This is an optimization exercise on Yosys and OpenROAD, whose aim is small area, not a production implementation.
RTL that was checked went through simulation tests only; none was proved equivalent to the original.
Some runs may be left out. An edit can pass the tests and still lose a function that they never use.
For runs 3 to 6, only the layout was checked, not whether the RTL still works.

==> design/flow/design.v <==
module delay_unit #(parameter DATA_WIDTH=32 )
(
input clk,
input reset,
input  [DATA_WIDTH-1:0] in_data,
output reg  [DATA_WIDTH-1:0] out_data
);
always @ (posedge clk, negedge reset )begin
  if(!reset) begin
    out_data<='b0;
  end
  else begin
    out_data<= in_data;
  end
end
endmodule
module Multiplier #(
    parameter DATA_WIDTH = 16
) (
    input wire signed [DATA_WIDTH-1:0] in1, in2,
    output wire signed [2*DATA_WIDTH-1:0] out
);
  assign out = in1*in2;
endmodule
module Complex_MUX2x1 #(
    parameter DATA_WIDTH = 18
) (
    input       wire                          sel,
    input       wire      [DATA_WIDTH-1:0]    in0_r, in0_i,
    input       wire      [DATA_WIDTH-1:0]    in1_r, in1_i,
    output      wire      [DATA_WIDTH-1:0]    out_r, out_i
);
assign out_r = sel?in1_r:in0_r;
assign out_i = sel?in1_i:in0_i;
endmodule
module Butterfly #(
    parameter   DATA_WIDTH = 18
) (
    input   wire                                          en,  
    input   wire    signed        [DATA_WIDTH-1:0]        in1_r, in1_i,
    input   wire    signed        [DATA_WIDTH-1:0]        in2_r, in2_i,
    output  wire    signed        [DATA_WIDTH-1:0]        sum_out_r, sum_out_i,
    output  wire    signed        [DATA_WIDTH-1:0]        diff_out_r, diff_out_i
);
    assign sum_out_r = en? in1_r + in2_r:'b0;
    assign sum_out_i = en? in1_i + in2_i:'b0;
    assign diff_out_r = en? in1_r - in2_r:'b0;
    assign diff_out_i = en? in1_i - in2_i:'b0;
endmodule
module Memory_Shifter 
#(parameter MEMORY_DEPTH=8 ,DATA_WIDTH=16)
 (input    [DATA_WIDTH-1:0]    data_in_r, data_in_i,
 input      clk,
 input      rst,
 output   [DATA_WIDTH-1:0] data_out_r, data_out_i
);
    genvar i ;
wire [DATA_WIDTH-1:0] out_data_r [0:MEMORY_DEPTH-1];
wire [DATA_WIDTH-1:0] out_data_i [0:MEMORY_DEPTH-1];
    generate 
        for(i=0;i<(MEMORY_DEPTH);i=i+1)begin :for_loop
            if(i==0) begin
               delay_unit #(.DATA_WIDTH(DATA_WIDTH)) u0_r   (.clk(clk),.reset(rst), .in_data(data_in_r), .out_data(out_data_r[i]) );
               delay_unit #(.DATA_WIDTH(DATA_WIDTH)) u0_i   (.clk(clk),.reset(rst), .in_data(data_in_i), .out_data(out_data_i[i]) );
            end
            else  begin
                delay_unit #(.DATA_WIDTH(DATA_WIDTH)) u1_r  (.clk(clk),.reset(rst), .in_data(out_data_r[i-1]), .out_data(out_data_r[i]) );
                delay_unit #(.DATA_WIDTH(DATA_WIDTH)) u1_i  (.clk(clk),.reset(rst), .in_data(out_data_i[i-1]), .out_data(out_data_i[i]) );
            end
        end
    endgenerate
    assign data_out_r = out_data_r[MEMORY_DEPTH-1];
    assign data_out_i = out_data_i[MEMORY_DEPTH-1];
endmodule
module MUX1_Control_unit #(parameter   NFFT = 64, STAGE_NO = 1 )
 (
    input   wire    clk, rst,
    input   wire    start_conv,
    output  reg     sel1   
);                
localparam  IDLE    = 0,
            INACTIVE = 1,
            ACTIVE = 2;
reg [$clog2(NFFT)-STAGE_NO:0] counter, counter_seq;      
reg [STAGE_NO:0]  end_control_counter;                   
reg [STAGE_NO:0]  end_control_counter_seq; 
reg end_control;                                         
reg [1:0] current_state, next_state;                    
always@(posedge clk or negedge rst) begin
    if(!rst) begin
        current_state <= 'b0;
        counter_seq <= 'b0;
        end_control_counter_seq <='b0;
    end
    else begin
        current_state <= next_state;
        counter_seq <= counter;
        end_control_counter_seq <= end_control_counter;
    end
end
always @(*) begin
    sel1         = 1'b0;
    end_control = 1'b1;
    counter     = 'b0;
    end_control_counter = 'b0;
    next_state  = IDLE;
    case (current_state)
        IDLE: begin
            sel1         = 1'b0;
            end_control = 1'b1;
            counter     = 'b0;
            end_control_counter = 'b0;
            if(start_conv) begin
                next_state = INACTIVE;
                end_control_counter = end_control_counter_seq + 1'b1;
                counter     = 'b0;
            end
            else begin
                next_state = IDLE;
                end_control_counter = end_control_counter_seq;
            end
        end
        INACTIVE: begin
            sel1         = 1'b0;
            end_control = 1'b0;
            if(counter_seq == 2**($clog2(NFFT)-STAGE_NO)-1) begin
                if(end_control_counter_seq == 2**(STAGE_NO-1)+1) begin
                    next_state = IDLE;
                    counter = 'b0;
                    end_control_counter = 'b0;
                end
                else begin
                    next_state  = ACTIVE;
                    sel1         = 1'b1;
                    counter = 'b0;
                    end_control_counter = end_control_counter_seq;
                end
            end
            else begin
                counter     = counter_seq + 1'b1;
                next_state  = INACTIVE;
                end_control_counter = end_control_counter_seq;
            end
        end
        ACTIVE: begin
            sel1         = 1'b1;
            end_control = 1'b0;
            if(counter_seq == 2**($clog2(NFFT)-STAGE_NO)-1) begin
                counter = 'b0;
                next_state = INACTIVE;
                sel1         = 1'b0;
                end_control_counter = end_control_counter_seq + 1'b1;
            end
            else begin
                counter     = counter_seq + 1'b1;
                next_state = ACTIVE;
                end_control_counter = end_control_counter_seq;
            end
        end
        default: begin
            sel1         = 1'b0;
            end_control = 1'b1;
            counter     = 'b0;
            end_control_counter = 'b0;
            next_state  = IDLE;
        end
    endcase
end
endmodule
module Address_gen_1st_fft #( parameter   STAGE_NO = 1,NFFT = 64 )
(
    input       wire                        clk, rst,
    input       wire                        Twiddle_active,
    output      reg [5:0]      Twiddle_address  
);
localparam  IDLE = 0,
            ADDRESS_GEN = 1;
reg [5:0] counter, counter_seq;
reg                  current_state, next_state;
always @(posedge clk or negedge rst) begin
    if(!rst) begin
        counter_seq <= 'b0;
        current_state <= IDLE;
    end
    else begin
        counter_seq <= counter;
        current_state <= next_state;
    end
end
always @(*) begin
       next_state = IDLE;
       Twiddle_address = 'b0;
       counter = 'b0;
       case (current_state)
           IDLE:begin
                Twiddle_address = 'b0;
                counter = 'b0;
                    if(Twiddle_active == 1'b1) begin
                        next_state = ADDRESS_GEN;
                    end
                    else begin
                        next_state = IDLE;
                    end
                end
           ADDRESS_GEN:begin
                    counter = counter_seq + 1'b1;
		            Twiddle_address=counter_seq[4]*counter_seq[5];  
                    if(counter_seq == NFFT-1)begin  
                    next_state = IDLE;
                    end
                    else begin
                    next_state = ADDRESS_GEN;
                    end
                        end
        endcase
end
endmodule
module Address_gen_2nd_fft #( parameter   STAGE_NO = 2,NFFT = 64 )
(
    input       wire                        clk, rst,
    input       wire                        Twiddle_active,
    output      reg  [5:0]     Twiddle_address  
);
localparam  IDLE = 0,
            ADDRESS_GEN = 1;
reg [5:0] counter, counter_seq     ;
reg                  current_state, next_state;
always @(posedge clk or negedge rst) begin
    if(!rst) begin
        counter_seq <= 'b0;
        current_state <= IDLE;
    end
    else begin
        counter_seq <= counter;
        current_state <= next_state;
    end
end
always @(*) begin
       next_state = IDLE;
       Twiddle_address = 'b0;
       counter = 'b0;
       case (current_state)
          IDLE:begin
                   Twiddle_address = 'b0;
                    counter = 'b0;
                    if(Twiddle_active == 1'b1) begin
                        next_state = ADDRESS_GEN;
                    end
                    else begin
                        next_state = IDLE;
                    end
                end
            ADDRESS_GEN:begin
                counter = counter_seq + 1'b1;
        		       Twiddle_address=counter_seq[3]*{counter_seq[4],counter_seq[5]};  
                        if(counter_seq == NFFT-1)begin  
                            next_state = IDLE;
                            end
                        else begin
                            next_state = ADDRESS_GEN;
                            end
                        end
        endcase
end
endmodule
module Address_gen_3rd_fft #( parameter  STAGE_NO = 3, NFFT = 64 )
(
    input       wire                        clk, rst,
    input       wire                        Twiddle_active,
    output      reg  [5:0]     Twiddle_address  
);
localparam  IDLE = 0,
            ADDRESS_GEN = 1;
reg [5:0] counter, counter_seq     ;
reg                    current_state, next_state;
always @(posedge clk or negedge rst) begin
    if(!rst) begin
        counter_seq <= 'b0;
        current_state <= IDLE;
    end
    else begin
        counter_seq <= counter;
        current_state <= next_state;
    end
end
always @(*) begin
    next_state = IDLE;
    Twiddle_address = 'b0;
    counter = 'b0;
    case (current_state)
        IDLE:begin
            Twiddle_address = 'b0;
            counter = 'b0;
            if(Twiddle_active == 1'b1) begin
                next_state = ADDRESS_GEN;
            end
            else begin
                next_state = IDLE;
            end
        end
        ADDRESS_GEN: begin
            counter = counter_seq + 1'b1;
            Twiddle_address = counter_seq;
            if(counter_seq == NFFT-1)begin  
                next_state = IDLE;
                end
            else begin
                next_state = ADDRESS_GEN;
                end
            end
    endcase
end
endmodule
module Address_gen_4th_fft #(parameter   STAGE_NO = 4, NFFT = 64 )
(
    input       wire                        clk, rst,
    input       wire                        Twiddle_active,
    output      reg  [5:0]     Twiddle_address   
);
localparam  IDLE = 0,
            ADDRESS_GEN = 1;
reg [5:0] counter, counter_seq     ;
reg                    current_state, next_state;
always @(posedge clk or negedge rst) begin
    if(!rst) begin
        counter_seq <= 'b0;
        current_state <= IDLE;
    end
    else begin
        counter_seq <= counter;
        current_state <= next_state;
    end
end
always @(*) begin
       next_state = IDLE;
       Twiddle_address = 'b0;
       counter = 'b0;
       case (current_state)
         IDLE:begin
            Twiddle_address = 'b0;
            counter = 'b0;
            if(Twiddle_active == 1'b1) begin
                next_state = ADDRESS_GEN;
            end
            else begin
                next_state = IDLE;
            end
        end
         ADDRESS_GEN:begin
                counter = counter_seq + 1'b1;
                Twiddle_address=counter_seq[1]*counter_seq[2];  
                if(counter_seq == NFFT-1)begin  
                    next_state = IDLE;
                    end
                else  begin
                      next_state = ADDRESS_GEN;
                      end
                    end
       endcase
end
endmodule
module Address_gen_5th_fft #(parameter   STAGE_NO = 5, NFFT = 64 )
(
    input       wire                        clk, rst,
    input       wire                        Twiddle_active,
    output      reg  [5:0]                  Twiddle_address
);
localparam  IDLE = 0,
            ADDRESS_GEN = 1;
reg [5:0] counter, counter_seq     ;
reg                    current_state, next_state;
always @(posedge clk or negedge rst) begin
    if(!rst) begin
        counter_seq <= 'b0;
        current_state <= IDLE;
    end
    else begin
        counter_seq <= counter;
        current_state <= next_state;
    end
end
always @(*) begin
       next_state = IDLE;
       Twiddle_address = 'b0;
       counter = 'b0;
       case (current_state)
            IDLE:begin
                Twiddle_address = 'b0;
                counter = 'b0;
                if(Twiddle_active == 1'b1) begin
                    next_state = ADDRESS_GEN;
                end
                else begin
                    next_state = IDLE;
                     end
                end
            ADDRESS_GEN: begin
                counter = counter_seq + 1'b1;
                Twiddle_address=counter_seq[0]*{counter_seq[1],counter_seq[2]};  
                if(counter_seq == NFFT-1)  
                    next_state = IDLE;
                else
                    next_state = ADDRESS_GEN;
            end
    endcase
end
endmodule
module Trivial_multiplier_fft #(
    parameter INTEGER_SIZE = 6,
              FRACT_SIZE = 12
) (
    input   wire            [5:0]                            address,
    input   wire                                             clk, rst,
    input   wire    signed  [INTEGER_SIZE+FRACT_SIZE-1:0]    in1_r,in1_i,
    output  wire    signed  [INTEGER_SIZE+FRACT_SIZE-1:0]    out_r,out_i
);
localparam DATA_WIDTH = INTEGER_SIZE+FRACT_SIZE ;
wire signed [DATA_WIDTH-1:0] res_r, res_i;
assign res_r = (address[0]) ?  in1_i : in1_r;
assign res_i = (address[0]) ? -in1_r : in1_i;
delay_unit #(.DATA_WIDTH(DATA_WIDTH)) D_r (.clk(clk), .reset(rst), .in_data(res_r), .out_data(out_r));
delay_unit #(.DATA_WIDTH(DATA_WIDTH)) D_i (.clk(clk), .reset(rst), .in_data(res_i), .out_data(out_i));
endmodule
module Constant_Multiplier_fft #(
    parameter INTEGER_SIZE = 6,
                FRACT_SIZE = 12,
                NFFT=64
) (
    input   wire            [5:0]               address,
    input   wire                                             clk, rst,
    input   wire    signed  [INTEGER_SIZE+FRACT_SIZE-1:0]    in1_r,in1_i,
    output  wire    signed  [INTEGER_SIZE+FRACT_SIZE-1:0]    out_r,out_i
);
localparam DATA_WIDTH = INTEGER_SIZE+FRACT_SIZE ;
reg signed  [INTEGER_SIZE+FRACT_SIZE-1:0]    in2_r,in2_i;
wire signed [2*DATA_WIDTH-1:0]               prod1, prod2, prod3, prod4;
wire signed [2*DATA_WIDTH-1:0]               prod1_seq, prod2_seq, prod3_seq, prod4_seq;
always @(*) begin
	case (address) 
	'd0 : begin
	in2_r= 'b000010000000000000; 
	in2_i= 'b000000000000000000;
	end
	'd1 : begin
	in2_r= 'b000001011010100000;
	in2_i= 'b111110100101100000;
	end
	'd2 : begin
	in2_r= 'b000000000000000000;
	in2_i= 'b111110000000000000;
	end
	'd3 : begin
	in2_r= 'b111110100101100000;
	in2_i= 'b111110100101100000;
	end
	default:begin
	in2_r='b0;
	in2_i='b0;
	end
	endcase
end
wire signed [DATA_WIDTH-1:0]   temp1, temp2,temp3,temp4;
assign temp1=prod1_seq>>FRACT_SIZE;
assign temp2=prod2_seq>>FRACT_SIZE;
assign temp3=prod3_seq>>FRACT_SIZE;
assign temp4=prod4_seq>>FRACT_SIZE;
assign out_r = (temp1 - temp2);
assign out_i = (temp3 + temp4);
Multiplier #(.DATA_WIDTH(DATA_WIDTH)) M0 (.in1(in1_r), .in2(in2_r), .out(prod1));
Multiplier #(.DATA_WIDTH(DATA_WIDTH)) M1 (.in1(in1_i), .in2(in2_i), .out(prod2));
Multiplier #(.DATA_WIDTH(DATA_WIDTH)) M2 (.in1(in1_r), .in2(in2_i), .out(prod3));
Multiplier #(.DATA_WIDTH(DATA_WIDTH)) M3 (.in1(in2_r), .in2(in1_i), .out(prod4));
delay_unit #(.DATA_WIDTH(2*DATA_WIDTH)) D1 (.clk(clk), .reset(rst), .in_data(prod1), .out_data(prod1_seq));
delay_unit #(.DATA_WIDTH(2*DATA_WIDTH)) D2 (.clk(clk), .reset(rst), .in_data(prod2), .out_data(prod2_seq));
delay_unit #(.DATA_WIDTH(2*DATA_WIDTH)) D3 (.clk(clk), .reset(rst), .in_data(prod3), .out_data(prod3_seq));
delay_unit #(.DATA_WIDTH(2*DATA_WIDTH)) D4 (.clk(clk), .reset(rst), .in_data(prod4), .out_data(prod4_seq));
endmodule
module Complex_Multiplier_fft #(
    parameter INTEGER_SIZE = 8,
                FRACT_SIZE = 8
) (
    input   wire                                             clk, rst,
    input   wire    signed  [INTEGER_SIZE+FRACT_SIZE-1:0]    in1_r,in1_i,
    input   wire    signed  [INTEGER_SIZE+FRACT_SIZE-1:0]    in2_r,in2_i,
    output  wire    signed  [INTEGER_SIZE+FRACT_SIZE-1:0]    out_r,out_i
);
localparam DATA_WIDTH = INTEGER_SIZE+FRACT_SIZE ;
wire signed [2*DATA_WIDTH-1:0] prod1, prod2, prod3, prod4;
wire signed [2*DATA_WIDTH-1:0] prod1_seq, prod2_seq, prod3_seq, prod4_seq;
wire signed [DATA_WIDTH-1:0]   temp1, temp2,temp3,temp4;
assign temp1=prod1_seq>>FRACT_SIZE;
assign temp2=prod2_seq>>FRACT_SIZE;
assign temp3=prod3_seq>>FRACT_SIZE;
assign temp4=prod4_seq>>FRACT_SIZE;
assign out_r = (temp1 - temp2);
assign out_i = (temp3 + temp4);
Multiplier #(.DATA_WIDTH(DATA_WIDTH)) M0 (.in1(in1_r), .in2(in2_r), .out(prod1));
Multiplier #(.DATA_WIDTH(DATA_WIDTH)) M1 (.in1(in1_i), .in2(in2_i), .out(prod2));
Multiplier #(.DATA_WIDTH(DATA_WIDTH)) M2 (.in1(in1_r), .in2(in2_i), .out(prod3));
Multiplier #(.DATA_WIDTH(DATA_WIDTH)) M3 (.in1(in2_r), .in2(in1_i), .out(prod4));
delay_unit #(.DATA_WIDTH(2*DATA_WIDTH)) D1 (.clk(clk), .reset(rst), .in_data(prod1), .out_data(prod1_seq));
delay_unit #(.DATA_WIDTH(2*DATA_WIDTH)) D2 (.clk(clk), .reset(rst), .in_data(prod2), .out_data(prod2_seq));
delay_unit #(.DATA_WIDTH(2*DATA_WIDTH)) D3 (.clk(clk), .reset(rst), .in_data(prod3), .out_data(prod3_seq));
delay_unit #(.DATA_WIDTH(2*DATA_WIDTH)) D4 (.clk(clk), .reset(rst), .in_data(prod4), .out_data(prod4_seq));
endmodule
module Twiddle_Factor_fft_3rd_stage #(
    parameter NFFT = 64,
              DATA_WIDTH = 18
) (
    input   wire            [5:0]               address,
    output  reg     signed  [DATA_WIDTH-1:0]    data_real, data_imag
);
always @(*) begin
    case (address)
    6'd0: begin data_real = 18'sd8192; data_imag = 18'sd0; end  
    6'd1: begin data_real = 18'sd8192; data_imag = 18'sd0; end  
    6'd2: begin data_real = 18'sd8192; data_imag = 18'sd0; end  
    6'd3: begin data_real = 18'sd8192; data_imag = 18'sd0; end  
    6'd4: begin data_real = 18'sd8192; data_imag = 18'sd0; end  
    6'd5: begin data_real = 18'sd8192; data_imag = 18'sd0; end  
    6'd6: begin data_real = 18'sd8192; data_imag = 18'sd0; end  
    6'd7: begin data_real = 18'sd8192; data_imag = 18'sd0; end  
    6'd8: begin data_real = 18'sd8192; data_imag = 18'sd0; end  
    6'd9: begin data_real = 18'sd7568; data_imag = -18'sd3135; end  
    6'd10: begin data_real = 18'sd5793; data_imag = -18'sd5793; end  
    6'd11: begin data_real = 18'sd3135; data_imag = -18'sd7568; end  
    6'd12: begin data_real = 18'sd0; data_imag = -18'sd8192; end  
    6'd13: begin data_real = -18'sd3135; data_imag = -18'sd7568; end  
    6'd14: begin data_real = -18'sd5793; data_imag = -18'sd5793; end  
    6'd15: begin data_real = -18'sd7568; data_imag = -18'sd3135; end  
    6'd16: begin data_real = 18'sd8192; data_imag = 18'sd0; end  
    6'd17: begin data_real = 18'sd8035; data_imag = -18'sd1598; end  
    6'd18: begin data_real = 18'sd7568; data_imag = -18'sd3135; end  
    6'd19: begin data_real = 18'sd6811; data_imag = -18'sd4551; end  
    6'd20: begin data_real = 18'sd5793; data_imag = -18'sd5793; end  
    6'd21: begin data_real = 18'sd4551; data_imag = -18'sd6811; end  
    6'd22: begin data_real = 18'sd3135; data_imag = -18'sd7568; end  
    6'd23: begin data_real = 18'sd1598; data_imag = -18'sd8035; end  
    6'd24: begin data_real = 18'sd8192; data_imag = 18'sd0; end  
    6'd25: begin data_real = 18'sd6811; data_imag = -18'sd4551; end  
    6'd26: begin data_real = 18'sd3135; data_imag = -18'sd7568; end  
    6'd27: begin data_real = -18'sd1598; data_imag = -18'sd8035; end  
    6'd28: begin data_real = -18'sd5793; data_imag = -18'sd5793; end  
    6'd29: begin data_real = -18'sd8035; data_imag = -18'sd1598; end  
    6'd30: begin data_real = -18'sd7568; data_imag = 18'sd3135; end  
    6'd31: begin data_real = -18'sd4551; data_imag = 18'sd6811; end  
    6'd32: begin data_real = 18'sd8192; data_imag = 18'sd0; end  
    6'd33: begin data_real = 18'sd8153; data_imag = -18'sd803; end  
    6'd34: begin data_real = 18'sd8035; data_imag = -18'sd1598; end  
    6'd35: begin data_real = 18'sd7839; data_imag = -18'sd2378; end  
    6'd36: begin data_real = 18'sd7568; data_imag = -18'sd3135; end  
    6'd37: begin data_real = 18'sd7225; data_imag = -18'sd3862; end  
    6'd38: begin data_real = 18'sd6811; data_imag = -18'sd4551; end  
    6'd39: begin data_real = 18'sd6333; data_imag = -18'sd5197; end  
    6'd40: begin data_real = 18'sd8192; data_imag = 18'sd0; end  
    6'd41: begin data_real = 18'sd7225; data_imag = -18'sd3862; end  
    6'd42: begin data_real = 18'sd4551; data_imag = -18'sd6811; end  
    6'd43: begin data_real = 18'sd803; data_imag = -18'sd8153; end  
    6'd44: begin data_real = -18'sd3135; data_imag = -18'sd7568; end  
    6'd45: begin data_real = -18'sd6333; data_imag = -18'sd5197; end  
    6'd46: begin data_real = -18'sd8035; data_imag = -18'sd1598; end  
    6'd47: begin data_real = -18'sd7839; data_imag = 18'sd2378; end  
    6'd48: begin data_real = 18'sd8192; data_imag = 18'sd0; end  
    6'd49: begin data_real = 18'sd7839; data_imag = -18'sd2378; end  
    6'd50: begin data_real = 18'sd6811; data_imag = -18'sd4551; end  
    6'd51: begin data_real = 18'sd5197; data_imag = -18'sd6333; end  
    6'd52: begin data_real = 18'sd3135; data_imag = -18'sd7568; end  
    6'd53: begin data_real = 18'sd803; data_imag = -18'sd8153; end  
    6'd54: begin data_real = -18'sd1598; data_imag = -18'sd8035; end  
    6'd55: begin data_real = -18'sd3862; data_imag = -18'sd7225; end  
    6'd56: begin data_real = 18'sd8192; data_imag = 18'sd0; end  
    6'd57: begin data_real = 18'sd6333; data_imag = -18'sd5197; end  
    6'd58: begin data_real = 18'sd1598; data_imag = -18'sd8035; end  
    6'd59: begin data_real = -18'sd3862; data_imag = -18'sd7225; end  
    6'd60: begin data_real = -18'sd7568; data_imag = -18'sd3135; end  
    6'd61: begin data_real = -18'sd7839; data_imag = 18'sd2378; end  
    6'd62: begin data_real = -18'sd4551; data_imag = 18'sd6811; end  
    6'd63: begin data_real = 18'sd803; data_imag = 18'sd8153; end  
    default: begin data_real = 'b0; data_imag = 'b0; end
    endcase
end
endmodule
module FFT_1st_stage #(
    parameter   INTEGER_SIZE = 6,
                FRACT_SIZE = 12,
                STAGE_NO = 1,
                NFFT = 64
) (
    input       wire                                             clk, rst,
    input       wire                                             start_conv,
    input       wire    signed  [INTEGER_SIZE+FRACT_SIZE-1:0]    serial_in_r, serial_in_i,
    output      wire    signed  [INTEGER_SIZE+FRACT_SIZE-1:0]    serial_out_r, serial_out_i
);
localparam DATA_WIDTH = INTEGER_SIZE+FRACT_SIZE ;
wire signed [DATA_WIDTH-1:0]        BUF_in_r, BUF_in_i;      
wire signed [DATA_WIDTH-1:0]        BUF_out_r, BUF_out_i;    
wire signed [DATA_WIDTH-1:0]        BFLY_out1_r, BFLY_out1_i;    
wire signed [DATA_WIDTH-1:0]        BFLY_out2_r, BFLY_out2_i;    
wire signed [DATA_WIDTH-1:0]        MUL_r_buf_in, MUL_r_buf_out;
wire signed [DATA_WIDTH-1:0]        MUL_i_buf_in, MUL_i_buf_out;
wire signed [DATA_WIDTH-1:0]        TF_r_buf_out, TF_i_buf_out;
wire signed [DATA_WIDTH-1:0]        MUX2_in0_r, MUX2_in0_i;
wire signed [DATA_WIDTH-1:0]        MUX2_in1_r, MUX2_in1_i;
wire                                sel1, sel2                 ;
wire        [5:0]      Twiddle_address;
Complex_MUX2x1 #(.DATA_WIDTH(DATA_WIDTH)) MUX1 (
    .sel(sel1),
    .in0_r(serial_in_r), 
    .in0_i(serial_in_i),
    .in1_r(BFLY_out2_r),
    .in1_i(BFLY_out2_i),
    .out_r(BUF_in_r),
    .out_i(BUF_in_i)
    );
Memory_Shifter #(   .DATA_WIDTH(DATA_WIDTH), 
                    .MEMORY_DEPTH(2**($clog2(NFFT)-STAGE_NO))) MS1 (  
    .clk(clk),
    .rst(rst),
    .data_in_r(BUF_in_r),
    .data_in_i(BUF_in_i),
    .data_out_r(BUF_out_r),
    .data_out_i(BUF_out_i)
);
Butterfly #(.DATA_WIDTH(DATA_WIDTH)) BF1 (
    .en(sel1),
    .in1_r(BUF_out_r),
    .in1_i(BUF_out_i),
    .in2_r(serial_in_r),
    .in2_i(serial_in_i),
    .sum_out_r(BFLY_out1_r),
    .sum_out_i(BFLY_out1_i),
    .diff_out_r(BFLY_out2_r),
    .diff_out_i(BFLY_out2_i)
);
delay_unit #(.DATA_WIDTH(1)) DU_SEL1_MUX2 (
    .clk(clk),
    .reset(rst),
    .in_data(sel1),
    .out_data(sel2)
);
Complex_MUX2x1 #(.DATA_WIDTH(DATA_WIDTH)) MUX2 (
    .sel(sel2),
    .in0_r(MUX2_in0_r),
    .in0_i(MUX2_in0_i),
    .in1_r(MUX2_in1_r),
    .in1_i(MUX2_in1_i),
    .out_r(MUL_r_buf_in),
    .out_i(MUL_i_buf_in)
);
delay_unit #(.DATA_WIDTH(DATA_WIDTH)) DU_MUX2_MUL_r (
    .clk(clk),
    .reset(rst),
    .in_data(MUL_r_buf_in),
    .out_data(MUL_r_buf_out)
);
delay_unit #(.DATA_WIDTH(DATA_WIDTH)) DU_MUX2_MUL_i (
    .clk(clk),
    .reset(rst),
    .in_data(MUL_i_buf_in),
    .out_data(MUL_i_buf_out)
);
MUX1_Control_unit #(.NFFT(NFFT), .STAGE_NO(STAGE_NO)) CU1 (
    .clk(clk),
    .rst(rst),
    .start_conv(start_conv),
    .sel1(sel1)
);
Address_gen_1st_fft #(.STAGE_NO(STAGE_NO), .NFFT(NFFT)) CU4 (
    .clk(clk),
    .rst(rst),
    .Twiddle_active(sel2),
    .Twiddle_address(Twiddle_address)
);
Trivial_multiplier_fft #(.INTEGER_SIZE(INTEGER_SIZE), .FRACT_SIZE(FRACT_SIZE)) MUL1 (
    .clk(clk),
    .rst(rst),
    .address(Twiddle_address),
    .in1_r(MUL_r_buf_out),
    .in1_i(MUL_i_buf_out),
    .out_r(serial_out_r),
    .out_i(serial_out_i)
);
delay_unit #(.DATA_WIDTH(DATA_WIDTH)) DU1_MS_r (
    .clk(clk),
    .reset(rst),
    .in_data(BUF_out_r),
    .out_data(MUX2_in0_r)
);
delay_unit #(.DATA_WIDTH(DATA_WIDTH)) DU1_MS_i (
    .clk(clk),
    .reset(rst),
    .in_data(BUF_out_i),
    .out_data(MUX2_in0_i)
);
delay_unit #(.DATA_WIDTH(DATA_WIDTH)) DU1_BF_r (
    .clk(clk),
    .reset(rst),
    .in_data(BFLY_out1_r),
    .out_data(MUX2_in1_r)
);
delay_unit #(.DATA_WIDTH(DATA_WIDTH)) DU1_BF_i (
    .clk(clk),
    .reset(rst),
    .in_data(BFLY_out1_i),
    .out_data(MUX2_in1_i)
);
endmodule
module FFT_2nd_stage #(
    parameter   INTEGER_SIZE = 6,
                FRACT_SIZE = 12,
                STAGE_NO = 1,
                NFFT = 64
) (
    input       wire                                             clk, rst,
    input       wire                                             start_conv,
    input       wire    signed  [INTEGER_SIZE+FRACT_SIZE-1:0]    serial_in_r, serial_in_i,
    output      wire    signed  [INTEGER_SIZE+FRACT_SIZE-1:0]    serial_out_r, serial_out_i
);
localparam DATA_WIDTH = INTEGER_SIZE+FRACT_SIZE ;
wire signed [DATA_WIDTH-1:0]        BUF_in_r, BUF_in_i;      
wire signed [DATA_WIDTH-1:0]        BUF_out_r, BUF_out_i;    
wire signed [DATA_WIDTH-1:0]        BFLY_out1_r, BFLY_out1_i;    
wire signed [DATA_WIDTH-1:0]        BFLY_out2_r, BFLY_out2_i;    
wire signed [DATA_WIDTH-1:0]        MUL_r_buf_in, MUL_r_buf_out;
wire signed [DATA_WIDTH-1:0]        MUL_i_buf_in, MUL_i_buf_out;
wire signed [DATA_WIDTH-1:0]        TF_r_buf_out, TF_i_buf_out;
wire signed [DATA_WIDTH-1:0]        MUX2_in0_r, MUX2_in0_i;
wire signed [DATA_WIDTH-1:0]        MUX2_in1_r, MUX2_in1_i;
wire                                sel1, sel2  ;
wire        [5:0]      Twiddle_address;
Complex_MUX2x1 #(.DATA_WIDTH(DATA_WIDTH)) MUX1 (
    .sel(sel1),
    .in0_r(serial_in_r), 
    .in0_i(serial_in_i),
    .in1_r(BFLY_out2_r),
    .in1_i(BFLY_out2_i),
    .out_r(BUF_in_r),
    .out_i(BUF_in_i)
    );
Memory_Shifter #(   .DATA_WIDTH(DATA_WIDTH), 
                    .MEMORY_DEPTH(2**($clog2(NFFT)-STAGE_NO))) MS1 (  
    .clk(clk),
    .rst(rst),
    .data_in_r(BUF_in_r),
    .data_in_i(BUF_in_i),
    .data_out_r(BUF_out_r),
    .data_out_i(BUF_out_i)
);
Butterfly #(.DATA_WIDTH(DATA_WIDTH)) BF1 (
    .en(sel1),
    .in1_r(BUF_out_r),
    .in1_i(BUF_out_i),
    .in2_r(serial_in_r),
    .in2_i(serial_in_i),
    .sum_out_r(BFLY_out1_r),
    .sum_out_i(BFLY_out1_i),
    .diff_out_r(BFLY_out2_r),
    .diff_out_i(BFLY_out2_i)
);
delay_unit #(.DATA_WIDTH(1)) DU_SEL1_MUX2 (
    .clk(clk),
    .reset(rst),
    .in_data(sel1),
    .out_data(sel2)
);
Complex_MUX2x1 #(.DATA_WIDTH(DATA_WIDTH)) MUX2 (
    .sel(sel2),
    .in0_r(MUX2_in0_r),
    .in0_i(MUX2_in0_i),
    .in1_r(MUX2_in1_r),
    .in1_i(MUX2_in1_i),
    .out_r(MUL_r_buf_in),
    .out_i(MUL_i_buf_in)
);
delay_unit #(.DATA_WIDTH(DATA_WIDTH)) DU_MUX2_MUL_r (
    .clk(clk),
    .reset(rst),
    .in_data(MUL_r_buf_in),
    .out_data(MUL_r_buf_out)
);
delay_unit #(.DATA_WIDTH(DATA_WIDTH)) DU_MUX2_MUL_i (
    .clk(clk),
    .reset(rst),
    .in_data(MUL_i_buf_in),
    .out_data(MUL_i_buf_out)
);
MUX1_Control_unit #(.NFFT(NFFT), .STAGE_NO(STAGE_NO)) CU1 (
    .clk(clk),
    .rst(rst),
    .start_conv(start_conv),
    .sel1(sel1)
);
Address_gen_2nd_fft #(.STAGE_NO(STAGE_NO), .NFFT(NFFT)) CU4 (
    .clk(clk),
    .rst(rst),
    .Twiddle_active(sel2),
    .Twiddle_address(Twiddle_address)
);
Constant_Multiplier_fft #(.INTEGER_SIZE(INTEGER_SIZE), .FRACT_SIZE(FRACT_SIZE)) MUL1 (
    .clk(clk),
    .rst(rst),
    .address(Twiddle_address),
    .in1_r(MUL_r_buf_out),
    .in1_i(MUL_i_buf_out),
    .out_r(serial_out_r),
    .out_i(serial_out_i)
);
delay_unit #(.DATA_WIDTH(DATA_WIDTH)) DU1_MS_r (
    .clk(clk),
    .reset(rst),
    .in_data(BUF_out_r),
    .out_data(MUX2_in0_r)
);
delay_unit #(.DATA_WIDTH(DATA_WIDTH)) DU1_MS_i (
    .clk(clk),
    .reset(rst),
    .in_data(BUF_out_i),
    .out_data(MUX2_in0_i)
);
delay_unit #(.DATA_WIDTH(DATA_WIDTH)) DU1_BF_r (
    .clk(clk),
    .reset(rst),
    .in_data(BFLY_out1_r),
    .out_data(MUX2_in1_r)
);
delay_unit #(.DATA_WIDTH(DATA_WIDTH)) DU1_BF_i (
    .clk(clk),
    .reset(rst),
    .in_data(BFLY_out1_i),
    .out_data(MUX2_in1_i)
);
endmodule
module FFT_3rd_stage #(
    parameter   INTEGER_SIZE = 6,
                FRACT_SIZE = 12,
                STAGE_NO = 1,
                NFFT = 64
) (
    input       wire                                             clk, rst,
    input       wire                                             start_conv,
    input       wire    signed  [INTEGER_SIZE+FRACT_SIZE-1:0]    serial_in_r, serial_in_i,
    output      wire    signed  [INTEGER_SIZE+FRACT_SIZE-1:0]    serial_out_r, serial_out_i
);
localparam DATA_WIDTH = INTEGER_SIZE+FRACT_SIZE ;
wire signed [DATA_WIDTH-1:0]        BUF_in_r, BUF_in_i;      
wire signed [DATA_WIDTH-1:0]        BUF_out_r, BUF_out_i;    
wire signed [DATA_WIDTH-1:0]        BFLY_out1_r, BFLY_out1_i;    
wire signed [DATA_WIDTH-1:0]        BFLY_out2_r, BFLY_out2_i;    
wire signed [DATA_WIDTH-1:0]        MUL_r_buf_in, MUL_r_buf_out;
wire signed [DATA_WIDTH-1:0]        MUL_i_buf_in, MUL_i_buf_out;
wire signed [DATA_WIDTH-1:0]        TF_r_buf_out, TF_i_buf_out;
wire signed [DATA_WIDTH-1:0]        MUX2_in0_r, MUX2_in0_i;
wire signed [DATA_WIDTH-1:0]        MUX2_in1_r, MUX2_in1_i;
wire                                sel1, sel2                  ;
wire        [5:0]      Twiddle_address;
Complex_MUX2x1 #(.DATA_WIDTH(DATA_WIDTH)) MUX1 (
    .sel(sel1),
    .in0_r(serial_in_r), 
    .in0_i(serial_in_i),
    .in1_r(BFLY_out2_r),
    .in1_i(BFLY_out2_i),
    .out_r(BUF_in_r),
    .out_i(BUF_in_i)
    );
Memory_Shifter #(   .DATA_WIDTH(DATA_WIDTH), 
                    .MEMORY_DEPTH(2**($clog2(NFFT)-STAGE_NO))) MS1 (  
    .clk(clk),
    .rst(rst),
    .data_in_r(BUF_in_r),
    .data_in_i(BUF_in_i),
    .data_out_r(BUF_out_r),
    .data_out_i(BUF_out_i)
);
Butterfly #(.DATA_WIDTH(DATA_WIDTH)) BF1 (
    .en(sel1),
    .in1_r(BUF_out_r),
    .in1_i(BUF_out_i),
    .in2_r(serial_in_r),
    .in2_i(serial_in_i),
    .sum_out_r(BFLY_out1_r),
    .sum_out_i(BFLY_out1_i),
    .diff_out_r(BFLY_out2_r),
    .diff_out_i(BFLY_out2_i)
);
delay_unit #(.DATA_WIDTH(1)) DU_SEL1_MUX2 (
    .clk(clk),
    .reset(rst),
    .in_data(sel1),
    .out_data(sel2)
);
Complex_MUX2x1 #(.DATA_WIDTH(DATA_WIDTH)) MUX2 (
    .sel(sel2),
    .in0_r(MUX2_in0_r),
    .in0_i(MUX2_in0_i),
    .in1_r(MUX2_in1_r),
    .in1_i(MUX2_in1_i),
    .out_r(MUL_r_buf_in),
    .out_i(MUL_i_buf_in)
);
delay_unit #(.DATA_WIDTH(DATA_WIDTH)) DU_MUX2_MUL_r (
    .clk(clk),
    .reset(rst),
    .in_data(MUL_r_buf_in),
    .out_data(MUL_r_buf_out)
);
delay_unit #(.DATA_WIDTH(DATA_WIDTH)) DU_MUX2_MUL_i (
    .clk(clk),
    .reset(rst),
    .in_data(MUL_i_buf_in),
    .out_data(MUL_i_buf_out)
);
MUX1_Control_unit #(.NFFT(NFFT), .STAGE_NO(STAGE_NO)) CU1 (
    .clk(clk),
    .rst(rst),
    .start_conv(start_conv),
    .sel1(sel1)
);
Address_gen_3rd_fft #(.STAGE_NO(STAGE_NO), .NFFT(NFFT)) CU4 (
    .clk(clk),
    .rst(rst),
    .Twiddle_active(sel2),
    .Twiddle_address(Twiddle_address)
);
Twiddle_Factor_fft_3rd_stage #(.NFFT(NFFT), .DATA_WIDTH(DATA_WIDTH)) TF1 (
    .address(Twiddle_address),
    .data_real(TF_r_buf_out),
    .data_imag(TF_i_buf_out)
);
Complex_Multiplier_fft #(.INTEGER_SIZE(INTEGER_SIZE), .FRACT_SIZE(FRACT_SIZE)) MUL1 (
    .clk(clk),
    .rst(rst),
    .in1_r(MUL_r_buf_out),
    .in1_i(MUL_i_buf_out),
    .in2_r(TF_r_buf_out),
    .in2_i(TF_i_buf_out),
    .out_r(serial_out_r),
    .out_i(serial_out_i)
);
delay_unit #(.DATA_WIDTH(DATA_WIDTH)) DU1_MS_r (
    .clk(clk),
    .reset(rst),
    .in_data(BUF_out_r),
    .out_data(MUX2_in0_r)
);
delay_unit #(.DATA_WIDTH(DATA_WIDTH)) DU1_MS_i (
    .clk(clk),
    .reset(rst),
    .in_data(BUF_out_i),
    .out_data(MUX2_in0_i)
);
delay_unit #(.DATA_WIDTH(DATA_WIDTH)) DU1_BF_r (
    .clk(clk),
    .reset(rst),
    .in_data(BFLY_out1_r),
    .out_data(MUX2_in1_r)
);
delay_unit #(.DATA_WIDTH(DATA_WIDTH)) DU1_BF_i (
    .clk(clk),
    .reset(rst),
    .in_data(BFLY_out1_i),
    .out_data(MUX2_in1_i)
);
endmodule
module FFT_4th_stage #(
    parameter   INTEGER_SIZE = 6,
                FRACT_SIZE = 12,
                STAGE_NO = 1,
                NFFT = 64
) (
    input       wire                                             clk, rst,
    input       wire                                             start_conv,
    input       wire    signed  [INTEGER_SIZE+FRACT_SIZE-1:0]    serial_in_r, serial_in_i,
    output      wire    signed  [INTEGER_SIZE+FRACT_SIZE-1:0]    serial_out_r, serial_out_i
);
localparam DATA_WIDTH = INTEGER_SIZE+FRACT_SIZE ;
wire signed [DATA_WIDTH-1:0]        BUF_in_r, BUF_in_i;      
wire signed [DATA_WIDTH-1:0]        BUF_out_r, BUF_out_i;    
wire signed [DATA_WIDTH-1:0]        BFLY_out1_r, BFLY_out1_i;    
wire signed [DATA_WIDTH-1:0]        BFLY_out2_r, BFLY_out2_i;    
wire signed [DATA_WIDTH-1:0]        MUL_r_buf_in, MUL_r_buf_out;
wire signed [DATA_WIDTH-1:0]        MUL_i_buf_in, MUL_i_buf_out;
wire signed [DATA_WIDTH-1:0]        TF_r_buf_out, TF_i_buf_out;
wire signed [DATA_WIDTH-1:0]        MUX2_in0_r, MUX2_in0_i;
wire signed [DATA_WIDTH-1:0]        MUX2_in1_r, MUX2_in1_i;
wire                                sel1, sel2  ;
wire        [5:0]      Twiddle_address;
Complex_MUX2x1 #(.DATA_WIDTH(DATA_WIDTH)) MUX1 (
    .sel(sel1),
    .in0_r(serial_in_r), 
    .in0_i(serial_in_i),
    .in1_r(BFLY_out2_r),
    .in1_i(BFLY_out2_i),
    .out_r(BUF_in_r),
    .out_i(BUF_in_i)
    );
Memory_Shifter #(   .DATA_WIDTH(DATA_WIDTH), 
                    .MEMORY_DEPTH(2**($clog2(NFFT)-STAGE_NO))) MS1 (  
    .clk(clk),
    .rst(rst),
    .data_in_r(BUF_in_r),
    .data_in_i(BUF_in_i),
    .data_out_r(BUF_out_r),
    .data_out_i(BUF_out_i)
);
Butterfly #(.DATA_WIDTH(DATA_WIDTH)) BF1 (
    .en(sel1),
    .in1_r(BUF_out_r),
    .in1_i(BUF_out_i),
    .in2_r(serial_in_r),
    .in2_i(serial_in_i),
    .sum_out_r(BFLY_out1_r),
    .sum_out_i(BFLY_out1_i),
    .diff_out_r(BFLY_out2_r),
    .diff_out_i(BFLY_out2_i)
);
delay_unit #(.DATA_WIDTH(1)) DU_SEL1_MUX2 (
    .clk(clk),
    .reset(rst),
    .in_data(sel1),
    .out_data(sel2)
);
Complex_MUX2x1 #(.DATA_WIDTH(DATA_WIDTH)) MUX2 (
    .sel(sel2),
    .in0_r(MUX2_in0_r),
    .in0_i(MUX2_in0_i),
    .in1_r(MUX2_in1_r),
    .in1_i(MUX2_in1_i),
    .out_r(MUL_r_buf_in),
    .out_i(MUL_i_buf_in)
);
delay_unit #(.DATA_WIDTH(DATA_WIDTH)) DU_MUX2_MUL_r (
    .clk(clk),
    .reset(rst),
    .in_data(MUL_r_buf_in),
    .out_data(MUL_r_buf_out)
);
delay_unit #(.DATA_WIDTH(DATA_WIDTH)) DU_MUX2_MUL_i (
    .clk(clk),
    .reset(rst),
    .in_data(MUL_i_buf_in),
    .out_data(MUL_i_buf_out)
);
MUX1_Control_unit #(.NFFT(NFFT), .STAGE_NO(STAGE_NO)) CU1 (
    .clk(clk),
    .rst(rst),
    .start_conv(start_conv),
    .sel1(sel1)
);
Address_gen_4th_fft #(.STAGE_NO(STAGE_NO), .NFFT(NFFT)) CU4 (
    .clk(clk),
    .rst(rst),
    .Twiddle_active(sel2),
    .Twiddle_address(Twiddle_address)
);
Trivial_multiplier_fft #(.INTEGER_SIZE(INTEGER_SIZE), .FRACT_SIZE(FRACT_SIZE)) MUL1 (
    .clk(clk),
    .rst(rst),
    .address(Twiddle_address),
    .in1_r(MUL_r_buf_out),
    .in1_i(MUL_i_buf_out),
    .out_r(serial_out_r),
    .out_i(serial_out_i)
);
delay_unit #(.DATA_WIDTH(DATA_WIDTH)) DU1_MS_r (
    .clk(clk),
    .reset(rst),
    .in_data(BUF_out_r),
    .out_data(MUX2_in0_r)
);
delay_unit #(.DATA_WIDTH(DATA_WIDTH)) DU1_MS_i (
    .clk(clk),
    .reset(rst),
    .in_data(BUF_out_i),
    .out_data(MUX2_in0_i)
);
delay_unit #(.DATA_WIDTH(DATA_WIDTH)) DU1_BF_r (
    .clk(clk),
    .reset(rst),
    .in_data(BFLY_out1_r),
    .out_data(MUX2_in1_r)
);
delay_unit #(.DATA_WIDTH(DATA_WIDTH)) DU1_BF_i (
    .clk(clk),
    .reset(rst),
    .in_data(BFLY_out1_i),
    .out_data(MUX2_in1_i)
);
endmodule
module FFT_5th_stage #(
    parameter   INTEGER_SIZE = 6,
                FRACT_SIZE = 12,
                STAGE_NO = 1,
                NFFT = 64
) (
    input       wire                                             clk, rst,
    input       wire                                             start_conv,
    input       wire    signed  [INTEGER_SIZE+FRACT_SIZE-1:0]    serial_in_r, serial_in_i,
    output      wire    signed  [INTEGER_SIZE+FRACT_SIZE-1:0]    serial_out_r, serial_out_i
);
localparam DATA_WIDTH = INTEGER_SIZE+FRACT_SIZE ;
wire signed [DATA_WIDTH-1:0]        BUF_in_r, BUF_in_i;      
wire signed [DATA_WIDTH-1:0]        BUF_out_r, BUF_out_i;    
wire signed [DATA_WIDTH-1:0]        BFLY_out1_r, BFLY_out1_i;    
wire signed [DATA_WIDTH-1:0]        BFLY_out2_r, BFLY_out2_i;    
wire signed [DATA_WIDTH-1:0]        MUL_r_buf_in, MUL_r_buf_out;
wire signed [DATA_WIDTH-1:0]        MUL_i_buf_in, MUL_i_buf_out;
wire signed [DATA_WIDTH-1:0]        TF_r_buf_out, TF_i_buf_out;
wire signed [DATA_WIDTH-1:0]        MUX2_in0_r, MUX2_in0_i;
wire signed [DATA_WIDTH-1:0]        MUX2_in1_r, MUX2_in1_i;
wire                                sel1, sel2  ;
wire        [5:0]      Twiddle_address;
Complex_MUX2x1 #(.DATA_WIDTH(DATA_WIDTH)) MUX1 (
    .sel(sel1),
    .in0_r(serial_in_r), 
    .in0_i(serial_in_i),
    .in1_r(BFLY_out2_r),
    .in1_i(BFLY_out2_i),
    .out_r(BUF_in_r),
    .out_i(BUF_in_i)
    );
Memory_Shifter #(   .DATA_WIDTH(DATA_WIDTH), 
                    .MEMORY_DEPTH(2**($clog2(NFFT)-STAGE_NO))) MS1 (  
    .clk(clk),
    .rst(rst),
    .data_in_r(BUF_in_r),
    .data_in_i(BUF_in_i),
    .data_out_r(BUF_out_r),
    .data_out_i(BUF_out_i)
);
Butterfly #(.DATA_WIDTH(DATA_WIDTH)) BF1 (
    .en(sel1),
    .in1_r(BUF_out_r),
    .in1_i(BUF_out_i),
    .in2_r(serial_in_r),
    .in2_i(serial_in_i),
    .sum_out_r(BFLY_out1_r),
    .sum_out_i(BFLY_out1_i),
    .diff_out_r(BFLY_out2_r),
    .diff_out_i(BFLY_out2_i)
);
delay_unit #(.DATA_WIDTH(1)) DU_SEL1_MUX2 (
    .clk(clk),
    .reset(rst),
    .in_data(sel1),
    .out_data(sel2)
);
Complex_MUX2x1 #(.DATA_WIDTH(DATA_WIDTH)) MUX2 (
    .sel(sel2),
    .in0_r(MUX2_in0_r),
    .in0_i(MUX2_in0_i),
    .in1_r(MUX2_in1_r),
    .in1_i(MUX2_in1_i),
    .out_r(MUL_r_buf_in),
    .out_i(MUL_i_buf_in)
);
delay_unit #(.DATA_WIDTH(DATA_WIDTH)) DU_MUX2_MUL_r (
    .clk(clk),
    .reset(rst),
    .in_data(MUL_r_buf_in),
    .out_data(MUL_r_buf_out)
);
delay_unit #(.DATA_WIDTH(DATA_WIDTH)) DU_MUX2_MUL_i (
    .clk(clk),
    .reset(rst),
    .in_data(MUL_i_buf_in),
    .out_data(MUL_i_buf_out)
);
MUX1_Control_unit #(.NFFT(NFFT), .STAGE_NO(STAGE_NO)) CU1 (
    .clk(clk),
    .rst(rst),
    .start_conv(start_conv),
    .sel1(sel1)
);
Address_gen_5th_fft #(.STAGE_NO(STAGE_NO), .NFFT(NFFT)) CU4 (
    .clk(clk),
    .rst(rst),
    .Twiddle_active(sel2),
    .Twiddle_address(Twiddle_address)
);
Constant_Multiplier_fft #(.INTEGER_SIZE(INTEGER_SIZE), .FRACT_SIZE(FRACT_SIZE)) MUL1 (
    .clk(clk),
    .rst(rst),
    .address(Twiddle_address),
    .in1_r(MUL_r_buf_out),
    .in1_i(MUL_i_buf_out),
    .out_r(serial_out_r),
    .out_i(serial_out_i)
);
delay_unit #(.DATA_WIDTH(DATA_WIDTH)) DU1_MS_r (
    .clk(clk),
    .reset(rst),
    .in_data(BUF_out_r),
    .out_data(MUX2_in0_r)
);
delay_unit #(.DATA_WIDTH(DATA_WIDTH)) DU1_MS_i (
    .clk(clk),
    .reset(rst),
    .in_data(BUF_out_i),
    .out_data(MUX2_in0_i)
);
delay_unit #(.DATA_WIDTH(DATA_WIDTH)) DU1_BF_r (
    .clk(clk),
    .reset(rst),
    .in_data(BFLY_out1_r),
    .out_data(MUX2_in1_r)
);
delay_unit #(.DATA_WIDTH(DATA_WIDTH)) DU1_BF_i (
    .clk(clk),
    .reset(rst),
    .in_data(BFLY_out1_i),
    .out_data(MUX2_in1_i)
);
endmodule
module FFT_6th_stage #(
    parameter   INTEGER_SIZE = 6,
                FRACT_SIZE = 12,
                STAGE_NO = 1,
                NFFT = 64
) (
    input       wire                                             clk, rst,
    input       wire                                             start_conv,
    input       wire    signed  [INTEGER_SIZE+FRACT_SIZE-1:0]    serial_in_r, serial_in_i,
    output      wire    signed  [INTEGER_SIZE+FRACT_SIZE-1:0]    serial_out_r, serial_out_i
);
localparam DATA_WIDTH = INTEGER_SIZE+FRACT_SIZE ;
wire signed [DATA_WIDTH-1:0]        BUF_in_r, BUF_in_i;      
wire signed [DATA_WIDTH-1:0]        BUF_out_r, BUF_out_i;    
wire signed [DATA_WIDTH-1:0]        BFLY_out1_r, BFLY_out1_i;    
wire signed [DATA_WIDTH-1:0]        BFLY_out2_r, BFLY_out2_i;    
wire signed [DATA_WIDTH-1:0]        MUL_r_buf_in, MUL_r_buf_out;
wire signed [DATA_WIDTH-1:0]        MUL_i_buf_in, MUL_i_buf_out;
wire signed [DATA_WIDTH-1:0]        TF_r_buf_out, TF_i_buf_out;
wire signed [DATA_WIDTH-1:0]        MUX2_in0_r, MUX2_in0_i;
wire signed [DATA_WIDTH-1:0]        MUX2_in1_r, MUX2_in1_i;
wire                                sel1, sel2               ;
Complex_MUX2x1 #(.DATA_WIDTH(DATA_WIDTH)) MUX1 (
    .sel(sel1),
    .in0_r(serial_in_r), 
    .in0_i(serial_in_i),
    .in1_r(BFLY_out2_r),
    .in1_i(BFLY_out2_i),
    .out_r(BUF_in_r),
    .out_i(BUF_in_i)
    );
Memory_Shifter #(   .DATA_WIDTH(DATA_WIDTH), 
                    .MEMORY_DEPTH(2**($clog2(NFFT)-STAGE_NO))) MS1 ( 
    .clk(clk),
    .rst(rst),
    .data_in_r(BUF_in_r),
    .data_in_i(BUF_in_i),
    .data_out_r(BUF_out_r),
    .data_out_i(BUF_out_i)
);
Butterfly #(.DATA_WIDTH(DATA_WIDTH)) BF1 (
    .en(sel1),
    .in1_r(BUF_out_r),
    .in1_i(BUF_out_i),
    .in2_r(serial_in_r), 
    .in2_i(serial_in_i), 
    .sum_out_r(BFLY_out1_r),
    .sum_out_i(BFLY_out1_i),
    .diff_out_r(BFLY_out2_r),
    .diff_out_i(BFLY_out2_i)
);
delay_unit #(.DATA_WIDTH(1)) DU_SEL1_MUX2 (
    .clk(clk),
    .reset(rst),
    .in_data(sel1),
    .out_data(sel2)
);
Complex_MUX2x1 #(.DATA_WIDTH(DATA_WIDTH)) MUX2 (
    .sel(sel2),
    .in0_r(MUX2_in0_r),
    .in0_i(MUX2_in0_i),
    .in1_r(MUX2_in1_r),
    .in1_i(MUX2_in1_i),
    .out_r(MUL_r_buf_in),
    .out_i(MUL_i_buf_in)
);
delay_unit #(.DATA_WIDTH(DATA_WIDTH)) DU_MUX2_MUL_r (
    .clk(clk),
    .reset(rst),
    .in_data(MUL_r_buf_in),
    .out_data(MUL_r_buf_out)  
);
delay_unit #(.DATA_WIDTH(DATA_WIDTH)) DU_MUX2_MUL_i (
    .clk(clk),
    .reset(rst),
    .in_data(MUL_i_buf_in),
    .out_data(MUL_i_buf_out)  
);
delay_unit #(.DATA_WIDTH(DATA_WIDTH)) last_delay_r (
    .clk(clk),
    .reset(rst),
    .in_data(MUL_r_buf_out),
    .out_data(serial_out_r)  
);
delay_unit #(.DATA_WIDTH(DATA_WIDTH)) last_delay_i (
    .clk(clk),
    .reset(rst),
    .in_data(MUL_i_buf_out),
    .out_data(serial_out_i)  
);
MUX1_Control_unit #(.NFFT(NFFT), .STAGE_NO(STAGE_NO)) CU1 (
    .clk(clk),
    .rst(rst),
    .start_conv(start_conv),
    .sel1(sel1)
);
delay_unit #(.DATA_WIDTH(DATA_WIDTH)) DU1_MS_r (
    .clk(clk),
    .reset(rst),
    .in_data(BUF_out_r),
    .out_data(MUX2_in0_r)
);
delay_unit #(.DATA_WIDTH(DATA_WIDTH)) DU1_MS_i (
    .clk(clk),
    .reset(rst),
    .in_data(BUF_out_i),
    .out_data(MUX2_in0_i)
);
delay_unit #(.DATA_WIDTH(DATA_WIDTH)) DU1_BF_r (
    .clk(clk),
    .reset(rst),
    .in_data(BFLY_out1_r),
    .out_data(MUX2_in1_r)
);
delay_unit #(.DATA_WIDTH(DATA_WIDTH)) DU1_BF_i (
    .clk(clk),
    .reset(rst),
    .in_data(BFLY_out1_i),
    .out_data(MUX2_in1_i)
);
endmodule
module Top_controller_fft #( parameter   NFFT = 64 )
(
    input   wire                    clk, rst,
    input   wire                    start_FFT,
    output  reg  [$clog2(NFFT)-1:0] start_stage,
    output  reg                     end_FFT, data_valid
);
    localparam  IDLE = 0,
                STAGE_OPERATION = 1,
                DATA_VALID = 3;
reg [$clog2(NFFT)-1:0] counter1, counter1_seq;   
reg [$clog2(NFFT)-1:0] counter_limit, counter_limit_seq;  
reg [$clog2(NFFT)-1:0] start_stage_seq;
reg [1:0]              current_state, next_state;
always @(posedge clk or negedge rst) begin
    if(!rst) begin
        counter1_seq <= 'b0;
        counter_limit_seq <= 'b0;
        current_state <= 2'b0;
        start_stage_seq <= 'b0;
    end
    else begin
        counter1_seq <= counter1;
        counter_limit_seq <= counter_limit;
        current_state <= next_state;
        start_stage_seq <= start_stage;
    end
end
always @(*) begin
    counter1 = 'b0;
    counter_limit = 'b0;
    next_state = IDLE;
    start_stage = 'b0;
    end_FFT = 1'b0;
    data_valid = 1'b0;
    case (current_state)
        IDLE: begin
            if(start_FFT) begin
                next_state = STAGE_OPERATION;
                start_stage = 'b1;
                counter1 = 'b0;
                counter_limit = NFFT>>1;
            end
            else begin
                next_state = IDLE;
                start_stage = 'b0;
                counter1 = 'b0;
                counter_limit = 'b0;
            end
        end 
        STAGE_OPERATION: begin
            counter_limit = counter_limit_seq;
            start_stage = start_stage_seq;
            if(counter1_seq == counter_limit_seq+2) begin
                if(start_stage[$clog2(NFFT)-1] == 1) begin  
                    next_state = DATA_VALID;
                    start_stage = 'b0;
                    counter1 = 'b0;
                    counter_limit = NFFT-1;
                    end_FFT = 1'b1;
                    data_valid = 1'b1;
                end
                else begin  
                    next_state = STAGE_OPERATION;
                    start_stage = start_stage_seq<<1;
                    counter1 = 'b0;
                    counter_limit = counter_limit_seq>>1;
                    end_FFT = 1'b0;
                end
            end
            else begin
                next_state = STAGE_OPERATION;
                counter1 = counter1_seq + 1'b1;
            end
        end
        DATA_VALID: begin
            counter_limit = counter_limit_seq;
            data_valid = 1'b1;
            if(counter1_seq == counter_limit_seq) begin  
                next_state = IDLE;
                counter1 = 'b0;
                data_valid = 1'b0;
            end
            else begin  
                next_state = DATA_VALID;
                counter1 = counter1_seq +1'b1;
            end
        end
    endcase
end
endmodule
module Top_FFT #(
    parameter   INTEGER_SIZE = 4,
                FRACT_SIZE = 14,
                NFFT = 64
) (
    input       wire                                             clk, rst,
    input       wire                                             start_FFT,
    input       wire    signed  [INTEGER_SIZE+FRACT_SIZE-1:0]    serial_in_r, serial_in_i,
    output      wire    signed  [INTEGER_SIZE+FRACT_SIZE-1:0]    serial_out_r, serial_out_i,
    output      wire                                             end_FFT, data_valid_FFT
);
localparam DATA_WIDTH = INTEGER_SIZE+FRACT_SIZE ;
wire    [$clog2(NFFT)-1:0]        start_stages;
wire    [DATA_WIDTH-1:0]        stage2_in_r, stage2_in_i;
wire    [DATA_WIDTH-1:0]        stage3_in_r, stage3_in_i;
wire    [DATA_WIDTH-1:0]        stage4_in_r, stage4_in_i;
wire    [DATA_WIDTH-1:0]        stage5_in_r, stage5_in_i;
wire    [DATA_WIDTH-1:0]        stage6_in_r, stage6_in_i;
wire    [DATA_WIDTH-1:0]        stage7_in_r, stage7_in_i;
FFT_1st_stage #(.INTEGER_SIZE(INTEGER_SIZE), .FRACT_SIZE(FRACT_SIZE), .STAGE_NO(1), .NFFT(NFFT)) ST1 (
    .clk(clk),
    .rst(rst),
    .start_conv(start_stages[0]),
    .serial_in_r(serial_in_r),
    .serial_in_i(serial_in_i),
    .serial_out_r(stage2_in_r),
    .serial_out_i(stage2_in_i)
);
FFT_2nd_stage #(.INTEGER_SIZE(INTEGER_SIZE), .FRACT_SIZE(FRACT_SIZE), .STAGE_NO(2), .NFFT(NFFT)) ST2 (
    .clk(clk),
    .rst(rst),
    .start_conv(start_stages[1]),
    .serial_in_r(stage2_in_r),
    .serial_in_i(stage2_in_i),
    .serial_out_r(stage3_in_r),
    .serial_out_i(stage3_in_i)
);
FFT_3rd_stage #(.INTEGER_SIZE(INTEGER_SIZE), .FRACT_SIZE(FRACT_SIZE), .STAGE_NO(3), .NFFT(NFFT)) ST3 (
    .clk(clk),
    .rst(rst),
    .start_conv(start_stages[2]),
    .serial_in_r(stage3_in_r),
    .serial_in_i(stage3_in_i),
    .serial_out_r(stage4_in_r),
    .serial_out_i(stage4_in_i)
);
FFT_4th_stage #(.INTEGER_SIZE(INTEGER_SIZE), .FRACT_SIZE(FRACT_SIZE), .STAGE_NO(4), .NFFT(NFFT)) ST4 (
    .clk(clk),
    .rst(rst),
    .start_conv(start_stages[3]),
    .serial_in_r(stage4_in_r),
    .serial_in_i(stage4_in_i),
    .serial_out_r(stage5_in_r),
    .serial_out_i(stage5_in_i)
);
FFT_5th_stage #(.INTEGER_SIZE(INTEGER_SIZE), .FRACT_SIZE(FRACT_SIZE), .STAGE_NO(5), .NFFT(NFFT)) ST5 (
    .clk(clk),
    .rst(rst),
    .start_conv(start_stages[4]),
    .serial_in_r(stage5_in_r),
    .serial_in_i(stage5_in_i),
    .serial_out_r(stage6_in_r),
    .serial_out_i(stage6_in_i)
);
FFT_6th_stage #(.INTEGER_SIZE(INTEGER_SIZE), .FRACT_SIZE(FRACT_SIZE), .STAGE_NO(6), .NFFT(NFFT)) ST6 (
    .clk(clk),
    .rst(rst),
    .start_conv(start_stages[5]),
    .serial_in_r(stage6_in_r),
    .serial_in_i(stage6_in_i),
    .serial_out_r(serial_out_r),
    .serial_out_i(serial_out_i)
);
Top_controller_fft #(.NFFT(NFFT)) TOP_CONT1 (
    .clk(clk),
    .rst(rst),
    .start_FFT(start_FFT),
    .start_stage(start_stages),
    .end_FFT(end_FFT),
    .data_valid(data_valid_FFT)
);
endmodule
==> design/flow/run.sh <==
#!/bin/bash
# synth_recipe.tcl (not shown) runs the flow's synth.tcl, then flattens the netlist and writes it again
# the make line also repeats each setting of config.mk as NAME=value (left out here)
make -C /OpenROAD-flow-scripts/flow DESIGN_CONFIG=/design/flow/config.mk WORK_HOME=/design/flow/orfs CLKGATE_MAP_FILE= SYNTH_SCRIPT=/design/flow/synth_recipe.tcl finish
==> design/flow/config.mk <==
export PLATFORM = sky130hd
export DESIGN_NAME = Top_FFT
export DESIGN_NICKNAME = Top_FFT
export VERILOG_FILES = /design/flow/design.v
export SDC_FILE = /design/flow/constraint.sdc
export NUM_CORES = 4
export LEC_CHECK = 0
export CAP_MARGIN = 20
export CORE_MARGIN = 2
export CORE_UTILIZATION = 40
export PLACE_DENSITY = 0.6
export SLEW_MARGIN = 20
==> design/flow/constraint.sdc <==
create_clock -name core_clock -period 12.0 [get_ports {clk}]
set_input_delay 2.4000 -clock core_clock [delete_from_list [all_inputs] [get_ports {clk}]]
set_output_delay 2.4000 -clock core_clock [all_outputs]
set_load 0.01 [all_outputs]
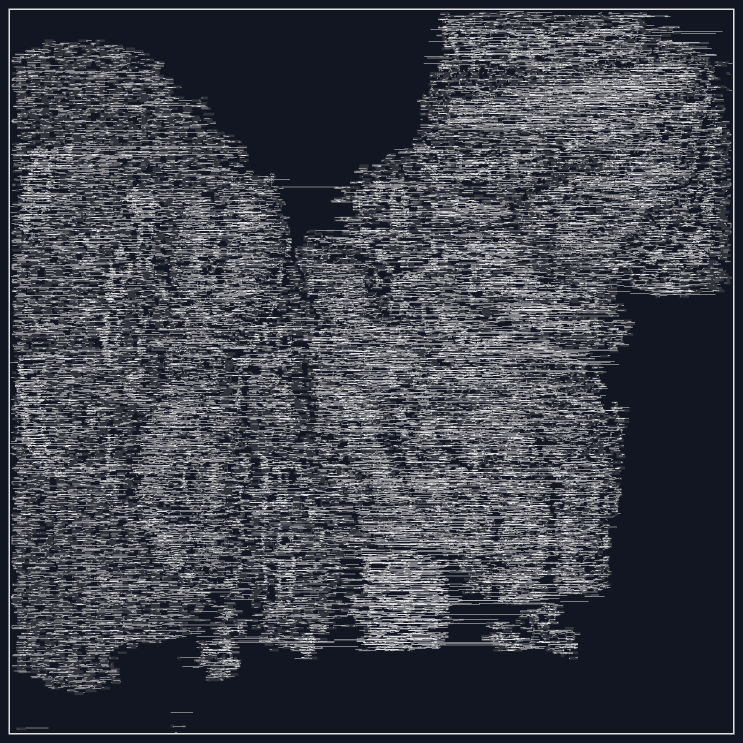
*Met1 routing, run 1*
(1 px per um) Cells faint in the background.
The longest straight run is 160 um. The layer holds 44% of the routed length. 20721 nets have wire on it. The layer carries 199 mm of wire. The wires run mostly horizontal.
GR Util met1: 23.8%
routed via count: 120k

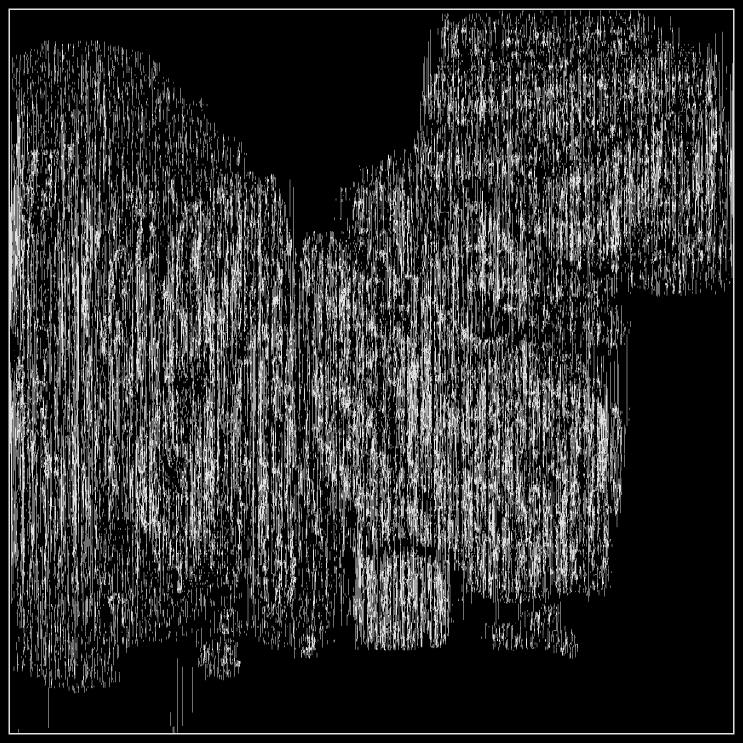
*Metal 2, run 1*
(1 px per um)
The wires run mostly vertical. 18392 nets have wire on it.
grt met2 use: 31.6%
final wirelength: 457000 um

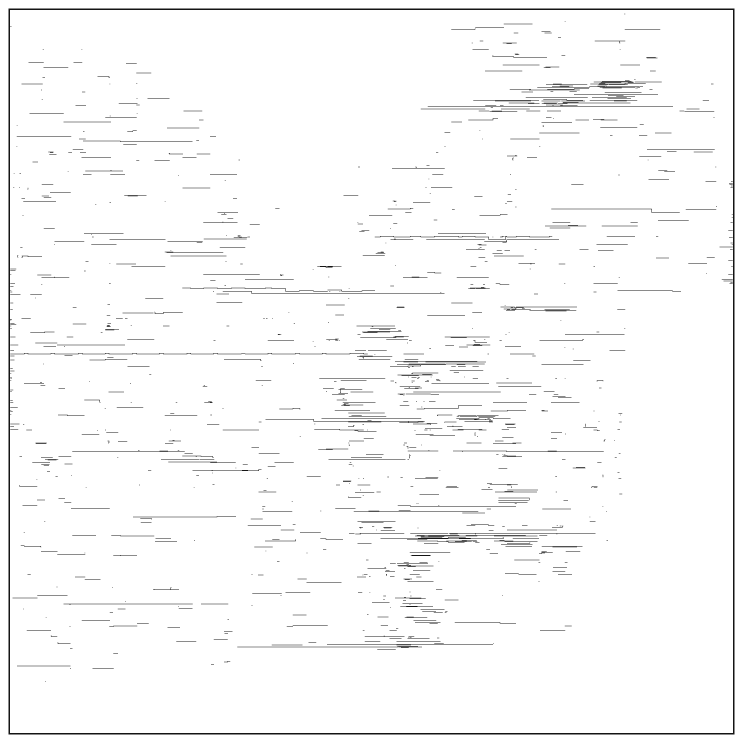
*M3 wires, run 1*
(1 px per um)
557 nets have wire on it. The longest straight run is 245 um.
met3 Resource Use GR: 2.10%

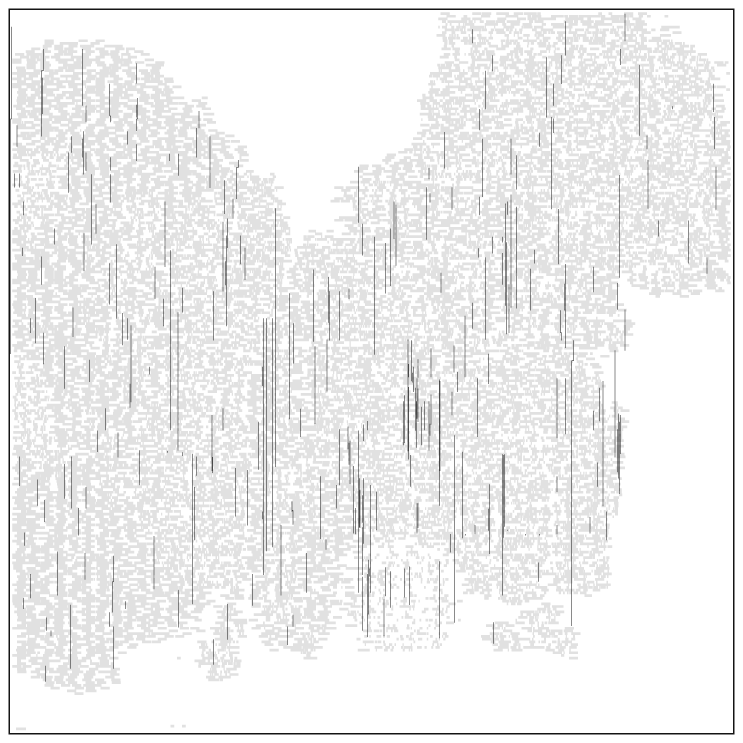
*The metal 4 layer, run 1*
(1 px per um) Cells faint in the background.
The wires run mostly vertical. The layer carries 12400 um of wire. The longest straight run is 265 um. 133 nets have wire on it. The layer holds 2.7% of the routed length.

==> flow_summary.toml, run 1 <==
[run_status]
status = "timing/DRC/antenna clean"

[clocking]
cts_root_buf = "clkbuf_16"
htreeDepth = 5
cts_buffers = 348
cts.sinks = 3360
ctsLongestPathBuffers = 4
clkTransAtPathRegs_ns = 0.06
cts_hold_buffers = 0
cts_setup_buffers = 0
cts-resized-gates = 0
clk_latency_ns = 1.06
tritoncts = "yes"

[sta]
worst_slack_ns = 1.81
rsz0062_at_grt = "false"
tightest_slew_ns = 1.13
finalMaxSlewViolations = 0
fin_tns_setup_ns = 0
period_needed_ns = 10.19
min_period_over_period_pct = 84.9
slew_headroom_pct = 24.5
setup_viol = 0
fmax_mhz = 98.1
skew_ns = 0.159
hold_violations = 0

[die]
die_h_um = 723
dieArea_sq_um = 523000
rows = 264
die_width_um = 723
start_util_pct = 40.1
io_pins = 77
placeableCoreArea_sq_um = 516000

[flow_run]
drv_cap = 0

[worst_setup_path]
slowest_stage = "a2111oi_0"
worstSetupPathType = "reg -> reg"
worstReg2RegStart = "ST3.CU4.current_state$_DFF_PN0_"
critPathMaxStageDelay_ns = 0.90
endpoint_kind = "flip-flop"
cp-endpoint = "ST3.MUL1.D1.out_data[31]$_DFF_PN0_"
arrival_ns = 11.06
startpoint = "ST3.CU4.current_state$_DFF_PN0_"
cp.required_ns = 12.87
worstSetupStartpointType = "flip-flop"
critPathMostFrequentCell = "fa_1"
r2r-end = "ST3.MUL1.D1.out_data[31]$_DFF_PN0_"
reg2regPathDepth = 32
regToRegSetupSlack_ns = 1.81
crit_fanout = 29

[yosys]
dominantRegCellSynth = "dfrtp_1"
synth_top_area_cell = "dfrtp_1"
synth_seq_cells = 3360
yosysMostFrequentCell = "inv_1"
synthCells = 17900
synth_top_area_share_pct = 40.7
synth_edf_count = 0
ys_warn_count = 23
ys_top_cells_by_area = "dfrtp_1 (41%), fa_1 (23%), ha_1 (10%)"
synth_common_cells = "inv_1 (3481), dfrtp_1 (3360), fa_1 (2345), ha_1 (1669), nand2_1 (1169)"
async_flop_share_pct = 100
syn_area_sq_um = 207000
ys_seq_area_share_pct = 40.7
synth_fp_nets = 22000
synth.distinct_cells = 104
avgSynthCellArea_sq_um = 11.5

[route]
vias_per_cell = 4.75
met1Wirelength_um = 199000
top_layer_used = "met5"
wl_per_cell_um = 18.1
postRouteAntennaNets = 0
drc = 0
drtIter0Drc = 6603
wl_met3_um = 17100
firstDrtPassIters = 8
dr_wl_met2_um = 228000

[grt]
grt_pass1_wl_um = 743000
grt_max_degree = 189
grt_pass1_vias = 131000
antenna_found_initial = 20
grt_overflow_total = 0
track_usage_pct = 18.0

[cells_and_area]
stdcell_area_sq_um = 228000
register_area_sq_um = 84100
layout-drive-gt1-share_pct = 6.48
fill_cells = 47700
area_delta_synth_final_pct = 10.3
multi_input_area_sq_um = 108000
fin_nets = 22000

[place]
dpl.hpwl_um = 346000
dpl_worst_slack_ns = 1.86
routabilityCongestion = 0.870
port_buffers = 76
place_area_sq_um = 216000

[worst_hold_path]
hp-class = "reg -> reg"
==> run 1: layout make-up <==
type | count | share of cell area (%)
Clock inverter | 154 | 0.980
Sequential cell | 3360 | 36.9
Multi-Input combinational cell | 10500 | 47.3
Inverter | 3488 | 5.74
Clock buffer | 479 | 4.37
Tap cell | 6916 | 3.79
Antenna cell | 12 | 0.0132
Timing Repair Buffer | 241 | 0.966
==> run 1: critical path, delay by kind of cell (launching register included) <==
kind	cells	cell delay, ns
AO/OA/AOI/OAI	11	3.62
XOR/XNOR	1	0.12
adder cells (fa/ha/maj)	8	3.38
buffers and inverters	6	1.06
flip-flops	1	0.32
AND/OR/NAND/NOR	6	1.55
==> run 1: routing by layer <==
layer	up-vias	global-route usage [%]
li1	55400	-
met1	61700	23.8
met2	1880	31.6
met3	640	2.10
met4	10	4.51
met5	-	0
==> run 1: cells by family (layout without fill, tap and decap cells) <==
| logic type | count (synthesis) | after routing | share of synthesized area, % |
|---|---|---|---|
| flip-flops | 3360 | 3360 | 40.7 |
| adder cells (fa/ha/maj) | 4014 | 4014 | 32.8 |
| AND/OR/NAND/NOR | 3657 | 3657 | 8.69 |
| AO/OA/AOI/OAI | 1726 | 1726 | 5.33 |
| multiplexers | 291 | 291 | 1.58 |
| XOR/XNOR | 858 | 858 | 3.63 |
| other | 0 | 12 | 0 |
| buffers and inverters | 4000 | 4362 | 7.30 |
==> run 1: cells in the final DEF (no fill, tap or decap), drive strengths merged, types with 22 or more instances in the layout <==
cell	Yosys	routed
a31o	23	23
a21boi	39	39
o21ai	451	451
nand2	1169	1169
xnor2	622	622
inv	3484	3500
nand3b	32	32
mux2	268	268
buf	75	166
nand2b	139	139
nand4	38	38
or2	61	61
and3	70	70
nor3b	23	23
clkinv	4	94
clkdlybuf4s50	0	75
and2	684	684
a211oi	49	49
nor4	26	26
o21bai	88	88
ha	1669	1669
nand3	142	142
mux2i	22	22
a31oi	43	43
a21o	100	100
o211ai	37	37
o21a	84	84
bufinv	0	33
clkbuf	437	479
xor2	236	236
o31ai	76	76
or3	81	81
nor2b	210	210
nor2	707	707
a21oi	500	500
dfrtp	3360	3360
fa	2345	2345
nor3	213	213
==> run 1: state kept, by name, summed over array words and instances (netlist names), 54 cells and up <==
name / count
ST1.MS1.for_loop.genblk1.u1_i.out_data: 558
ST1.MS1.for_loop.genblk1.u1_r.out_data: 558
ST2.MS1.for_loop.genblk1.u1_i.out_data: 270
ST2.MS1.for_loop.genblk1.u1_r.out_data: 270
ST3.MS1.for_loop.genblk1.u1_i.out_data: 126
ST3.MS1.for_loop.genblk1.u1_r.out_data: 126
ST4.MS1.for_loop.genblk1.u1_i.out_data: 54
ST4.MS1.for_loop.genblk1.u1_r.out_data: 54
==> run 1: metrics by stage <==
stage                     hold WS [ns]  utilization, %  instances
after floorplan                  0.331               -      17900
after global placement           0.331            41.8      24500
after detailed placement         0.335            41.8      24500
after CTS                        0.262            44.2      25200
after global routing             0.270            44.2      25200
final                            0.274            44.2      25200
==> run 1: worst min-delay path by stage <==
stage | from | to | slack (ns) | cells past startpoint
finish | ST2.MS1.for_loop[2].genblk1.u1_i.out_data[8]$_DFF_PN0_ | ST2.MS1.for_loop[3].genblk1.u1_i.out_data[8]$_DFF_PN0_ | 0.27 | 0
global route | ST2.MS1.for_loop[2].genblk1.u1_i.out_data[8]$_DFF_PN0_ | ST2.MS1.for_loop[3].genblk1.u1_i.out_data[8]$_DFF_PN0_ | 0.27 | 0
CTS | ST2.MS1.for_loop[2].genblk1.u1_i.out_data[8]$_DFF_PN0_ | ST2.MS1.for_loop[3].genblk1.u1_i.out_data[8]$_DFF_PN0_ | 0.26 | 0
detailed placement | ST1.MS1.for_loop[9].genblk1.u1_i.out_data[13]$_DFF_PN0_ | ST1.MS1.for_loop[10].genblk1.u1_i.out_data[13]$_DFF_PN0_ | 0.33 | 0
global placement | ST2.MS1.for_loop[10].genblk1.u1_i.out_data[8]$_DFF_PN0_ | ST2.MS1.for_loop[11].genblk1.u1_i.out_data[8]$_DFF_PN0_ | 0.33 | 0
floorplan | ST1.MS1.for_loop[9].genblk1.u1_i.out_data[0]$_DFF_PN0_ | ST1.MS1.for_loop[10].genblk1.u1_i.out_data[0]$_DFF_PN0_ | 0.33 | 0
### Placement view, run 1

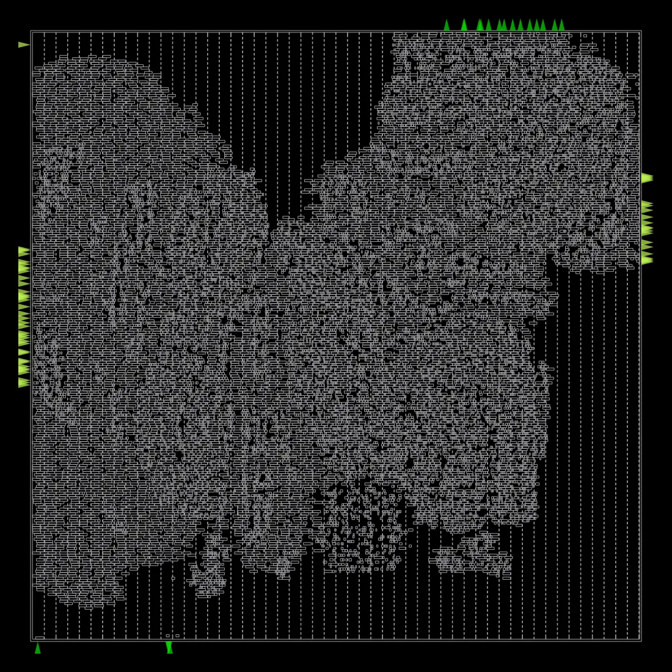

## Run 2: files that changed since run 1, shown whole
==> design/flow/design.v <==
module sdf_delay #(parameter W = 36, D = 1) (
    input  wire         clk,
    input  wire [W-1:0] din,
    output wire [W-1:0] dout
);
reg [W-1:0] sr [0:D-1];
integer k;
always @(posedge clk) begin
    sr[0] <= din;
    for (k = 1; k < D; k = k + 1) sr[k] <= sr[k-1];
end
assign dout = sr[D-1];
endmodule
module sdf_bfly #(parameter W = 18) (
    input  wire         sel,
    input  wire [W-1:0] a_r, a_i, u_r, u_i,
    output wire [W-1:0] dl_r, dl_i,      
    output wire [W-1:0] o_r, o_i         
);
assign dl_r = sel ? a_r - u_r : u_r;
assign dl_i = sel ? a_i - u_i : u_i;
assign o_r  = sel ? a_r + u_r : a_r;
assign o_i  = sel ? a_i + u_i : a_i;
endmodule
module tw_trivial #(parameter W = 18) (
    input  wire         m,
    input  wire [W-1:0] in_r, in_i,
    output wire [W-1:0] out_r, out_i
);
assign out_r = m ? in_i : in_r;
assign out_i = m ? -in_r : in_i;
endmodule
module tw_w8 #(parameter W = 18) (
    input  wire [1:0]   addr,
    input  wire [W-1:0] in_r, in_i,
    output wire [W-1:0] out_r, out_i
);
wire signed [W-1:0]  a = in_r, b = in_i;
wire signed [31:0]   pa = a * 32'sd5792;
wire signed [31:0]   pb = b * 32'sd5792;
wire [W-1:0] hA  = addr[0] ? pa[31:14]   : {a[W-1], a[W-1:1]};
wire [W-1:0] hB  = addr[0] ? pb[31:14]   : {b[W-1], b[W-1:1]};
wire         nzA = addr[0] ? |pa[13:0]   : a[0];
wire         nzB = addr[0] ? |pb[13:0]   : b[0];
wire negAr = (addr == 2'd3);
wire enAr  = (addr != 2'd2);
wire enBr  = (addr != 2'd0);
wire enAi  = (addr != 2'd0);
wire negBi = (addr == 2'd3);
wire enBi  = (addr != 2'd2);
wire [W-1:0] tAr = enAr ? (negAr ? ~hA : hA) : {W{1'b0}};
wire         cAr = enAr & negAr & ~nzA;
wire [W-1:0] tBr = enBr ? hB : {W{1'b0}};
wire         cBr = enBr & nzB;
wire [W-1:0] tAi = enAi ? ~hA : {W{1'b0}};
wire         cAi = enAi & ~nzA;
wire [W-1:0] tBi = enBi ? (negBi ? ~hB : hB) : {W{1'b0}};
wire         cBi = enBi & negBi & ~nzB;
assign out_r = tAr + tBr + cAr + cBr;
assign out_i = tAi + tBi + cAi + cBi;
endmodule
module tw_w64 #(parameter W = 18) (
    input  wire [W-1:0] in_r, in_i,
    input  wire [W-1:0] c_r, c_i,
    output wire [W-1:0] out_r, out_i
);
wire signed [W-1:0] a = in_r, b = in_i, cr = c_r, ci = c_i;
wire signed [35:0] p1 = a * cr;
wire signed [35:0] p2 = b * ci;
wire signed [35:0] p3 = a * ci;
wire signed [35:0] p4 = b * cr;
assign out_r = p1[31:14] - p2[31:14];
assign out_i = p3[31:14] + p4[31:14];
endmodule
module Twiddle_Factor_fft_3rd_stage #(
    parameter NFFT = 64,
              DATA_WIDTH = 18
) (
    input   wire            [5:0]               address,
    output  reg     signed  [DATA_WIDTH-1:0]    data_real, data_imag
);
always @(*) begin
    case (address)
    6'd0: begin data_real = 18'sd8192; data_imag = 18'sd0; end  
    6'd1: begin data_real = 18'sd8192; data_imag = 18'sd0; end  
    6'd2: begin data_real = 18'sd8192; data_imag = 18'sd0; end  
    6'd3: begin data_real = 18'sd8192; data_imag = 18'sd0; end  
    6'd4: begin data_real = 18'sd8192; data_imag = 18'sd0; end  
    6'd5: begin data_real = 18'sd8192; data_imag = 18'sd0; end  
    6'd6: begin data_real = 18'sd8192; data_imag = 18'sd0; end  
    6'd7: begin data_real = 18'sd8192; data_imag = 18'sd0; end  
    6'd8: begin data_real = 18'sd8192; data_imag = 18'sd0; end  
    6'd9: begin data_real = 18'sd7568; data_imag = -18'sd3135; end  
    6'd10: begin data_real = 18'sd5793; data_imag = -18'sd5793; end  
    6'd11: begin data_real = 18'sd3135; data_imag = -18'sd7568; end  
    6'd12: begin data_real = 18'sd0; data_imag = -18'sd8192; end  
    6'd13: begin data_real = -18'sd3135; data_imag = -18'sd7568; end  
    6'd14: begin data_real = -18'sd5793; data_imag = -18'sd5793; end  
    6'd15: begin data_real = -18'sd7568; data_imag = -18'sd3135; end  
    6'd16: begin data_real = 18'sd8192; data_imag = 18'sd0; end  
    6'd17: begin data_real = 18'sd8035; data_imag = -18'sd1598; end  
    6'd18: begin data_real = 18'sd7568; data_imag = -18'sd3135; end  
    6'd19: begin data_real = 18'sd6811; data_imag = -18'sd4551; end  
    6'd20: begin data_real = 18'sd5793; data_imag = -18'sd5793; end  
    6'd21: begin data_real = 18'sd4551; data_imag = -18'sd6811; end  
    6'd22: begin data_real = 18'sd3135; data_imag = -18'sd7568; end  
    6'd23: begin data_real = 18'sd1598; data_imag = -18'sd8035; end  
    6'd24: begin data_real = 18'sd8192; data_imag = 18'sd0; end  
    6'd25: begin data_real = 18'sd6811; data_imag = -18'sd4551; end  
    6'd26: begin data_real = 18'sd3135; data_imag = -18'sd7568; end  
    6'd27: begin data_real = -18'sd1598; data_imag = -18'sd8035; end  
    6'd28: begin data_real = -18'sd5793; data_imag = -18'sd5793; end  
    6'd29: begin data_real = -18'sd8035; data_imag = -18'sd1598; end  
    6'd30: begin data_real = -18'sd7568; data_imag = 18'sd3135; end  
    6'd31: begin data_real = -18'sd4551; data_imag = 18'sd6811; end  
    6'd32: begin data_real = 18'sd8192; data_imag = 18'sd0; end  
    6'd33: begin data_real = 18'sd8153; data_imag = -18'sd803; end  
    6'd34: begin data_real = 18'sd8035; data_imag = -18'sd1598; end  
    6'd35: begin data_real = 18'sd7839; data_imag = -18'sd2378; end  
    6'd36: begin data_real = 18'sd7568; data_imag = -18'sd3135; end  
    6'd37: begin data_real = 18'sd7225; data_imag = -18'sd3862; end  
    6'd38: begin data_real = 18'sd6811; data_imag = -18'sd4551; end  
    6'd39: begin data_real = 18'sd6333; data_imag = -18'sd5197; end  
    6'd40: begin data_real = 18'sd8192; data_imag = 18'sd0; end  
    6'd41: begin data_real = 18'sd7225; data_imag = -18'sd3862; end  
    6'd42: begin data_real = 18'sd4551; data_imag = -18'sd6811; end  
    6'd43: begin data_real = 18'sd803; data_imag = -18'sd8153; end  
    6'd44: begin data_real = -18'sd3135; data_imag = -18'sd7568; end  
    6'd45: begin data_real = -18'sd6333; data_imag = -18'sd5197; end  
    6'd46: begin data_real = -18'sd8035; data_imag = -18'sd1598; end  
    6'd47: begin data_real = -18'sd7839; data_imag = 18'sd2378; end  
    6'd48: begin data_real = 18'sd8192; data_imag = 18'sd0; end  
    6'd49: begin data_real = 18'sd7839; data_imag = -18'sd2378; end  
    6'd50: begin data_real = 18'sd6811; data_imag = -18'sd4551; end  
    6'd51: begin data_real = 18'sd5197; data_imag = -18'sd6333; end  
    6'd52: begin data_real = 18'sd3135; data_imag = -18'sd7568; end  
    6'd53: begin data_real = 18'sd803; data_imag = -18'sd8153; end  
    6'd54: begin data_real = -18'sd1598; data_imag = -18'sd8035; end  
    6'd55: begin data_real = -18'sd3862; data_imag = -18'sd7225; end  
    6'd56: begin data_real = 18'sd8192; data_imag = 18'sd0; end  
    6'd57: begin data_real = 18'sd6333; data_imag = -18'sd5197; end  
    6'd58: begin data_real = 18'sd1598; data_imag = -18'sd8035; end  
    6'd59: begin data_real = -18'sd3862; data_imag = -18'sd7225; end  
    6'd60: begin data_real = -18'sd7568; data_imag = -18'sd3135; end  
    6'd61: begin data_real = -18'sd7839; data_imag = 18'sd2378; end  
    6'd62: begin data_real = -18'sd4551; data_imag = 18'sd6811; end  
    6'd63: begin data_real = 18'sd803; data_imag = 18'sd8153; end  
    default: begin data_real = 'b0; data_imag = 'b0; end
    endcase
end
endmodule
module fft_ctrl (
    input  wire       clk, rst, start_FFT,
    output reg        busy,
    output reg  [7:0] cnt,
    output wire       end_FFT, data_valid
);
always @(posedge clk or negedge rst) begin
    if (!rst) begin
        busy <= 1'b0;
        cnt  <= 8'd0;
    end else if (!busy) begin
        if (start_FFT) begin
            busy <= 1'b1;
            cnt  <= 8'd0;
        end
    end else begin
        if (cnt == 8'd144) busy <= 1'b0;
        cnt <= cnt + 8'd1;
    end
end
assign data_valid = busy & (cnt >= 8'd80) & (cnt <= 8'd143);
assign end_FFT    = busy & (cnt == 8'd80);
endmodule
module Top_FFT #(
    parameter   INTEGER_SIZE = 4,
                FRACT_SIZE = 14,
                NFFT = 64
) (
    input       wire                                             clk, rst,
    input       wire                                             start_FFT,
    input       wire    signed  [INTEGER_SIZE+FRACT_SIZE-1:0]    serial_in_r, serial_in_i,
    output      wire    signed  [INTEGER_SIZE+FRACT_SIZE-1:0]    serial_out_r, serial_out_i,
    output      wire                                             end_FFT, data_valid_FFT
);
localparam W = INTEGER_SIZE + FRACT_SIZE;
wire       busy;
wire [7:0] cnt;
fft_ctrl CTRL (.clk(clk), .rst(rst), .start_FFT(start_FFT), .busy(busy), .cnt(cnt),
               .end_FFT(end_FFT), .data_valid(data_valid_FFT));
localparam S1 = 8, S2 = 41, S3 = 59, S4 = 69, S5 = 74, S6 = 78;
wire [7:0] t1 = cnt - S1, t2 = cnt - S2, t3 = cnt - S3, t4 = cnt - S4, t5 = cnt - S5, t6 = cnt - S6;
wire [7:0] m1 = cnt - (S1 + 32);
wire [7:0] m2 = cnt - (S2 + 16 + 1);
wire [7:0] m4 = cnt - (S4 + 4);
wire [7:0] m5 = cnt - (S5 + 2 + 1);
wire [2*W-1:0] u1;
sdf_delay #(.W(2*W), .D(9)) DIN (.clk(clk), .din({serial_in_r, serial_in_i}), .dout(u1));
wire [2*W-1:0] a1, dl1, o1, w1, u2;
sdf_delay #(.W(2*W), .D(32)) DL1 (.clk(clk), .din(dl1), .dout(a1));
sdf_bfly  #(.W(W)) BF1 (.sel(t1[5]), .a_r(a1[2*W-1:W]), .a_i(a1[W-1:0]), .u_r(u1[2*W-1:W]), .u_i(u1[W-1:0]),
                        .dl_r(dl1[2*W-1:W]), .dl_i(dl1[W-1:0]), .o_r(o1[2*W-1:W]), .o_i(o1[W-1:0]));
tw_trivial #(.W(W)) TW1 (.m(m1[4] & m1[5]), .in_r(o1[2*W-1:W]), .in_i(o1[W-1:0]), .out_r(w1[2*W-1:W]), .out_i(w1[W-1:0]));
sdf_delay #(.W(2*W), .D(1)) R1 (.clk(clk), .din(w1), .dout(u2));
wire [2*W-1:0] a2, dl2, o2, p2, w2, u3;
sdf_delay #(.W(2*W), .D(16)) DL2 (.clk(clk), .din(dl2), .dout(a2));
sdf_bfly  #(.W(W)) BF2 (.sel(t2[4]), .a_r(a2[2*W-1:W]), .a_i(a2[W-1:0]), .u_r(u2[2*W-1:W]), .u_i(u2[W-1:0]),
                        .dl_r(dl2[2*W-1:W]), .dl_i(dl2[W-1:0]), .o_r(o2[2*W-1:W]), .o_i(o2[W-1:0]));
sdf_delay #(.W(2*W), .D(1)) P2 (.clk(clk), .din(o2), .dout(p2));
tw_w8 #(.W(W)) TW2 (.addr(m2[3] ? {m2[4], m2[5]} : 2'd0), .in_r(p2[2*W-1:W]), .in_i(p2[W-1:0]), .out_r(w2[2*W-1:W]), .out_i(w2[W-1:0]));
sdf_delay #(.W(2*W), .D(1)) R2 (.clk(clk), .din(w2), .dout(u3));
wire [2*W-1:0] a3, dl3, o3, p3, w3, u4;
wire [W-1:0]   c3_r, c3_i;
sdf_delay #(.W(2*W), .D(8)) DL3 (.clk(clk), .din(dl3), .dout(a3));
sdf_bfly  #(.W(W)) BF3 (.sel(t3[3]), .a_r(a3[2*W-1:W]), .a_i(a3[W-1:0]), .u_r(u3[2*W-1:W]), .u_i(u3[W-1:0]),
                        .dl_r(dl3[2*W-1:W]), .dl_i(dl3[W-1:0]), .o_r(o3[2*W-1:W]), .o_i(o3[W-1:0]));
sdf_delay #(.W(2*W), .D(1)) P3 (.clk(clk), .din(o3), .dout(p3));
wire [W-1:0]   c3n_r, c3n_i;
wire [7:0]     m3n = cnt - (S3 + 8);    
Twiddle_Factor_fft_3rd_stage #(.NFFT(NFFT), .DATA_WIDTH(W)) ROM3 (.address(m3n[5:0]), .data_real(c3n_r), .data_imag(c3n_i));
sdf_delay #(.W(2*W), .D(1)) C3 (.clk(clk), .din({c3n_r, c3n_i}), .dout({c3_r, c3_i}));
tw_w64 #(.W(W)) TW3 (.in_r(p3[2*W-1:W]), .in_i(p3[W-1:0]), .c_r(c3_r), .c_i(c3_i), .out_r(w3[2*W-1:W]), .out_i(w3[W-1:0]));
sdf_delay #(.W(2*W), .D(1)) R3 (.clk(clk), .din(w3), .dout(u4));
wire [2*W-1:0] a4, dl4, o4, w4, u5;
sdf_delay #(.W(2*W), .D(4)) DL4 (.clk(clk), .din(dl4), .dout(a4));
sdf_bfly  #(.W(W)) BF4 (.sel(t4[2]), .a_r(a4[2*W-1:W]), .a_i(a4[W-1:0]), .u_r(u4[2*W-1:W]), .u_i(u4[W-1:0]),
                        .dl_r(dl4[2*W-1:W]), .dl_i(dl4[W-1:0]), .o_r(o4[2*W-1:W]), .o_i(o4[W-1:0]));
tw_trivial #(.W(W)) TW4 (.m(m4[1] & m4[2]), .in_r(o4[2*W-1:W]), .in_i(o4[W-1:0]), .out_r(w4[2*W-1:W]), .out_i(w4[W-1:0]));
sdf_delay #(.W(2*W), .D(1)) R4 (.clk(clk), .din(w4), .dout(u5));
wire [2*W-1:0] a5, dl5, o5, p5, w5, u6;
sdf_delay #(.W(2*W), .D(2)) DL5 (.clk(clk), .din(dl5), .dout(a5));
sdf_bfly  #(.W(W)) BF5 (.sel(t5[1]), .a_r(a5[2*W-1:W]), .a_i(a5[W-1:0]), .u_r(u5[2*W-1:W]), .u_i(u5[W-1:0]),
                        .dl_r(dl5[2*W-1:W]), .dl_i(dl5[W-1:0]), .o_r(o5[2*W-1:W]), .o_i(o5[W-1:0]));
sdf_delay #(.W(2*W), .D(1)) P5 (.clk(clk), .din(o5), .dout(p5));
tw_w8 #(.W(W)) TW5 (.addr(m5[0] ? {m5[1], m5[2]} : 2'd0), .in_r(p5[2*W-1:W]), .in_i(p5[W-1:0]), .out_r(w5[2*W-1:W]), .out_i(w5[W-1:0]));
sdf_delay #(.W(2*W), .D(1)) R5 (.clk(clk), .din(w5), .dout(u6));
wire [2*W-1:0] a6, dl6, o6, y;
sdf_delay #(.W(2*W), .D(1)) DL6 (.clk(clk), .din(dl6), .dout(a6));
sdf_bfly  #(.W(W)) BF6 (.sel(t6[0]), .a_r(a6[2*W-1:W]), .a_i(a6[W-1:0]), .u_r(u6[2*W-1:W]), .u_i(u6[W-1:0]),
                        .dl_r(dl6[2*W-1:W]), .dl_i(dl6[W-1:0]), .o_r(o6[2*W-1:W]), .o_i(o6[W-1:0]));
sdf_delay #(.W(2*W), .D(1)) R6 (.clk(clk), .din(o6), .dout(y));
assign serial_out_r = y[2*W-1:W];
assign serial_out_i = y[W-1:0];
endmodule
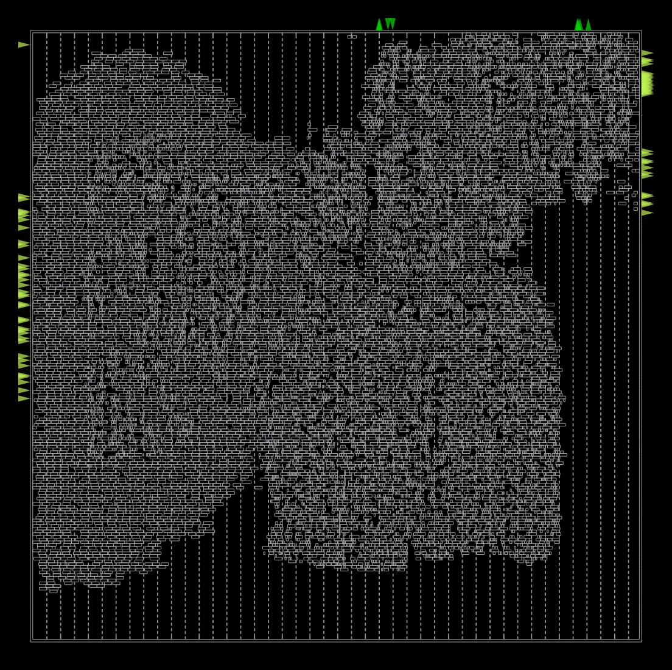
*Placement view, run 2*
Seq cells: 2954
Rows: 222
n_taps: 4816

==> run 2 against run 1 <==
  * Still clean on timing, DRC and antenna
  * Sequential share of layout area shrank 0.46 points
  * Routed wire length fell by 29%
  * Worst setup slack improved by 1.1 ns
  * Fmax grew 12%
  * Flip-flop and latch count is 406 lower
  * Core utilization increased by 0.34 points
  * Die area down 29%
  * Synthesized cell count down 22%
  * Critical endpoint is now R3.sr[0][17]$_DFF_P_
  * Highest routed layer is now met4
==> flow_summary.toml, run 2 <==
[run_status]
status = "timing/DRC/antenna clean"

[yosys]
dominantRegCellSynth = "dfxtp_1"
synthCells = 14000
synth_top_area_share_pct = 40.3
synth.distinct_cells = 111
synth_fp_nets = 16700
ys_seq_area_share_pct = 40.4
async_flop_share_pct = 0.305
synth_seq_cells = 2954
avgSynthCellArea_sq_um = 10.5
synth_common_cells = "dfxtp_1 (2945), inv_1 (2054), fa_1 (1385), ha_1 (1259), nand2_1 (1073)"
ys_top_cells_by_area = "dfxtp_1 (40%), fa_1 (19%), ha_1 (11%)"
syn_area_sq_um = 146000
ys_warn_count = 16
synth_top_area_cell = "dfxtp_1"
yosysMostFrequentCell = "dfxtp_1"

[worst_setup_path]
critPathMaxStageDelay_ns = 0.60
worstReg2RegStart = "C3.sr[0][3]$_DFF_P_"
cp_num_cells = 32
arrival_ns = 9.83
slowest_stage = "dfxtp_1"
cpLargestDelayFamily = "adder cells"
cp.required_ns = 12.74
regToRegSetupSlack_ns = 2.91
critPathMostFrequentCell = "fa_1"
reg2regPathDepth = 32

[clocking]
ctsLongestPathBuffers = 4
tritoncts = "yes"
cts_setup_buffers = 0
htreeDepth = 5

[cells_and_area]
fin_nets = 16700
final_common_cell = "dfxtp_1"
final_cell_mix = "dfxtp_1 (2935), inv_1 (2054), fa_1 (1385)"
fin_util_pct = 44.6
layout-drive-gt1-share_pct = 4.93
top_regs = "DL1.sr (1152), DL2.sr (576), DIN.sr (324)"
area_delta_synth_final_pct = 11.1
largest_register_ffs = 1152

[route]
wl_per_cell_um = 17.0
drc = 0
firstDrtPassIters = 6
vias_per_cell = 4.78
postRouteAntennaNets = 0
drtIter0Drc = 4725

[sta]
fmax_mhz = 110
tightest_slew_ns = 1.14
finalMaxSlewViolations = 0
skew_ns = 0.0669
hold_violations = 0

[grt]
grt_max_degree = 181
grt_pass1_vias = 93400
grt_pass1_wl_um = 517000
antenna_found_initial = 24

[die]
io_pins = 77
placeableCoreArea_sq_um = 365000
die_width_um = 609
die_h_um = 609
start_util_pct = 40.1

[place]
port_buffers = 76
routabilityCongestion = 0.893
dpl.hpwl_um = 244000

[flow_run]
drv_cap = 0
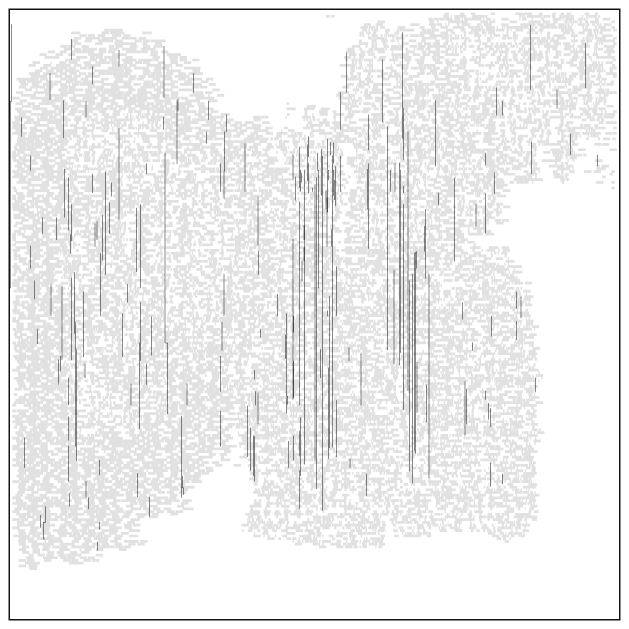
*The metal 4 layer, run 2*
(1 px per um) Cells faint in the background.
The wires run mostly vertical. 127 nets have wire on it. The longest straight run is 354 um.
routed via count: 91.3k
final wirelength: 324000 um

[run 2: how the worst min path moves through the flow]
| stage | start | endpoint | slack [ns] | cells after the start |
|---|---|---|---|---|
| 2_1_floorplan | DIN.sr[0][0]$_DFF_P_ | DIN.sr[1][0]$_DFF_P_ | 0.31 | 0 |
| 3_3_place_gp | DL1.sr[15][1]$_DFF_P_ | DL1.sr[16][1]$_DFF_P_ | 0.31 | 0 |
| 3_5_place_dp | DL1.sr[11][33]$_DFF_P_ | DL1.sr[12][33]$_DFF_P_ | 0.31 | 0 |
| 4_1_cts | DL1.sr[28][31]$_DFF_P_ | DL1.sr[29][31]$_DFF_P_ | 0.26 | 0 |
| 5_1_grt | DIN.sr[4][21]$_DFF_P_ | DIN.sr[5][21]$_DFF_P_ | 0.26 | 0 |
| 6_report | DL1.sr[3][28]$_DFF_P_ | DL1.sr[4][28]$_DFF_P_ | 0.27 | 0 |
[run 2: layout make-up]
cell class              instances  area, sq um
diodes                         52          130
clock buffers                 404         8320
clock inverters               122         1780
fillers                     34600       202000
inverters                    2057         7720
multi-input cells            8471        77700
flip-flops and latches       2954        59200
well taps                    4816         6030
repair buffers                200         1720
[run 2: through the flow]
stage	instance area, sq um	hold slack [ns]	cells
2_1_floorplan	146000	0.310	14000
3_3_place_gp	152000	0.310	18500
3_5_place_dp	152000	0.312	18500
4_1_cts	162000	0.259	19000
5_1_grt	163000	0.260	19100
6_report	163000	0.265	19100
[run 2: cell families after synthesis]
logic type      share of synthesized area [%]
mux                                     0.389
flops                                    40.4
compound gates                           8.84
xor+xnor                                 3.83
simple gates                             10.2
fa+ha+maj                                29.7
buf+inv                                  6.57
[run 2: routing by layer]
metal  wire, um  track usage, %  part of all wire [%]  vias to the layer above
met5          0               0                     0                        -
li1           -               -                     -                    44600
met3      14400            2.26                   4.4                      464
met4      10800            6.20                   3.3                        0
met2     157000            30.3                    49                     1776
met1     142000            22.3                    44                    44400
[run 2: worst reg2reg max path, delay by kind of cell (launching register included)]
| family | cells | cell delay [ns] |
|---|---|---|
| fa+ha+maj | 8 | 3.61 |
| compound gates | 12 | 2.60 |
| simple gates | 5 | 1.10 |
| buf+inv | 4 | 0.60 |
| flops | 1 | 0.60 |
| xor+xnor | 3 | 0.46 |
### Routing congestion, run 2

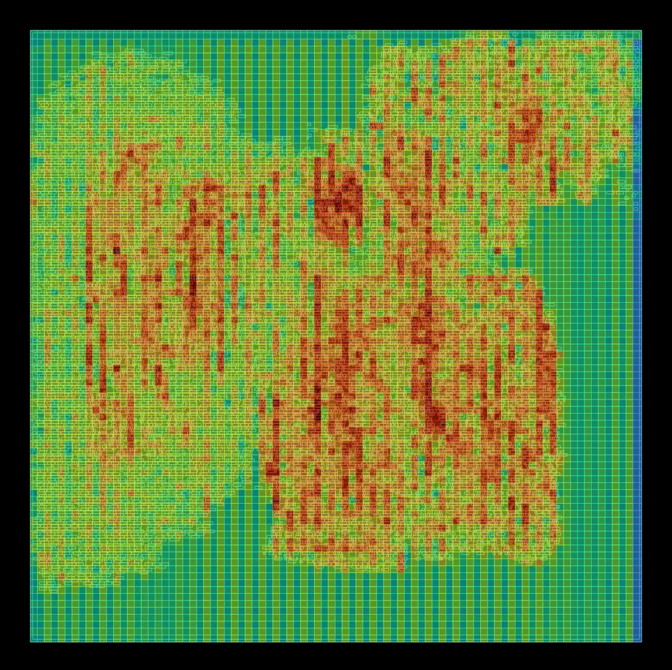

==> run 3: a larger rewrite; changed files in full <==
==> design/flow/design.v <==
module sdf_delay #(parameter W = 36, D = 1) (
    input  wire         clk,
    input  wire [W-1:0] din,
    output wire [W-1:0] dout
);
reg [W-1:0] sr [0:D-1];
integer k;
always @(posedge clk) begin
    sr[0] <= din;
    for (k = 1; k < D; k = k + 1) sr[k] <= sr[k-1];
end
assign dout = sr[D-1];
endmodule
module w8_prod (
    input  wire [17:0] a,
    input  wire        s, odd,
    output wire [17:0] f,
    output wire        nz
);
wire [17:0] x = a ^ {18{s}};
wire t1 = x[5] ^ x[3];
wire t2 = x[5] & x[3];
wire t3 = x[6] ^ x[4];
wire t4 = x[6] & x[4];
wire t5 = x[7] ^ x[5] ^ x[3];
wire t6 = (x[7] & x[5]) | (x[7] & x[3]) | (x[5] & x[3]);
wire t7 = x[2] ^ x[0];
wire t8 = x[2] & x[0];
wire t9 = x[8] ^ x[6] ^ x[4];
wire t10 = (x[8] & x[6]) | (x[8] & x[4]) | (x[6] & x[4]);
wire t11 = x[3] ^ x[1];
wire t12 = x[3] & x[1];
wire t13 = x[9] ^ x[7] ^ x[5];
wire t14 = (x[9] & x[7]) | (x[9] & x[5]) | (x[7] & x[5]);
wire t15 = x[4] ^ x[2];
wire t16 = x[4] & x[2];
wire t17 = x[10] ^ x[8] ^ x[6];
wire t18 = (x[10] & x[8]) | (x[10] & x[6]) | (x[8] & x[6]);
wire t19 = x[5] ^ x[3];
wire t20 = x[5] & x[3];
wire t21 = x[11] ^ x[9] ^ x[7];
wire t22 = (x[11] & x[9]) | (x[11] & x[7]) | (x[9] & x[7]);
wire t23 = x[6] ^ x[4];
wire t24 = x[6] & x[4];
wire t25 = x[12] ^ x[10] ^ x[8];
wire t26 = (x[12] & x[10]) | (x[12] & x[8]) | (x[10] & x[8]);
wire t27 = x[7] ^ x[5];
wire t28 = x[7] & x[5];
wire t29 = x[13] ^ x[11] ^ x[9];
wire t30 = (x[13] & x[11]) | (x[13] & x[9]) | (x[11] & x[9]);
wire t31 = x[8] ^ x[6];
wire t32 = x[8] & x[6];
wire t33 = x[14] ^ x[12] ^ x[10];
wire t34 = (x[14] & x[12]) | (x[14] & x[10]) | (x[12] & x[10]);
wire t35 = x[9] ^ x[7];
wire t36 = x[9] & x[7];
wire t37 = x[15] ^ x[13] ^ x[11];
wire t38 = (x[15] & x[13]) | (x[15] & x[11]) | (x[13] & x[11]);
wire t39 = x[10] ^ x[8];
wire t40 = x[10] & x[8];
wire t41 = x[16] ^ x[14] ^ x[12];
wire t42 = (x[16] & x[14]) | (x[16] & x[12]) | (x[14] & x[12]);
wire t43 = x[11] ^ x[9];
wire t44 = x[11] & x[9];
wire t45 = ~x[17] ^ x[15] ^ x[13];
wire t46 = (~x[17] & x[15]) | (~x[17] & x[13]) | (x[15] & x[13]);
wire t47 = x[12] ^ x[10] ^ 1'b1;
wire t48 = (x[12] & x[10]) | (x[12] & 1'b1) | (x[10] & 1'b1);
wire t49 = x[16] ^ x[14] ^ x[13];
wire t50 = (x[16] & x[14]) | (x[16] & x[13]) | (x[14] & x[13]);
wire t51 = x[11] ^ 1'b1;
wire t52 = x[11] & 1'b1;
wire t53 = ~x[17] ^ x[15] ^ x[14];
wire t54 = (~x[17] & x[15]) | (~x[17] & x[14]) | (x[15] & x[14]);
wire t55 = x[16] ^ x[15];
wire t56 = x[16] & x[15];
wire t57 = x[4] ^ x[2];
wire t58 = x[4] & x[2];
wire t59 = x[1] ^ x[0] ^ s;
wire t60 = (x[1] & x[0]) | (x[1] & s) | (x[0] & s);
wire t61 = x[2] ^ x[1] ^ t2;
wire t62 = (x[2] & x[1]) | (x[2] & t2) | (x[1] & t2);
wire t63 = s ^ t4 ^ t5;
wire t64 = (s & t4) | (s & t5) | (t4 & t5);
wire t65 = t6 ^ t8 ^ t9;
wire t66 = (t6 & t8) | (t6 & t9) | (t8 & t9);
wire t67 = t10 ^ t12 ^ t13;
wire t68 = (t10 & t12) | (t10 & t13) | (t12 & t13);
wire t69 = t14 ^ t16 ^ t17;
wire t70 = (t14 & t16) | (t14 & t17) | (t16 & t17);
wire t71 = t18 ^ t20 ^ t21;
wire t72 = (t18 & t20) | (t18 & t21) | (t20 & t21);
wire t73 = t22 ^ t24 ^ t25;
wire t74 = (t22 & t24) | (t22 & t25) | (t24 & t25);
wire t75 = t26 ^ t28 ^ t29;
wire t76 = (t26 & t28) | (t26 & t29) | (t28 & t29);
wire t77 = t30 ^ t32 ^ t33;
wire t78 = (t30 & t32) | (t30 & t33) | (t32 & t33);
wire t79 = t34 ^ t36 ^ t37;
wire t80 = (t34 & t36) | (t34 & t37) | (t36 & t37);
wire t81 = t38 ^ t40 ^ t41;
wire t82 = (t38 & t40) | (t38 & t41) | (t40 & t41);
wire t83 = t42 ^ t44 ^ t45;
wire t84 = (t42 & t44) | (t42 & t45) | (t44 & t45);
wire t85 = t46 ^ t48 ^ t49;
wire t86 = (t46 & t48) | (t46 & t49) | (t48 & t49);
wire t87 = x[12] ^ t50 ^ t52;
wire t88 = (x[12] & t50) | (x[12] & t52) | (t50 & t52);
wire t89 = x[13] ^ 1'b1 ^ t54;
wire t90 = (x[13] & 1'b1) | (x[13] & t54) | (1'b1 & t54);
wire t91 = ~x[17] ^ x[16] ^ x[14];
wire t92 = (~x[17] & x[16]) | (~x[17] & x[14]) | (x[16] & x[14]);
wire t93 = x[2] ^ x[0];
wire t94 = x[2] & x[0];
wire t95 = x[3] ^ x[1];
wire t96 = x[3] & x[1];
wire t97 = x[0] ^ s ^ t57;
wire t98 = (x[0] & s) | (x[0] & t57) | (s & t57);
wire t99 = t1 ^ t58 ^ t59;
wire t100 = (t1 & t58) | (t1 & t59) | (t58 & t59);
wire t101 = t3 ^ t60 ^ t61;
wire t102 = (t3 & t60) | (t3 & t61) | (t60 & t61);
wire t103 = t7 ^ t62 ^ t63;
wire t104 = (t7 & t62) | (t7 & t63) | (t62 & t63);
wire t105 = t11 ^ t64 ^ t65;
wire t106 = (t11 & t64) | (t11 & t65) | (t64 & t65);
wire t107 = t15 ^ t66 ^ t67;
wire t108 = (t15 & t66) | (t15 & t67) | (t66 & t67);
wire t109 = t19 ^ t68 ^ t69;
wire t110 = (t19 & t68) | (t19 & t69) | (t68 & t69);
wire t111 = t23 ^ t70 ^ t71;
wire t112 = (t23 & t70) | (t23 & t71) | (t70 & t71);
wire t113 = t27 ^ t72 ^ t73;
wire t114 = (t27 & t72) | (t27 & t73) | (t72 & t73);
wire t115 = t31 ^ t74 ^ t75;
wire t116 = (t31 & t74) | (t31 & t75) | (t74 & t75);
wire t117 = t35 ^ t76 ^ t77;
wire t118 = (t35 & t76) | (t35 & t77) | (t76 & t77);
wire t119 = t39 ^ t78 ^ t79;
wire t120 = (t39 & t78) | (t39 & t79) | (t78 & t79);
wire t121 = t43 ^ t80 ^ t81;
wire t122 = (t43 & t80) | (t43 & t81) | (t80 & t81);
wire t123 = t47 ^ t82 ^ t83;
wire t124 = (t47 & t82) | (t47 & t83) | (t82 & t83);
wire t125 = t51 ^ t84 ^ t85;
wire t126 = (t51 & t84) | (t51 & t85) | (t84 & t85);
wire t127 = t53 ^ t86 ^ t87;
wire t128 = (t53 & t86) | (t53 & t87) | (t86 & t87);
wire t129 = t55 ^ t88 ^ t89;
wire t130 = (t55 & t88) | (t55 & t89) | (t88 & t89);
wire t131 = t56 ^ t90 ^ t91;
wire t132 = (t56 & t90) | (t56 & t91) | (t90 & t91);
wire t133 = ~x[17] ^ x[15] ^ t92;
wire t134 = (~x[17] & x[15]) | (~x[17] & t92) | (x[15] & t92);
wire t135 = x[16] ^ 1'b1;
wire t136 = x[16] & 1'b1;
wire t137 = x[0] ^ s;
wire t138 = x[0] & s;
wire t139 = x[1] ^ t138;
wire t140 = x[1] & t138;
wire t141 = s ^ t93 ^ t140;
wire t142 = (s & t93) | (s & t140) | (t93 & t140);
wire t143 = t94 ^ t95 ^ t142;
wire t144 = (t94 & t95) | (t94 & t142) | (t95 & t142);
wire t145 = t96 ^ t97 ^ t144;
wire t146 = (t96 & t97) | (t96 & t144) | (t97 & t144);
wire t147 = t98 ^ t99 ^ t146;
wire t148 = (t98 & t99) | (t98 & t146) | (t99 & t146);
wire t149 = t100 ^ t101 ^ t148;
wire t150 = (t100 & t101) | (t100 & t148) | (t101 & t148);
wire t151 = t102 ^ t103 ^ t150;
wire t152 = (t102 & t103) | (t102 & t150) | (t103 & t150);
wire t153 = t104 ^ t105 ^ t152;
wire t154 = (t104 & t105) | (t104 & t152) | (t105 & t152);
wire t155 = t106 ^ t107;
wire t156 = t106 & t107;
wire t157 = t108 ^ t109 ^ t156;
wire t158 = (t108 & t109) | (t108 & t156) | (t109 & t156);
wire t159 = t110 ^ t111 ^ t158;
wire t160 = (t110 & t111) | (t110 & t158) | (t111 & t158);
wire t161 = t112 ^ t113 ^ t160;
wire t162 = (t112 & t113) | (t112 & t160) | (t113 & t160);
wire t163 = t114 ^ t115 ^ t162;
wire t164 = (t114 & t115) | (t114 & t162) | (t115 & t162);
wire t165 = t116 ^ t117 ^ t164;
wire t166 = (t116 & t117) | (t116 & t164) | (t117 & t164);
wire t167 = t118 ^ t119 ^ t166;
wire t168 = (t118 & t119) | (t118 & t166) | (t119 & t166);
wire t169 = t120 ^ t121 ^ t168;
wire t170 = (t120 & t121) | (t120 & t168) | (t121 & t168);
wire t171 = t122 ^ t123 ^ t170;
wire t172 = (t122 & t123) | (t122 & t170) | (t123 & t170);
wire t173 = t106 ^ t107 ^ 1'b1;
wire t174 = (t106 & t107) | (t106 & 1'b1) | (t107 & 1'b1);
wire t175 = t108 ^ t109 ^ t174;
wire t176 = (t108 & t109) | (t108 & t174) | (t109 & t174);
wire t177 = t110 ^ t111 ^ t176;
wire t178 = (t110 & t111) | (t110 & t176) | (t111 & t176);
wire t179 = t112 ^ t113 ^ t178;
wire t180 = (t112 & t113) | (t112 & t178) | (t113 & t178);
wire t181 = t114 ^ t115 ^ t180;
wire t182 = (t114 & t115) | (t114 & t180) | (t115 & t180);
wire t183 = t116 ^ t117 ^ t182;
wire t184 = (t116 & t117) | (t116 & t182) | (t117 & t182);
wire t185 = t118 ^ t119 ^ t184;
wire t186 = (t118 & t119) | (t118 & t184) | (t119 & t184);
wire t187 = t120 ^ t121 ^ t186;
wire t188 = (t120 & t121) | (t120 & t186) | (t121 & t186);
wire t189 = t122 ^ t123 ^ t188;
wire t190 = (t122 & t123) | (t122 & t188) | (t123 & t188);
wire t191 = t154 ? t173 : t155;
wire t192 = t154 ? t175 : t157;
wire t193 = t154 ? t177 : t159;
wire t194 = t154 ? t179 : t161;
wire t195 = t154 ? t181 : t163;
wire t196 = t154 ? t183 : t165;
wire t197 = t154 ? t185 : t167;
wire t198 = t154 ? t187 : t169;
wire t199 = t154 ? t189 : t171;
wire t200 = t154 ? t190 : t172;
wire t201 = t124 ^ t125;
wire t202 = t124 & t125;
wire t203 = t126 ^ t127 ^ t202;
wire t204 = (t126 & t127) | (t126 & t202) | (t127 & t202);
wire t205 = t128 ^ t129 ^ t204;
wire t206 = (t128 & t129) | (t128 & t204) | (t129 & t204);
wire t207 = t130 ^ t131 ^ t206;
wire t208 = (t130 & t131) | (t130 & t206) | (t131 & t206);
wire t209 = t132 ^ t133 ^ t208;
wire t210 = (t132 & t133) | (t132 & t208) | (t133 & t208);
wire t211 = t134 ^ t135 ^ t210;
wire t212 = (t134 & t135) | (t134 & t210) | (t135 & t210);
wire t213 = ~x[17] ^ t136 ^ t212;
wire t214 = (~x[17] & t136) | (~x[17] & t212) | (t136 & t212);
wire t215 = 1'b1 ^ t214;
wire t216 = 1'b1 & t214;
wire t217 = 1'b1 ^ t216;
wire t218 = 1'b1 & t216;
wire t219 = t124 ^ t125 ^ 1'b1;
wire t220 = (t124 & t125) | (t124 & 1'b1) | (t125 & 1'b1);
wire t221 = t126 ^ t127 ^ t220;
wire t222 = (t126 & t127) | (t126 & t220) | (t127 & t220);
wire t223 = t128 ^ t129 ^ t222;
wire t224 = (t128 & t129) | (t128 & t222) | (t129 & t222);
wire t225 = t130 ^ t131 ^ t224;
wire t226 = (t130 & t131) | (t130 & t224) | (t131 & t224);
wire t227 = t132 ^ t133 ^ t226;
wire t228 = (t132 & t133) | (t132 & t226) | (t133 & t226);
wire t229 = t134 ^ t135 ^ t228;
wire t230 = (t134 & t135) | (t134 & t228) | (t135 & t228);
wire t231 = ~x[17] ^ t136 ^ t230;
wire t232 = (~x[17] & t136) | (~x[17] & t230) | (t136 & t230);
wire t233 = 1'b1 ^ t232;
wire t234 = 1'b1 & t232;
wire t235 = 1'b1 ^ t234;
wire t236 = 1'b1 & t234;
wire t237 = t200 ? t219 : t201;
wire t238 = t200 ? t221 : t203;
wire t239 = t200 ? t223 : t205;
wire t240 = t200 ? t225 : t207;
wire t241 = t200 ? t227 : t209;
wire t242 = t200 ? t229 : t211;
wire t243 = t200 ? t231 : t213;
wire t244 = t200 ? t233 : t215;
wire t245 = t200 ? t235 : t217;
wire t246 = t200 ? t236 : t218;
wire [26:0] p = {t245, t244, t243, t242, t241, t240, t239, t238, t237, t199, t198, t197, t196, t195, t194, t193, t192, t191, t153, t151, t149, t147, t145, t143, t141, t139, t137};
assign f  = odd ? p[26:9] : {a[17], a[17:1]};
assign nz = odd ? |p[8:0] : a[0];
endmodule
module booth_prod (
    input  wire [17:0] a,
    input  wire [6:0]  s1, s2, ng,
    output wire [17:0] h
);
wire pp0_0 = (a[0] & s1[0]) ^ ng[0];
wire pp0_1 = ((a[1] & s1[0]) | (a[0] & s2[0])) ^ ng[0];
wire pp0_2 = ((a[2] & s1[0]) | (a[1] & s2[0])) ^ ng[0];
wire pp0_3 = ((a[3] & s1[0]) | (a[2] & s2[0])) ^ ng[0];
wire pp0_4 = ((a[4] & s1[0]) | (a[3] & s2[0])) ^ ng[0];
wire pp0_5 = ((a[5] & s1[0]) | (a[4] & s2[0])) ^ ng[0];
wire pp0_6 = ((a[6] & s1[0]) | (a[5] & s2[0])) ^ ng[0];
wire pp0_7 = ((a[7] & s1[0]) | (a[6] & s2[0])) ^ ng[0];
wire pp0_8 = ((a[8] & s1[0]) | (a[7] & s2[0])) ^ ng[0];
wire pp0_9 = ((a[9] & s1[0]) | (a[8] & s2[0])) ^ ng[0];
wire pp0_10 = ((a[10] & s1[0]) | (a[9] & s2[0])) ^ ng[0];
wire pp0_11 = ((a[11] & s1[0]) | (a[10] & s2[0])) ^ ng[0];
wire pp0_12 = ((a[12] & s1[0]) | (a[11] & s2[0])) ^ ng[0];
wire pp0_13 = ((a[13] & s1[0]) | (a[12] & s2[0])) ^ ng[0];
wire pp0_14 = ((a[14] & s1[0]) | (a[13] & s2[0])) ^ ng[0];
wire pp0_15 = ((a[15] & s1[0]) | (a[14] & s2[0])) ^ ng[0];
wire pp0_16 = ((a[16] & s1[0]) | (a[15] & s2[0])) ^ ng[0];
wire pp0_17 = ((a[17] & s1[0]) | (a[16] & s2[0])) ^ ng[0];
wire pp0_18 = ((a[17] & s1[0]) | (a[17] & s2[0])) ^ ng[0];
wire pp1_0 = (a[0] & s1[1]) ^ ng[1];
wire pp1_1 = ((a[1] & s1[1]) | (a[0] & s2[1])) ^ ng[1];
wire pp1_2 = ((a[2] & s1[1]) | (a[1] & s2[1])) ^ ng[1];
wire pp1_3 = ((a[3] & s1[1]) | (a[2] & s2[1])) ^ ng[1];
wire pp1_4 = ((a[4] & s1[1]) | (a[3] & s2[1])) ^ ng[1];
wire pp1_5 = ((a[5] & s1[1]) | (a[4] & s2[1])) ^ ng[1];
wire pp1_6 = ((a[6] & s1[1]) | (a[5] & s2[1])) ^ ng[1];
wire pp1_7 = ((a[7] & s1[1]) | (a[6] & s2[1])) ^ ng[1];
wire pp1_8 = ((a[8] & s1[1]) | (a[7] & s2[1])) ^ ng[1];
wire pp1_9 = ((a[9] & s1[1]) | (a[8] & s2[1])) ^ ng[1];
wire pp1_10 = ((a[10] & s1[1]) | (a[9] & s2[1])) ^ ng[1];
wire pp1_11 = ((a[11] & s1[1]) | (a[10] & s2[1])) ^ ng[1];
wire pp1_12 = ((a[12] & s1[1]) | (a[11] & s2[1])) ^ ng[1];
wire pp1_13 = ((a[13] & s1[1]) | (a[12] & s2[1])) ^ ng[1];
wire pp1_14 = ((a[14] & s1[1]) | (a[13] & s2[1])) ^ ng[1];
wire pp1_15 = ((a[15] & s1[1]) | (a[14] & s2[1])) ^ ng[1];
wire pp1_16 = ((a[16] & s1[1]) | (a[15] & s2[1])) ^ ng[1];
wire pp1_17 = ((a[17] & s1[1]) | (a[16] & s2[1])) ^ ng[1];
wire pp1_18 = ((a[17] & s1[1]) | (a[17] & s2[1])) ^ ng[1];
wire pp2_0 = (a[0] & s1[2]) ^ ng[2];
wire pp2_1 = ((a[1] & s1[2]) | (a[0] & s2[2])) ^ ng[2];
wire pp2_2 = ((a[2] & s1[2]) | (a[1] & s2[2])) ^ ng[2];
wire pp2_3 = ((a[3] & s1[2]) | (a[2] & s2[2])) ^ ng[2];
wire pp2_4 = ((a[4] & s1[2]) | (a[3] & s2[2])) ^ ng[2];
wire pp2_5 = ((a[5] & s1[2]) | (a[4] & s2[2])) ^ ng[2];
wire pp2_6 = ((a[6] & s1[2]) | (a[5] & s2[2])) ^ ng[2];
wire pp2_7 = ((a[7] & s1[2]) | (a[6] & s2[2])) ^ ng[2];
wire pp2_8 = ((a[8] & s1[2]) | (a[7] & s2[2])) ^ ng[2];
wire pp2_9 = ((a[9] & s1[2]) | (a[8] & s2[2])) ^ ng[2];
wire pp2_10 = ((a[10] & s1[2]) | (a[9] & s2[2])) ^ ng[2];
wire pp2_11 = ((a[11] & s1[2]) | (a[10] & s2[2])) ^ ng[2];
wire pp2_12 = ((a[12] & s1[2]) | (a[11] & s2[2])) ^ ng[2];
wire pp2_13 = ((a[13] & s1[2]) | (a[12] & s2[2])) ^ ng[2];
wire pp2_14 = ((a[14] & s1[2]) | (a[13] & s2[2])) ^ ng[2];
wire pp2_15 = ((a[15] & s1[2]) | (a[14] & s2[2])) ^ ng[2];
wire pp2_16 = ((a[16] & s1[2]) | (a[15] & s2[2])) ^ ng[2];
wire pp2_17 = ((a[17] & s1[2]) | (a[16] & s2[2])) ^ ng[2];
wire pp2_18 = ((a[17] & s1[2]) | (a[17] & s2[2])) ^ ng[2];
wire pp3_0 = (a[0] & s1[3]) ^ ng[3];
wire pp3_1 = ((a[1] & s1[3]) | (a[0] & s2[3])) ^ ng[3];
wire pp3_2 = ((a[2] & s1[3]) | (a[1] & s2[3])) ^ ng[3];
wire pp3_3 = ((a[3] & s1[3]) | (a[2] & s2[3])) ^ ng[3];
wire pp3_4 = ((a[4] & s1[3]) | (a[3] & s2[3])) ^ ng[3];
wire pp3_5 = ((a[5] & s1[3]) | (a[4] & s2[3])) ^ ng[3];
wire pp3_6 = ((a[6] & s1[3]) | (a[5] & s2[3])) ^ ng[3];
wire pp3_7 = ((a[7] & s1[3]) | (a[6] & s2[3])) ^ ng[3];
wire pp3_8 = ((a[8] & s1[3]) | (a[7] & s2[3])) ^ ng[3];
wire pp3_9 = ((a[9] & s1[3]) | (a[8] & s2[3])) ^ ng[3];
wire pp3_10 = ((a[10] & s1[3]) | (a[9] & s2[3])) ^ ng[3];
wire pp3_11 = ((a[11] & s1[3]) | (a[10] & s2[3])) ^ ng[3];
wire pp3_12 = ((a[12] & s1[3]) | (a[11] & s2[3])) ^ ng[3];
wire pp3_13 = ((a[13] & s1[3]) | (a[12] & s2[3])) ^ ng[3];
wire pp3_14 = ((a[14] & s1[3]) | (a[13] & s2[3])) ^ ng[3];
wire pp3_15 = ((a[15] & s1[3]) | (a[14] & s2[3])) ^ ng[3];
wire pp3_16 = ((a[16] & s1[3]) | (a[15] & s2[3])) ^ ng[3];
wire pp3_17 = ((a[17] & s1[3]) | (a[16] & s2[3])) ^ ng[3];
wire pp3_18 = ((a[17] & s1[3]) | (a[17] & s2[3])) ^ ng[3];
wire pp4_0 = (a[0] & s1[4]) ^ ng[4];
wire pp4_1 = ((a[1] & s1[4]) | (a[0] & s2[4])) ^ ng[4];
wire pp4_2 = ((a[2] & s1[4]) | (a[1] & s2[4])) ^ ng[4];
wire pp4_3 = ((a[3] & s1[4]) | (a[2] & s2[4])) ^ ng[4];
wire pp4_4 = ((a[4] & s1[4]) | (a[3] & s2[4])) ^ ng[4];
wire pp4_5 = ((a[5] & s1[4]) | (a[4] & s2[4])) ^ ng[4];
wire pp4_6 = ((a[6] & s1[4]) | (a[5] & s2[4])) ^ ng[4];
wire pp4_7 = ((a[7] & s1[4]) | (a[6] & s2[4])) ^ ng[4];
wire pp4_8 = ((a[8] & s1[4]) | (a[7] & s2[4])) ^ ng[4];
wire pp4_9 = ((a[9] & s1[4]) | (a[8] & s2[4])) ^ ng[4];
wire pp4_10 = ((a[10] & s1[4]) | (a[9] & s2[4])) ^ ng[4];
wire pp4_11 = ((a[11] & s1[4]) | (a[10] & s2[4])) ^ ng[4];
wire pp4_12 = ((a[12] & s1[4]) | (a[11] & s2[4])) ^ ng[4];
wire pp4_13 = ((a[13] & s1[4]) | (a[12] & s2[4])) ^ ng[4];
wire pp4_14 = ((a[14] & s1[4]) | (a[13] & s2[4])) ^ ng[4];
wire pp4_15 = ((a[15] & s1[4]) | (a[14] & s2[4])) ^ ng[4];
wire pp4_16 = ((a[16] & s1[4]) | (a[15] & s2[4])) ^ ng[4];
wire pp4_17 = ((a[17] & s1[4]) | (a[16] & s2[4])) ^ ng[4];
wire pp4_18 = ((a[17] & s1[4]) | (a[17] & s2[4])) ^ ng[4];
wire pp5_0 = (a[0] & s1[5]) ^ ng[5];
wire pp5_1 = ((a[1] & s1[5]) | (a[0] & s2[5])) ^ ng[5];
wire pp5_2 = ((a[2] & s1[5]) | (a[1] & s2[5])) ^ ng[5];
wire pp5_3 = ((a[3] & s1[5]) | (a[2] & s2[5])) ^ ng[5];
wire pp5_4 = ((a[4] & s1[5]) | (a[3] & s2[5])) ^ ng[5];
wire pp5_5 = ((a[5] & s1[5]) | (a[4] & s2[5])) ^ ng[5];
wire pp5_6 = ((a[6] & s1[5]) | (a[5] & s2[5])) ^ ng[5];
wire pp5_7 = ((a[7] & s1[5]) | (a[6] & s2[5])) ^ ng[5];
wire pp5_8 = ((a[8] & s1[5]) | (a[7] & s2[5])) ^ ng[5];
wire pp5_9 = ((a[9] & s1[5]) | (a[8] & s2[5])) ^ ng[5];
wire pp5_10 = ((a[10] & s1[5]) | (a[9] & s2[5])) ^ ng[5];
wire pp5_11 = ((a[11] & s1[5]) | (a[10] & s2[5])) ^ ng[5];
wire pp5_12 = ((a[12] & s1[5]) | (a[11] & s2[5])) ^ ng[5];
wire pp5_13 = ((a[13] & s1[5]) | (a[12] & s2[5])) ^ ng[5];
wire pp5_14 = ((a[14] & s1[5]) | (a[13] & s2[5])) ^ ng[5];
wire pp5_15 = ((a[15] & s1[5]) | (a[14] & s2[5])) ^ ng[5];
wire pp5_16 = ((a[16] & s1[5]) | (a[15] & s2[5])) ^ ng[5];
wire pp5_17 = ((a[17] & s1[5]) | (a[16] & s2[5])) ^ ng[5];
wire pp5_18 = ((a[17] & s1[5]) | (a[17] & s2[5])) ^ ng[5];
wire pp6_0 = (a[0] & s1[6]) ^ ng[6];
wire pp6_1 = ((a[1] & s1[6]) | (a[0] & s2[6])) ^ ng[6];
wire pp6_2 = ((a[2] & s1[6]) | (a[1] & s2[6])) ^ ng[6];
wire pp6_3 = ((a[3] & s1[6]) | (a[2] & s2[6])) ^ ng[6];
wire pp6_4 = ((a[4] & s1[6]) | (a[3] & s2[6])) ^ ng[6];
wire pp6_5 = ((a[5] & s1[6]) | (a[4] & s2[6])) ^ ng[6];
wire pp6_6 = ((a[6] & s1[6]) | (a[5] & s2[6])) ^ ng[6];
wire pp6_7 = ((a[7] & s1[6]) | (a[6] & s2[6])) ^ ng[6];
wire pp6_8 = ((a[8] & s1[6]) | (a[7] & s2[6])) ^ ng[6];
wire pp6_9 = ((a[9] & s1[6]) | (a[8] & s2[6])) ^ ng[6];
wire pp6_10 = ((a[10] & s1[6]) | (a[9] & s2[6])) ^ ng[6];
wire pp6_11 = ((a[11] & s1[6]) | (a[10] & s2[6])) ^ ng[6];
wire pp6_12 = ((a[12] & s1[6]) | (a[11] & s2[6])) ^ ng[6];
wire pp6_13 = ((a[13] & s1[6]) | (a[12] & s2[6])) ^ ng[6];
wire pp6_14 = ((a[14] & s1[6]) | (a[13] & s2[6])) ^ ng[6];
wire pp6_15 = ((a[15] & s1[6]) | (a[14] & s2[6])) ^ ng[6];
wire pp6_16 = ((a[16] & s1[6]) | (a[15] & s2[6])) ^ ng[6];
wire pp6_17 = ((a[17] & s1[6]) | (a[16] & s2[6])) ^ ng[6];
wire pp6_18 = ((a[17] & s1[6]) | (a[17] & s2[6])) ^ ng[6];
wire t1 = pp0_10 ^ pp1_8;
wire t2 = pp0_10 & pp1_8;
wire t3 = pp0_11 ^ pp1_9;
wire t4 = pp0_11 & pp1_9;
wire t5 = pp0_12 ^ pp1_10 ^ pp2_8;
wire t6 = (pp0_12 & pp1_10) | (pp0_12 & pp2_8) | (pp1_10 & pp2_8);
wire t7 = pp3_6 ^ pp4_4;
wire t8 = pp3_6 & pp4_4;
wire t9 = pp0_13 ^ pp1_11 ^ pp2_9;
wire t10 = (pp0_13 & pp1_11) | (pp0_13 & pp2_9) | (pp1_11 & pp2_9);
wire t11 = pp3_7 ^ pp4_5;
wire t12 = pp3_7 & pp4_5;
wire t13 = pp0_14 ^ pp1_12 ^ pp2_10;
wire t14 = (pp0_14 & pp1_12) | (pp0_14 & pp2_10) | (pp1_12 & pp2_10);
wire t15 = pp3_8 ^ pp4_6;
wire t16 = pp3_8 & pp4_6;
wire t17 = pp0_15 ^ pp1_13 ^ pp2_11;
wire t18 = (pp0_15 & pp1_13) | (pp0_15 & pp2_11) | (pp1_13 & pp2_11);
wire t19 = pp3_9 ^ pp4_7;
wire t20 = pp3_9 & pp4_7;
wire t21 = pp0_16 ^ pp1_14 ^ pp2_12;
wire t22 = (pp0_16 & pp1_14) | (pp0_16 & pp2_12) | (pp1_14 & pp2_12);
wire t23 = pp3_10 ^ pp4_8;
wire t24 = pp3_10 & pp4_8;
wire t25 = pp0_17 ^ pp1_15 ^ pp2_13;
wire t26 = (pp0_17 & pp1_15) | (pp0_17 & pp2_13) | (pp1_15 & pp2_13);
wire t27 = pp3_11 ^ pp4_9;
wire t28 = pp3_11 & pp4_9;
wire t29 = ~pp0_18 ^ pp1_16 ^ pp2_14;
wire t30 = (~pp0_18 & pp1_16) | (~pp0_18 & pp2_14) | (pp1_16 & pp2_14);
wire t31 = pp3_12 ^ pp4_10 ^ pp5_8;
wire t32 = (pp3_12 & pp4_10) | (pp3_12 & pp5_8) | (pp4_10 & pp5_8);
wire t33 = pp1_17 ^ pp2_15 ^ pp3_13;
wire t34 = (pp1_17 & pp2_15) | (pp1_17 & pp3_13) | (pp2_15 & pp3_13);
wire t35 = pp4_11 ^ pp5_9;
wire t36 = pp4_11 & pp5_9;
wire t37 = ~pp1_18 ^ pp2_16 ^ pp3_14;
wire t38 = (~pp1_18 & pp2_16) | (~pp1_18 & pp3_14) | (pp2_16 & pp3_14);
wire t39 = pp2_17 ^ pp3_15;
wire t40 = pp2_17 & pp3_15;
wire t41 = pp0_6 ^ pp1_4;
wire t42 = pp0_6 & pp1_4;
wire t43 = pp0_7 ^ pp1_5;
wire t44 = pp0_7 & pp1_5;
wire t45 = pp0_8 ^ pp1_6 ^ pp2_4;
wire t46 = (pp0_8 & pp1_6) | (pp0_8 & pp2_4) | (pp1_6 & pp2_4);
wire t47 = pp3_2 ^ pp4_0;
wire t48 = pp3_2 & pp4_0;
wire t49 = pp0_9 ^ pp1_7 ^ pp2_5;
wire t50 = (pp0_9 & pp1_7) | (pp0_9 & pp2_5) | (pp1_7 & pp2_5);
wire t51 = pp3_3 ^ pp4_1;
wire t52 = pp3_3 & pp4_1;
wire t53 = pp2_6 ^ pp3_4 ^ pp4_2;
wire t54 = (pp2_6 & pp3_4) | (pp2_6 & pp4_2) | (pp3_4 & pp4_2);
wire t55 = pp5_0 ^ ng[5] ^ t1;
wire t56 = (pp5_0 & ng[5]) | (pp5_0 & t1) | (ng[5] & t1);
wire t57 = pp2_7 ^ pp3_5 ^ pp4_3;
wire t58 = (pp2_7 & pp3_5) | (pp2_7 & pp4_3) | (pp3_5 & pp4_3);
wire t59 = pp5_1 ^ t2 ^ t3;
wire t60 = (pp5_1 & t2) | (pp5_1 & t3) | (t2 & t3);
wire t61 = pp5_2 ^ pp6_0 ^ ng[6];
wire t62 = (pp5_2 & pp6_0) | (pp5_2 & ng[6]) | (pp6_0 & ng[6]);
wire t63 = t4 ^ t5 ^ t7;
wire t64 = (t4 & t5) | (t4 & t7) | (t5 & t7);
wire t65 = pp5_3 ^ pp6_1 ^ t6;
wire t66 = (pp5_3 & pp6_1) | (pp5_3 & t6) | (pp6_1 & t6);
wire t67 = t8 ^ t9 ^ t11;
wire t68 = (t8 & t9) | (t8 & t11) | (t9 & t11);
wire t69 = pp5_4 ^ pp6_2 ^ t10;
wire t70 = (pp5_4 & pp6_2) | (pp5_4 & t10) | (pp6_2 & t10);
wire t71 = t12 ^ t13 ^ t15;
wire t72 = (t12 & t13) | (t12 & t15) | (t13 & t15);
wire t73 = pp5_5 ^ pp6_3 ^ t14;
wire t74 = (pp5_5 & pp6_3) | (pp5_5 & t14) | (pp6_3 & t14);
wire t75 = t16 ^ t17 ^ t19;
wire t76 = (t16 & t17) | (t16 & t19) | (t17 & t19);
wire t77 = pp5_6 ^ pp6_4 ^ t18;
wire t78 = (pp5_6 & pp6_4) | (pp5_6 & t18) | (pp6_4 & t18);
wire t79 = t20 ^ t21 ^ t23;
wire t80 = (t20 & t21) | (t20 & t23) | (t21 & t23);
wire t81 = pp5_7 ^ pp6_5 ^ t22;
wire t82 = (pp5_7 & pp6_5) | (pp5_7 & t22) | (pp6_5 & t22);
wire t83 = t24 ^ t25 ^ t27;
wire t84 = (t24 & t25) | (t24 & t27) | (t25 & t27);
wire t85 = pp6_6 ^ 1'b1 ^ t26;
wire t86 = (pp6_6 & 1'b1) | (pp6_6 & t26) | (1'b1 & t26);
wire t87 = t28 ^ t29 ^ t31;
wire t88 = (t28 & t29) | (t28 & t31) | (t29 & t31);
wire t89 = pp6_7 ^ 1'b1 ^ t30;
wire t90 = (pp6_7 & 1'b1) | (pp6_7 & t30) | (1'b1 & t30);
wire t91 = t32 ^ t33 ^ t35;
wire t92 = (t32 & t33) | (t32 & t35) | (t33 & t35);
wire t93 = pp4_12 ^ pp5_10 ^ pp6_8;
wire t94 = (pp4_12 & pp5_10) | (pp4_12 & pp6_8) | (pp5_10 & pp6_8);
wire t95 = t34 ^ t36 ^ t37;
wire t96 = (t34 & t36) | (t34 & t37) | (t36 & t37);
wire t97 = pp4_13 ^ pp5_11 ^ pp6_9;
wire t98 = (pp4_13 & pp5_11) | (pp4_13 & pp6_9) | (pp5_11 & pp6_9);
wire t99 = 1'b1 ^ t38 ^ t39;
wire t100 = (1'b1 & t38) | (1'b1 & t39) | (t38 & t39);
wire t101 = ~pp2_18 ^ pp3_16 ^ pp4_14;
wire t102 = (~pp2_18 & pp3_16) | (~pp2_18 & pp4_14) | (pp3_16 & pp4_14);
wire t103 = pp5_12 ^ pp6_10 ^ t40;
wire t104 = (pp5_12 & pp6_10) | (pp5_12 & t40) | (pp6_10 & t40);
wire t105 = pp3_17 ^ pp4_15 ^ pp5_13;
wire t106 = (pp3_17 & pp4_15) | (pp3_17 & pp5_13) | (pp4_15 & pp5_13);
wire t107 = pp6_11 ^ 1'b1;
wire t108 = pp6_11 & 1'b1;
wire t109 = ~pp3_18 ^ pp4_16 ^ pp5_14;
wire t110 = (~pp3_18 & pp4_16) | (~pp3_18 & pp5_14) | (pp4_16 & pp5_14);
wire t111 = pp4_17 ^ pp5_15;
wire t112 = pp4_17 & pp5_15;
wire t113 = pp0_4 ^ pp1_2;
wire t114 = pp0_4 & pp1_2;
wire t115 = pp0_5 ^ pp1_3;
wire t116 = pp0_5 & pp1_3;
wire t117 = pp2_2 ^ pp3_0 ^ ng[3];
wire t118 = (pp2_2 & pp3_0) | (pp2_2 & ng[3]) | (pp3_0 & ng[3]);
wire t119 = pp2_3 ^ pp3_1 ^ t42;
wire t120 = (pp2_3 & pp3_1) | (pp2_3 & t42) | (pp3_1 & t42);
wire t121 = ng[4] ^ t44 ^ t45;
wire t122 = (ng[4] & t44) | (ng[4] & t45) | (t44 & t45);
wire t123 = t46 ^ t48 ^ t49;
wire t124 = (t46 & t48) | (t46 & t49) | (t48 & t49);
wire t125 = t50 ^ t52 ^ t53;
wire t126 = (t50 & t52) | (t50 & t53) | (t52 & t53);
wire t127 = t54 ^ t56 ^ t57;
wire t128 = (t54 & t56) | (t54 & t57) | (t56 & t57);
wire t129 = t58 ^ t60 ^ t61;
wire t130 = (t58 & t60) | (t58 & t61) | (t60 & t61);
wire t131 = t62 ^ t64 ^ t65;
wire t132 = (t62 & t64) | (t62 & t65) | (t64 & t65);
wire t133 = t66 ^ t68 ^ t69;
wire t134 = (t66 & t68) | (t66 & t69) | (t68 & t69);
wire t135 = t70 ^ t72 ^ t73;
wire t136 = (t70 & t72) | (t70 & t73) | (t72 & t73);
wire t137 = t74 ^ t76 ^ t77;
wire t138 = (t74 & t76) | (t74 & t77) | (t76 & t77);
wire t139 = t78 ^ t80 ^ t81;
wire t140 = (t78 & t80) | (t78 & t81) | (t80 & t81);
wire t141 = t82 ^ t84 ^ t85;
wire t142 = (t82 & t84) | (t82 & t85) | (t84 & t85);
wire t143 = t86 ^ t88 ^ t89;
wire t144 = (t86 & t88) | (t86 & t89) | (t88 & t89);
wire t145 = t90 ^ t92 ^ t93;
wire t146 = (t90 & t92) | (t90 & t93) | (t92 & t93);
wire t147 = t94 ^ t96 ^ t97;
wire t148 = (t94 & t96) | (t94 & t97) | (t96 & t97);
wire t149 = t98 ^ t100 ^ t101;
wire t150 = (t98 & t100) | (t98 & t101) | (t100 & t101);
wire t151 = t102 ^ t104 ^ t105;
wire t152 = (t102 & t104) | (t102 & t105) | (t104 & t105);
wire t153 = pp6_12 ^ t106 ^ t108;
wire t154 = (pp6_12 & t106) | (pp6_12 & t108) | (t106 & t108);
wire t155 = pp6_13 ^ 1'b1 ^ t110;
wire t156 = (pp6_13 & 1'b1) | (pp6_13 & t110) | (1'b1 & t110);
wire t157 = ~pp4_18 ^ pp5_16 ^ pp6_14;
wire t158 = (~pp4_18 & pp5_16) | (~pp4_18 & pp6_14) | (pp5_16 & pp6_14);
wire t159 = pp5_17 ^ pp6_15;
wire t160 = pp5_17 & pp6_15;
wire t161 = pp0_2 ^ pp1_0;
wire t162 = pp0_2 & pp1_0;
wire t163 = pp0_3 ^ pp1_1;
wire t164 = pp0_3 & pp1_1;
wire t165 = pp2_0 ^ ng[2] ^ t113;
wire t166 = (pp2_0 & ng[2]) | (pp2_0 & t113) | (ng[2] & t113);
wire t167 = pp2_1 ^ t114 ^ t115;
wire t168 = (pp2_1 & t114) | (pp2_1 & t115) | (t114 & t115);
wire t169 = t41 ^ t116 ^ t117;
wire t170 = (t41 & t116) | (t41 & t117) | (t116 & t117);
wire t171 = t43 ^ t118 ^ t119;
wire t172 = (t43 & t118) | (t43 & t119) | (t118 & t119);
wire t173 = t47 ^ t120 ^ t121;
wire t174 = (t47 & t120) | (t47 & t121) | (t120 & t121);
wire t175 = t51 ^ t122 ^ t123;
wire t176 = (t51 & t122) | (t51 & t123) | (t122 & t123);
wire t177 = t55 ^ t124 ^ t125;
wire t178 = (t55 & t124) | (t55 & t125) | (t124 & t125);
wire t179 = t59 ^ t126 ^ t127;
wire t180 = (t59 & t126) | (t59 & t127) | (t126 & t127);
wire t181 = t63 ^ t128 ^ t129;
wire t182 = (t63 & t128) | (t63 & t129) | (t128 & t129);
wire t183 = t67 ^ t130 ^ t131;
wire t184 = (t67 & t130) | (t67 & t131) | (t130 & t131);
wire t185 = t71 ^ t132 ^ t133;
wire t186 = (t71 & t132) | (t71 & t133) | (t132 & t133);
wire t187 = t75 ^ t134 ^ t135;
wire t188 = (t75 & t134) | (t75 & t135) | (t134 & t135);
wire t189 = t79 ^ t136 ^ t137;
wire t190 = (t79 & t136) | (t79 & t137) | (t136 & t137);
wire t191 = t83 ^ t138 ^ t139;
wire t192 = (t83 & t138) | (t83 & t139) | (t138 & t139);
wire t193 = t87 ^ t140 ^ t141;
wire t194 = (t87 & t140) | (t87 & t141) | (t140 & t141);
wire t195 = t91 ^ t142 ^ t143;
wire t196 = (t91 & t142) | (t91 & t143) | (t142 & t143);
wire t197 = t95 ^ t144 ^ t145;
wire t198 = (t95 & t144) | (t95 & t145) | (t144 & t145);
wire t199 = t99 ^ t146 ^ t147;
wire t200 = (t99 & t146) | (t99 & t147) | (t146 & t147);
wire t201 = t103 ^ t148 ^ t149;
wire t202 = (t103 & t148) | (t103 & t149) | (t148 & t149);
wire t203 = t107 ^ t150 ^ t151;
wire t204 = (t107 & t150) | (t107 & t151) | (t150 & t151);
wire t205 = t109 ^ t152 ^ t153;
wire t206 = (t109 & t152) | (t109 & t153) | (t152 & t153);
wire t207 = t111 ^ t154 ^ t155;
wire t208 = (t111 & t154) | (t111 & t155) | (t154 & t155);
wire t209 = t112 ^ t156 ^ t157;
wire t210 = (t112 & t156) | (t112 & t157) | (t156 & t157);
wire t211 = 1'b1 ^ t158 ^ t159;
wire t212 = (1'b1 & t158) | (1'b1 & t159) | (t158 & t159);
wire t213 = ~pp5_18 ^ pp6_16 ^ t160;
wire t214 = (~pp5_18 & pp6_16) | (~pp5_18 & t160) | (pp6_16 & t160);
wire t215 = pp6_17 ^ 1'b1;
wire t216 = pp6_17 & 1'b1;
wire t217 = pp0_0 ^ ng[0];
wire t218 = pp0_0 & ng[0];
wire t219 = pp0_1 ^ t218;
wire t220 = pp0_1 & t218;
wire t221 = ng[1] ^ t161 ^ t220;
wire t222 = (ng[1] & t161) | (ng[1] & t220) | (t161 & t220);
wire t223 = t162 ^ t163 ^ t222;
wire t224 = (t162 & t163) | (t162 & t222) | (t163 & t222);
wire t225 = t164 ^ t165 ^ t224;
wire t226 = (t164 & t165) | (t164 & t224) | (t165 & t224);
wire t227 = t166 ^ t167 ^ t226;
wire t228 = (t166 & t167) | (t166 & t226) | (t167 & t226);
wire t229 = t168 ^ t169 ^ t228;
wire t230 = (t168 & t169) | (t168 & t228) | (t169 & t228);
wire t231 = t170 ^ t171 ^ t230;
wire t232 = (t170 & t171) | (t170 & t230) | (t171 & t230);
wire t233 = t172 ^ t173 ^ t232;
wire t234 = (t172 & t173) | (t172 & t232) | (t173 & t232);
wire t235 = t174 ^ t175 ^ t234;
wire t236 = (t174 & t175) | (t174 & t234) | (t175 & t234);
wire t237 = t176 ^ t177 ^ t236;
wire t238 = (t176 & t177) | (t176 & t236) | (t177 & t236);
wire t239 = t178 ^ t179 ^ t238;
wire t240 = (t178 & t179) | (t178 & t238) | (t179 & t238);
wire t241 = t180 ^ t181 ^ t240;
wire t242 = (t180 & t181) | (t180 & t240) | (t181 & t240);
wire t243 = t182 ^ t183 ^ t242;
wire t244 = (t182 & t183) | (t182 & t242) | (t183 & t242);
wire t245 = t184 ^ t185;
wire t246 = t184 & t185;
wire t247 = t186 ^ t187 ^ t246;
wire t248 = (t186 & t187) | (t186 & t246) | (t187 & t246);
wire t249 = t188 ^ t189 ^ t248;
wire t250 = (t188 & t189) | (t188 & t248) | (t189 & t248);
wire t251 = t190 ^ t191 ^ t250;
wire t252 = (t190 & t191) | (t190 & t250) | (t191 & t250);
wire t253 = t192 ^ t193 ^ t252;
wire t254 = (t192 & t193) | (t192 & t252) | (t193 & t252);
wire t255 = t194 ^ t195 ^ t254;
wire t256 = (t194 & t195) | (t194 & t254) | (t195 & t254);
wire t257 = t184 ^ t185 ^ 1'b1;
wire t258 = (t184 & t185) | (t184 & 1'b1) | (t185 & 1'b1);
wire t259 = t186 ^ t187 ^ t258;
wire t260 = (t186 & t187) | (t186 & t258) | (t187 & t258);
wire t261 = t188 ^ t189 ^ t260;
wire t262 = (t188 & t189) | (t188 & t260) | (t189 & t260);
wire t263 = t190 ^ t191 ^ t262;
wire t264 = (t190 & t191) | (t190 & t262) | (t191 & t262);
wire t265 = t192 ^ t193 ^ t264;
wire t266 = (t192 & t193) | (t192 & t264) | (t193 & t264);
wire t267 = t194 ^ t195 ^ t266;
wire t268 = (t194 & t195) | (t194 & t266) | (t195 & t266);
wire t269 = t244 ? t257 : t245;
wire t270 = t244 ? t259 : t247;
wire t271 = t244 ? t261 : t249;
wire t272 = t244 ? t263 : t251;
wire t273 = t244 ? t265 : t253;
wire t274 = t244 ? t267 : t255;
wire t275 = t244 ? t268 : t256;
wire t276 = t196 ^ t197;
wire t277 = t196 & t197;
wire t278 = t198 ^ t199 ^ t277;
wire t279 = (t198 & t199) | (t198 & t277) | (t199 & t277);
wire t280 = t200 ^ t201 ^ t279;
wire t281 = (t200 & t201) | (t200 & t279) | (t201 & t279);
wire t282 = t202 ^ t203 ^ t281;
wire t283 = (t202 & t203) | (t202 & t281) | (t203 & t281);
wire t284 = t204 ^ t205 ^ t283;
wire t285 = (t204 & t205) | (t204 & t283) | (t205 & t283);
wire t286 = t206 ^ t207 ^ t285;
wire t287 = (t206 & t207) | (t206 & t285) | (t207 & t285);
wire t288 = t196 ^ t197 ^ 1'b1;
wire t289 = (t196 & t197) | (t196 & 1'b1) | (t197 & 1'b1);
wire t290 = t198 ^ t199 ^ t289;
wire t291 = (t198 & t199) | (t198 & t289) | (t199 & t289);
wire t292 = t200 ^ t201 ^ t291;
wire t293 = (t200 & t201) | (t200 & t291) | (t201 & t291);
wire t294 = t202 ^ t203 ^ t293;
wire t295 = (t202 & t203) | (t202 & t293) | (t203 & t293);
wire t296 = t204 ^ t205 ^ t295;
wire t297 = (t204 & t205) | (t204 & t295) | (t205 & t295);
wire t298 = t206 ^ t207 ^ t297;
wire t299 = (t206 & t207) | (t206 & t297) | (t207 & t297);
wire t300 = t275 ? t288 : t276;
wire t301 = t275 ? t290 : t278;
wire t302 = t275 ? t292 : t280;
wire t303 = t275 ? t294 : t282;
wire t304 = t275 ? t296 : t284;
wire t305 = t275 ? t298 : t286;
wire t306 = t275 ? t299 : t287;
wire t307 = t208 ^ t209;
wire t308 = t208 & t209;
wire t309 = t210 ^ t211 ^ t308;
wire t310 = (t210 & t211) | (t210 & t308) | (t211 & t308);
wire t311 = t212 ^ t213 ^ t310;
wire t312 = (t212 & t213) | (t212 & t310) | (t213 & t310);
wire t313 = t214 ^ t215 ^ t312;
wire t314 = (t214 & t215) | (t214 & t312) | (t215 & t312);
wire t315 = ~pp6_18 ^ t216 ^ t314;
wire t316 = (~pp6_18 & t216) | (~pp6_18 & t314) | (t216 & t314);
wire t317 = 1'b1 ^ t316;
wire t318 = 1'b1 & t316;
wire t319 = t208 ^ t209 ^ 1'b1;
wire t320 = (t208 & t209) | (t208 & 1'b1) | (t209 & 1'b1);
wire t321 = t210 ^ t211 ^ t320;
wire t322 = (t210 & t211) | (t210 & t320) | (t211 & t320);
wire t323 = t212 ^ t213 ^ t322;
wire t324 = (t212 & t213) | (t212 & t322) | (t213 & t322);
wire t325 = t214 ^ t215 ^ t324;
wire t326 = (t214 & t215) | (t214 & t324) | (t215 & t324);
wire t327 = ~pp6_18 ^ t216 ^ t326;
wire t328 = (~pp6_18 & t216) | (~pp6_18 & t326) | (t216 & t326);
wire t329 = 1'b1 ^ t328;
wire t330 = 1'b1 & t328;
wire t331 = t306 ? t319 : t307;
wire t332 = t306 ? t321 : t309;
wire t333 = t306 ? t323 : t311;
wire t334 = t306 ? t325 : t313;
wire t335 = t306 ? t327 : t315;
wire t336 = t306 ? t329 : t317;
wire t337 = t306 ? t330 : t318;
wire [31:0] p = {t336, t335, t334, t333, t332, t331, t305, t304, t303, t302, t301, t300, t274, t273, t272, t271, t270, t269, t243, t241, t239, t237, t235, t233, t231, t229, t227, t225, t223, t221, t219, t217};
assign h = p[31:14];
endmodule
module rca #(parameter W = 18) (
    input  wire [W-1:0] x, y,
    input  wire         ci,
    output wire [W-1:0] s
);
wire [W:0] c;
assign c[0] = ci;
genvar k;
generate for (k = 0; k < W; k = k + 1) begin : b
    assign s[k]   = x[k] ^ y[k] ^ c[k];
    assign c[k+1] = (x[k] & y[k]) | (x[k] & c[k]) | (y[k] & c[k]);
end endgenerate
endmodule
module sdf_bfly #(parameter W = 18) (
    input  wire         sel, tw,
    input  wire [W-1:0] a_r, a_i, u_r, u_i,
    output wire [W-1:0] dl_r, dl_i,      
    output wire [W-1:0] o_r, o_i         
);
wire         t    = tw & ~sel;
wire [W-1:0] xr   = t ? a_i : a_r;
wire [W-1:0] xi   = t ? ~a_r : a_i;
wire [W-1:0] yr   = sel ? u_r : {W{1'b0}};
wire [W-1:0] yi   = sel ? u_i : {W{1'b0}};
wire [W-1:0] d_r, d_i;
rca #(W) ADR (.x(xr),  .y(yr),   .ci(1'b0), .s(o_r));
rca #(W) ADI (.x(xi),  .y(yi),   .ci(t),    .s(o_i));
rca #(W) SBR (.x(a_r), .y(~u_r), .ci(1'b1), .s(d_r));
rca #(W) SBI (.x(a_i), .y(~u_i), .ci(1'b1), .s(d_i));
assign dl_r = sel ? d_r : u_r;
assign dl_i = sel ? d_i : u_i;
endmodule
module w8_front (
    input  wire [1:0]  addr,
    input  wire [17:0] in_r, in_i,
    output wire [37:0] q         
);
wire s = (addr == 2'd3);
wire [17:0] fA, fB;
wire        nzA, nzB;
w8_prod PA (.a(in_r), .s(s), .odd(addr[0]), .f(fA), .nz(nzA));
w8_prod PB (.a(in_i), .s(s), .odd(addr[0]), .f(fB), .nz(nzB));
assign q = {fA, nzA, fB, nzB};
endmodule
module w8_back (
    input  wire [1:0]  addr,
    input  wire [37:0] q,
    output wire [17:0] out_r, out_i
);
wire [17:0] fA = q[37:20], fB = q[18:1];
wire        nzA = q[19], nzB = q[0];
wire [17:0] xr = (addr == 2'd2) ? 18'd0 : fA;
wire [17:0] yr = (addr == 2'd0) ? 18'd0 : (addr == 2'd3) ? ~fB : fB;
wire        cr = (addr == 2'd3) | (addr[0] ^ addr[1]) & nzB;
wire [17:0] xi = (addr == 2'd0) ? 18'd0 : (addr == 2'd3) ? fA : ~fA;
wire [17:0] yi = (addr == 2'd2) ? 18'd0 : fB;
wire        ci = (addr[0] ^ addr[1]) & ~nzA;
rca #(18) AR (.x(xr), .y(yr), .ci(cr), .s(out_r));
rca #(18) AI (.x(xi), .y(yi), .ci(ci), .s(out_i));
endmodule
module w64_front (
    input  wire [17:0] in_r, in_i,
    input  wire [20:0] dr, di,        
    output wire [71:0] q              
);
booth_prod M1 (.a(in_r), .s1(dr[20:14]), .s2(dr[13:7]), .ng(dr[6:0]), .h(q[71:54]));
booth_prod M2 (.a(in_i), .s1(di[20:14]), .s2(di[13:7]), .ng(di[6:0]), .h(q[53:36]));
booth_prod M3 (.a(in_r), .s1(di[20:14]), .s2(di[13:7]), .ng(di[6:0]), .h(q[35:18]));
booth_prod M4 (.a(in_i), .s1(dr[20:14]), .s2(dr[13:7]), .ng(dr[6:0]), .h(q[17:0]));
endmodule
module w64_back (
    input  wire [71:0] q,
    output wire [17:0] out_r, out_i
);
rca #(18) AR (.x(q[71:54]), .y(~q[53:36]), .ci(1'b1), .s(out_r));
rca #(18) AI (.x(q[35:18]), .y(q[17:0]),   .ci(1'b0), .s(out_i));
endmodule
module tw64_rom (
    input  wire [5:0]  address,
    output reg  [20:0] dr, di
);
always @(*) begin
    case (address)
    6'd0: begin dr = 21'h002000; di = 21'h000000; end  
    6'd1: begin dr = 21'h002000; di = 21'h000000; end  
    6'd2: begin dr = 21'h002000; di = 21'h000000; end  
    6'd3: begin dr = 21'h002000; di = 21'h000000; end  
    6'd4: begin dr = 21'h002000; di = 21'h000000; end  
    6'd5: begin dr = 21'h002000; di = 21'h000000; end  
    6'd6: begin dr = 21'h002000; di = 21'h000000; end  
    6'd7: begin dr = 21'h002000; di = 21'h000000; end  
    6'd8: begin dr = 21'h002000; di = 21'h000000; end  
    6'd9: begin dr = 21'h0d2420; di = 21'h1a4048; end  
    6'd10: begin dr = 21'h184e00; di = 21'h067241; end  
    6'd11: begin dr = 21'h1a4021; di = 21'h012c44; end  
    6'd12: begin dr = 21'h000000; di = 21'h002040; end  
    6'd13: begin dr = 21'h1a4048; di = 21'h012c44; end  
    6'd14: begin dr = 21'h067241; di = 21'h067241; end  
    6'd15: begin dr = 21'h012c44; di = 21'h1a4048; end  
    6'd16: begin dr = 21'h002000; di = 21'h000000; end  
    6'd17: begin dr = 21'h06e211; di = 21'h1218c8; end  
    6'd18: begin dr = 21'h0d2420; di = 21'h1a4048; end  
    6'd19: begin dr = 21'h10de03; di = 21'h1b4964; end  
    6'd20: begin dr = 21'h184e00; di = 21'h067241; end  
    6'd21: begin dr = 21'h124909; di = 21'h0ee240; end  
    6'd22: begin dr = 21'h1a4021; di = 21'h012c44; end  
    6'd23: begin dr = 21'h0a8882; di = 21'h00e642; end  
    6'd24: begin dr = 21'h002000; di = 21'h000000; end  
    6'd25: begin dr = 21'h10de03; di = 21'h1b4964; end  
    6'd26: begin dr = 21'h1a4021; di = 21'h012c44; end  
    6'd27: begin dr = 21'h1218c8; di = 21'h00e642; end  
    6'd28: begin dr = 21'h067241; di = 21'h067241; end  
    6'd29: begin dr = 21'h00e642; di = 21'h1218c8; end  
    6'd30: begin dr = 21'h012c44; di = 21'h1a4021; end  
    6'd31: begin dr = 21'h1b4964; di = 21'h10de03; end  
    6'd32: begin dr = 21'h002000; di = 21'h000000; end  
    6'd33: begin dr = 21'h036108; di = 21'h0ec22a; end  
    6'd34: begin dr = 21'h06e211; di = 21'h1218c8; end  
    6'd35: begin dr = 21'h086e21; di = 21'h1790dc; end  
    6'd36: begin dr = 21'h0d2420; di = 21'h1a4048; end  
    6'd37: begin dr = 21'h0b6124; di = 21'h1603c8; end  
    6'd38: begin dr = 21'h10de03; di = 21'h1b4964; end  
    6'd39: begin dr = 21'h16d00a; di = 21'h1bc06d; end  
    6'd40: begin dr = 21'h002000; di = 21'h000000; end  
    6'd41: begin dr = 21'h0b6124; di = 21'h1603c8; end  
    6'd42: begin dr = 21'h124909; di = 21'h0ee240; end  
    6'd43: begin dr = 21'h0cc211; di = 21'h006341; end  
    6'd44: begin dr = 21'h1a4048; di = 21'h012c44; end  
    6'd45: begin dr = 21'h06f051; di = 21'h1bc06d; end  
    6'd46: begin dr = 21'h00e642; di = 21'h1218c8; end  
    6'd47: begin dr = 21'h066240; di = 21'h061180; end  
    6'd48: begin dr = 21'h002000; di = 21'h000000; end  
    6'd49: begin dr = 21'h086e21; di = 21'h1790dc; end  
    6'd50: begin dr = 21'h10de03; di = 21'h1b4964; end  
    6'd51: begin dr = 21'h1bc002; di = 21'h06f051; end  
    6'd52: begin dr = 21'h1a4021; di = 21'h012c44; end  
    6'd53: begin dr = 21'h0cc211; di = 21'h006341; end  
    6'd54: begin dr = 21'h1218c8; di = 21'h00e642; end  
    6'd55: begin dr = 21'h1603c8; di = 21'h0a6149; end  
    6'd56: begin dr = 21'h002000; di = 21'h000000; end  
    6'd57: begin dr = 21'h16d00a; di = 21'h1bc06d; end  
    6'd58: begin dr = 21'h0a8882; di = 21'h00e642; end  
    6'd59: begin dr = 21'h1603c8; di = 21'h0a6149; end  
    6'd60: begin dr = 21'h012c44; di = 21'h1a4048; end  
    6'd61: begin dr = 21'h066240; di = 21'h061180; end  
    6'd62: begin dr = 21'h1b4964; di = 21'h10de03; end  
    6'd63: begin dr = 21'h0cc211; di = 21'h036108; end  
    default: begin dr = 21'h0; di = 21'h0; end
    endcase
end
endmodule
module fft_ctrl (
    input  wire       clk, rst, start_FFT,
    output reg        busy,
    output reg  [7:0] cnt,
    output wire       end_FFT, data_valid
);
always @(posedge clk or negedge rst) begin
    if (!rst) begin
        busy <= 1'b0;
        cnt  <= 8'd0;
    end else if (!busy) begin
        if (start_FFT) begin
            busy <= 1'b1;
            cnt  <= 8'd0;
        end
    end else begin
        if (cnt == 8'd144) busy <= 1'b0;
        cnt <= cnt + 8'd1;
    end
end
assign data_valid = busy & (cnt >= 8'd80) & (cnt <= 8'd143);
assign end_FFT    = busy & (cnt == 8'd80);
endmodule
module Top_FFT #(
    parameter   INTEGER_SIZE = 4,
                FRACT_SIZE = 14,
                NFFT = 64
) (
    input       wire                                             clk, rst,
    input       wire                                             start_FFT,
    input       wire    signed  [INTEGER_SIZE+FRACT_SIZE-1:0]    serial_in_r, serial_in_i,
    output      wire    signed  [INTEGER_SIZE+FRACT_SIZE-1:0]    serial_out_r, serial_out_i,
    output      wire                                             end_FFT, data_valid_FFT
);
localparam W = INTEGER_SIZE + FRACT_SIZE;
wire       busy;
wire [7:0] cnt;
fft_ctrl CTRL (.clk(clk), .rst(rst), .start_FFT(start_FFT), .busy(busy), .cnt(cnt),
               .end_FFT(end_FFT), .data_valid(data_valid_FFT));
localparam LIN = 6;
localparam S1 = LIN - 1, S2 = S1 + 32 + 1, S3 = S2 + 16 + 3, S4 = S3 + 8 + 3, S5 = S4 + 4 + 1, S6 = S5 + 2 + 3;
wire [7:0] t1 = cnt - S1, t2 = cnt - S2, t3 = cnt - S3, t4 = cnt - S4, t5 = cnt - S5, t6 = cnt - S6;
wire [7:0] m1  = cnt - (S1 + 32);
wire [7:0] m2f = cnt - (S2 + 16 + 1), m2b = cnt - (S2 + 16 + 2);
wire [7:0] m3n = cnt - (S3 + 8);        
wire [7:0] m4  = cnt - (S4 + 4);
wire [7:0] m5f = cnt - (S5 + 2 + 1), m5b = cnt - (S5 + 2 + 2);
wire [2*W-1:0] u1;
sdf_delay #(.W(2*W), .D(LIN)) DIN (.clk(clk), .din({serial_in_r, serial_in_i}), .dout(u1));
wire [2*W-1:0] a1, dl1, o1;
sdf_delay #(.W(2*W), .D(32)) DL1 (.clk(clk), .din(dl1), .dout(a1));
sdf_bfly  #(.W(W)) BF1 (.sel(t1[5]), .tw(m1[4] & m1[5]),
    .a_r(a1[2*W-1:W]), .a_i(a1[W-1:0]), .u_r(u1[2*W-1:W]), .u_i(u1[W-1:0]),
    .dl_r(dl1[2*W-1:W]), .dl_i(dl1[W-1:0]), .o_r(o1[2*W-1:W]), .o_i(o1[W-1:0]));
wire [2*W-1:0] u2;
sdf_delay #(.W(2*W), .D(1)) R1 (.clk(clk), .din(o1), .dout(u2));
wire [2*W-1:0] a2, dl2, o2;
sdf_delay #(.W(2*W), .D(16)) DL2 (.clk(clk), .din(dl2), .dout(a2));
sdf_bfly  #(.W(W)) BF2 (.sel(t2[4]), .tw(1'b0),
    .a_r(a2[2*W-1:W]), .a_i(a2[W-1:0]), .u_r(u2[2*W-1:W]), .u_i(u2[W-1:0]),
    .dl_r(dl2[2*W-1:W]), .dl_i(dl2[W-1:0]), .o_r(o2[2*W-1:W]), .o_i(o2[W-1:0]));
wire [2*W-1:0] p2, w2, u3;
wire [37:0]    f2, q2;
sdf_delay #(.W(2*W), .D(1)) P2 (.clk(clk), .din(o2), .dout(p2));
w8_front TF2 (.addr(m2f[3] ? {m2f[4], m2f[5]} : 2'd0), .in_r(p2[2*W-1:W]), .in_i(p2[W-1:0]), .q(f2));
sdf_delay #(.W(38), .D(1)) Q2 (.clk(clk), .din(f2), .dout(q2));
w8_back  TB2 (.addr(m2b[3] ? {m2b[4], m2b[5]} : 2'd0), .q(q2), .out_r(w2[2*W-1:W]), .out_i(w2[W-1:0]));
sdf_delay #(.W(2*W), .D(1)) R2 (.clk(clk), .din(w2), .dout(u3));
wire [2*W-1:0] a3, dl3, o3;
sdf_delay #(.W(2*W), .D(8)) DL3 (.clk(clk), .din(dl3), .dout(a3));
sdf_bfly  #(.W(W)) BF3 (.sel(t3[3]), .tw(1'b0),
    .a_r(a3[2*W-1:W]), .a_i(a3[W-1:0]), .u_r(u3[2*W-1:W]), .u_i(u3[W-1:0]),
    .dl_r(dl3[2*W-1:W]), .dl_i(dl3[W-1:0]), .o_r(o3[2*W-1:W]), .o_i(o3[W-1:0]));
wire [2*W-1:0] p3, w3, u4;
wire [41:0]    cn3, c3;
wire [71:0]    f3, q3;
sdf_delay #(.W(2*W), .D(1)) P3 (.clk(clk), .din(o3), .dout(p3));
tw64_rom ROM3 (.address(m3n[5:0]), .dr(cn3[41:21]), .di(cn3[20:0]));
sdf_delay #(.W(42), .D(1)) C3 (.clk(clk), .din(cn3), .dout(c3));
w64_front TF3 (.in_r(p3[2*W-1:W]), .in_i(p3[W-1:0]), .dr(c3[41:21]), .di(c3[20:0]), .q(f3));
sdf_delay #(.W(72), .D(1)) Q3 (.clk(clk), .din(f3), .dout(q3));
w64_back  TB3 (.q(q3), .out_r(w3[2*W-1:W]), .out_i(w3[W-1:0]));
sdf_delay #(.W(2*W), .D(1)) R3 (.clk(clk), .din(w3), .dout(u4));
wire [2*W-1:0] a4, dl4, o4;
sdf_delay #(.W(2*W), .D(4)) DL4 (.clk(clk), .din(dl4), .dout(a4));
sdf_bfly  #(.W(W)) BF4 (.sel(t4[2]), .tw(m4[1] & m4[2]),
    .a_r(a4[2*W-1:W]), .a_i(a4[W-1:0]), .u_r(u4[2*W-1:W]), .u_i(u4[W-1:0]),
    .dl_r(dl4[2*W-1:W]), .dl_i(dl4[W-1:0]), .o_r(o4[2*W-1:W]), .o_i(o4[W-1:0]));
wire [2*W-1:0] u5;
sdf_delay #(.W(2*W), .D(1)) R4 (.clk(clk), .din(o4), .dout(u5));
wire [2*W-1:0] a5, dl5, o5;
sdf_delay #(.W(2*W), .D(2)) DL5 (.clk(clk), .din(dl5), .dout(a5));
sdf_bfly  #(.W(W)) BF5 (.sel(t5[1]), .tw(1'b0),
    .a_r(a5[2*W-1:W]), .a_i(a5[W-1:0]), .u_r(u5[2*W-1:W]), .u_i(u5[W-1:0]),
    .dl_r(dl5[2*W-1:W]), .dl_i(dl5[W-1:0]), .o_r(o5[2*W-1:W]), .o_i(o5[W-1:0]));
wire [2*W-1:0] p5, w5, u6;
wire [37:0]    f5, q5;
sdf_delay #(.W(2*W), .D(1)) P5 (.clk(clk), .din(o5), .dout(p5));
w8_front TF5 (.addr(m5f[0] ? {m5f[1], m5f[2]} : 2'd0), .in_r(p5[2*W-1:W]), .in_i(p5[W-1:0]), .q(f5));
sdf_delay #(.W(38), .D(1)) Q5 (.clk(clk), .din(f5), .dout(q5));
w8_back  TB5 (.addr(m5b[0] ? {m5b[1], m5b[2]} : 2'd0), .q(q5), .out_r(w5[2*W-1:W]), .out_i(w5[W-1:0]));
sdf_delay #(.W(2*W), .D(1)) R5 (.clk(clk), .din(w5), .dout(u6));
wire [2*W-1:0] a6, dl6, o6;
sdf_delay #(.W(2*W), .D(1)) DL6 (.clk(clk), .din(dl6), .dout(a6));
sdf_bfly  #(.W(W)) BF6 (.sel(t6[0]), .tw(1'b0),
    .a_r(a6[2*W-1:W]), .a_i(a6[W-1:0]), .u_r(u6[2*W-1:W]), .u_i(u6[W-1:0]),
    .dl_r(dl6[2*W-1:W]), .dl_i(dl6[W-1:0]), .o_r(o6[2*W-1:W]), .o_i(o6[W-1:0]));
wire [2*W-1:0] y;
sdf_delay #(.W(2*W), .D(1)) R6 (.clk(clk), .din(o6), .dout(y));
assign serial_out_r = y[2*W-1:W];
assign serial_out_i = y[W-1:0];
endmodule
==> design/flow/config.mk <==
export PLATFORM = sky130hd
export DESIGN_NAME = Top_FFT
export DESIGN_NICKNAME = Top_FFT
export VERILOG_FILES = /design/flow/design.v
export SDC_FILE = /design/flow/constraint.sdc
export NUM_CORES = 4
export LEC_CHECK = 0
export ABC_AREA = 1
export CAP_MARGIN = 20
export CORE_MARGIN = 2
export CORE_UTILIZATION = 50
export CTS_BUF_LIST = sky130_fd_sc_hd__clkbuf_8
export CTS_CLUSTER_SIZE = 20
export PLACE_DENSITY = 0.65
export SLEW_MARGIN = 20
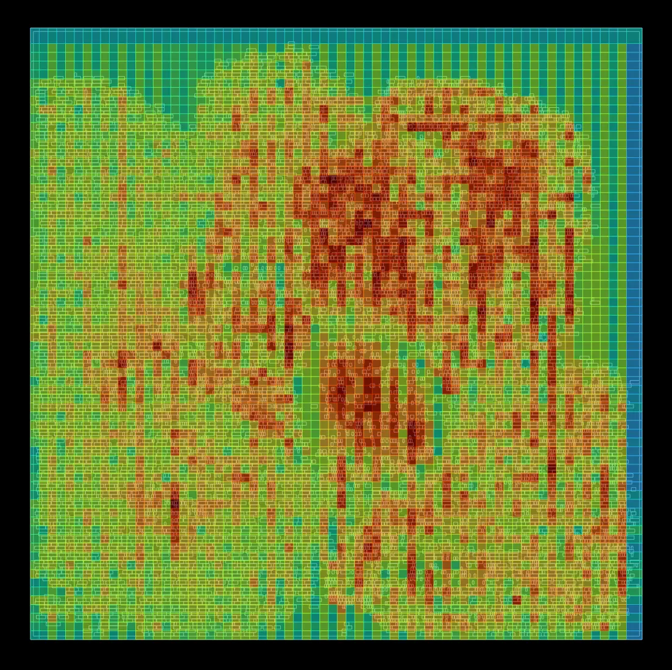
*Routing congestion, run 3*
Util after Layout: 55.9%
met3 Resource Use GR: 4.09%

==> run 3 against run 2 <==
  * Still clean on timing, DRC and antenna
  * Worst setup slack worse by 1.3 ns
  * Sequential share of layout area is 11 points higher
  * Non-clock buffer count is 40 lower
  * Synthesized area is 22% lower
  * Clock skew is 0.097 ns higher
  * Critical path depth is 3 lower
  * First-iteration DRC count is 2.3% lower
  * Flip-flop and latch count is 49 higher
  * Fmax is 12% lower
  * Critical path type unchanged
  * Largest cell class is now flip-flops and latches
  * Highest routed layer is now met5
==> flow_summary.toml, run 3 <==
[sta]
fin_tns_setup_ns = 0
setup_viol = 0
worst_slack_ns = 1.62
min_period_over_period_pct = 86.5
hold_violations = 0
rsz0062_at_grt = "false"
fmax_mhz = 96.4
slew_headroom_pct = 27.5
skew_ns = 0.164
period_needed_ns = 10.38
tightest_slew_ns = 1.08
finalMaxSlewViolations = 0

[route]
drtIter0Drc = 4617
vias_per_cell = 4.93
wl_per_cell_um = 18.0

[place]
routabilityCongestion = 0.913
port_buffers = 76
dpl_worst_slack_ns = 1.61

[clocking]
cts_hold_buffers = 0
cts_buffers = 442
cts_root_buf = "clkbuf_8"
tritoncts = "yes"
ctsLongestPathBuffers = 4
cts-resized-gates = 0
cts.sinks = 3003
cts_setup_buffers = 0
clkTransAtPathRegs_ns = 0.07
clk_latency_ns = 1.11

[yosys]
synth_top_area_cell = "dfxtp_1"
syn_area_sq_um = 114000
synth_seq_cells = 3003
yosysMostFrequentCell = "dfxtp_1"
async_flop_share_pct = 0.300
synth_fp_nets = 11800
synth.distinct_cells = 64
synth_top_area_share_pct = 52.6
avgSynthCellArea_sq_um = 10.9
ys_seq_area_share_pct = 52.8
ys_warn_count = 22

[run_status]
status = "timing/DRC/antenna clean"

[worst_setup_path]
critPathMaxStageDelay_ns = 0.69
cp.required_ns = 12.94
critPathMostFrequentCell = "fa_1"
endpoint_kind = "flip-flop"
arrival_ns = 11.32
crit_fanout = 73
startpoint = "CTRL.cnt[1]$_DFFE_PN0P_"
slowest_stage = "nand2_1"

[die]
die_width_um = 481
rows = 175
die_h_um = 481
io_pins = 77
placeableCoreArea_sq_um = 227000
start_util_pct = 50.2
dieArea_sq_um = 232000

[cells_and_area]
layout-drive-gt1-share_pct = 7.72
largest_register_ffs = 1152
fin_nets = 12000
multi_input_area_sq_um = 46000
final_common_cell = "dfxtp_1"
final_cell_mix = "dfxtp_1 (2994), inv_1 (1738), nand2_1 (1165)"
fill_cells = 19000
area_delta_synth_final_pct = 11.3
top_regs = "DL1.sr (1152), DL2.sr (576), DL3.sr (288)"

[worst_hold_path]
hp-start = "DL3.sr[4][35]$_DFF_P_"
hp-class = "reg -> reg"

[grt]
grt_max_degree = 92
track_usage_pct = 22.1
grt_pass1_vias = 71800
grt_overflow_total = 0
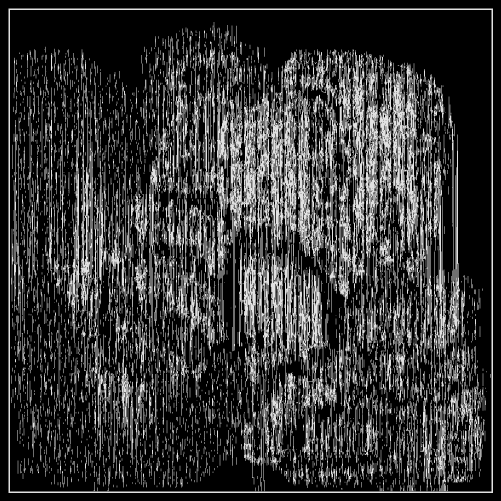
*Metal 2, run 3*
(1 px per um)
The layer carries 118 mm of wire. The layer holds 47% of the routed length. 9994 nets have wire on it. The longest straight run is 184 um.
routed via count: 69.2k
final wirelength: 253000 um

-- run 3: routing by layer --
metal	global-route usage, %	routed length (um)
met5	0	27
met4	10.6	11900
met3	4.09	15400
met2	36.0	118000
met1	28.4	108000
-- run 3: path summary, 6_finish.rpt --
kind	slack (ns)	to	depth (start not counted)
max reg2reg	1.62	R1.sr[0][17]$_DFF_P_	29
min in group asynchronous	1.77	CTRL.cnt[3]$_DFFE_PN0P_	1
max	1.62	R1.sr[0][17]$_DFF_P_	29
min	0.22	DL3.sr[5][35]$_DFF_P_	0
max in group asynchronous	9.80	CTRL.cnt[5]$_DFFE_PN0P_	1
min reg2reg	0.22	DL3.sr[5][35]$_DFF_P_	0
-- run 3: cells by family (layout without fill, tap and decap cells) --
logic type               after synthesis  count (layout)  share of synthesized area (%)
flip-flops                          3003            3003                           52.8
buffers and inverters               2075            2617                           6.89
AND/OR/NAND/NOR                     1892            1892                           6.79
AO/OA/AOI/OAI                       1405            1405                           6.98
adder cells (fa/ha/maj)             1245            1245                           19.9
XOR/XNOR                             850             850                           6.57
multiplexers                          13              13                          0.117
other                                  0              10                              0
-- run 3: metrics by stage --
step	hold slack (ns)	instance area [sq um]	util [%]	cells
after floorplan	0.310	114000	-	10500
after global placement	0.309	118000	51.8	13300
after detailed placement	0.312	118000	51.8	13300
after CTS	0.209	127000	55.9	14000
after global routing	0.203	127000	55.9	14000
final	0.216	127000	55.9	14000
-- run 3: critical path, delay by kind of cell, from the launching register on --
kind | cells | cell delay [ns]
XOR/XNOR | 2 | 0.32
flip-flops | 1 | 0.59
buffers and inverters | 3 | 1.09
AO/OA/AOI/OAI | 2 | 0.32
AND/OR/NAND/NOR | 5 | 1.14
adder cells (fa/ha/maj) | 17 | 6.80
-- run 3: final cells by class --
| class | count | share of cell area, % |
|---|---|---|
| clock buffer | 555 | 6.02 |
| clock inverter | 216 | 1.22 |
| sequential | 3003 | 47.4 |
| timing repair buffer | 160 | 1.10 |
| multi-input combinational | 5405 | 36.3 |
| inverter | 1686 | 4.99 |
| tap | 3009 | 2.97 |
| antenna | 10 | 0.0197 |
### The metal 4 layer, run 3

(1 px per um) Cells faint in the background.
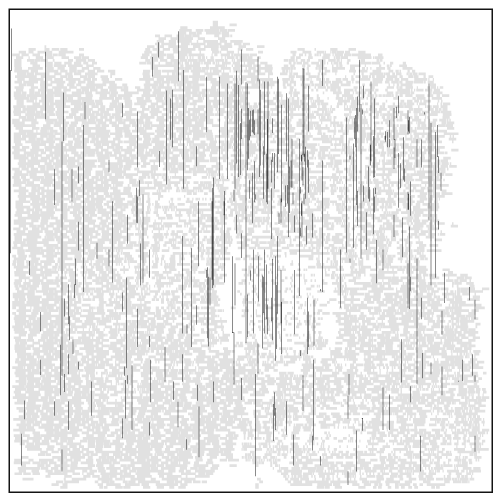

==> inputs of run 4 (changes only) <==
--- a/design/flow/config.mk
+++ b/design/flow/config.mk
@@ -11,4 +11,3 @@
 export CORE_UTILIZATION = 50
-export CTS_BUF_LIST = sky130_fd_sc_hd__clkbuf_8
-export CTS_CLUSTER_SIZE = 20
+export CTS_BUF_LIST = sky130_fd_sc_hd__clkbuf_4 sky130_fd_sc_hd__clkbuf_8
 export PLACE_DENSITY = 0.65
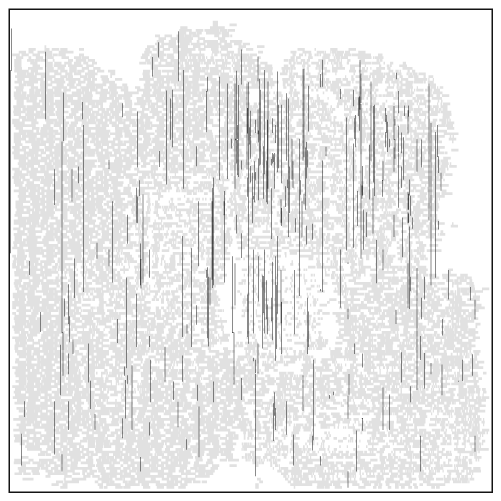
*The metal 4 layer, run 4*
(1 px per um) Cells faint in the background.
190 nets have wire on it. The layer carries 12100 um of wire.
routed via count: 69.2k
final wirelength: 253000 um

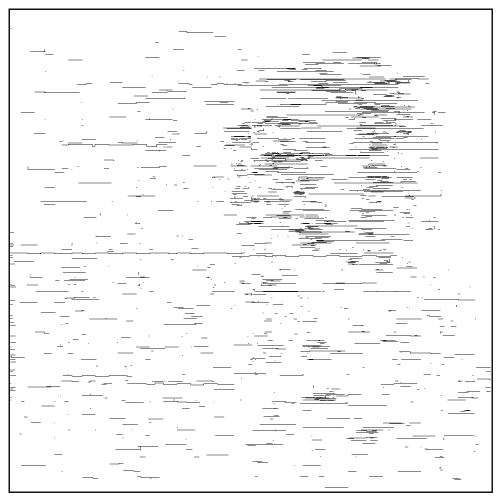
*M3 wires, run 4*
(1 px per um)
The layer holds 5.8% of the routed length. The longest straight run is 127 um. The wires run mostly horizontal. 565 nets have wire on it. The layer carries 14800 um of wire.
met3 Resource Use GR: 3.99%

==> run 4 against run 3 <==
  * Flip-flop and latch count unchanged
  * Cell area up 0.39%
  * Hold slack better by 0.00072 ns
  * Sequential share of layout area down 0.19 points
  * Routed wire length about the same
  * Count of clock-buffer cells in the layout up 133
  * Critical path type unchanged
  * Critical endpoint unchanged
==> flow_summary.toml, run 4 <==
[run_status]
status = "timing/DRC/antenna clean"

[sta]
setup_viol = 0
rsz0062_at_grt = "false"
skew_ns = 0.165
finalMaxSlewViolations = 0
period_needed_ns = 10.39
min_period_over_period_pct = 86.6
hold_violations = 0
fmax_mhz = 96.2
slew_headroom_pct = 27.4
fin_tns_setup_ns = 0
tightest_slew_ns = 1.09
worst_slack_ns = 1.61

[yosys]
syn_area_sq_um = 114000
ys_top_cells_by_area = "dfxtp_1 (53%), fa_1 (17%), inv_1 (5.3%)"
synth_common_cells = "dfxtp_1 (2994), inv_1 (1606), nand2_1 (1167), fa_1 (942), xor2_1 (673)"
synth_top_area_cell = "dfxtp_1"
ys_warn_count = 22
yosysMostFrequentCell = "dfxtp_1"
avgSynthCellArea_sq_um = 10.9
synth.distinct_cells = 64
ys_seq_area_share_pct = 52.8
dominantRegCellSynth = "dfxtp_1"
synth_edf_count = 0
async_flop_share_pct = 0.300
synth_top_area_share_pct = 52.6
synth_fp_nets = 11800
synth_seq_cells = 3003
synthCells = 10500

[route]
vias_per_cell = 4.93
wl_per_cell_um = 18.0
drtIter0Drc = 4581
firstDrtPassIters = 5
drc = 0
postRouteAntennaNets = 0

[worst_setup_path]
worstReg2RegStart = "CTRL.cnt[1]$_DFFE_PN0P_"
cp.required_ns = 12.93
reg2regPathDepth = 29
critPathMaxStageDelay_ns = 0.69
worstSetupStartpointType = "flip-flop"
arrival_ns = 11.32
worstSetupPathType = "reg -> reg"
crit_fanout = 73
endpoint_kind = "flip-flop"
startpoint = "CTRL.cnt[1]$_DFFE_PN0P_"
critPathMostFrequentCell = "fa_1"
slowest_stage = "nand2_1"

[grt]
grt_pass1_wl_um = 401000
grt_pass1_vias = 71900
track_usage_pct = 22.1
grt_max_degree = 92
grt_overflow_total = 0
antenna_found_initial = 12

[cells_and_area]
final_cell_mix = "dfxtp_1 (2994), inv_1 (1605), nand2_1 (1165)"
area_delta_synth_final_pct = 11.8
fin_nets = 12000
largest_register_ffs = 1152
multi_input_area_sq_um = 46000
top_regs = "DL1.sr (1152), DL2.sr (576), DL3.sr (288)"
stdcell_area_sq_um = 127000
layout-drive-gt1-share_pct = 8.93
top_register = "DL1.sr"
fill_cells = 18900
register_area_sq_um = 60200
final_common_cell = "dfxtp_1"
fin_util_pct = 56.1

[die]
start_util_pct = 50.2
placeableCoreArea_sq_um = 227000
die_h_um = 481
die_width_um = 481
rows = 175
dieArea_sq_um = 232000
io_pins = 77

[clocking]
cts_hold_buffers = 0
cts_root_buf = "clkbuf_8"
cts.sinks = 3003
htreeDepth = 5
clk_latency_ns = 1.11
clkTransAtPathRegs_ns = 0.07
tritoncts = "yes"
cts_buffers = 442
ctsLongestPathBuffers = 4
cts_setup_buffers = 0
cts-resized-gates = 0

[place]
dpl_worst_slack_ns = 1.61
port_buffers = 76
place_area_sq_um = 118000
routabilityCongestion = 0.913
dpl.hpwl_um = 180000

[flow_run]
drv_cap = 0

[worst_hold_path]
hp-start = "DL3.sr[4][35]$_DFF_P_"
min_path_cells = 0
hp-class = "reg -> reg"
[run 4: changes by cell type in the layout (fill, tap and decap cells not counted)]
cell      delta
clkbuf_4   +133
inv_1      -133
[run 4: area by class of cell]
type                       count  share of cell area (%)
clock inverter                83                   0.827
tap                         3009                    2.96
timing repair buffer         160                    1.09
inverter                    1686                    4.97
multi-input combinational   5405                    36.1
clock buffer                 688                    6.78
sequential                  3003                    47.2
antenna                       10                  0.0196
[run 4: worst max-delay path, delay by kind of cell, from the launching register on]
kind	cells	cell delay [ns]
XOR/XNOR	2	0.32
buffers and inverters	3	1.09
adder cells (fa/ha/maj)	17	6.80
AO/OA/AOI/OAI	2	0.32
flip-flops	1	0.59
AND/OR/NAND/NOR	5	1.14
[run 4: routing by layer]
layer  vias to the layer above  GRT usage (%)  wire length (um)
met4                         4           10.7             12100
met1                     33400           28.5            108000
met2                      2239           36.1            118000
met3                       668           3.99             14800
li1                      32900              -                 -
met5                         -              0                27
[run 4: final timing paths]
path                                            to  slack, ns
max in group asynchronous  CTRL.cnt[5]$_DFFE_PN0P_       9.80
min                          DL3.sr[5][35]$_DFF_P_       0.22
max reg2reg                   R1.sr[0][17]$_DFF_P_       1.61
max                           R1.sr[0][17]$_DFF_P_       1.61
min reg2reg                  DL3.sr[5][35]$_DFF_P_       0.22
min in group asynchronous  CTRL.cnt[3]$_DFFE_PN0P_       1.77
[run 4: per-stage QoR]
stage / hold slack [ns] / std cells
floorplan: 0.310 / 10500
global placement: 0.309 / 13300
finish: 0.217 / 14000
CTS: 0.209 / 14000
global route: 0.203 / 14000
detailed placement: 0.312 / 13300
[run 4: logic make-up after synthesis]
kind of cell,share of synthesized area [%]
DFF,52.8
buffers and inverters,6.89
and+or+nand+nor,6.79
AOI/OAI and AO/OA,6.98
adders and majority gates,19.9
xor gates and xnor gates,6.57
muxes,0.117
### Metal 2, run 4

(1 px per um)
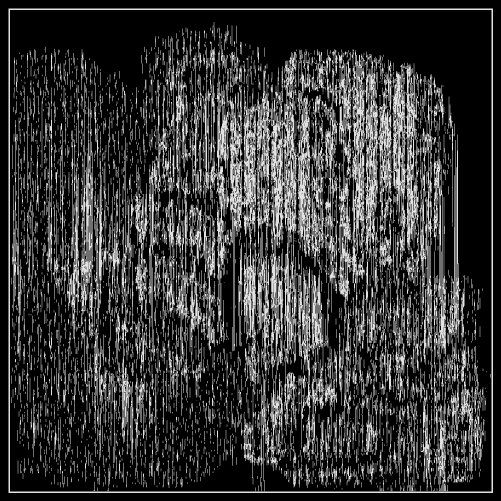

==> inputs of run 5 (changes only) <==
--- a/design/flow/design.v
+++ b/design/flow/design.v
@@ -13,7 +13,6 @@
 endmodule
-module w8_prod (
+module w8_tree (
     input  wire [17:0] a,
-    input  wire        s, odd,
-    output wire [17:0] f,
-    output wire        nz
+    input  wire        s,
+    output wire [26:0] p
 );
@@ -64,12 +63,12 @@
 wire t44 = x[11] & x[9];
-wire t45 = ~x[17] ^ x[15] ^ x[13];
-wire t46 = (~x[17] & x[15]) | (~x[17] & x[13]) | (x[15] & x[13]);
-wire t47 = x[12] ^ x[10] ^ 1'b1;
-wire t48 = (x[12] & x[10]) | (x[12] & 1'b1) | (x[10] & 1'b1);
+wire t45 = x[15] ^ x[13] ^ x[12];
+wire t46 = (x[15] & x[13]) | (x[15] & x[12]) | (x[13] & x[12]);
+wire t47 = x[10] ^ x[17];
+wire t48 = x[10] & x[17];
 wire t49 = x[16] ^ x[14] ^ x[13];
 wire t50 = (x[16] & x[14]) | (x[16] & x[13]) | (x[14] & x[13]);
-wire t51 = x[11] ^ 1'b1;
-wire t52 = x[11] & 1'b1;
-wire t53 = ~x[17] ^ x[15] ^ x[14];
-wire t54 = (~x[17] & x[15]) | (~x[17] & x[14]) | (x[15] & x[14]);
+wire t51 = x[11] ^ x[17];
+wire t52 = x[11] & x[17];
+wire t53 = x[15] ^ x[14];
+wire t54 = x[15] & x[14];
 wire t55 = x[16] ^ x[15];
@@ -108,6 +107,6 @@
 wire t88 = (x[12] & t50) | (x[12] & t52) | (t50 & t52);
-wire t89 = x[13] ^ 1'b1 ^ t54;
-wire t90 = (x[13] & 1'b1) | (x[13] & t54) | (1'b1 & t54);
-wire t91 = ~x[17] ^ x[16] ^ x[14];
-wire t92 = (~x[17] & x[16]) | (~x[17] & x[14]) | (x[16] & x[14]);
+wire t89 = x[13] ^ x[17] ^ t54;
+wire t90 = (x[13] & x[17]) | (x[13] & t54) | (x[17] & t54);
+wire t91 = x[16] ^ x[14];
+wire t92 = x[16] & x[14];
 wire t93 = x[2] ^ x[0];
@@ -152,6 +151,6 @@
 wire t132 = (t56 & t90) | (t56 & t91) | (t90 & t91);
-wire t133 = ~x[17] ^ x[15] ^ t92;
-wire t134 = (~x[17] & x[15]) | (~x[17] & t92) | (x[15] & t92);
-wire t135 = x[16] ^ 1'b1;
-wire t136 = x[16] & 1'b1;
+wire t133 = x[15] ^ t92;
+wire t134 = x[15] & t92;
+wire t135 = x[16] ^ x[17];
+wire t136 = x[16] & x[17];
 wire t137 = x[0] ^ s;
@@ -174,4 +173,4 @@
 wire t154 = (t104 & t105) | (t104 & t152) | (t105 & t152);
-wire t155 = t106 ^ t107;
-wire t156 = t106 & t107;
+wire t155 = t106 ^ t107 ^ t154;
+wire t156 = (t106 & t107) | (t106 & t154) | (t107 & t154);
 wire t157 = t108 ^ t109 ^ t156;
@@ -192,77 +191,30 @@
 wire t172 = (t122 & t123) | (t122 & t170) | (t123 & t170);
-wire t173 = t106 ^ t107 ^ 1'b1;
-wire t174 = (t106 & t107) | (t106 & 1'b1) | (t107 & 1'b1);
-wire t175 = t108 ^ t109 ^ t174;
-wire t176 = (t108 & t109) | (t108 & t174) | (t109 & t174);
-wire t177 = t110 ^ t111 ^ t176;
-wire t178 = (t110 & t111) | (t110 & t176) | (t111 & t176);
-wire t179 = t112 ^ t113 ^ t178;
-wire t180 = (t112 & t113) | (t112 & t178) | (t113 & t178);
-wire t181 = t114 ^ t115 ^ t180;
-wire t182 = (t114 & t115) | (t114 & t180) | (t115 & t180);
-wire t183 = t116 ^ t117 ^ t182;
-wire t184 = (t116 & t117) | (t116 & t182) | (t117 & t182);
-wire t185 = t118 ^ t119 ^ t184;
-wire t186 = (t118 & t119) | (t118 & t184) | (t119 & t184);
-wire t187 = t120 ^ t121 ^ t186;
-wire t188 = (t120 & t121) | (t120 & t186) | (t121 & t186);
-wire t189 = t122 ^ t123 ^ t188;
-wire t190 = (t122 & t123) | (t122 & t188) | (t123 & t188);
-wire t191 = t154 ? t173 : t155;
-wire t192 = t154 ? t175 : t157;
-wire t193 = t154 ? t177 : t159;
-wire t194 = t154 ? t179 : t161;
-wire t195 = t154 ? t181 : t163;
-wire t196 = t154 ? t183 : t165;
-wire t197 = t154 ? t185 : t167;
-wire t198 = t154 ? t187 : t169;
-wire t199 = t154 ? t189 : t171;
-wire t200 = t154 ? t190 : t172;
-wire t201 = t124 ^ t125;
-wire t202 = t124 & t125;
-wire t203 = t126 ^ t127 ^ t202;
-wire t204 = (t126 & t127) | (t126 & t202) | (t127 & t202);
-wire t205 = t128 ^ t129 ^ t204;
-wire t206 = (t128 & t129) | (t128 & t204) | (t129 & t204);
-wire t207 = t130 ^ t131 ^ t206;
-wire t208 = (t130 & t131) | (t130 & t206) | (t131 & t206);
-wire t209 = t132 ^ t133 ^ t208;
-wire t210 = (t132 & t133) | (t132 & t208) | (t133 & t208);
-wire t211 = t134 ^ t135 ^ t210;
-wire t212 = (t134 & t135) | (t134 & t210) | (t135 & t210);
-wire t213 = ~x[17] ^ t136 ^ t212;
-wire t214 = (~x[17] & t136) | (~x[17] & t212) | (t136 & t212);
-wire t215 = 1'b1 ^ t214;
-wire t216 = 1'b1 & t214;
-wire t217 = 1'b1 ^ t216;
-wire t218 = 1'b1 & t216;
-wire t219 = t124 ^ t125 ^ 1'b1;
-wire t220 = (t124 & t125) | (t124 & 1'b1) | (t125 & 1'b1);
-wire t221 = t126 ^ t127 ^ t220;
-wire t222 = (t126 & t127) | (t126 & t220) | (t127 & t220);
-wire t223 = t128 ^ t129 ^ t222;
-wire t224 = (t128 & t129) | (t128 & t222) | (t129 & t222);
-wire t225 = t130 ^ t131 ^ t224;
-wire t226 = (t130 & t131) | (t130 & t224) | (t131 & t224);
-wire t227 = t132 ^ t133 ^ t226;
-wire t228 = (t132 & t133) | (t132 & t226) | (t133 & t226);
-wire t229 = t134 ^ t135 ^ t228;
-wire t230 = (t134 & t135) | (t134 & t228) | (t135 & t228);
-wire t231 = ~x[17] ^ t136 ^ t230;
-wire t232 = (~x[17] & t136) | (~x[17] & t230) | (t136 & t230);
-wire t233 = 1'b1 ^ t232;
-wire t234 = 1'b1 & t232;
-wire t235 = 1'b1 ^ t234;
-wire t236 = 1'b1 & t234;
-wire t237 = t200 ? t219 : t201;
-wire t238 = t200 ? t221 : t203;
-wire t239 = t200 ? t223 : t205;
-wire t240 = t200 ? t225 : t207;
-wire t241 = t200 ? t227 : t209;
-wire t242 = t200 ? t229 : t211;
-wire t243 = t200 ? t231 : t213;
-wire t244 = t200 ? t233 : t215;
-wire t245 = t200 ? t235 : t217;
-wire t246 = t200 ? t236 : t218;
-wire [26:0] p = {t245, t244, t243, t242, t241, t240, t239, t238, t237, t199, t198, t197, t196, t195, t194, t193, t192, t191, t153, t151, t149, t147, t145, t143, t141, t139, t137};
+wire t173 = t124 ^ t125 ^ t172;
+wire t174 = (t124 & t125) | (t124 & t172) | (t125 & t172);
+wire t175 = t126 ^ t127 ^ t174;
+wire t176 = (t126 & t127) | (t126 & t174) | (t127 & t174);
+wire t177 = t128 ^ t129 ^ t176;
+wire t178 = (t128 & t129) | (t128 & t176) | (t129 & t176);
+wire t179 = t130 ^ t131 ^ t178;
+wire t180 = (t130 & t131) | (t130 & t178) | (t131 & t178);
+wire t181 = t132 ^ t133 ^ t180;
+wire t182 = (t132 & t133) | (t132 & t180) | (t133 & t180);
+wire t183 = t134 ^ t135 ^ t182;
+wire t184 = (t134 & t135) | (t134 & t182) | (t135 & t182);
+wire t185 = t136 ^ t184;
+wire t186 = t136 & t184;
+wire t187 = x[17] ^ t186;
+wire t188 = x[17] & t186;
+wire t189 = x[17] ^ t188;
+wire t190 = x[17] & t188;
+assign p = {t189, t187, t185, t183, t181, t179, t177, t175, t173, t171, t169, t167, t165, t163, t161, t159, t157, t155, t153, t151, t149, t147, t145, t143, t141, t139, t137};
+endmodule
+module w8_prod (
+    input  wire [17:0] a,
+    input  wire        s, odd,
+    output wire [17:0] f,
+    output wire        nz
+);
+wire [26:0] p;
+w8_tree T (.a(a), .s(s), .p(p));
 assign f  = odd ? p[26:9] : {a[17], a[17:1]};
@@ -652,4 +604,4 @@
 wire t244 = (t182 & t183) | (t182 & t242) | (t183 & t242);
-wire t245 = t184 ^ t185;
-wire t246 = t184 & t185;
+wire t245 = t184 ^ t185 ^ t244;
+wire t246 = (t184 & t185) | (t184 & t244) | (t185 & t244);
 wire t247 = t186 ^ t187 ^ t246;
@@ -664,84 +616,27 @@
 wire t256 = (t194 & t195) | (t194 & t254) | (t195 & t254);
-wire t257 = t184 ^ t185 ^ 1'b1;
-wire t258 = (t184 & t185) | (t184 & 1'b1) | (t185 & 1'b1);
-wire t259 = t186 ^ t187 ^ t258;
-wire t260 = (t186 & t187) | (t186 & t258) | (t187 & t258);
-wire t261 = t188 ^ t189 ^ t260;
-wire t262 = (t188 & t189) | (t188 & t260) | (t189 & t260);
-wire t263 = t190 ^ t191 ^ t262;
-wire t264 = (t190 & t191) | (t190 & t262) | (t191 & t262);
-wire t265 = t192 ^ t193 ^ t264;
-wire t266 = (t192 & t193) | (t192 & t264) | (t193 & t264);
-wire t267 = t194 ^ t195 ^ t266;
-wire t268 = (t194 & t195) | (t194 & t266) | (t195 & t266);
-wire t269 = t244 ? t257 : t245;
-wire t270 = t244 ? t259 : t247;
-wire t271 = t244 ? t261 : t249;
-wire t272 = t244 ? t263 : t251;
-wire t273 = t244 ? t265 : t253;
-wire t274 = t244 ? t267 : t255;
-wire t275 = t244 ? t268 : t256;
-wire t276 = t196 ^ t197;
-wire t277 = t196 & t197;
-wire t278 = t198 ^ t199 ^ t277;
-wire t279 = (t198 & t199) | (t198 & t277) | (t199 & t277);
-wire t280 = t200 ^ t201 ^ t279;
-wire t281 = (t200 & t201) | (t200 & t279) | (t201 & t279);
-wire t282 = t202 ^ t203 ^ t281;
-wire t283 = (t202 & t203) | (t202 & t281) | (t203 & t281);
-wire t284 = t204 ^ t205 ^ t283;
-wire t285 = (t204 & t205) | (t204 & t283) | (t205 & t283);
-wire t286 = t206 ^ t207 ^ t285;
-wire t287 = (t206 & t207) | (t206 & t285) | (t207 & t285);
-wire t288 = t196 ^ t197 ^ 1'b1;
-wire t289 = (t196 & t197) | (t196 & 1'b1) | (t197 & 1'b1);
-wire t290 = t198 ^ t199 ^ t289;
-wire t291 = (t198 & t199) | (t198 & t289) | (t199 & t289);
-wire t292 = t200 ^ t201 ^ t291;
-wire t293 = (t200 & t201) | (t200 & t291) | (t201 & t291);
-wire t294 = t202 ^ t203 ^ t293;
-wire t295 = (t202 & t203) | (t202 & t293) | (t203 & t293);
-wire t296 = t204 ^ t205 ^ t295;
-wire t297 = (t204 & t205) | (t204 & t295) | (t205 & t295);
-wire t298 = t206 ^ t207 ^ t297;
-wire t299 = (t206 & t207) | (t206 & t297) | (t207 & t297);
-wire t300 = t275 ? t288 : t276;
-wire t301 = t275 ? t290 : t278;
-wire t302 = t275 ? t292 : t280;
-wire t303 = t275 ? t294 : t282;
-wire t304 = t275 ? t296 : t284;
-wire t305 = t275 ? t298 : t286;
-wire t306 = t275 ? t299 : t287;
-wire t307 = t208 ^ t209;
-wire t308 = t208 & t209;
-wire t309 = t210 ^ t211 ^ t308;
-wire t310 = (t210 & t211) | (t210 & t308) | (t211 & t308);
-wire t311 = t212 ^ t213 ^ t310;
-wire t312 = (t212 & t213) | (t212 & t310) | (t213 & t310);
-wire t313 = t214 ^ t215 ^ t312;
-wire t314 = (t214 & t215) | (t214 & t312) | (t215 & t312);
-wire t315 = ~pp6_18 ^ t216 ^ t314;
-wire t316 = (~pp6_18 & t216) | (~pp6_18 & t314) | (t216 & t314);
-wire t317 = 1'b1 ^ t316;
-wire t318 = 1'b1 & t316;
-wire t319 = t208 ^ t209 ^ 1'b1;
-wire t320 = (t208 & t209) | (t208 & 1'b1) | (t209 & 1'b1);
-wire t321 = t210 ^ t211 ^ t320;
-wire t322 = (t210 & t211) | (t210 & t320) | (t211 & t320);
-wire t323 = t212 ^ t213 ^ t322;
-wire t324 = (t212 & t213) | (t212 & t322) | (t213 & t322);
-wire t325 = t214 ^ t215 ^ t324;
-wire t326 = (t214 & t215) | (t214 & t324) | (t215 & t324);
-wire t327 = ~pp6_18 ^ t216 ^ t326;
-wire t328 = (~pp6_18 & t216) | (~pp6_18 & t326) | (t216 & t326);
-wire t329 = 1'b1 ^ t328;
-wire t330 = 1'b1 & t328;
-wire t331 = t306 ? t319 : t307;
-wire t332 = t306 ? t321 : t309;
-wire t333 = t306 ? t323 : t311;
-wire t334 = t306 ? t325 : t313;
-wire t335 = t306 ? t327 : t315;
-wire t336 = t306 ? t329 : t317;
-wire t337 = t306 ? t330 : t318;
-wire [31:0] p = {t336, t335, t334, t333, t332, t331, t305, t304, t303, t302, t301, t300, t274, t273, t272, t271, t270, t269, t243, t241, t239, t237, t235, t233, t231, t229, t227, t225, t223, t221, t219, t217};
+wire t257 = t196 ^ t197 ^ t256;
+wire t258 = (t196 & t197) | (t196 & t256) | (t197 & t256);
+wire t259 = t198 ^ t199 ^ t258;
+wire t260 = (t198 & t199) | (t198 & t258) | (t199 & t258);
+wire t261 = t200 ^ t201 ^ t260;
+wire t262 = (t200 & t201) | (t200 & t260) | (t201 & t260);
+wire t263 = t202 ^ t203 ^ t262;
+wire t264 = (t202 & t203) | (t202 & t262) | (t203 & t262);
+wire t265 = t204 ^ t205 ^ t264;
+wire t266 = (t204 & t205) | (t204 & t264) | (t205 & t264);
+wire t267 = t206 ^ t207 ^ t266;
+wire t268 = (t206 & t207) | (t206 & t266) | (t207 & t266);
+wire t269 = t208 ^ t209 ^ t268;
+wire t270 = (t208 & t209) | (t208 & t268) | (t209 & t268);
+wire t271 = t210 ^ t211 ^ t270;
+wire t272 = (t210 & t211) | (t210 & t270) | (t211 & t270);
+wire t273 = t212 ^ t213 ^ t272;
+wire t274 = (t212 & t213) | (t212 & t272) | (t213 & t272);
+wire t275 = t214 ^ t215 ^ t274;
+wire t276 = (t214 & t215) | (t214 & t274) | (t215 & t274);
+wire t277 = ~pp6_18 ^ t216 ^ t276;
+wire t278 = (~pp6_18 & t216) | (~pp6_18 & t276) | (t216 & t276);
+wire t279 = 1'b1 ^ t278;
+wire t280 = 1'b1 & t278;
+wire [31:0] p = {t279, t277, t275, t273, t271, t269, t267, t265, t263, t261, t259, t257, t255, t253, t251, t249, t247, t245, t243, t241, t239, t237, t235, t233, t231, t229, t227, t225, t223, t221, t219, t217};
 assign h = p[31:14];
@@ -808,2 +703,23 @@
 endmodule
+module w8_front2 (
+    input  wire [1:0]  addr,          
+    input  wire [17:0] in_r, in_i,
+    input  wire [38:0] q1,            
+    output wire [38:0] q1n,           
+    output wire [39:0] q2n            
+);
+wire [1:0]  pa  = q1[1:0];            
+wire [17:0] pb  = q1[19:2];           
+wire        bc  = pa[0];              
+wire [17:0] x   = bc ? pb : in_r;
+wire        s   = bc ? (pa == 2'd3) : (addr == 2'd3);
+wire [26:0] p;
+w8_tree T (.a(x), .s(s), .p(p));
+wire [17:0] fA  = addr[0] ? p[26:9] : {in_r[17], in_r[17:1]};
+wire        nzA = addr[0] ? |p[8:0] : in_r[0];
+wire [17:0] fB  = pa[0] ? p[26:9] : {pb[17], pb[17:1]};
+wire        nzB = pa[0] ? |p[8:0] : pb[0];
+assign q1n = {fA, nzA, in_i, addr};
+assign q2n = {q1[38:20], fB, nzB, pa};
+endmodule
 module w64_front (
@@ -827,73 +743,30 @@
     input  wire [5:0]  address,
-    output reg  [20:0] dr, di
+    output wire [20:0] dr, di
 );
+wire [5:0] e = {address[3], address[4], address[5]} * address[2:0];
+reg  [20:0] br, bi;
 always @(*) begin
-    case (address)
-    6'd0: begin dr = 21'h002000; di = 21'h000000; end  
-    6'd1: begin dr = 21'h002000; di = 21'h000000; end  
-    6'd2: begin dr = 21'h002000; di = 21'h000000; end  
-    6'd3: begin dr = 21'h002000; di = 21'h000000; end  
-    6'd4: begin dr = 21'h002000; di = 21'h000000; end  
-    6'd5: begin dr = 21'h002000; di = 21'h000000; end  
-    6'd6: begin dr = 21'h002000; di = 21'h000000; end  
-    6'd7: begin dr = 21'h002000; di = 21'h000000; end  
-    6'd8: begin dr = 21'h002000; di = 21'h000000; end  
-    6'd9: begin dr = 21'h0d2420; di = 21'h1a4048; end  
-    6'd10: begin dr = 21'h184e00; di = 21'h067241; end  
-    6'd11: begin dr = 21'h1a4021; di = 21'h012c44; end  
-    6'd12: begin dr = 21'h000000; di = 21'h002040; end  
-    6'd13: begin dr = 21'h1a4048; di = 21'h012c44; end  
-    6'd14: begin dr = 21'h067241; di = 21'h067241; end  
-    6'd15: begin dr = 21'h012c44; di = 21'h1a4048; end  
-    6'd16: begin dr = 21'h002000; di = 21'h000000; end  
-    6'd17: begin dr = 21'h06e211; di = 21'h1218c8; end  
-    6'd18: begin dr = 21'h0d2420; di = 21'h1a4048; end  
-    6'd19: begin dr = 21'h10de03; di = 21'h1b4964; end  
-    6'd20: begin dr = 21'h184e00; di = 21'h067241; end  
-    6'd21: begin dr = 21'h124909; di = 21'h0ee240; end  
-    6'd22: begin dr = 21'h1a4021; di = 21'h012c44; end  
-    6'd23: begin dr = 21'h0a8882; di = 21'h00e642; end  
-    6'd24: begin dr = 21'h002000; di = 21'h000000; end  
-    6'd25: begin dr = 21'h10de03; di = 21'h1b4964; end  
-    6'd26: begin dr = 21'h1a4021; di = 21'h012c44; end  
-    6'd27: begin dr = 21'h1218c8; di = 21'h00e642; end  
-    6'd28: begin dr = 21'h067241; di = 21'h067241; end  
-    6'd29: begin dr = 21'h00e642; di = 21'h1218c8; end  
-    6'd30: begin dr = 21'h012c44; di = 21'h1a4021; end  
-    6'd31: begin dr = 21'h1b4964; di = 21'h10de03; end  
-    6'd32: begin dr = 21'h002000; di = 21'h000000; end  
-    6'd33: begin dr = 21'h036108; di = 21'h0ec22a; end  
-    6'd34: begin dr = 21'h06e211; di = 21'h1218c8; end  
-    6'd35: begin dr = 21'h086e21; di = 21'h1790dc; end  
-    6'd36: begin dr = 21'h0d2420; di = 21'h1a4048; end  
-    6'd37: begin dr = 21'h0b6124; di = 21'h1603c8; end  
-    6'd38: begin dr = 21'h10de03; di = 21'h1b4964; end  
-    6'd39: begin dr = 21'h16d00a; di = 21'h1bc06d; end  
-    6'd40: begin dr = 21'h002000; di = 21'h000000; end  
-    6'd41: begin dr = 21'h0b6124; di = 21'h1603c8; end  
-    6'd42: begin dr = 21'h124909; di = 21'h0ee240; end  
-    6'd43: begin dr = 21'h0cc211; di = 21'h006341; end  
-    6'd44: begin dr = 21'h1a4048; di = 21'h012c44; end  
-    6'd45: begin dr = 21'h06f051; di = 21'h1bc06d; end  
-    6'd46: begin dr = 21'h00e642; di = 21'h1218c8; end  
-    6'd47: begin dr = 21'h066240; di = 21'h061180; end  
-    6'd48: begin dr = 21'h002000; di = 21'h000000; end  
-    6'd49: begin dr = 21'h086e21; di = 21'h1790dc; end  
-    6'd50: begin dr = 21'h10de03; di = 21'h1b4964; end  
-    6'd51: begin dr = 21'h1bc002; di = 21'h06f051; end  
-    6'd52: begin dr = 21'h1a4021; di = 21'h012c44; end  
-    6'd53: begin dr = 21'h0cc211; di = 21'h006341; end  
-    6'd54: begin dr = 21'h1218c8; di = 21'h00e642; end  
-    6'd55: begin dr = 21'h1603c8; di = 21'h0a6149; end  
-    6'd56: begin dr = 21'h002000; di = 21'h000000; end  
-    6'd57: begin dr = 21'h16d00a; di = 21'h1bc06d; end  
-    6'd58: begin dr = 21'h0a8882; di = 21'h00e642; end  
-    6'd59: begin dr = 21'h1603c8; di = 21'h0a6149; end  
-    6'd60: begin dr = 21'h012c44; di = 21'h1a4048; end  
-    6'd61: begin dr = 21'h066240; di = 21'h061180; end  
-    6'd62: begin dr = 21'h1b4964; di = 21'h10de03; end  
-    6'd63: begin dr = 21'h0cc211; di = 21'h036108; end  
-    default: begin dr = 21'h0; di = 21'h0; end
+    case (e[3:0])
+    4'd0: begin br = 21'h002000; bi = 21'h000000; end  
+    4'd1: begin br = 21'h036108; bi = 21'h0ec22a; end  
+    4'd2: begin br = 21'h06e211; bi = 21'h1218c8; end  
+    4'd3: begin br = 21'h086e21; bi = 21'h1790dc; end  
+    4'd4: begin br = 21'h0d2420; bi = 21'h1a4048; end  
+    4'd5: begin br = 21'h0b6124; bi = 21'h1603c8; end  
+    4'd6: begin br = 21'h10de03; bi = 21'h1b4964; end  
+    4'd7: begin br = 21'h16d00a; bi = 21'h1bc06d; end  
+    4'd8: begin br = 21'h184e00; bi = 21'h067241; end  
+    4'd9: begin br = 21'h1bc002; bi = 21'h06f051; end  
+    4'd10: begin br = 21'h124909; bi = 21'h0ee240; end  
+    4'd12: begin br = 21'h1a4021; bi = 21'h012c44; end  
+    4'd14: begin br = 21'h0a8882; bi = 21'h00e642; end  
+    4'd15: begin br = 21'h0cc211; bi = 21'h006341; end  
+    default: begin br = 21'h0; bi = 21'h0; end
     endcase
 end
+function [20:0] dneg(input [20:0] d);
+    dneg = {d[20:7], d[6:0] ^ (d[20:14] | d[13:7])};
+endfunction
+assign dr = (e[5:4] == 2'd0) ? br : (e[5:4] == 2'd1) ? bi : (e[5:4] == 2'd2) ? dneg(br) : dneg(bi);
+assign di = (e[5:4] == 2'd0) ? bi : (e[5:4] == 2'd1) ? dneg(br) : (e[5:4] == 2'd2) ? dneg(bi) : br;
 endmodule
@@ -938,10 +811,15 @@
                .end_FFT(end_FFT), .data_valid(data_valid_FFT));
-localparam LIN = 6;
-localparam S1 = LIN - 1, S2 = S1 + 32 + 1, S3 = S2 + 16 + 3, S4 = S3 + 8 + 3, S5 = S4 + 4 + 1, S6 = S5 + 2 + 3;
+localparam LIN = 5;
+localparam S1 = LIN - 1, S2 = S1 + 32 + 1, S3 = S2 + 16 + 3, S4 = S3 + 8 + 3, S5 = S4 + 4 + 1, S6 = S5 + 2 + 4;
 wire [7:0] t1 = cnt - S1, t2 = cnt - S2, t3 = cnt - S3, t4 = cnt - S4, t5 = cnt - S5, t6 = cnt - S6;
 wire [7:0] m1  = cnt - (S1 + 32);
-wire [7:0] m2f = cnt - (S2 + 16 + 1), m2b = cnt - (S2 + 16 + 2);
+wire [7:0] m2n = cnt - (S2 + 16), m2b = cnt - (S2 + 16 + 2);
 wire [7:0] m3n = cnt - (S3 + 8);        
 wire [7:0] m4  = cnt - (S4 + 4);
-wire [7:0] m5f = cnt - (S5 + 2 + 1), m5b = cnt - (S5 + 2 + 2);
+wire [7:0] m5n = cnt - (S5 + 2);
+reg  [1:0] ad2f, ad5f;
+always @(posedge clk) begin
+    ad2f <= m2n[3] ? {m2n[4], m2n[5]} : 2'd0;
+    ad5f <= m5n[0] ? {m5n[1], m5n[2]} : 2'd0;
+end
 wire [2*W-1:0] u1;
@@ -963,3 +841,3 @@
 sdf_delay #(.W(2*W), .D(1)) P2 (.clk(clk), .din(o2), .dout(p2));
-w8_front TF2 (.addr(m2f[3] ? {m2f[4], m2f[5]} : 2'd0), .in_r(p2[2*W-1:W]), .in_i(p2[W-1:0]), .q(f2));
+w8_front TF2 (.addr(ad2f), .in_r(p2[2*W-1:W]), .in_i(p2[W-1:0]), .q(f2));
 sdf_delay #(.W(38), .D(1)) Q2 (.clk(clk), .din(f2), .dout(q2));
@@ -995,7 +873,10 @@
 wire [2*W-1:0] p5, w5, u6;
-wire [37:0]    f5, q5;
+wire [38:0]    q51n, q51;
+wire [39:0]    q52n, q52;
 sdf_delay #(.W(2*W), .D(1)) P5 (.clk(clk), .din(o5), .dout(p5));
-w8_front TF5 (.addr(m5f[0] ? {m5f[1], m5f[2]} : 2'd0), .in_r(p5[2*W-1:W]), .in_i(p5[W-1:0]), .q(f5));
-sdf_delay #(.W(38), .D(1)) Q5 (.clk(clk), .din(f5), .dout(q5));
-w8_back  TB5 (.addr(m5b[0] ? {m5b[1], m5b[2]} : 2'd0), .q(q5), .out_r(w5[2*W-1:W]), .out_i(w5[W-1:0]));
+w8_front2 TF5 (.addr(ad5f), .in_r(p5[2*W-1:W]), .in_i(p5[W-1:0]),
+               .q1(q51), .q1n(q51n), .q2n(q52n));
+sdf_delay #(.W(39), .D(1)) Q51 (.clk(clk), .din(q51n), .dout(q51));
+sdf_delay #(.W(40), .D(1)) Q52 (.clk(clk), .din(q52n), .dout(q52));
+w8_back  TB5 (.addr(q52[1:0]), .q(q52[39:2]), .out_r(w5[2*W-1:W]), .out_i(w5[W-1:0]));
 sdf_delay #(.W(2*W), .D(1)) R5 (.clk(clk), .din(w5), .dout(u6));
--- a/design/flow/config.mk
+++ b/design/flow/config.mk
@@ -10,5 +10,7 @@
 export CORE_MARGIN = 2
-export CORE_UTILIZATION = 50
-export CTS_BUF_LIST = sky130_fd_sc_hd__clkbuf_4 sky130_fd_sc_hd__clkbuf_8
-export PLACE_DENSITY = 0.65
+export CORE_UTILIZATION = 55
+export CTS_BUF_LIST = sky130_fd_sc_hd__clkbuf_16
+export CTS_CLUSTER_DIAMETER = 150
+export CTS_CLUSTER_SIZE = 25
+export PLACE_DENSITY = 0.7
 export SLEW_MARGIN = 20
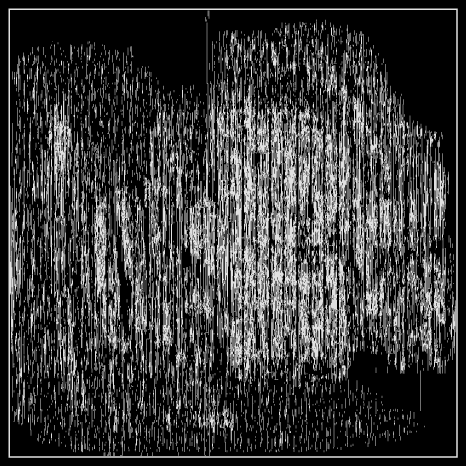
*Metal 2, run 5*
(1 px per um)
The wires run mostly vertical. The layer holds 48% of the routed length. The layer carries 108 mm of wire. 8692 nets have wire on it.
final wirelength: 223000 um
routed via count: 58.3k
grt met2 use: 39.0%

==> run 5 against run 4 <==
  * Via count shrank 16%
  * Routed wire length shrank 12%
  * Register-to-register slack lost 0.46 ns
  * Die area shrank 14%
  * Worst setup slack lost 0.46 ns
  * Fmax shrank 4.2%
  * Hold slack gained 0.091 ns
  * Critical path depth grew 2
  * Core utilization grew 3.0 points
==> flow_summary.toml, run 5 <==
[run_status]
status = "timing/DRC/antenna clean"

[cells_and_area]
fin_nets = 10300
area_delta_synth_final_pct = 6.85
largest_register_ffs = 1152
final_cell_mix = "dfxtp_1 (3007), inv_1 (1307), fa_1 (1031)"
stdcell_area_sq_um = 115000
top_regs = "DL1.sr (1152), DL2.sr (576), DL3.sr (288)"
top_register = "DL1.sr"
layout-drive-gt1-share_pct = 4.29
final_common_cell = "dfxtp_1"

[yosys]
avgSynthCellArea_sq_um = 11.9
synth.distinct_cells = 56
synth_fp_nets = 10300
synth_common_cells = "dfxtp_1 (3007), inv_1 (1307), fa_1 (1031), nand2_1 (840), xor2_1 (628)"
yosysMostFrequentCell = "dfxtp_1"
syn_area_sq_um = 108000
synth_top_area_cell = "dfxtp_1"
ys_seq_area_share_pct = 56.2
ys_top_cells_by_area = "dfxtp_1 (56%), fa_1 (19%), xor2_1 (5.1%)"
async_flop_share_pct = 0.298
ys_warn_count = 27
synth_edf_count = 0
dominantRegCellSynth = "dfxtp_1"
synthCells = 9044
synth_seq_cells = 3016
synth_top_area_share_pct = 56.0

[worst_setup_path]
endpoint_kind = "flip-flop"
arrival_ns = 11.63
slowest_stage = "fa_1"
cp.required_ns = 12.78
worstSetupStartpointType = "flip-flop"
critPathMostFrequentCell = "fa_1"
cpLargestDelayFamily = "adder cells"
path_buf_inv = 5
worstSetupPathType = "reg -> reg"
crit_fanout = 15
critPathMaxStageDelay_ns = 0.55

[clocking]
cts_buffers = 140
cts_setup_buffers = 0
cts-resized-gates = 0
cts.sinks = 3016
ctsLongestPathBuffers = 3
clkTransAtPathRegs_ns = 0.11
clk_latency_ns = 0.85
htreeDepth = 4
tritoncts = "yes"
cts_root_buf = "clkbuf_16"
cts_hold_buffers = 0

[place]
dpl_worst_slack_ns = 1.20
routabilityCongestion = 0.970
port_buffers = 76
place_area_sq_um = 111000
dpl.hpwl_um = 162000

[sta]
rsz0062_at_grt = "false"
period_needed_ns = 10.85
worst_slack_ns = 1.15
min_period_over_period_pct = 90.4
slew_headroom_pct = 31.3
hold_violations = 0
tightest_slew_ns = 1.02
skew_ns = 0.0432
fin_tns_setup_ns = 0
finalMaxSlewViolations = 0
fmax_mhz = 92.1
setup_viol = 0

[route]
vias_per_cell = 5.03
drtIter0Drc = 4026
wl_met3_um = 12600
met1Wirelength_um = 88500
top_layer_used = "met5"
firstDrtPassIters = 8
postRouteAntennaNets = 0
drc = 0
dr_wl_met2_um = 108000

[die]
placeableCoreArea_sq_um = 195000
dieArea_sq_um = 199000
start_util_pct = 55.3
rows = 162
die_h_um = 446
die_width_um = 446
io_pins = 77

[worst_hold_path]
hp-class = "reg -> reg"

[grt]
grt_overflow_total = 0
grt_pass1_vias = 62500
track_usage_pct = 23.1
antenna_found_initial = 6
grt_pass1_wl_um = 353000
grt_max_degree = 76

[flow_run]
drv_cap = 0
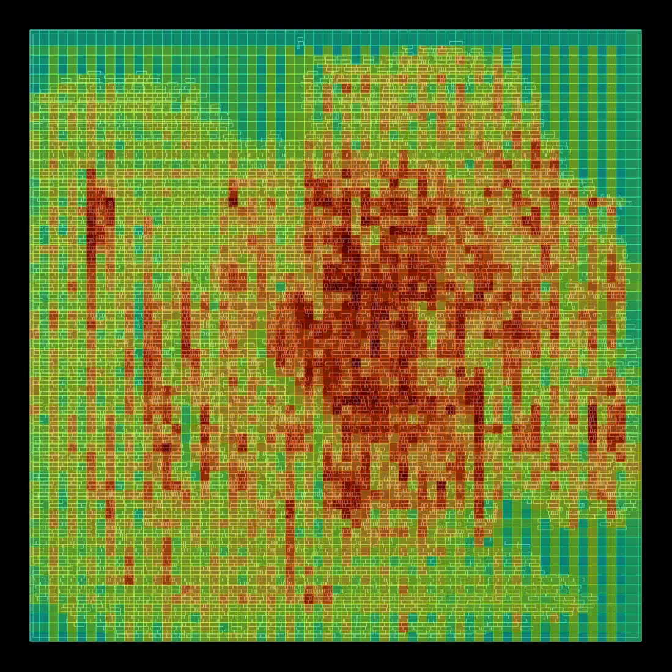
*Routing congestion, run 5*
Util after Layout: 59.1%
WL per Instance: 19.3 um

[run 5: final cells by class]
| class | instances | area (sq um) |
|---|---|---|
| inverters | 1387 | 5210 |
| flip-flops and latches | 3016 | 60400 |
| fillers | 15500 | 79700 |
| repair buffers | 205 | 1730 |
| multi-input cells | 4270 | 40400 |
| clock buffers | 144 | 3600 |
| clock inverters | 18 | 335 |
| diodes | 2 | 5.00 |
| well taps | 2542 | 3180 |
[run 5: routing by layer]
layer  vias up  global-route usage (%)
li1      27400                       -
met1     28500                    28.0
met2      1788                    39.0
met3       595                    3.84
met4         4                    13.2
met5         -                       0
[run 5: worst paths after layout]
kind | to | slack [ns] | startpoint | cells past startpoint
setup / recovery | Q3.sr[0][16]$_DFF_P_ | 1.15 | C3.sr[0][36]$_DFF_P_ | 31
hold / removal | DL4.sr[3][4]$_DFF_P_ | 0.31 | DL4.sr[2][4]$_DFF_P_ | 0
setup reg to reg | Q3.sr[0][16]$_DFF_P_ | 1.15 | C3.sr[0][36]$_DFF_P_ | 31
hold reg to reg | DL4.sr[3][4]$_DFF_P_ | 0.31 | DL4.sr[2][4]$_DFF_P_ | 0
max in group asynchronous | CTRL.cnt[3]$_DFFE_PN0P_ | 9.83 | rst | 1
min in group asynchronous | CTRL.cnt[0]$_DFFE_PN0P_ | 1.84 | rst | 1
[run 5: through the flow]
| step | std cells | util (%) | hold WS, ns |
|---|---|---|---|
| after floorplan | 9044 | - | 0.310 |
| after global placement | 11400 | 57.0 | 0.310 |
| after detailed placement | 11400 | 57.0 | 0.312 |
| after CTS | 11600 | 59.1 | 0.309 |
| after global routing | 11600 | 59.1 | 0.311 |
| final | 11600 | 59.1 | 0.307 |
[run 5: kinds of logic (layout without fill, tap and decap cells)]
group | after synthesis | after routing | synth area share [%]
flops | 3016 | 3016 | 56.2
buf+inv | 1758 | 1754 | 6.24
fa+ha+maj | 1209 | 1209 | 21.3
simple gates | 1176 | 1176 | 4.27
compound gates | 1162 | 1162 | 6.12
xor+xnor | 716 | 716 | 5.86
mux | 7 | 7 | 0.0698
other cells | 0 | 2 | 0
### The metal 4 layer, run 5

(1 px per um) Cells faint in the background.
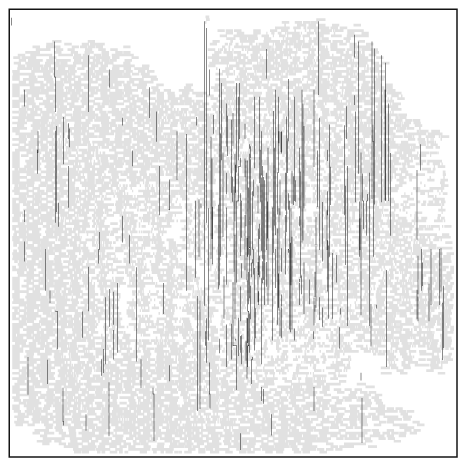

==> inputs of run 6 (changes only) <==
--- a/design/flow/config.mk
+++ b/design/flow/config.mk
@@ -12,4 +12,4 @@
 export CTS_BUF_LIST = sky130_fd_sc_hd__clkbuf_16
-export CTS_CLUSTER_DIAMETER = 150
-export CTS_CLUSTER_SIZE = 25
+export CTS_CLUSTER_DIAMETER = 100
+export CTS_CLUSTER_SIZE = 18
 export PLACE_DENSITY = 0.7
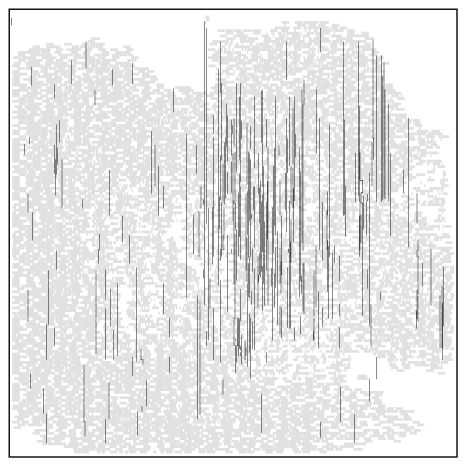
*The metal 4 layer, run 6*
(1 px per um) Cells faint in the background.
The layer carries 13900 um of wire. The wires run mostly vertical. The layer holds 6.2% of the routed length.
routed via count: 58.8k
final wirelength: 226000 um

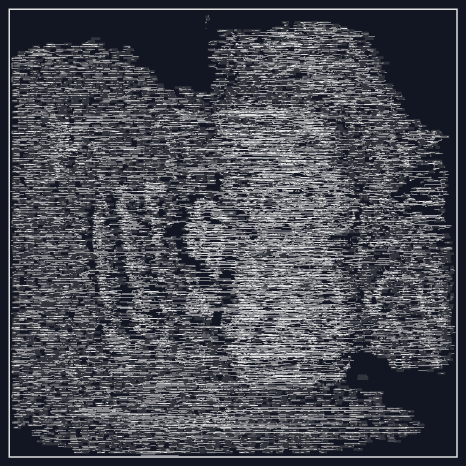
*Met1 routing, run 6*
(1 px per um) Cells faint in the background.
The wires run mostly horizontal. 9875 nets have wire on it. The layer carries 89.1 mm of wire. The longest straight run is 213 um. The layer holds 39% of the routed length.
GR Util met1: 28.1%

==> run 6 against run 5 <==
  * Hold slack worse by 0.025 ns
  * Still clean
  * Register-to-register slack worse by 0.02 ns
  * Routed wire length grew 1.2%
  * First-iteration DRC count down 0.55%
  * Synthesized cell count did not move
  * Cell area is 1.2% higher
  * Die area stayed put
  * Critical path type unchanged
  * Flip-flop and latch count is the same
==> flow_summary.toml, run 6 <==
[run_status]
status = "timing/DRC/antenna clean"

[sta]
hold_violations = 0
slew_headroom_pct = 31.9
setup_viol = 0
min_period_over_period_pct = 90.6
tightest_slew_ns = 1.01
skew_ns = 0.0782
fmax_mhz = 92.0
fin_tns_setup_ns = 0
rsz0062_at_grt = "false"
finalMaxSlewViolations = 0
period_needed_ns = 10.87

[flow_run]
drv_cap = 0

[yosys]
synth.distinct_cells = 56
yosysMostFrequentCell = "dfxtp_1"
synth_top_area_cell = "dfxtp_1"
ys_top_cells_by_area = "dfxtp_1 (56%), fa_1 (19%), xor2_1 (5.1%)"
synth_fp_nets = 10300
ys_warn_count = 27
syn_area_sq_um = 108000
synthCells = 9044
ys_seq_area_share_pct = 56.2
avgSynthCellArea_sq_um = 11.9
dominantRegCellSynth = "dfxtp_1"
synth_common_cells = "dfxtp_1 (3007), inv_1 (1307), fa_1 (1031), nand2_1 (840), xor2_1 (628)"
synth_seq_cells = 3016
synth_top_area_share_pct = 56.0
async_flop_share_pct = 0.298
synth_edf_count = 0

[die]
placeableCoreArea_sq_um = 195000
die_width_um = 446
die_h_um = 446
dieArea_sq_um = 199000
rows = 162
io_pins = 77
start_util_pct = 55.3

[grt]
grt_max_degree = 76
track_usage_pct = 23.4
grt_overflow_total = 0
grt_pass1_vias = 63600
grt_pass1_wl_um = 357000
antenna_found_initial = 4

[place]
dpl.hpwl_um = 162000
port_buffers = 76
routabilityCongestion = 0.970

[cells_and_area]
fin_util_pct = 59.7
fill_cells = 15300
final_cell_mix = "dfxtp_1 (3007), inv_1 (1310), fa_1 (1031)"
largest_register_ffs = 1152
area_delta_synth_final_pct = 8.09
top_regs = "DL1.sr (1152), DL2.sr (576), DL3.sr (288)"
fin_nets = 10300
top_register = "DL1.sr"
final_common_cell = "dfxtp_1"
layout-drive-gt1-share_pct = 4.85

[clocking]
cts_hold_buffers = 0
cts_buffers = 190
clk_latency_ns = 0.87
cts.sinks = 3016
clkTransAtPathRegs_ns = 0.09
cts_setup_buffers = 0
tritoncts = "yes"
ctsLongestPathBuffers = 3
cts-resized-gates = 0
htreeDepth = 4
cts_root_buf = "clkbuf_16"

[worst_setup_path]
crit_fanout = 15
critPathMaxStageDelay_ns = 0.53
arrival_ns = 11.66
worstSetupPathType = "reg -> reg"
endpoint_kind = "flip-flop"
cp.required_ns = 12.79
slowest_stage = "fa_1"
critPathMostFrequentCell = "fa_1"
worstSetupStartpointType = "flip-flop"

[route]
vias_per_cell = 5.05
drc = 0
drtIter0Drc = 4004
firstDrtPassIters = 8
postRouteAntennaNets = 0
wl_per_cell_um = 19.4

[worst_hold_path]
hp-class = "reg -> reg"
==> run 6: stage by stage <==
| step | instances | hold slack (ns) | setup WS [ns] | cell area (sq um) |
|---|---|---|---|---|
| after global routing | 11600 | 0.289 | 0.717 | 116000 |
| final | 11600 | 0.282 | 1.13 | 116000 |
| after global placement | 11400 | 0.310 | 1.21 | 111000 |
| after CTS | 11600 | 0.277 | 1.18 | 116000 |
| after floorplan | 9044 | 0.310 | 1.86 | 108000 |
| after detailed placement | 11400 | 0.312 | 1.20 | 111000 |
==> run 6: worst max-delay path, delay by kind of cell (launching register included) <==
| kind | cells | cell delay [ns] |
|---|---|---|
| XOR/XNOR | 1 | 0.21 |
| AO/OA/AOI/OAI | 3 | 0.54 |
| adder cells (fa/ha/maj) | 21 | 8.78 |
| buffers and inverters | 5 | 0.75 |
| flip-flops | 1 | 0.42 |
| AND/OR/NAND/NOR | 1 | 0.09 |
==> run 6: kinds of logic after synthesis <==
kind of cell	count (synthesis)	synth area share, %
buffers and inverters	1758	6.24
AND/OR/NAND/NOR	1176	4.27
AO/OA/AOI/OAI	1162	6.12
XOR/XNOR	716	5.86
adder cells (fa/ha/maj)	1209	21.3
flip-flops	3016	56.2
multiplexers	7	0.0698
==> run 6: final cells by class <==
cell class | count | area, sq um | share of cell area (%)
sequential | 3016 | 60400 | 52.0
antenna | 2 | 5.00 | 0.00431
clock inverter | 29 | 492 | 0.423
multi-input combinational | 4270 | 40400 | 34.8
timing repair buffer | 205 | 1730 | 1.49
inverter | 1387 | 5210 | 4.48
tap | 2542 | 3180 | 2.74
clock buffer | 191 | 4780 | 4.11
==> run 6: layer usage <==
layer	GRT usage [%]	wire length [um]	part of all wire, %	vias to the layer above
met2	39.6	110000	49	1899
met3	4.16	12900	5.7	602
li1	-	-	-	27500
met4	13.1	13900	6.2	4
met5	0	17	0.0075	-
met1	28.1	89100	39	28800
==> run 6: final timing paths <==
path	startpoint	endpoint	slack, ns	cells after the start
worst min register to register	DL1.sr[27][20]$_DFF_P_	DL1.sr[28][20]$_DFF_P_	0.28	0
max in group asynchronous	rst	CTRL.cnt[3]$_DFFE_PN0P_	9.85	1
worst max register to register	C3.sr[0][36]$_DFF_P_	Q3.sr[0][16]$_DFF_P_	1.13	31
worst max-delay path	C3.sr[0][36]$_DFF_P_	Q3.sr[0][16]$_DFF_P_	1.13	31
min in group asynchronous	rst	CTRL.cnt[1]$_DFFE_PN0P_	1.83	1
worst min-delay path	DL1.sr[27][20]$_DFF_P_	DL1.sr[28][20]$_DFF_P_	0.28	0
### Metal 2, run 6

(1 px per um)
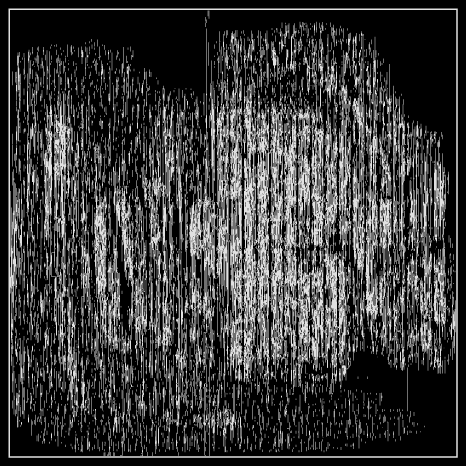

==> inputs of run 7 (changes only) <==
--- a/design/flow/design.v
+++ b/design/flow/design.v
@@ -811,4 +811,4 @@
                .end_FFT(end_FFT), .data_valid(data_valid_FFT));
-localparam LIN = 5;
-localparam S1 = LIN - 1, S2 = S1 + 32 + 1, S3 = S2 + 16 + 3, S4 = S3 + 8 + 3, S5 = S4 + 4 + 1, S6 = S5 + 2 + 4;
+localparam LIN = 6;
+localparam S1 = LIN - 1, S2 = S1 + 32 + 1, S3 = S2 + 16 + 3, S4 = S3 + 8 + 2, S5 = S4 + 4 + 1, S6 = S5 + 2 + 4;
 wire [7:0] t1 = cnt - S1, t2 = cnt - S2, t3 = cnt - S3, t4 = cnt - S4, t5 = cnt - S5, t6 = cnt - S6;
@@ -852,3 +852,3 @@
 wire [41:0]    cn3, c3;
-wire [71:0]    f3, q3;
+wire [71:0]    f3;
 sdf_delay #(.W(2*W), .D(1)) P3 (.clk(clk), .din(o3), .dout(p3));
@@ -857,4 +857,3 @@
 w64_front TF3 (.in_r(p3[2*W-1:W]), .in_i(p3[W-1:0]), .dr(c3[41:21]), .di(c3[20:0]), .q(f3));
-sdf_delay #(.W(72), .D(1)) Q3 (.clk(clk), .din(f3), .dout(q3));
-w64_back  TB3 (.q(q3), .out_r(w3[2*W-1:W]), .out_i(w3[W-1:0]));
+w64_back  TB3 (.q(f3), .out_r(w3[2*W-1:W]), .out_i(w3[W-1:0]));
 sdf_delay #(.W(2*W), .D(1)) R3 (.clk(clk), .din(w3), .dout(u4));
--- a/design/flow/config.mk
+++ b/design/flow/config.mk
@@ -12,4 +12,4 @@
 export CTS_BUF_LIST = sky130_fd_sc_hd__clkbuf_16
-export CTS_CLUSTER_DIAMETER = 100
-export CTS_CLUSTER_SIZE = 18
+export CTS_CLUSTER_DIAMETER = 120
+export CTS_CLUSTER_SIZE = 22
 export PLACE_DENSITY = 0.7
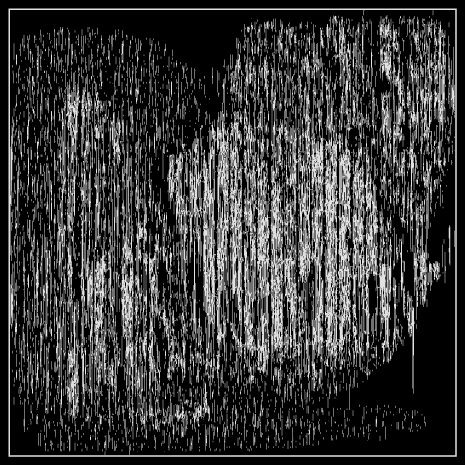
*Metal 2, run 7*
(1 px per um)
The layer carries 105 mm of wire. The longest straight run is 111 um. 8637 nets have wire on it.
final wirelength: 223000 um
routed via count: 58.4k

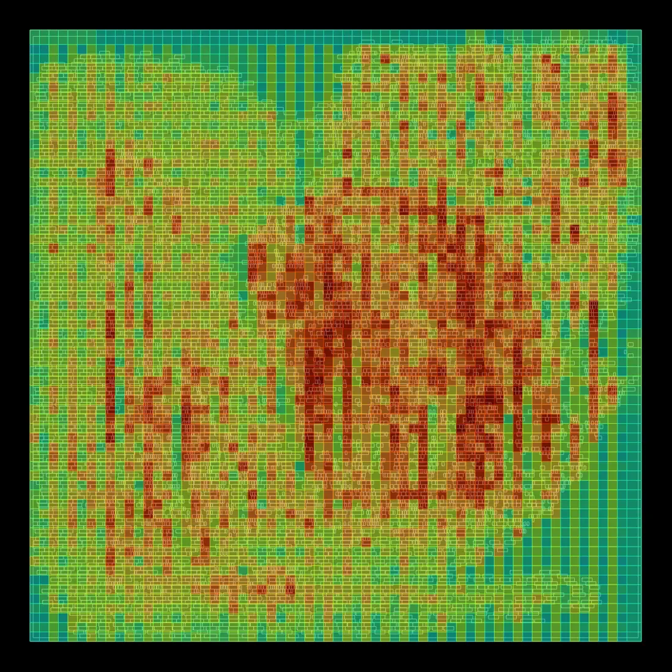
*Routing congestion, run 7*
GR Util met1: 31.0%
Util after Layout: 59.6%

==> run 7 against run 6 <==
  * Synthesized area decreased by 0.42%
  * Critical path type unchanged
  * Sequential share of layout area down 0.079 points
  * Synthesized cell count grew 0.50%
==> flow_summary.toml, run 7 <==
[yosys]
syn_area_sq_um = 107000
ys_seq_area_share_pct = 55.7
synth_seq_cells = 2980
dominantRegCellSynth = "dfxtp_1"
synth_fp_nets = 10300
synth.distinct_cells = 50
ys_warn_count = 25
synth_top_area_cell = "dfxtp_1"
synth_edf_count = 0
synthCells = 9089
ys_top_cells_by_area = "dfxtp_1 (56%), fa_1 (19%), xor2_1 (5.2%)"
synth_common_cells = "dfxtp_1 (2971), inv_1 (1361), fa_1 (1031), nand2_1 (846), xor2_1 (631)"
avgSynthCellArea_sq_um = 11.8
synth_top_area_share_pct = 55.5
async_flop_share_pct = 0.302
yosysMostFrequentCell = "dfxtp_1"

[die]
start_util_pct = 55.5
io_pins = 77
die_width_um = 445
dieArea_sq_um = 198000
die_h_um = 445
placeableCoreArea_sq_um = 193000
rows = 161

[place]
routabilityCongestion = 1.01
dpl.hpwl_um = 164000
port_buffers = 76

[cells_and_area]
area_delta_synth_final_pct = 7.41
largest_register_ffs = 1152
top_register = "DL1.sr"
final_common_cell = "dfxtp_1"
layout-drive-gt1-share_pct = 4.56
top_regs = "DL1.sr (1152), DL2.sr (576), DL3.sr (288)"
fin_nets = 10400
final_cell_mix = "dfxtp_1 (2971), inv_1 (1360), fa_1 (1031)"
fill_cells = 15300

[sta]
slew_headroom_pct = 13.3
rsz0062_at_grt = "false"
skew_ns = 0.0565
whs_ns = 0.288
setup_viol = 0
hold_violations = 0
finalMaxSlewViolations = 0
period_needed_ns = 11.34
fmax_mhz = 88.2
tightest_slew_ns = 1.29
fin_tns_setup_ns = 0
min_period_over_period_pct = 94.5

[clocking]
cts_buffers = 156
tritoncts = "yes"
cts_hold_buffers = 0
htreeDepth = 4
cts.sinks = 2980
ctsLongestPathBuffers = 3
clkTransAtPathRegs_ns = 0.09
clk_latency_ns = 0.84
cts-resized-gates = 0
cts_setup_buffers = 0
cts_root_buf = "clkbuf_16"

[grt]
track_usage_pct = 23.0
grt_overflow_total = 0
grt_pass1_wl_um = 351000
antenna_found_initial = 9
grt_pass1_vias = 61300
grt_max_degree = 76

[worst_setup_path]
slowest_stage = "inv_1"
regToRegSetupSlack_ns = 0.66
r2r-end = "R3.sr[0][34]$_DFF_P_"
arrival_ns = 12.03
worstReg2RegStart = "C3.sr[0][14]$_DFF_P_"
cp.required_ns = 12.69
critPathMostFrequentCell = "fa_1"
reg2regPathDepth = 31
critPathMaxStageDelay_ns = 0.61
crit_fanout = 21
endpoint_kind = "flip-flop"
worstSetupStartpointType = "flip-flop"
worstSetupPathType = "reg -> reg"

[worst_hold_path]
hp-start = "DL2.sr[3][4]$_DFF_P_"
min_path_cells = 0
hp-class = "reg -> reg"
whs_endpoint = "DL2.sr[4][4]$_DFF_P_"

[run_status]
status = "timing/DRC/antenna clean"

[route]
wl_per_cell_um = 19.1
firstDrtPassIters = 8
vias_per_cell = 5.01
drc = 0
drtIter0Drc = 4002
postRouteAntennaNets = 0

[flow_run]
drv_cap = 0
==> run 7: cell types whose count changed in the layout (fill, tap and decap cells not counted), sizes merged, moves of 20 or more <==
cell | before | now
buf | 129 | 155
inv | 1369 | 1419
nand3 | 18 | 38
dfxtp | 3007 | 2971
clkbuf | 191 | 156
==> run 7: critical path: cells and delay by family (launching register included) <==
kind            cells  cell delay (ns)
compound gates      3             0.47
xor+xnor            1             0.21
buf+inv             4             0.75
simple gates        1             0.04
flops               1             0.36
fa+ha+maj          22             9.37
==> run 7: cells by family (layout without fill, tap and decap cells) <==
family                   Yosys count  after routing  share of synthesized area, %
multiplexers                       3              3                        0.0315
other                              0              7                             0
AO/OA/AOI/OAI                   1153           1153                          6.07
buffers and inverters           1814           1851                          6.50
flip-flops                      2980           2980                          55.7
adder cells (fa/ha/maj)         1211           1211                          21.4
AND/OR/NAND/NOR                 1214           1214                          4.43
XOR/XNOR                         714            714                          5.85
==> run 7: worst max path at each step <==
stage / from / end / cells after the start
detailed placement: C3.sr[0][14]$_DFF_P_ / R3.sr[0][35]$_DFF_P_ / 31
global route: C3.sr[0][14]$_DFF_P_ / R3.sr[0][35]$_DFF_P_ / 31
CTS: C3.sr[0][14]$_DFF_P_ / R3.sr[0][34]$_DFF_P_ / 31
floorplan: C3.sr[0][2]$_DFF_P_ / R3.sr[0][17]$_DFF_P_ / 32
global placement: C3.sr[0][14]$_DFF_P_ / R3.sr[0][34]$_DFF_P_ / 31
finish: C3.sr[0][14]$_DFF_P_ / R3.sr[0][34]$_DFF_P_ / 31
==> run 7: cell type report <==
cell class | count | area [sq um] | area share, %
Antenna cell | 7 | 17.5 | 0.0152
Clock buffer | 156 | 3900 | 3.39
Clock inverter | 19 | 417 | 0.362
Inverter | 1445 | 5420 | 4.72
Multi-Input combinational cell | 4295 | 40500 | 35.2
Sequential cell | 2980 | 59700 | 51.9
Tap cell | 2526 | 3160 | 2.75
Timing Repair Buffer | 231 | 1940 | 1.69
==> run 7: per-stage QoR <==
step | instance area [sq um] | std cells | utilization, % | setup WS [ns]
3_5_place_dp | 111000 | 11500 | 57.3 | 0.638
3_3_place_gp | 111000 | 11500 | 57.3 | 0.780
5_1_grt | 115000 | 11700 | 59.6 | 0.203
4_1_cts | 115000 | 11700 | 59.6 | 0.631
6_report | 115000 | 11700 | 59.6 | 0.658
2_1_floorplan | 107000 | 9089 | - | 1.49
==> run 7: layer usage <==
metal / global-route usage, % / wire, um / up-vias
met5: 0 / 75 / -
met4: 8.22 / 8560 / 6
met3: 3.62 / 12700 / 474
met2: 37.8 / 105000 / 1776
met1: 31.0 / 97000 / 28600
li1: - / - / 27600
### Placement view, run 7

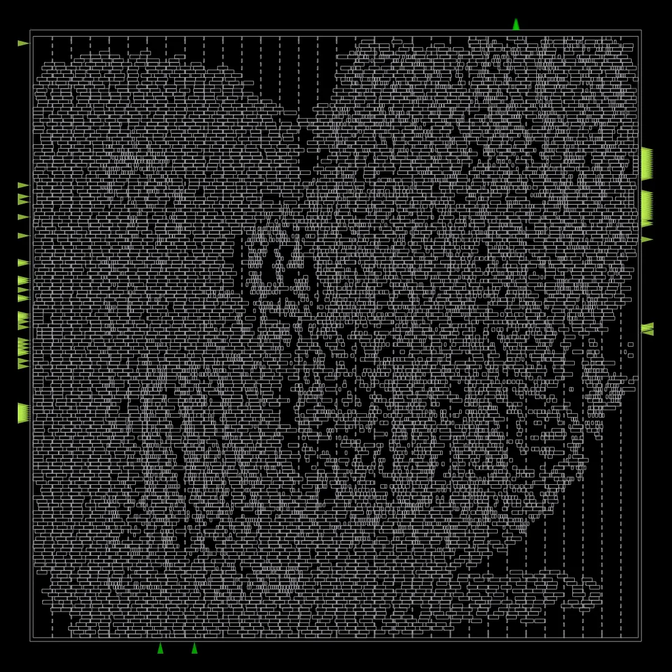

==> inputs of run 8 (changes only) <==
--- a/design/flow/design.v
+++ b/design/flow/design.v
@@ -824,4 +824,13 @@
 end
-wire [2*W-1:0] u1;
-sdf_delay #(.W(2*W), .D(LIN)) DIN (.clk(clk), .din({serial_in_r, serial_in_i}), .dout(u1));
+wire ml = busy & (cnt >= 8'd68);           
+wire [2*W-1:0] u1, y, a6, u6, u5, p5, dl5a, a5;
+wire [2*W-1:0] dl6, o6, w5, o4, o5, dl5;
+sdf_delay #(.W(2*W), .D(1)) R6  (.clk(clk), .din(ml ? o6  : {serial_in_r, serial_in_i}), .dout(y));
+sdf_delay #(.W(2*W), .D(1)) DL6 (.clk(clk), .din(ml ? dl6 : y),    .dout(a6));
+sdf_delay #(.W(2*W), .D(1)) R5  (.clk(clk), .din(ml ? w5  : a6),   .dout(u6));
+sdf_delay #(.W(2*W), .D(1)) R4  (.clk(clk), .din(ml ? o4  : u6),   .dout(u5));
+sdf_delay #(.W(2*W), .D(1)) P5  (.clk(clk), .din(ml ? o5  : u5),   .dout(p5));
+sdf_delay #(.W(2*W), .D(1)) DL5 (.clk(clk), .din(ml ? dl5 : p5),   .dout(dl5a));
+sdf_delay #(.W(2*W), .D(1)) DL5B (.clk(clk), .din(dl5a), .dout(a5));
+assign u1 = dl5a;
 wire [2*W-1:0] a1, dl1, o1;
@@ -859,3 +868,3 @@
 sdf_delay #(.W(2*W), .D(1)) R3 (.clk(clk), .din(w3), .dout(u4));
-wire [2*W-1:0] a4, dl4, o4;
+wire [2*W-1:0] a4, dl4;
 sdf_delay #(.W(2*W), .D(4)) DL4 (.clk(clk), .din(dl4), .dout(a4));
@@ -864,6 +873,2 @@
     .dl_r(dl4[2*W-1:W]), .dl_i(dl4[W-1:0]), .o_r(o4[2*W-1:W]), .o_i(o4[W-1:0]));
-wire [2*W-1:0] u5;
-sdf_delay #(.W(2*W), .D(1)) R4 (.clk(clk), .din(o4), .dout(u5));
-wire [2*W-1:0] a5, dl5, o5;
-sdf_delay #(.W(2*W), .D(2)) DL5 (.clk(clk), .din(dl5), .dout(a5));
 sdf_bfly  #(.W(W)) BF5 (.sel(t5[1]), .tw(1'b0),
@@ -871,6 +876,4 @@
     .dl_r(dl5[2*W-1:W]), .dl_i(dl5[W-1:0]), .o_r(o5[2*W-1:W]), .o_i(o5[W-1:0]));
-wire [2*W-1:0] p5, w5, u6;
 wire [38:0]    q51n, q51;
 wire [39:0]    q52n, q52;
-sdf_delay #(.W(2*W), .D(1)) P5 (.clk(clk), .din(o5), .dout(p5));
 w8_front2 TF5 (.addr(ad5f), .in_r(p5[2*W-1:W]), .in_i(p5[W-1:0]),
@@ -880,5 +883,2 @@
 w8_back  TB5 (.addr(q52[1:0]), .q(q52[39:2]), .out_r(w5[2*W-1:W]), .out_i(w5[W-1:0]));
-sdf_delay #(.W(2*W), .D(1)) R5 (.clk(clk), .din(w5), .dout(u6));
-wire [2*W-1:0] a6, dl6, o6;
-sdf_delay #(.W(2*W), .D(1)) DL6 (.clk(clk), .din(dl6), .dout(a6));
 sdf_bfly  #(.W(W)) BF6 (.sel(t6[0]), .tw(1'b0),
@@ -886,4 +886,2 @@
     .dl_r(dl6[2*W-1:W]), .dl_i(dl6[W-1:0]), .o_r(o6[2*W-1:W]), .o_i(o6[W-1:0]));
-wire [2*W-1:0] y;
-sdf_delay #(.W(2*W), .D(1)) R6 (.clk(clk), .din(o6), .dout(y));
 assign serial_out_r = y[2*W-1:W];
--- a/design/flow/config.mk
+++ b/design/flow/config.mk
@@ -10,3 +10,3 @@
 export CORE_MARGIN = 2
-export CORE_UTILIZATION = 55
+export CORE_UTILIZATION = 65
 export CTS_BUF_LIST = sky130_fd_sc_hd__clkbuf_16
@@ -14,3 +14,3 @@
 export CTS_CLUSTER_SIZE = 22
-export PLACE_DENSITY = 0.7
+export PLACE_DENSITY = 0.8
 export SLEW_MARGIN = 20
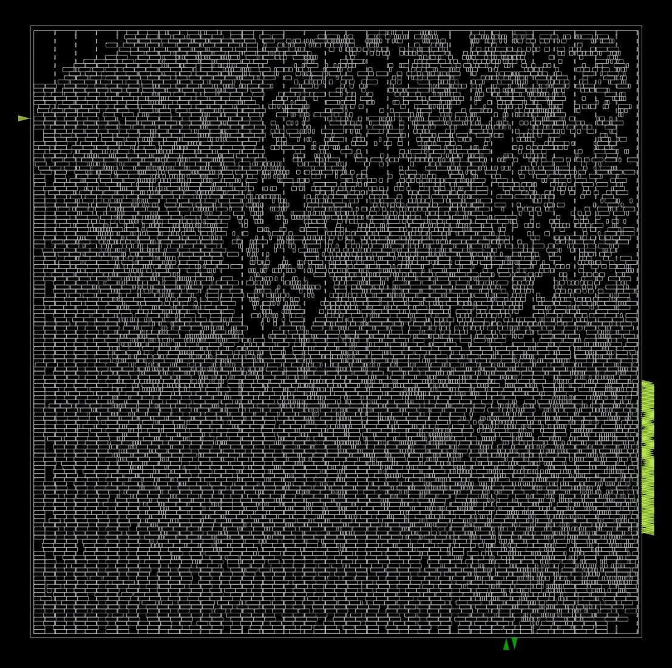
*Placement view, run 8*
Filler cells: 11.0k
sequential share of cell area: 49.5%
core area: 160000 sq um
Util after Layout: 69.7%

==> run 8 against run 7 <==
  * Cell area shrank 2.8%
  * Flip-flop and latch count shrank 216
==> flow_summary.toml, run 8 <==
[clocking]
cts_setup_buffers = 0
htreeDepth = 4
clk_latency_ns = 0.84
cts_buffers = 146
tritoncts = "yes"
clkTransAtPathRegs_ns = 0.09
ctsLongestPathBuffers = 3
cts_hold_buffers = 0
cts_root_buf = "clkbuf_16"
cts.sinks = 2764
cts-resized-gates = 0

[place]
dpl.hpwl_um = 183000
place_area_sq_um = 108000
port_buffers = 76
dp.cells = 11300
routabilityCongestion = 0.979

[route]
vias_per_cell = 5.46
drc = 0
postRouteAntennaNets = 0
drtIter0Drc = 5976
firstDrtPassIters = 8
wl_per_cell_um = 22.7

[sta]
hold_violations = 0
fin_tns_setup_ns = 0
tightest_slew_ns = 1.08
setup_viol = 0
rsz0062_at_grt = "false"
period_needed_ns = 11.51
finalMaxSlewViolations = 0
fmax_mhz = 86.9
skew_ns = 0.0774
slew_headroom_pct = 27.8
whs_ns = 0.288
min_period_over_period_pct = 95.9

[die]
io_pins = 77
die_width_um = 406
rows = 147
die_h_um = 406
dieArea_sq_um = 165000
start_util_pct = 65.4

[grt]
busiest_layer = "met2"
grt_pass1_vias = 66500
grt_overflow_total = 0
grt_pass1_wl_um = 401000
antenna_found_initial = 26
grt_use_met1_pct = 44.2
grtUsageMet2_pct = 52.5
track_usage_pct = 32.5
grt_max_degree = 120

[worst_setup_path]
cp.required_ns = 12.67
worstReg2RegStart = "C3.sr[0][35]$_DFF_P_"
worstSetupStartpointType = "flip-flop"
arrival_ns = 12.18
reg2regPathDepth = 30
endpoint_kind = "flip-flop"
crit_fanout = 23
worstSetupPathType = "reg -> reg"
critPathMaxStageDelay_ns = 0.69
critPathMostFrequentCell = "fa_1"
r2r-end = "R3.sr[0][35]$_DFF_P_"
slowest_stage = "inv_1"
regToRegSetupSlack_ns = 0.49

[cells_and_area]
register_area_sq_um = 55400
top_regs = "DL1.sr (1152), DL2.sr (576), DL3.sr (288)"
instances_no_fill = 11500
area_delta_synth_final_pct = 6.61
final_common_cell = "dfxtp_1"
top_register = "DL1.sr"
largest_register_ffs = 1152
fin_nets = 10600
stdcell_area_sq_um = 112000
final_cell_mix = "dfxtp_1 (2755), inv_1 (1325), nand2_1 (1194)"
multi_input_area_sq_um = 42600
layout-drive-gt1-share_pct = 4.15

[yosys]
synthCells = 9385
synth.distinct_cells = 53
yosysMostFrequentCell = "dfxtp_1"
synth_common_cells = "dfxtp_1 (2755), inv_1 (1320), nand2_1 (1198), fa_1 (1031), xor2_1 (638)"
ys_top_cells_by_area = "dfxtp_1 (53%), fa_1 (20%), xor2_1 (5.3%)"
synth_top_area_share_pct = 52.6
synth_seq_cells = 2764
ys_warn_count = 21
ys_seq_area_share_pct = 52.8
avgSynthCellArea_sq_um = 11.2
async_flop_share_pct = 0.326
syn_area_sq_um = 105000
synth_fp_nets = 10600
dominantRegCellSynth = "dfxtp_1"
synth_edf_count = 0
synth_top_area_cell = "dfxtp_1"

[worst_hold_path]
hp-class = "reg -> reg"
min_path_cells = 0
hp-start = "DL4.sr[0][21]$_DFF_P_"
whs_endpoint = "DL4.sr[1][21]$_DFF_P_"

[flow_run]
drv_cap = 0

[run_status]
status = "timing/DRC/antenna clean"
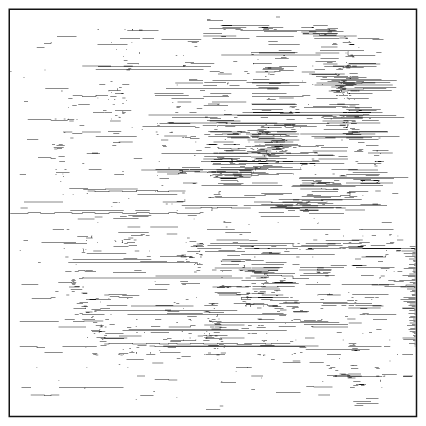
*M3 wires, run 8*
(1 px per um)
The longest straight run is 214 um. The layer carries 21.0 mm of wire. The layer holds 8.0% of the routed length. 826 nets have wire on it. The wires run mostly horizontal.
routed via count: 62.9k
met3 Resource Use GR: 6.58%
final wirelength: 261000 um

==> run 8: worst max-delay path by stage <==
stage                    startpoint                    to  slack, ns
2_1_floorplan   C3.sr[0][2]$_DFF_P_  R3.sr[0][17]$_DFF_P_       1.36
3_3_place_gp   C3.sr[0][35]$_DFF_P_  R3.sr[0][34]$_DFF_P_       0.70
3_5_place_dp   C3.sr[0][35]$_DFF_P_  R3.sr[0][35]$_DFF_P_       0.50
4_1_cts        C3.sr[0][35]$_DFF_P_  R3.sr[0][35]$_DFF_P_       0.52
5_1_grt        C3.sr[0][35]$_DFF_P_  R3.sr[0][35]$_DFF_P_       0.17
6_report       C3.sr[0][35]$_DFF_P_  R3.sr[0][35]$_DFF_P_       0.49
==> run 8: layer usage <==
metal / share of wire [%] / up-vias / wire [um]
met5: 0.022 / - / 58
met4: 3.7 / 10 / 9790
met3: 8.0 / 542 / 21000
met2: 47 / 2584 / 123000
met1: 41 / 31200 / 108000
li1: - / 28500 / -
==> run 8: layout make-up <==
cell class              count  share of cell area, %
diodes                      5                 0.0112
multi-input cells        4795                   38.1
repair buffers            214                   1.61
clock buffers             146                   3.27
clock inverters            25                  0.421
flip-flops and latches   2764                   49.5
well taps                2160                   2.42
inverters                1401                   4.70
==> run 8: critical path: cells and delay by family, from the launching register on <==
family,cells,cell delay (ns)
compound gates,3,0.48
fa+ha+maj,22,9.40
buf+inv,2,0.75
simple gates,1,0.05
xor+xnor,2,0.35
flops,1,0.35
==> run 8: logic make-up (layout without fill, tap and decap cells) <==
kind of cell / Yosys count / after routing / synth area share [%]
buffers and inverters: 1826 / 1786 / 6.68
DFF: 2764 / 2764 / 52.8
adders and majority gates: 1211 / 1211 / 21.8
and+or+nand+nor: 1561 / 1561 / 5.77
xor gates and xnor gates: 711 / 711 / 5.96
other: 0 / 5 / 0
AOI/OAI and AO/OA: 1309 / 1309 / 6.97
muxes: 3 / 3 / 0.0286
==> run 8: metrics by stage <==
stage          setup slack, ns
2_1_floorplan             1.36
3_3_place_gp             0.700
3_5_place_dp             0.496
4_1_cts                  0.524
5_1_grt                  0.166
6_report                 0.489
### The metal 4 layer, run 8

(1 px per um) Cells faint in the background.
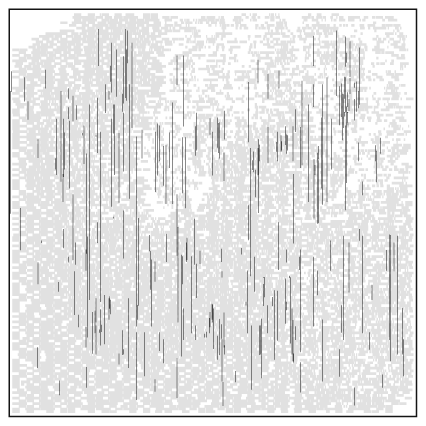

==> inputs of run 9 (changes only) <==
--- a/design/flow/config.mk
+++ b/design/flow/config.mk
@@ -10,3 +10,3 @@
 export CORE_MARGIN = 2
-export CORE_UTILIZATION = 65
+export CORE_UTILIZATION = 55
 export CTS_BUF_LIST = sky130_fd_sc_hd__clkbuf_16
@@ -14,3 +14,3 @@
 export CTS_CLUSTER_SIZE = 22
-export PLACE_DENSITY = 0.8
+export PLACE_DENSITY = 0.7
 export SLEW_MARGIN = 20
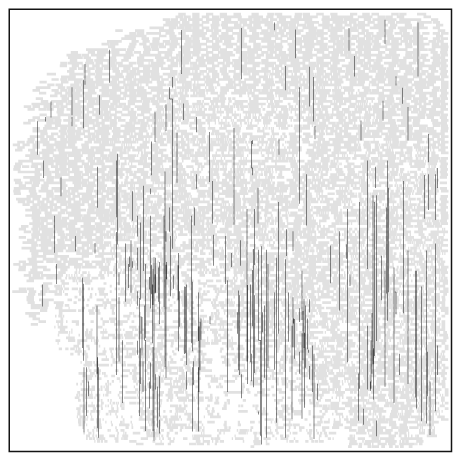
*The metal 4 layer, run 9*
(1 px per um) Cells faint in the background.
The layer holds 5.0% of the routed length. The longest straight run is 198 um. The layer carries 12400 um of wire. 162 nets have wire on it. The wires run mostly vertical.
final wirelength: 251000 um
routed via count: 61.6k

==> run 9 against run 8 <==
  * Non-clock buffer count is 15 higher
  * Synthesized cell count stayed put
  * Worst setup slack worse by 0.060 ns
  * Via count is 2.0% lower
  * Flip-flop and latch count stayed put
  * Still clean on timing, DRC and antenna
  * First-iteration DRC count is 15% lower
  * Clock skew is 0.014 ns lower
  * Core utilization is 10 points lower
  * Critical path type unchanged
  * Critical path depth is 7 higher
  * Hold slack better by 0.011 ns
==> flow_summary.toml, run 9 <==
[sta]
worst_slack_ns = 0.429
tightest_slew_ns = 1.17
min_period_over_period_pct = 96.4
fin_tns_setup_ns = 0
finalMaxSlewViolations = 0
slew_headroom_pct = 21.0
fmax_mhz = 86.4
hold_violations = 0
skew_ns = 0.0631
setup_viol = 0
rsz0062_at_grt = "false"
period_needed_ns = 11.57

[cells_and_area]
area_delta_synth_final_pct = 7.22
fin_util_pct = 59.3
largest_register_ffs = 1152
final_common_cell = "dfxtp_1"
top_register = "DL1.sr"
layout-drive-gt1-share_pct = 4.38
fin_nets = 10600
final_cell_mix = "dfxtp_1 (2755), inv_1 (1322), nand2_1 (1194)"
top_regs = "DL1.sr (1152), DL2.sr (576), DL3.sr (288)"

[place]
dpl_worst_slack_ns = 0.534
routabilityCongestion = 0.974
dpl.hpwl_um = 186000
port_buffers = 76

[die]
die_h_um = 441
dieArea_sq_um = 194000
placeableCoreArea_sq_um = 190000
start_util_pct = 55.3
rows = 160
io_pins = 77
die_width_um = 441

[grt]
grt_pass1_wl_um = 382000
grt_pass1_vias = 63000
grt_max_degree = 203
track_usage_pct = 26.1
antenna_found_initial = 15
grt_overflow_total = 0

[route]
vias_per_cell = 5.18
postRouteAntennaNets = 0
firstDrtPassIters = 8
drc = 0
wl_per_cell_um = 21.1
drtIter0Drc = 5075

[yosys]
synth_top_area_cell = "dfxtp_1"
synth_fp_nets = 10600
synth_xor_area_share_pct = 5.96
synth_compound_area_share_pct = 6.97
synth_top_area_share_pct = 52.6
synthCells = 9385
ys_seq_area_share_pct = 52.8
synthMuxAreaShare_pct = 0.0286
syn_area_sq_um = 105000
yosys.area_share.adder_pct = 21.8
synth_common_cells = "dfxtp_1 (2755), inv_1 (1320), nand2_1 (1198), fa_1 (1031), xor2_1 (638)"
synth_seq_cells = 2764
yosys.area_share.simple_pct = 5.77
ys_warn_count = 21
yosysMostFrequentCell = "dfxtp_1"
dominantRegCellSynth = "dfxtp_1"
synth.distinct_cells = 53
ys_top_cells_by_area = "dfxtp_1 (53%), fa_1 (20%), xor2_1 (5.3%)"
avgSynthCellArea_sq_um = 11.2
synth_edf_count = 0
async_flop_share_pct = 0.326
synth_top_family_by_area = "adder cells"

[worst_setup_path]
crit_fanout = 26
endpoint_kind = "flip-flop"
regToRegSetupSlack_ns = 0.43
cp.required_ns = 12.69
arrival_ns = 12.26
worstSetupPathType = "reg -> reg"
worstSetupStartpointType = "flip-flop"
slowest_stage = "fa_1"
critPathMaxStageDelay_ns = 0.52
critPathMostFrequentCell = "fa_1"

[clocking]
cts_buffers = 146
ctsLongestPathBuffers = 3
tritoncts = "yes"
clkTransAtPathRegs_ns = 0.10
cts_root_buf = "clkbuf_16"
cts.sinks = 2764
htreeDepth = 4
clk_latency_ns = 0.85

[run_status]
status = "timing/DRC/antenna clean"

[flow_run]
drv_cap = 0

[worst_hold_path]
hp-class = "reg -> reg"
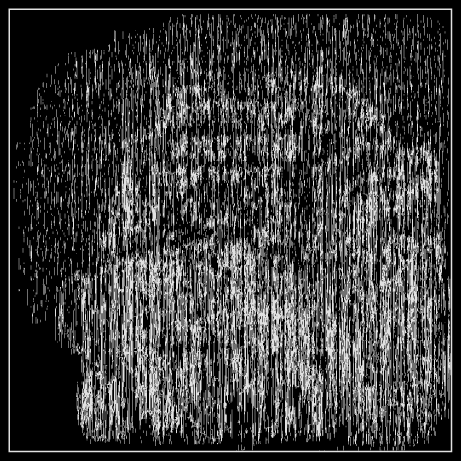
*Metal 2, run 9*
(1 px per um)
The layer holds 44% of the routed length. 8990 nets have wire on it. The wires run mostly vertical.
grt met2 use: 40.0%

-- run 9: cell counts after synthesis --
No cell type changed its count.
-- run 9: area by class of cell --
class                      count  area, sq um
multi-input combinational   4795        42600
fill                       15500        77300
inverter                    1401         5270
clock inverter                24          479
clock buffer                 146         3650
timing repair buffer         229         1960
antenna                       12         30.0
sequential                  2764        55400
tap                         2511         3140
-- run 9: per-stage QoR --
stage	instance area, sq um	instances	hold WS [ns]
floorplan	105000	9385	0.310
global placement	108000	11700	0.310
detailed placement	108000	11700	0.312
CTS	112000	11900	0.300
global route	112000	11900	0.313
finish	113000	11900	0.299
-- run 9: timing repair --
item	in CTS	in global routing
resized for setup	0	1
setup endpoints to repair	0	1
endpoints found under the hold margin	0	0
hold buffers	0	0
setup buffers	0	0
-- run 9: cells by family after synthesis --
logic type                 after synthesis
adders and majority gates             1211
buffers and inverters                 1826
xor gates and xnor gates               711
AOI/OAI and AO/OA                     1309
muxes                                    3
and+or+nand+nor                       1561
DFF                                   2764
-- run 9: worst max-delay path: cells and delay by family, from the launching register on --
kind / cells / cell delay, ns
buf+inv: 6 / 0.91
fa+ha+maj: 21 / 8.80
simple gates: 5 / 0.33
flops: 1 / 0.50
compound gates: 3 / 0.53
xor+xnor: 2 / 0.38
-- run 9: path summary, 6_finish.rpt --
kind / startpoint / to / cells after the start
max in group asynchronous: rst / CTRL.cnt[0]$_DFFE_PN0P_ / 1
worst min register to register: DL4.sr[1][20]$_DFF_P_ / DL4.sr[2][20]$_DFF_P_ / 0
min in group asynchronous: rst / CTRL.cnt[7]$_DFFE_PN0P_ / 1
worst max-delay path: C3.sr[0][16]$_DFF_P_ / R3.sr[0][17]$_DFF_P_ / 37
worst max register to register: C3.sr[0][16]$_DFF_P_ / R3.sr[0][17]$_DFF_P_ / 37
worst min-delay path: DL4.sr[1][20]$_DFF_P_ / DL4.sr[2][20]$_DFF_P_ / 0
-- run 9: routing by layer --
layer | up-vias | track usage, % | part of all wire (%)
met5 | - | 0 | 0.019
met4 | 6 | 11.6 | 5.0
met3 | 495 | 4.83 | 6.7
met2 | 2047 | 40.0 | 44
met1 | 30500 | 36.2 | 44
li1 | 28500 | - | -
### Met1 routing, run 9

(1 px per um) Cells faint in the background.
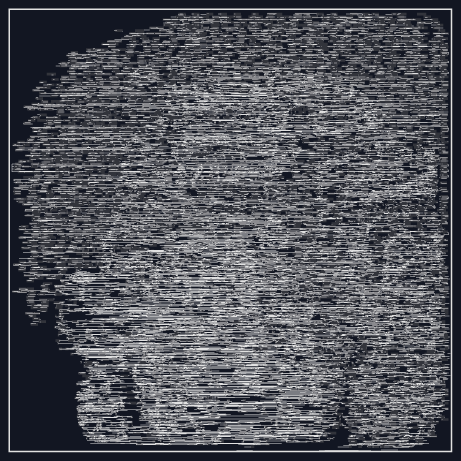

==> inputs of run 10 (changes only) <==
--- a/design/flow/config.mk
+++ b/design/flow/config.mk
@@ -12,4 +12,4 @@
 export CTS_BUF_LIST = sky130_fd_sc_hd__clkbuf_16
-export CTS_CLUSTER_DIAMETER = 120
-export CTS_CLUSTER_SIZE = 22
+export CTS_CLUSTER_DIAMETER = 110
+export CTS_CLUSTER_SIZE = 24
 export PLACE_DENSITY = 0.7
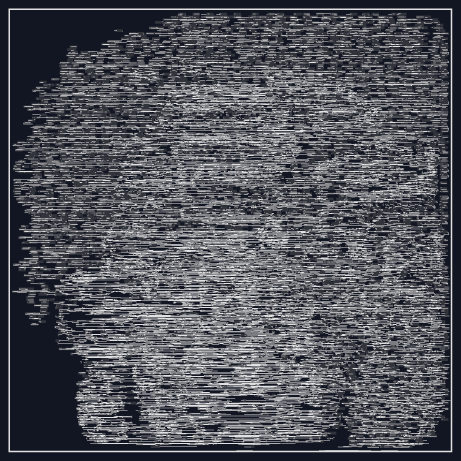
*Met1 routing, run 10*
(1 px per um) Cells faint in the background.
The wires run mostly horizontal. The layer carries 111 mm of wire.
GR Util met1: 36.2%
routed via count: 61.4k

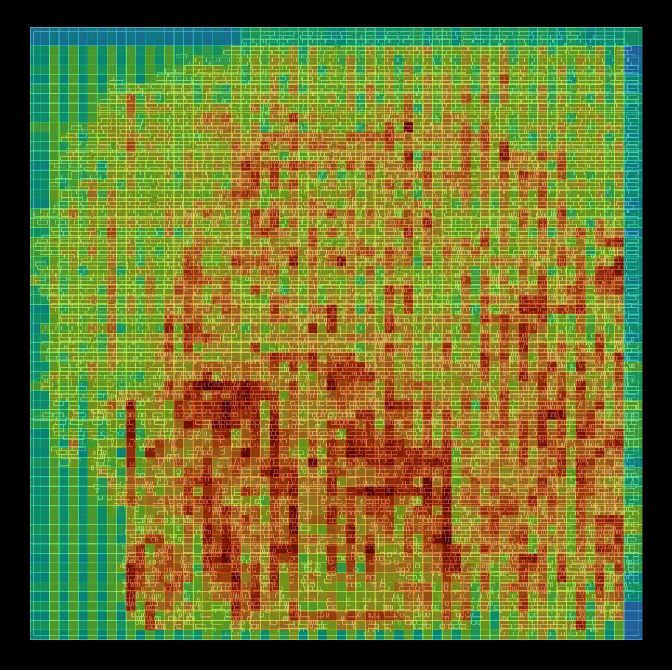
*Routing congestion, run 10*
GRT Util Overall: 26.1%
grt met2 use: 39.9%
grt peak-use layer: met2

==> run 10 against run 9 <==
  * Register-to-register slack worse by 0.07 ns
  * Non-clock buffer count fell by 1
  * Routed wire length is essentially flat
  * Fmax is 0.59% lower
  * Synthesized area did not move
  * Critical path depth is the same
  * Sequential share of layout area is 0.059 points higher
  * Still clean
==> flow_summary.toml, run 10 <==
[route]
drtIter0Drc = 4587
firstDrtPassIters = 8
postRouteAntennaNets = 0
wl_per_cell_um = 21.1
vias_per_cell = 5.17
drc = 0
wl_um = 250000

[grt]
grt_pass1_vias = 62900
grt_max_degree = 203
grt_pass1_wl_um = 381000
grt_overflow_total = 0
antenna_found_initial = 10

[clocking]
cts-resized-gates = 0
cts_buffers = 138
clkTransAtPathRegs_ns = 0.10
tritoncts = "yes"
cts_root_buf = "clkbuf_16"
cts_setup_buffers = 0
clk_latency_ns = 0.85
cts_hold_buffers = 0
cts.sinks = 2764
ctsLongestPathBuffers = 3
htreeDepth = 4

[cells_and_area]
fill_cells = 15500
area_delta_synth_final_pct = 7.09
largest_register_ffs = 1152
instances_no_fill = 11900
top_regs = "DL1.sr (1152), DL2.sr (576), DL3.sr (288)"
fin_nets = 10600
final_cell_mix = "dfxtp_1 (2755), inv_1 (1323), nand2_1 (1194)"
final_common_cell = "dfxtp_1"
top_register = "DL1.sr"
stdcell_area_sq_um = 112000
layout-drive-gt1-share_pct = 4.30

[place]
routabilityCongestion = 0.974
dpl_worst_slack_ns = 0.534
port_buffers = 76
dpl.hpwl_um = 186000
dp.cells = 11700
place_area_sq_um = 108000

[die]
die_width_um = 441
rows = 160
io_pins = 77
placeableCoreArea_sq_um = 190000
die_h_um = 441
start_util_pct = 55.3
dieArea_sq_um = 194000

[worst_setup_path]
critPathMaxStageDelay_ns = 0.52
slowest_stage = "fa_1"
worstSetupPathType = "reg -> reg"
crit_fanout = 26
worstSetupStartpointType = "flip-flop"
arrival_ns = 12.32
endpoint_kind = "flip-flop"
critPathMostFrequentCell = "fa_1"
cp.required_ns = 12.68

[yosys]
synth_top_area_cell = "dfxtp_1"
yosysMostFrequentCell = "dfxtp_1"
syn_area_sq_um = 105000
synth_seq_cells = 2764
synth_top_area_share_pct = 52.6
synthCells = 9385
dominantRegCellSynth = "dfxtp_1"
synth_common_cells = "dfxtp_1 (2755), inv_1 (1320), nand2_1 (1198), fa_1 (1031), xor2_1 (638)"
avgSynthCellArea_sq_um = 11.2
synth.distinct_cells = 53
async_flop_share_pct = 0.326
ys_warn_count = 21
ys_seq_area_share_pct = 52.8
synth_edf_count = 0
ys_top_cells_by_area = "dfxtp_1 (53%), fa_1 (20%), xor2_1 (5.3%)"
synth_fp_nets = 10600

[sta]
setup_viol = 0
skew_ns = 0.0648
worst_slack_ns = 0.360
period_needed_ns = 11.64
hold_violations = 0
slew_headroom_pct = 26.1
fin_tns_setup_ns = 0
finalMaxSlewViolations = 0
tightest_slew_ns = 1.10
fmax_mhz = 85.9
rsz0062_at_grt = "false"
min_period_over_period_pct = 97.0
whs_ns = 0.284

[flow_run]
drv_cap = 0

[run_status]
status = "timing/DRC/antenna clean"

[worst_hold_path]
hp-class = "reg -> reg"
-- run 10: cell counts after synthesis --
Identical to the previous run, type by type.
-- run 10: routing by layer --
layer | GRT usage (%) | vias to the layer above | wire length, um
met5 | 0 | - | 27
met4 | 11.7 | 4 | 12300
met3 | 4.85 | 462 | 16600
met2 | 39.9 | 2009 | 111000
met1 | 36.2 | 30400 | 111000
li1 | - | 28500 | -
-- run 10: logic make-up after synthesis --
kind of cell	share of synthesized area, %
adders and majority gates	21.8
DFF	52.8
xor gates and xnor gates	5.96
muxes	0.0286
buffers and inverters	6.68
AOI/OAI and AO/OA	6.97
and+or+nand+nor	5.77
-- run 10: critical path: cells and delay by family (launching register included) --
family                   cells  cell delay, ns
buffers and inverters        6            1.00
AND/OR/NAND/NOR              5            0.33
flip-flops                   1            0.47
adder cells (fa/ha/maj)     21            8.83
AO/OA/AOI/OAI                3            0.48
XOR/XNOR                     2            0.37
-- run 10: path summary, 6_finish.rpt --
kind | startpoint | end | slack [ns] | depth (start not counted)
worst max-delay path | C3.sr[0][16]$_DFF_P_ | R3.sr[0][17]$_DFF_P_ | 0.36 | 37
worst min-delay path | DL4.sr[2][4]$_DFF_P_ | DL4.sr[3][4]$_DFF_P_ | 0.28 | 0
min in group asynchronous | rst | CTRL.cnt[7]$_DFFE_PN0P_ | 1.90 | 1
max in group asynchronous | rst | CTRL.cnt[0]$_DFFE_PN0P_ | 9.75 | 1
worst max register to register | C3.sr[0][16]$_DFF_P_ | R3.sr[0][17]$_DFF_P_ | 0.36 | 37
worst min register to register | DL4.sr[2][4]$_DFF_P_ | DL4.sr[3][4]$_DFF_P_ | 0.28 | 0
-- run 10: through the flow --
step,utilization [%]
4_1_cts,59.2
3_5_place_dp,57.1
3_3_place_gp,57.1
5_1_grt,59.2
2_1_floorplan,-
6_report,59.2
-- run 10: final cells by class --
class | count | area [sq um] | area share [%]
Sequential cell | 2764 | 55400 | 49.3
Timing Repair Buffer | 228 | 1940 | 1.73
Clock buffer | 138 | 3450 | 3.07
Inverter | 1401 | 5260 | 4.68
Clock inverter | 27 | 573 | 0.510
Multi-Input combinational cell | 4795 | 42600 | 37.9
Tap cell | 2511 | 3140 | 2.80
Antenna cell | 10 | 25.0 | 0.0223

## static timing again, ports no longer ideal
How much do the figures lean on ideal ports? The routed layouts below were timed once more, with nothing changed but the port constraints. Step 1 (the two cells are an assumption about what drives the block):
set clk [get_ports {clk}]
set_driving_cell -lib_cell sky130_fd_sc_hd__clkbuf_16 $clk
set_driving_cell -lib_cell sky130_fd_sc_hd__buf_2 [delete_from_list [all_inputs] $clk]
Step 2 times the ports against the registers' clock, not the clock port: input delays grow and output delays shrink by t, the midpoint of the rising clock arrivals with the driver on. Slacks: ideal ports / drivers / drivers and shift; pairs: ideal ports / drivers.
run	shift t [ns]	setup WS [ns]	worst hold slack (ns)	worst setup path after step 2	worst register clock-pin slew, ns
run 1	1.094	1.810 / 1.810 / 1.810	0.274 / 0.274 / 0.274	register to register	0.07 / 0.07
run 2	0.967	2.912 / 2.912 / 2.912	0.265 / 0.265 / 0.265	register to register	0.08 / 0.08
run 3	1.109	1.623 / 1.623 / 1.623	0.216 / 0.216 / 0.216	register to register	0.08 / 0.08
run 4	1.114	1.607 / 1.607 / 1.607	0.217 / 0.217 / 0.217	register to register	0.08 / 0.08
run 5	0.905	1.148 / 1.148 / 1.148	0.307 / 0.307 / 0.307	register to register	0.12 / 0.12
run 6	0.916	1.130 / 1.130 / 1.130	0.282 / 0.282 / 0.282	register to register	0.09 / 0.09
run 7	0.897	0.658 / 0.658 / 0.658	0.288 / 0.288 / 0.288	register to register	0.10 / 0.10
run 8	0.882	0.489 / 0.489 / 0.489	0.288 / 0.288 / 0.288	register to register	0.11 / 0.11
run 9	0.897	0.429 / 0.429 / 0.429	0.299 / 0.299 / 0.299	register to register	0.10 / 0.10
run 10	0.899	0.360 / 0.360 / 0.360	0.284 / 0.284 / 0.284	register to register	0.10 / 0.10
After both steps setup and hold are still met in every run listed.
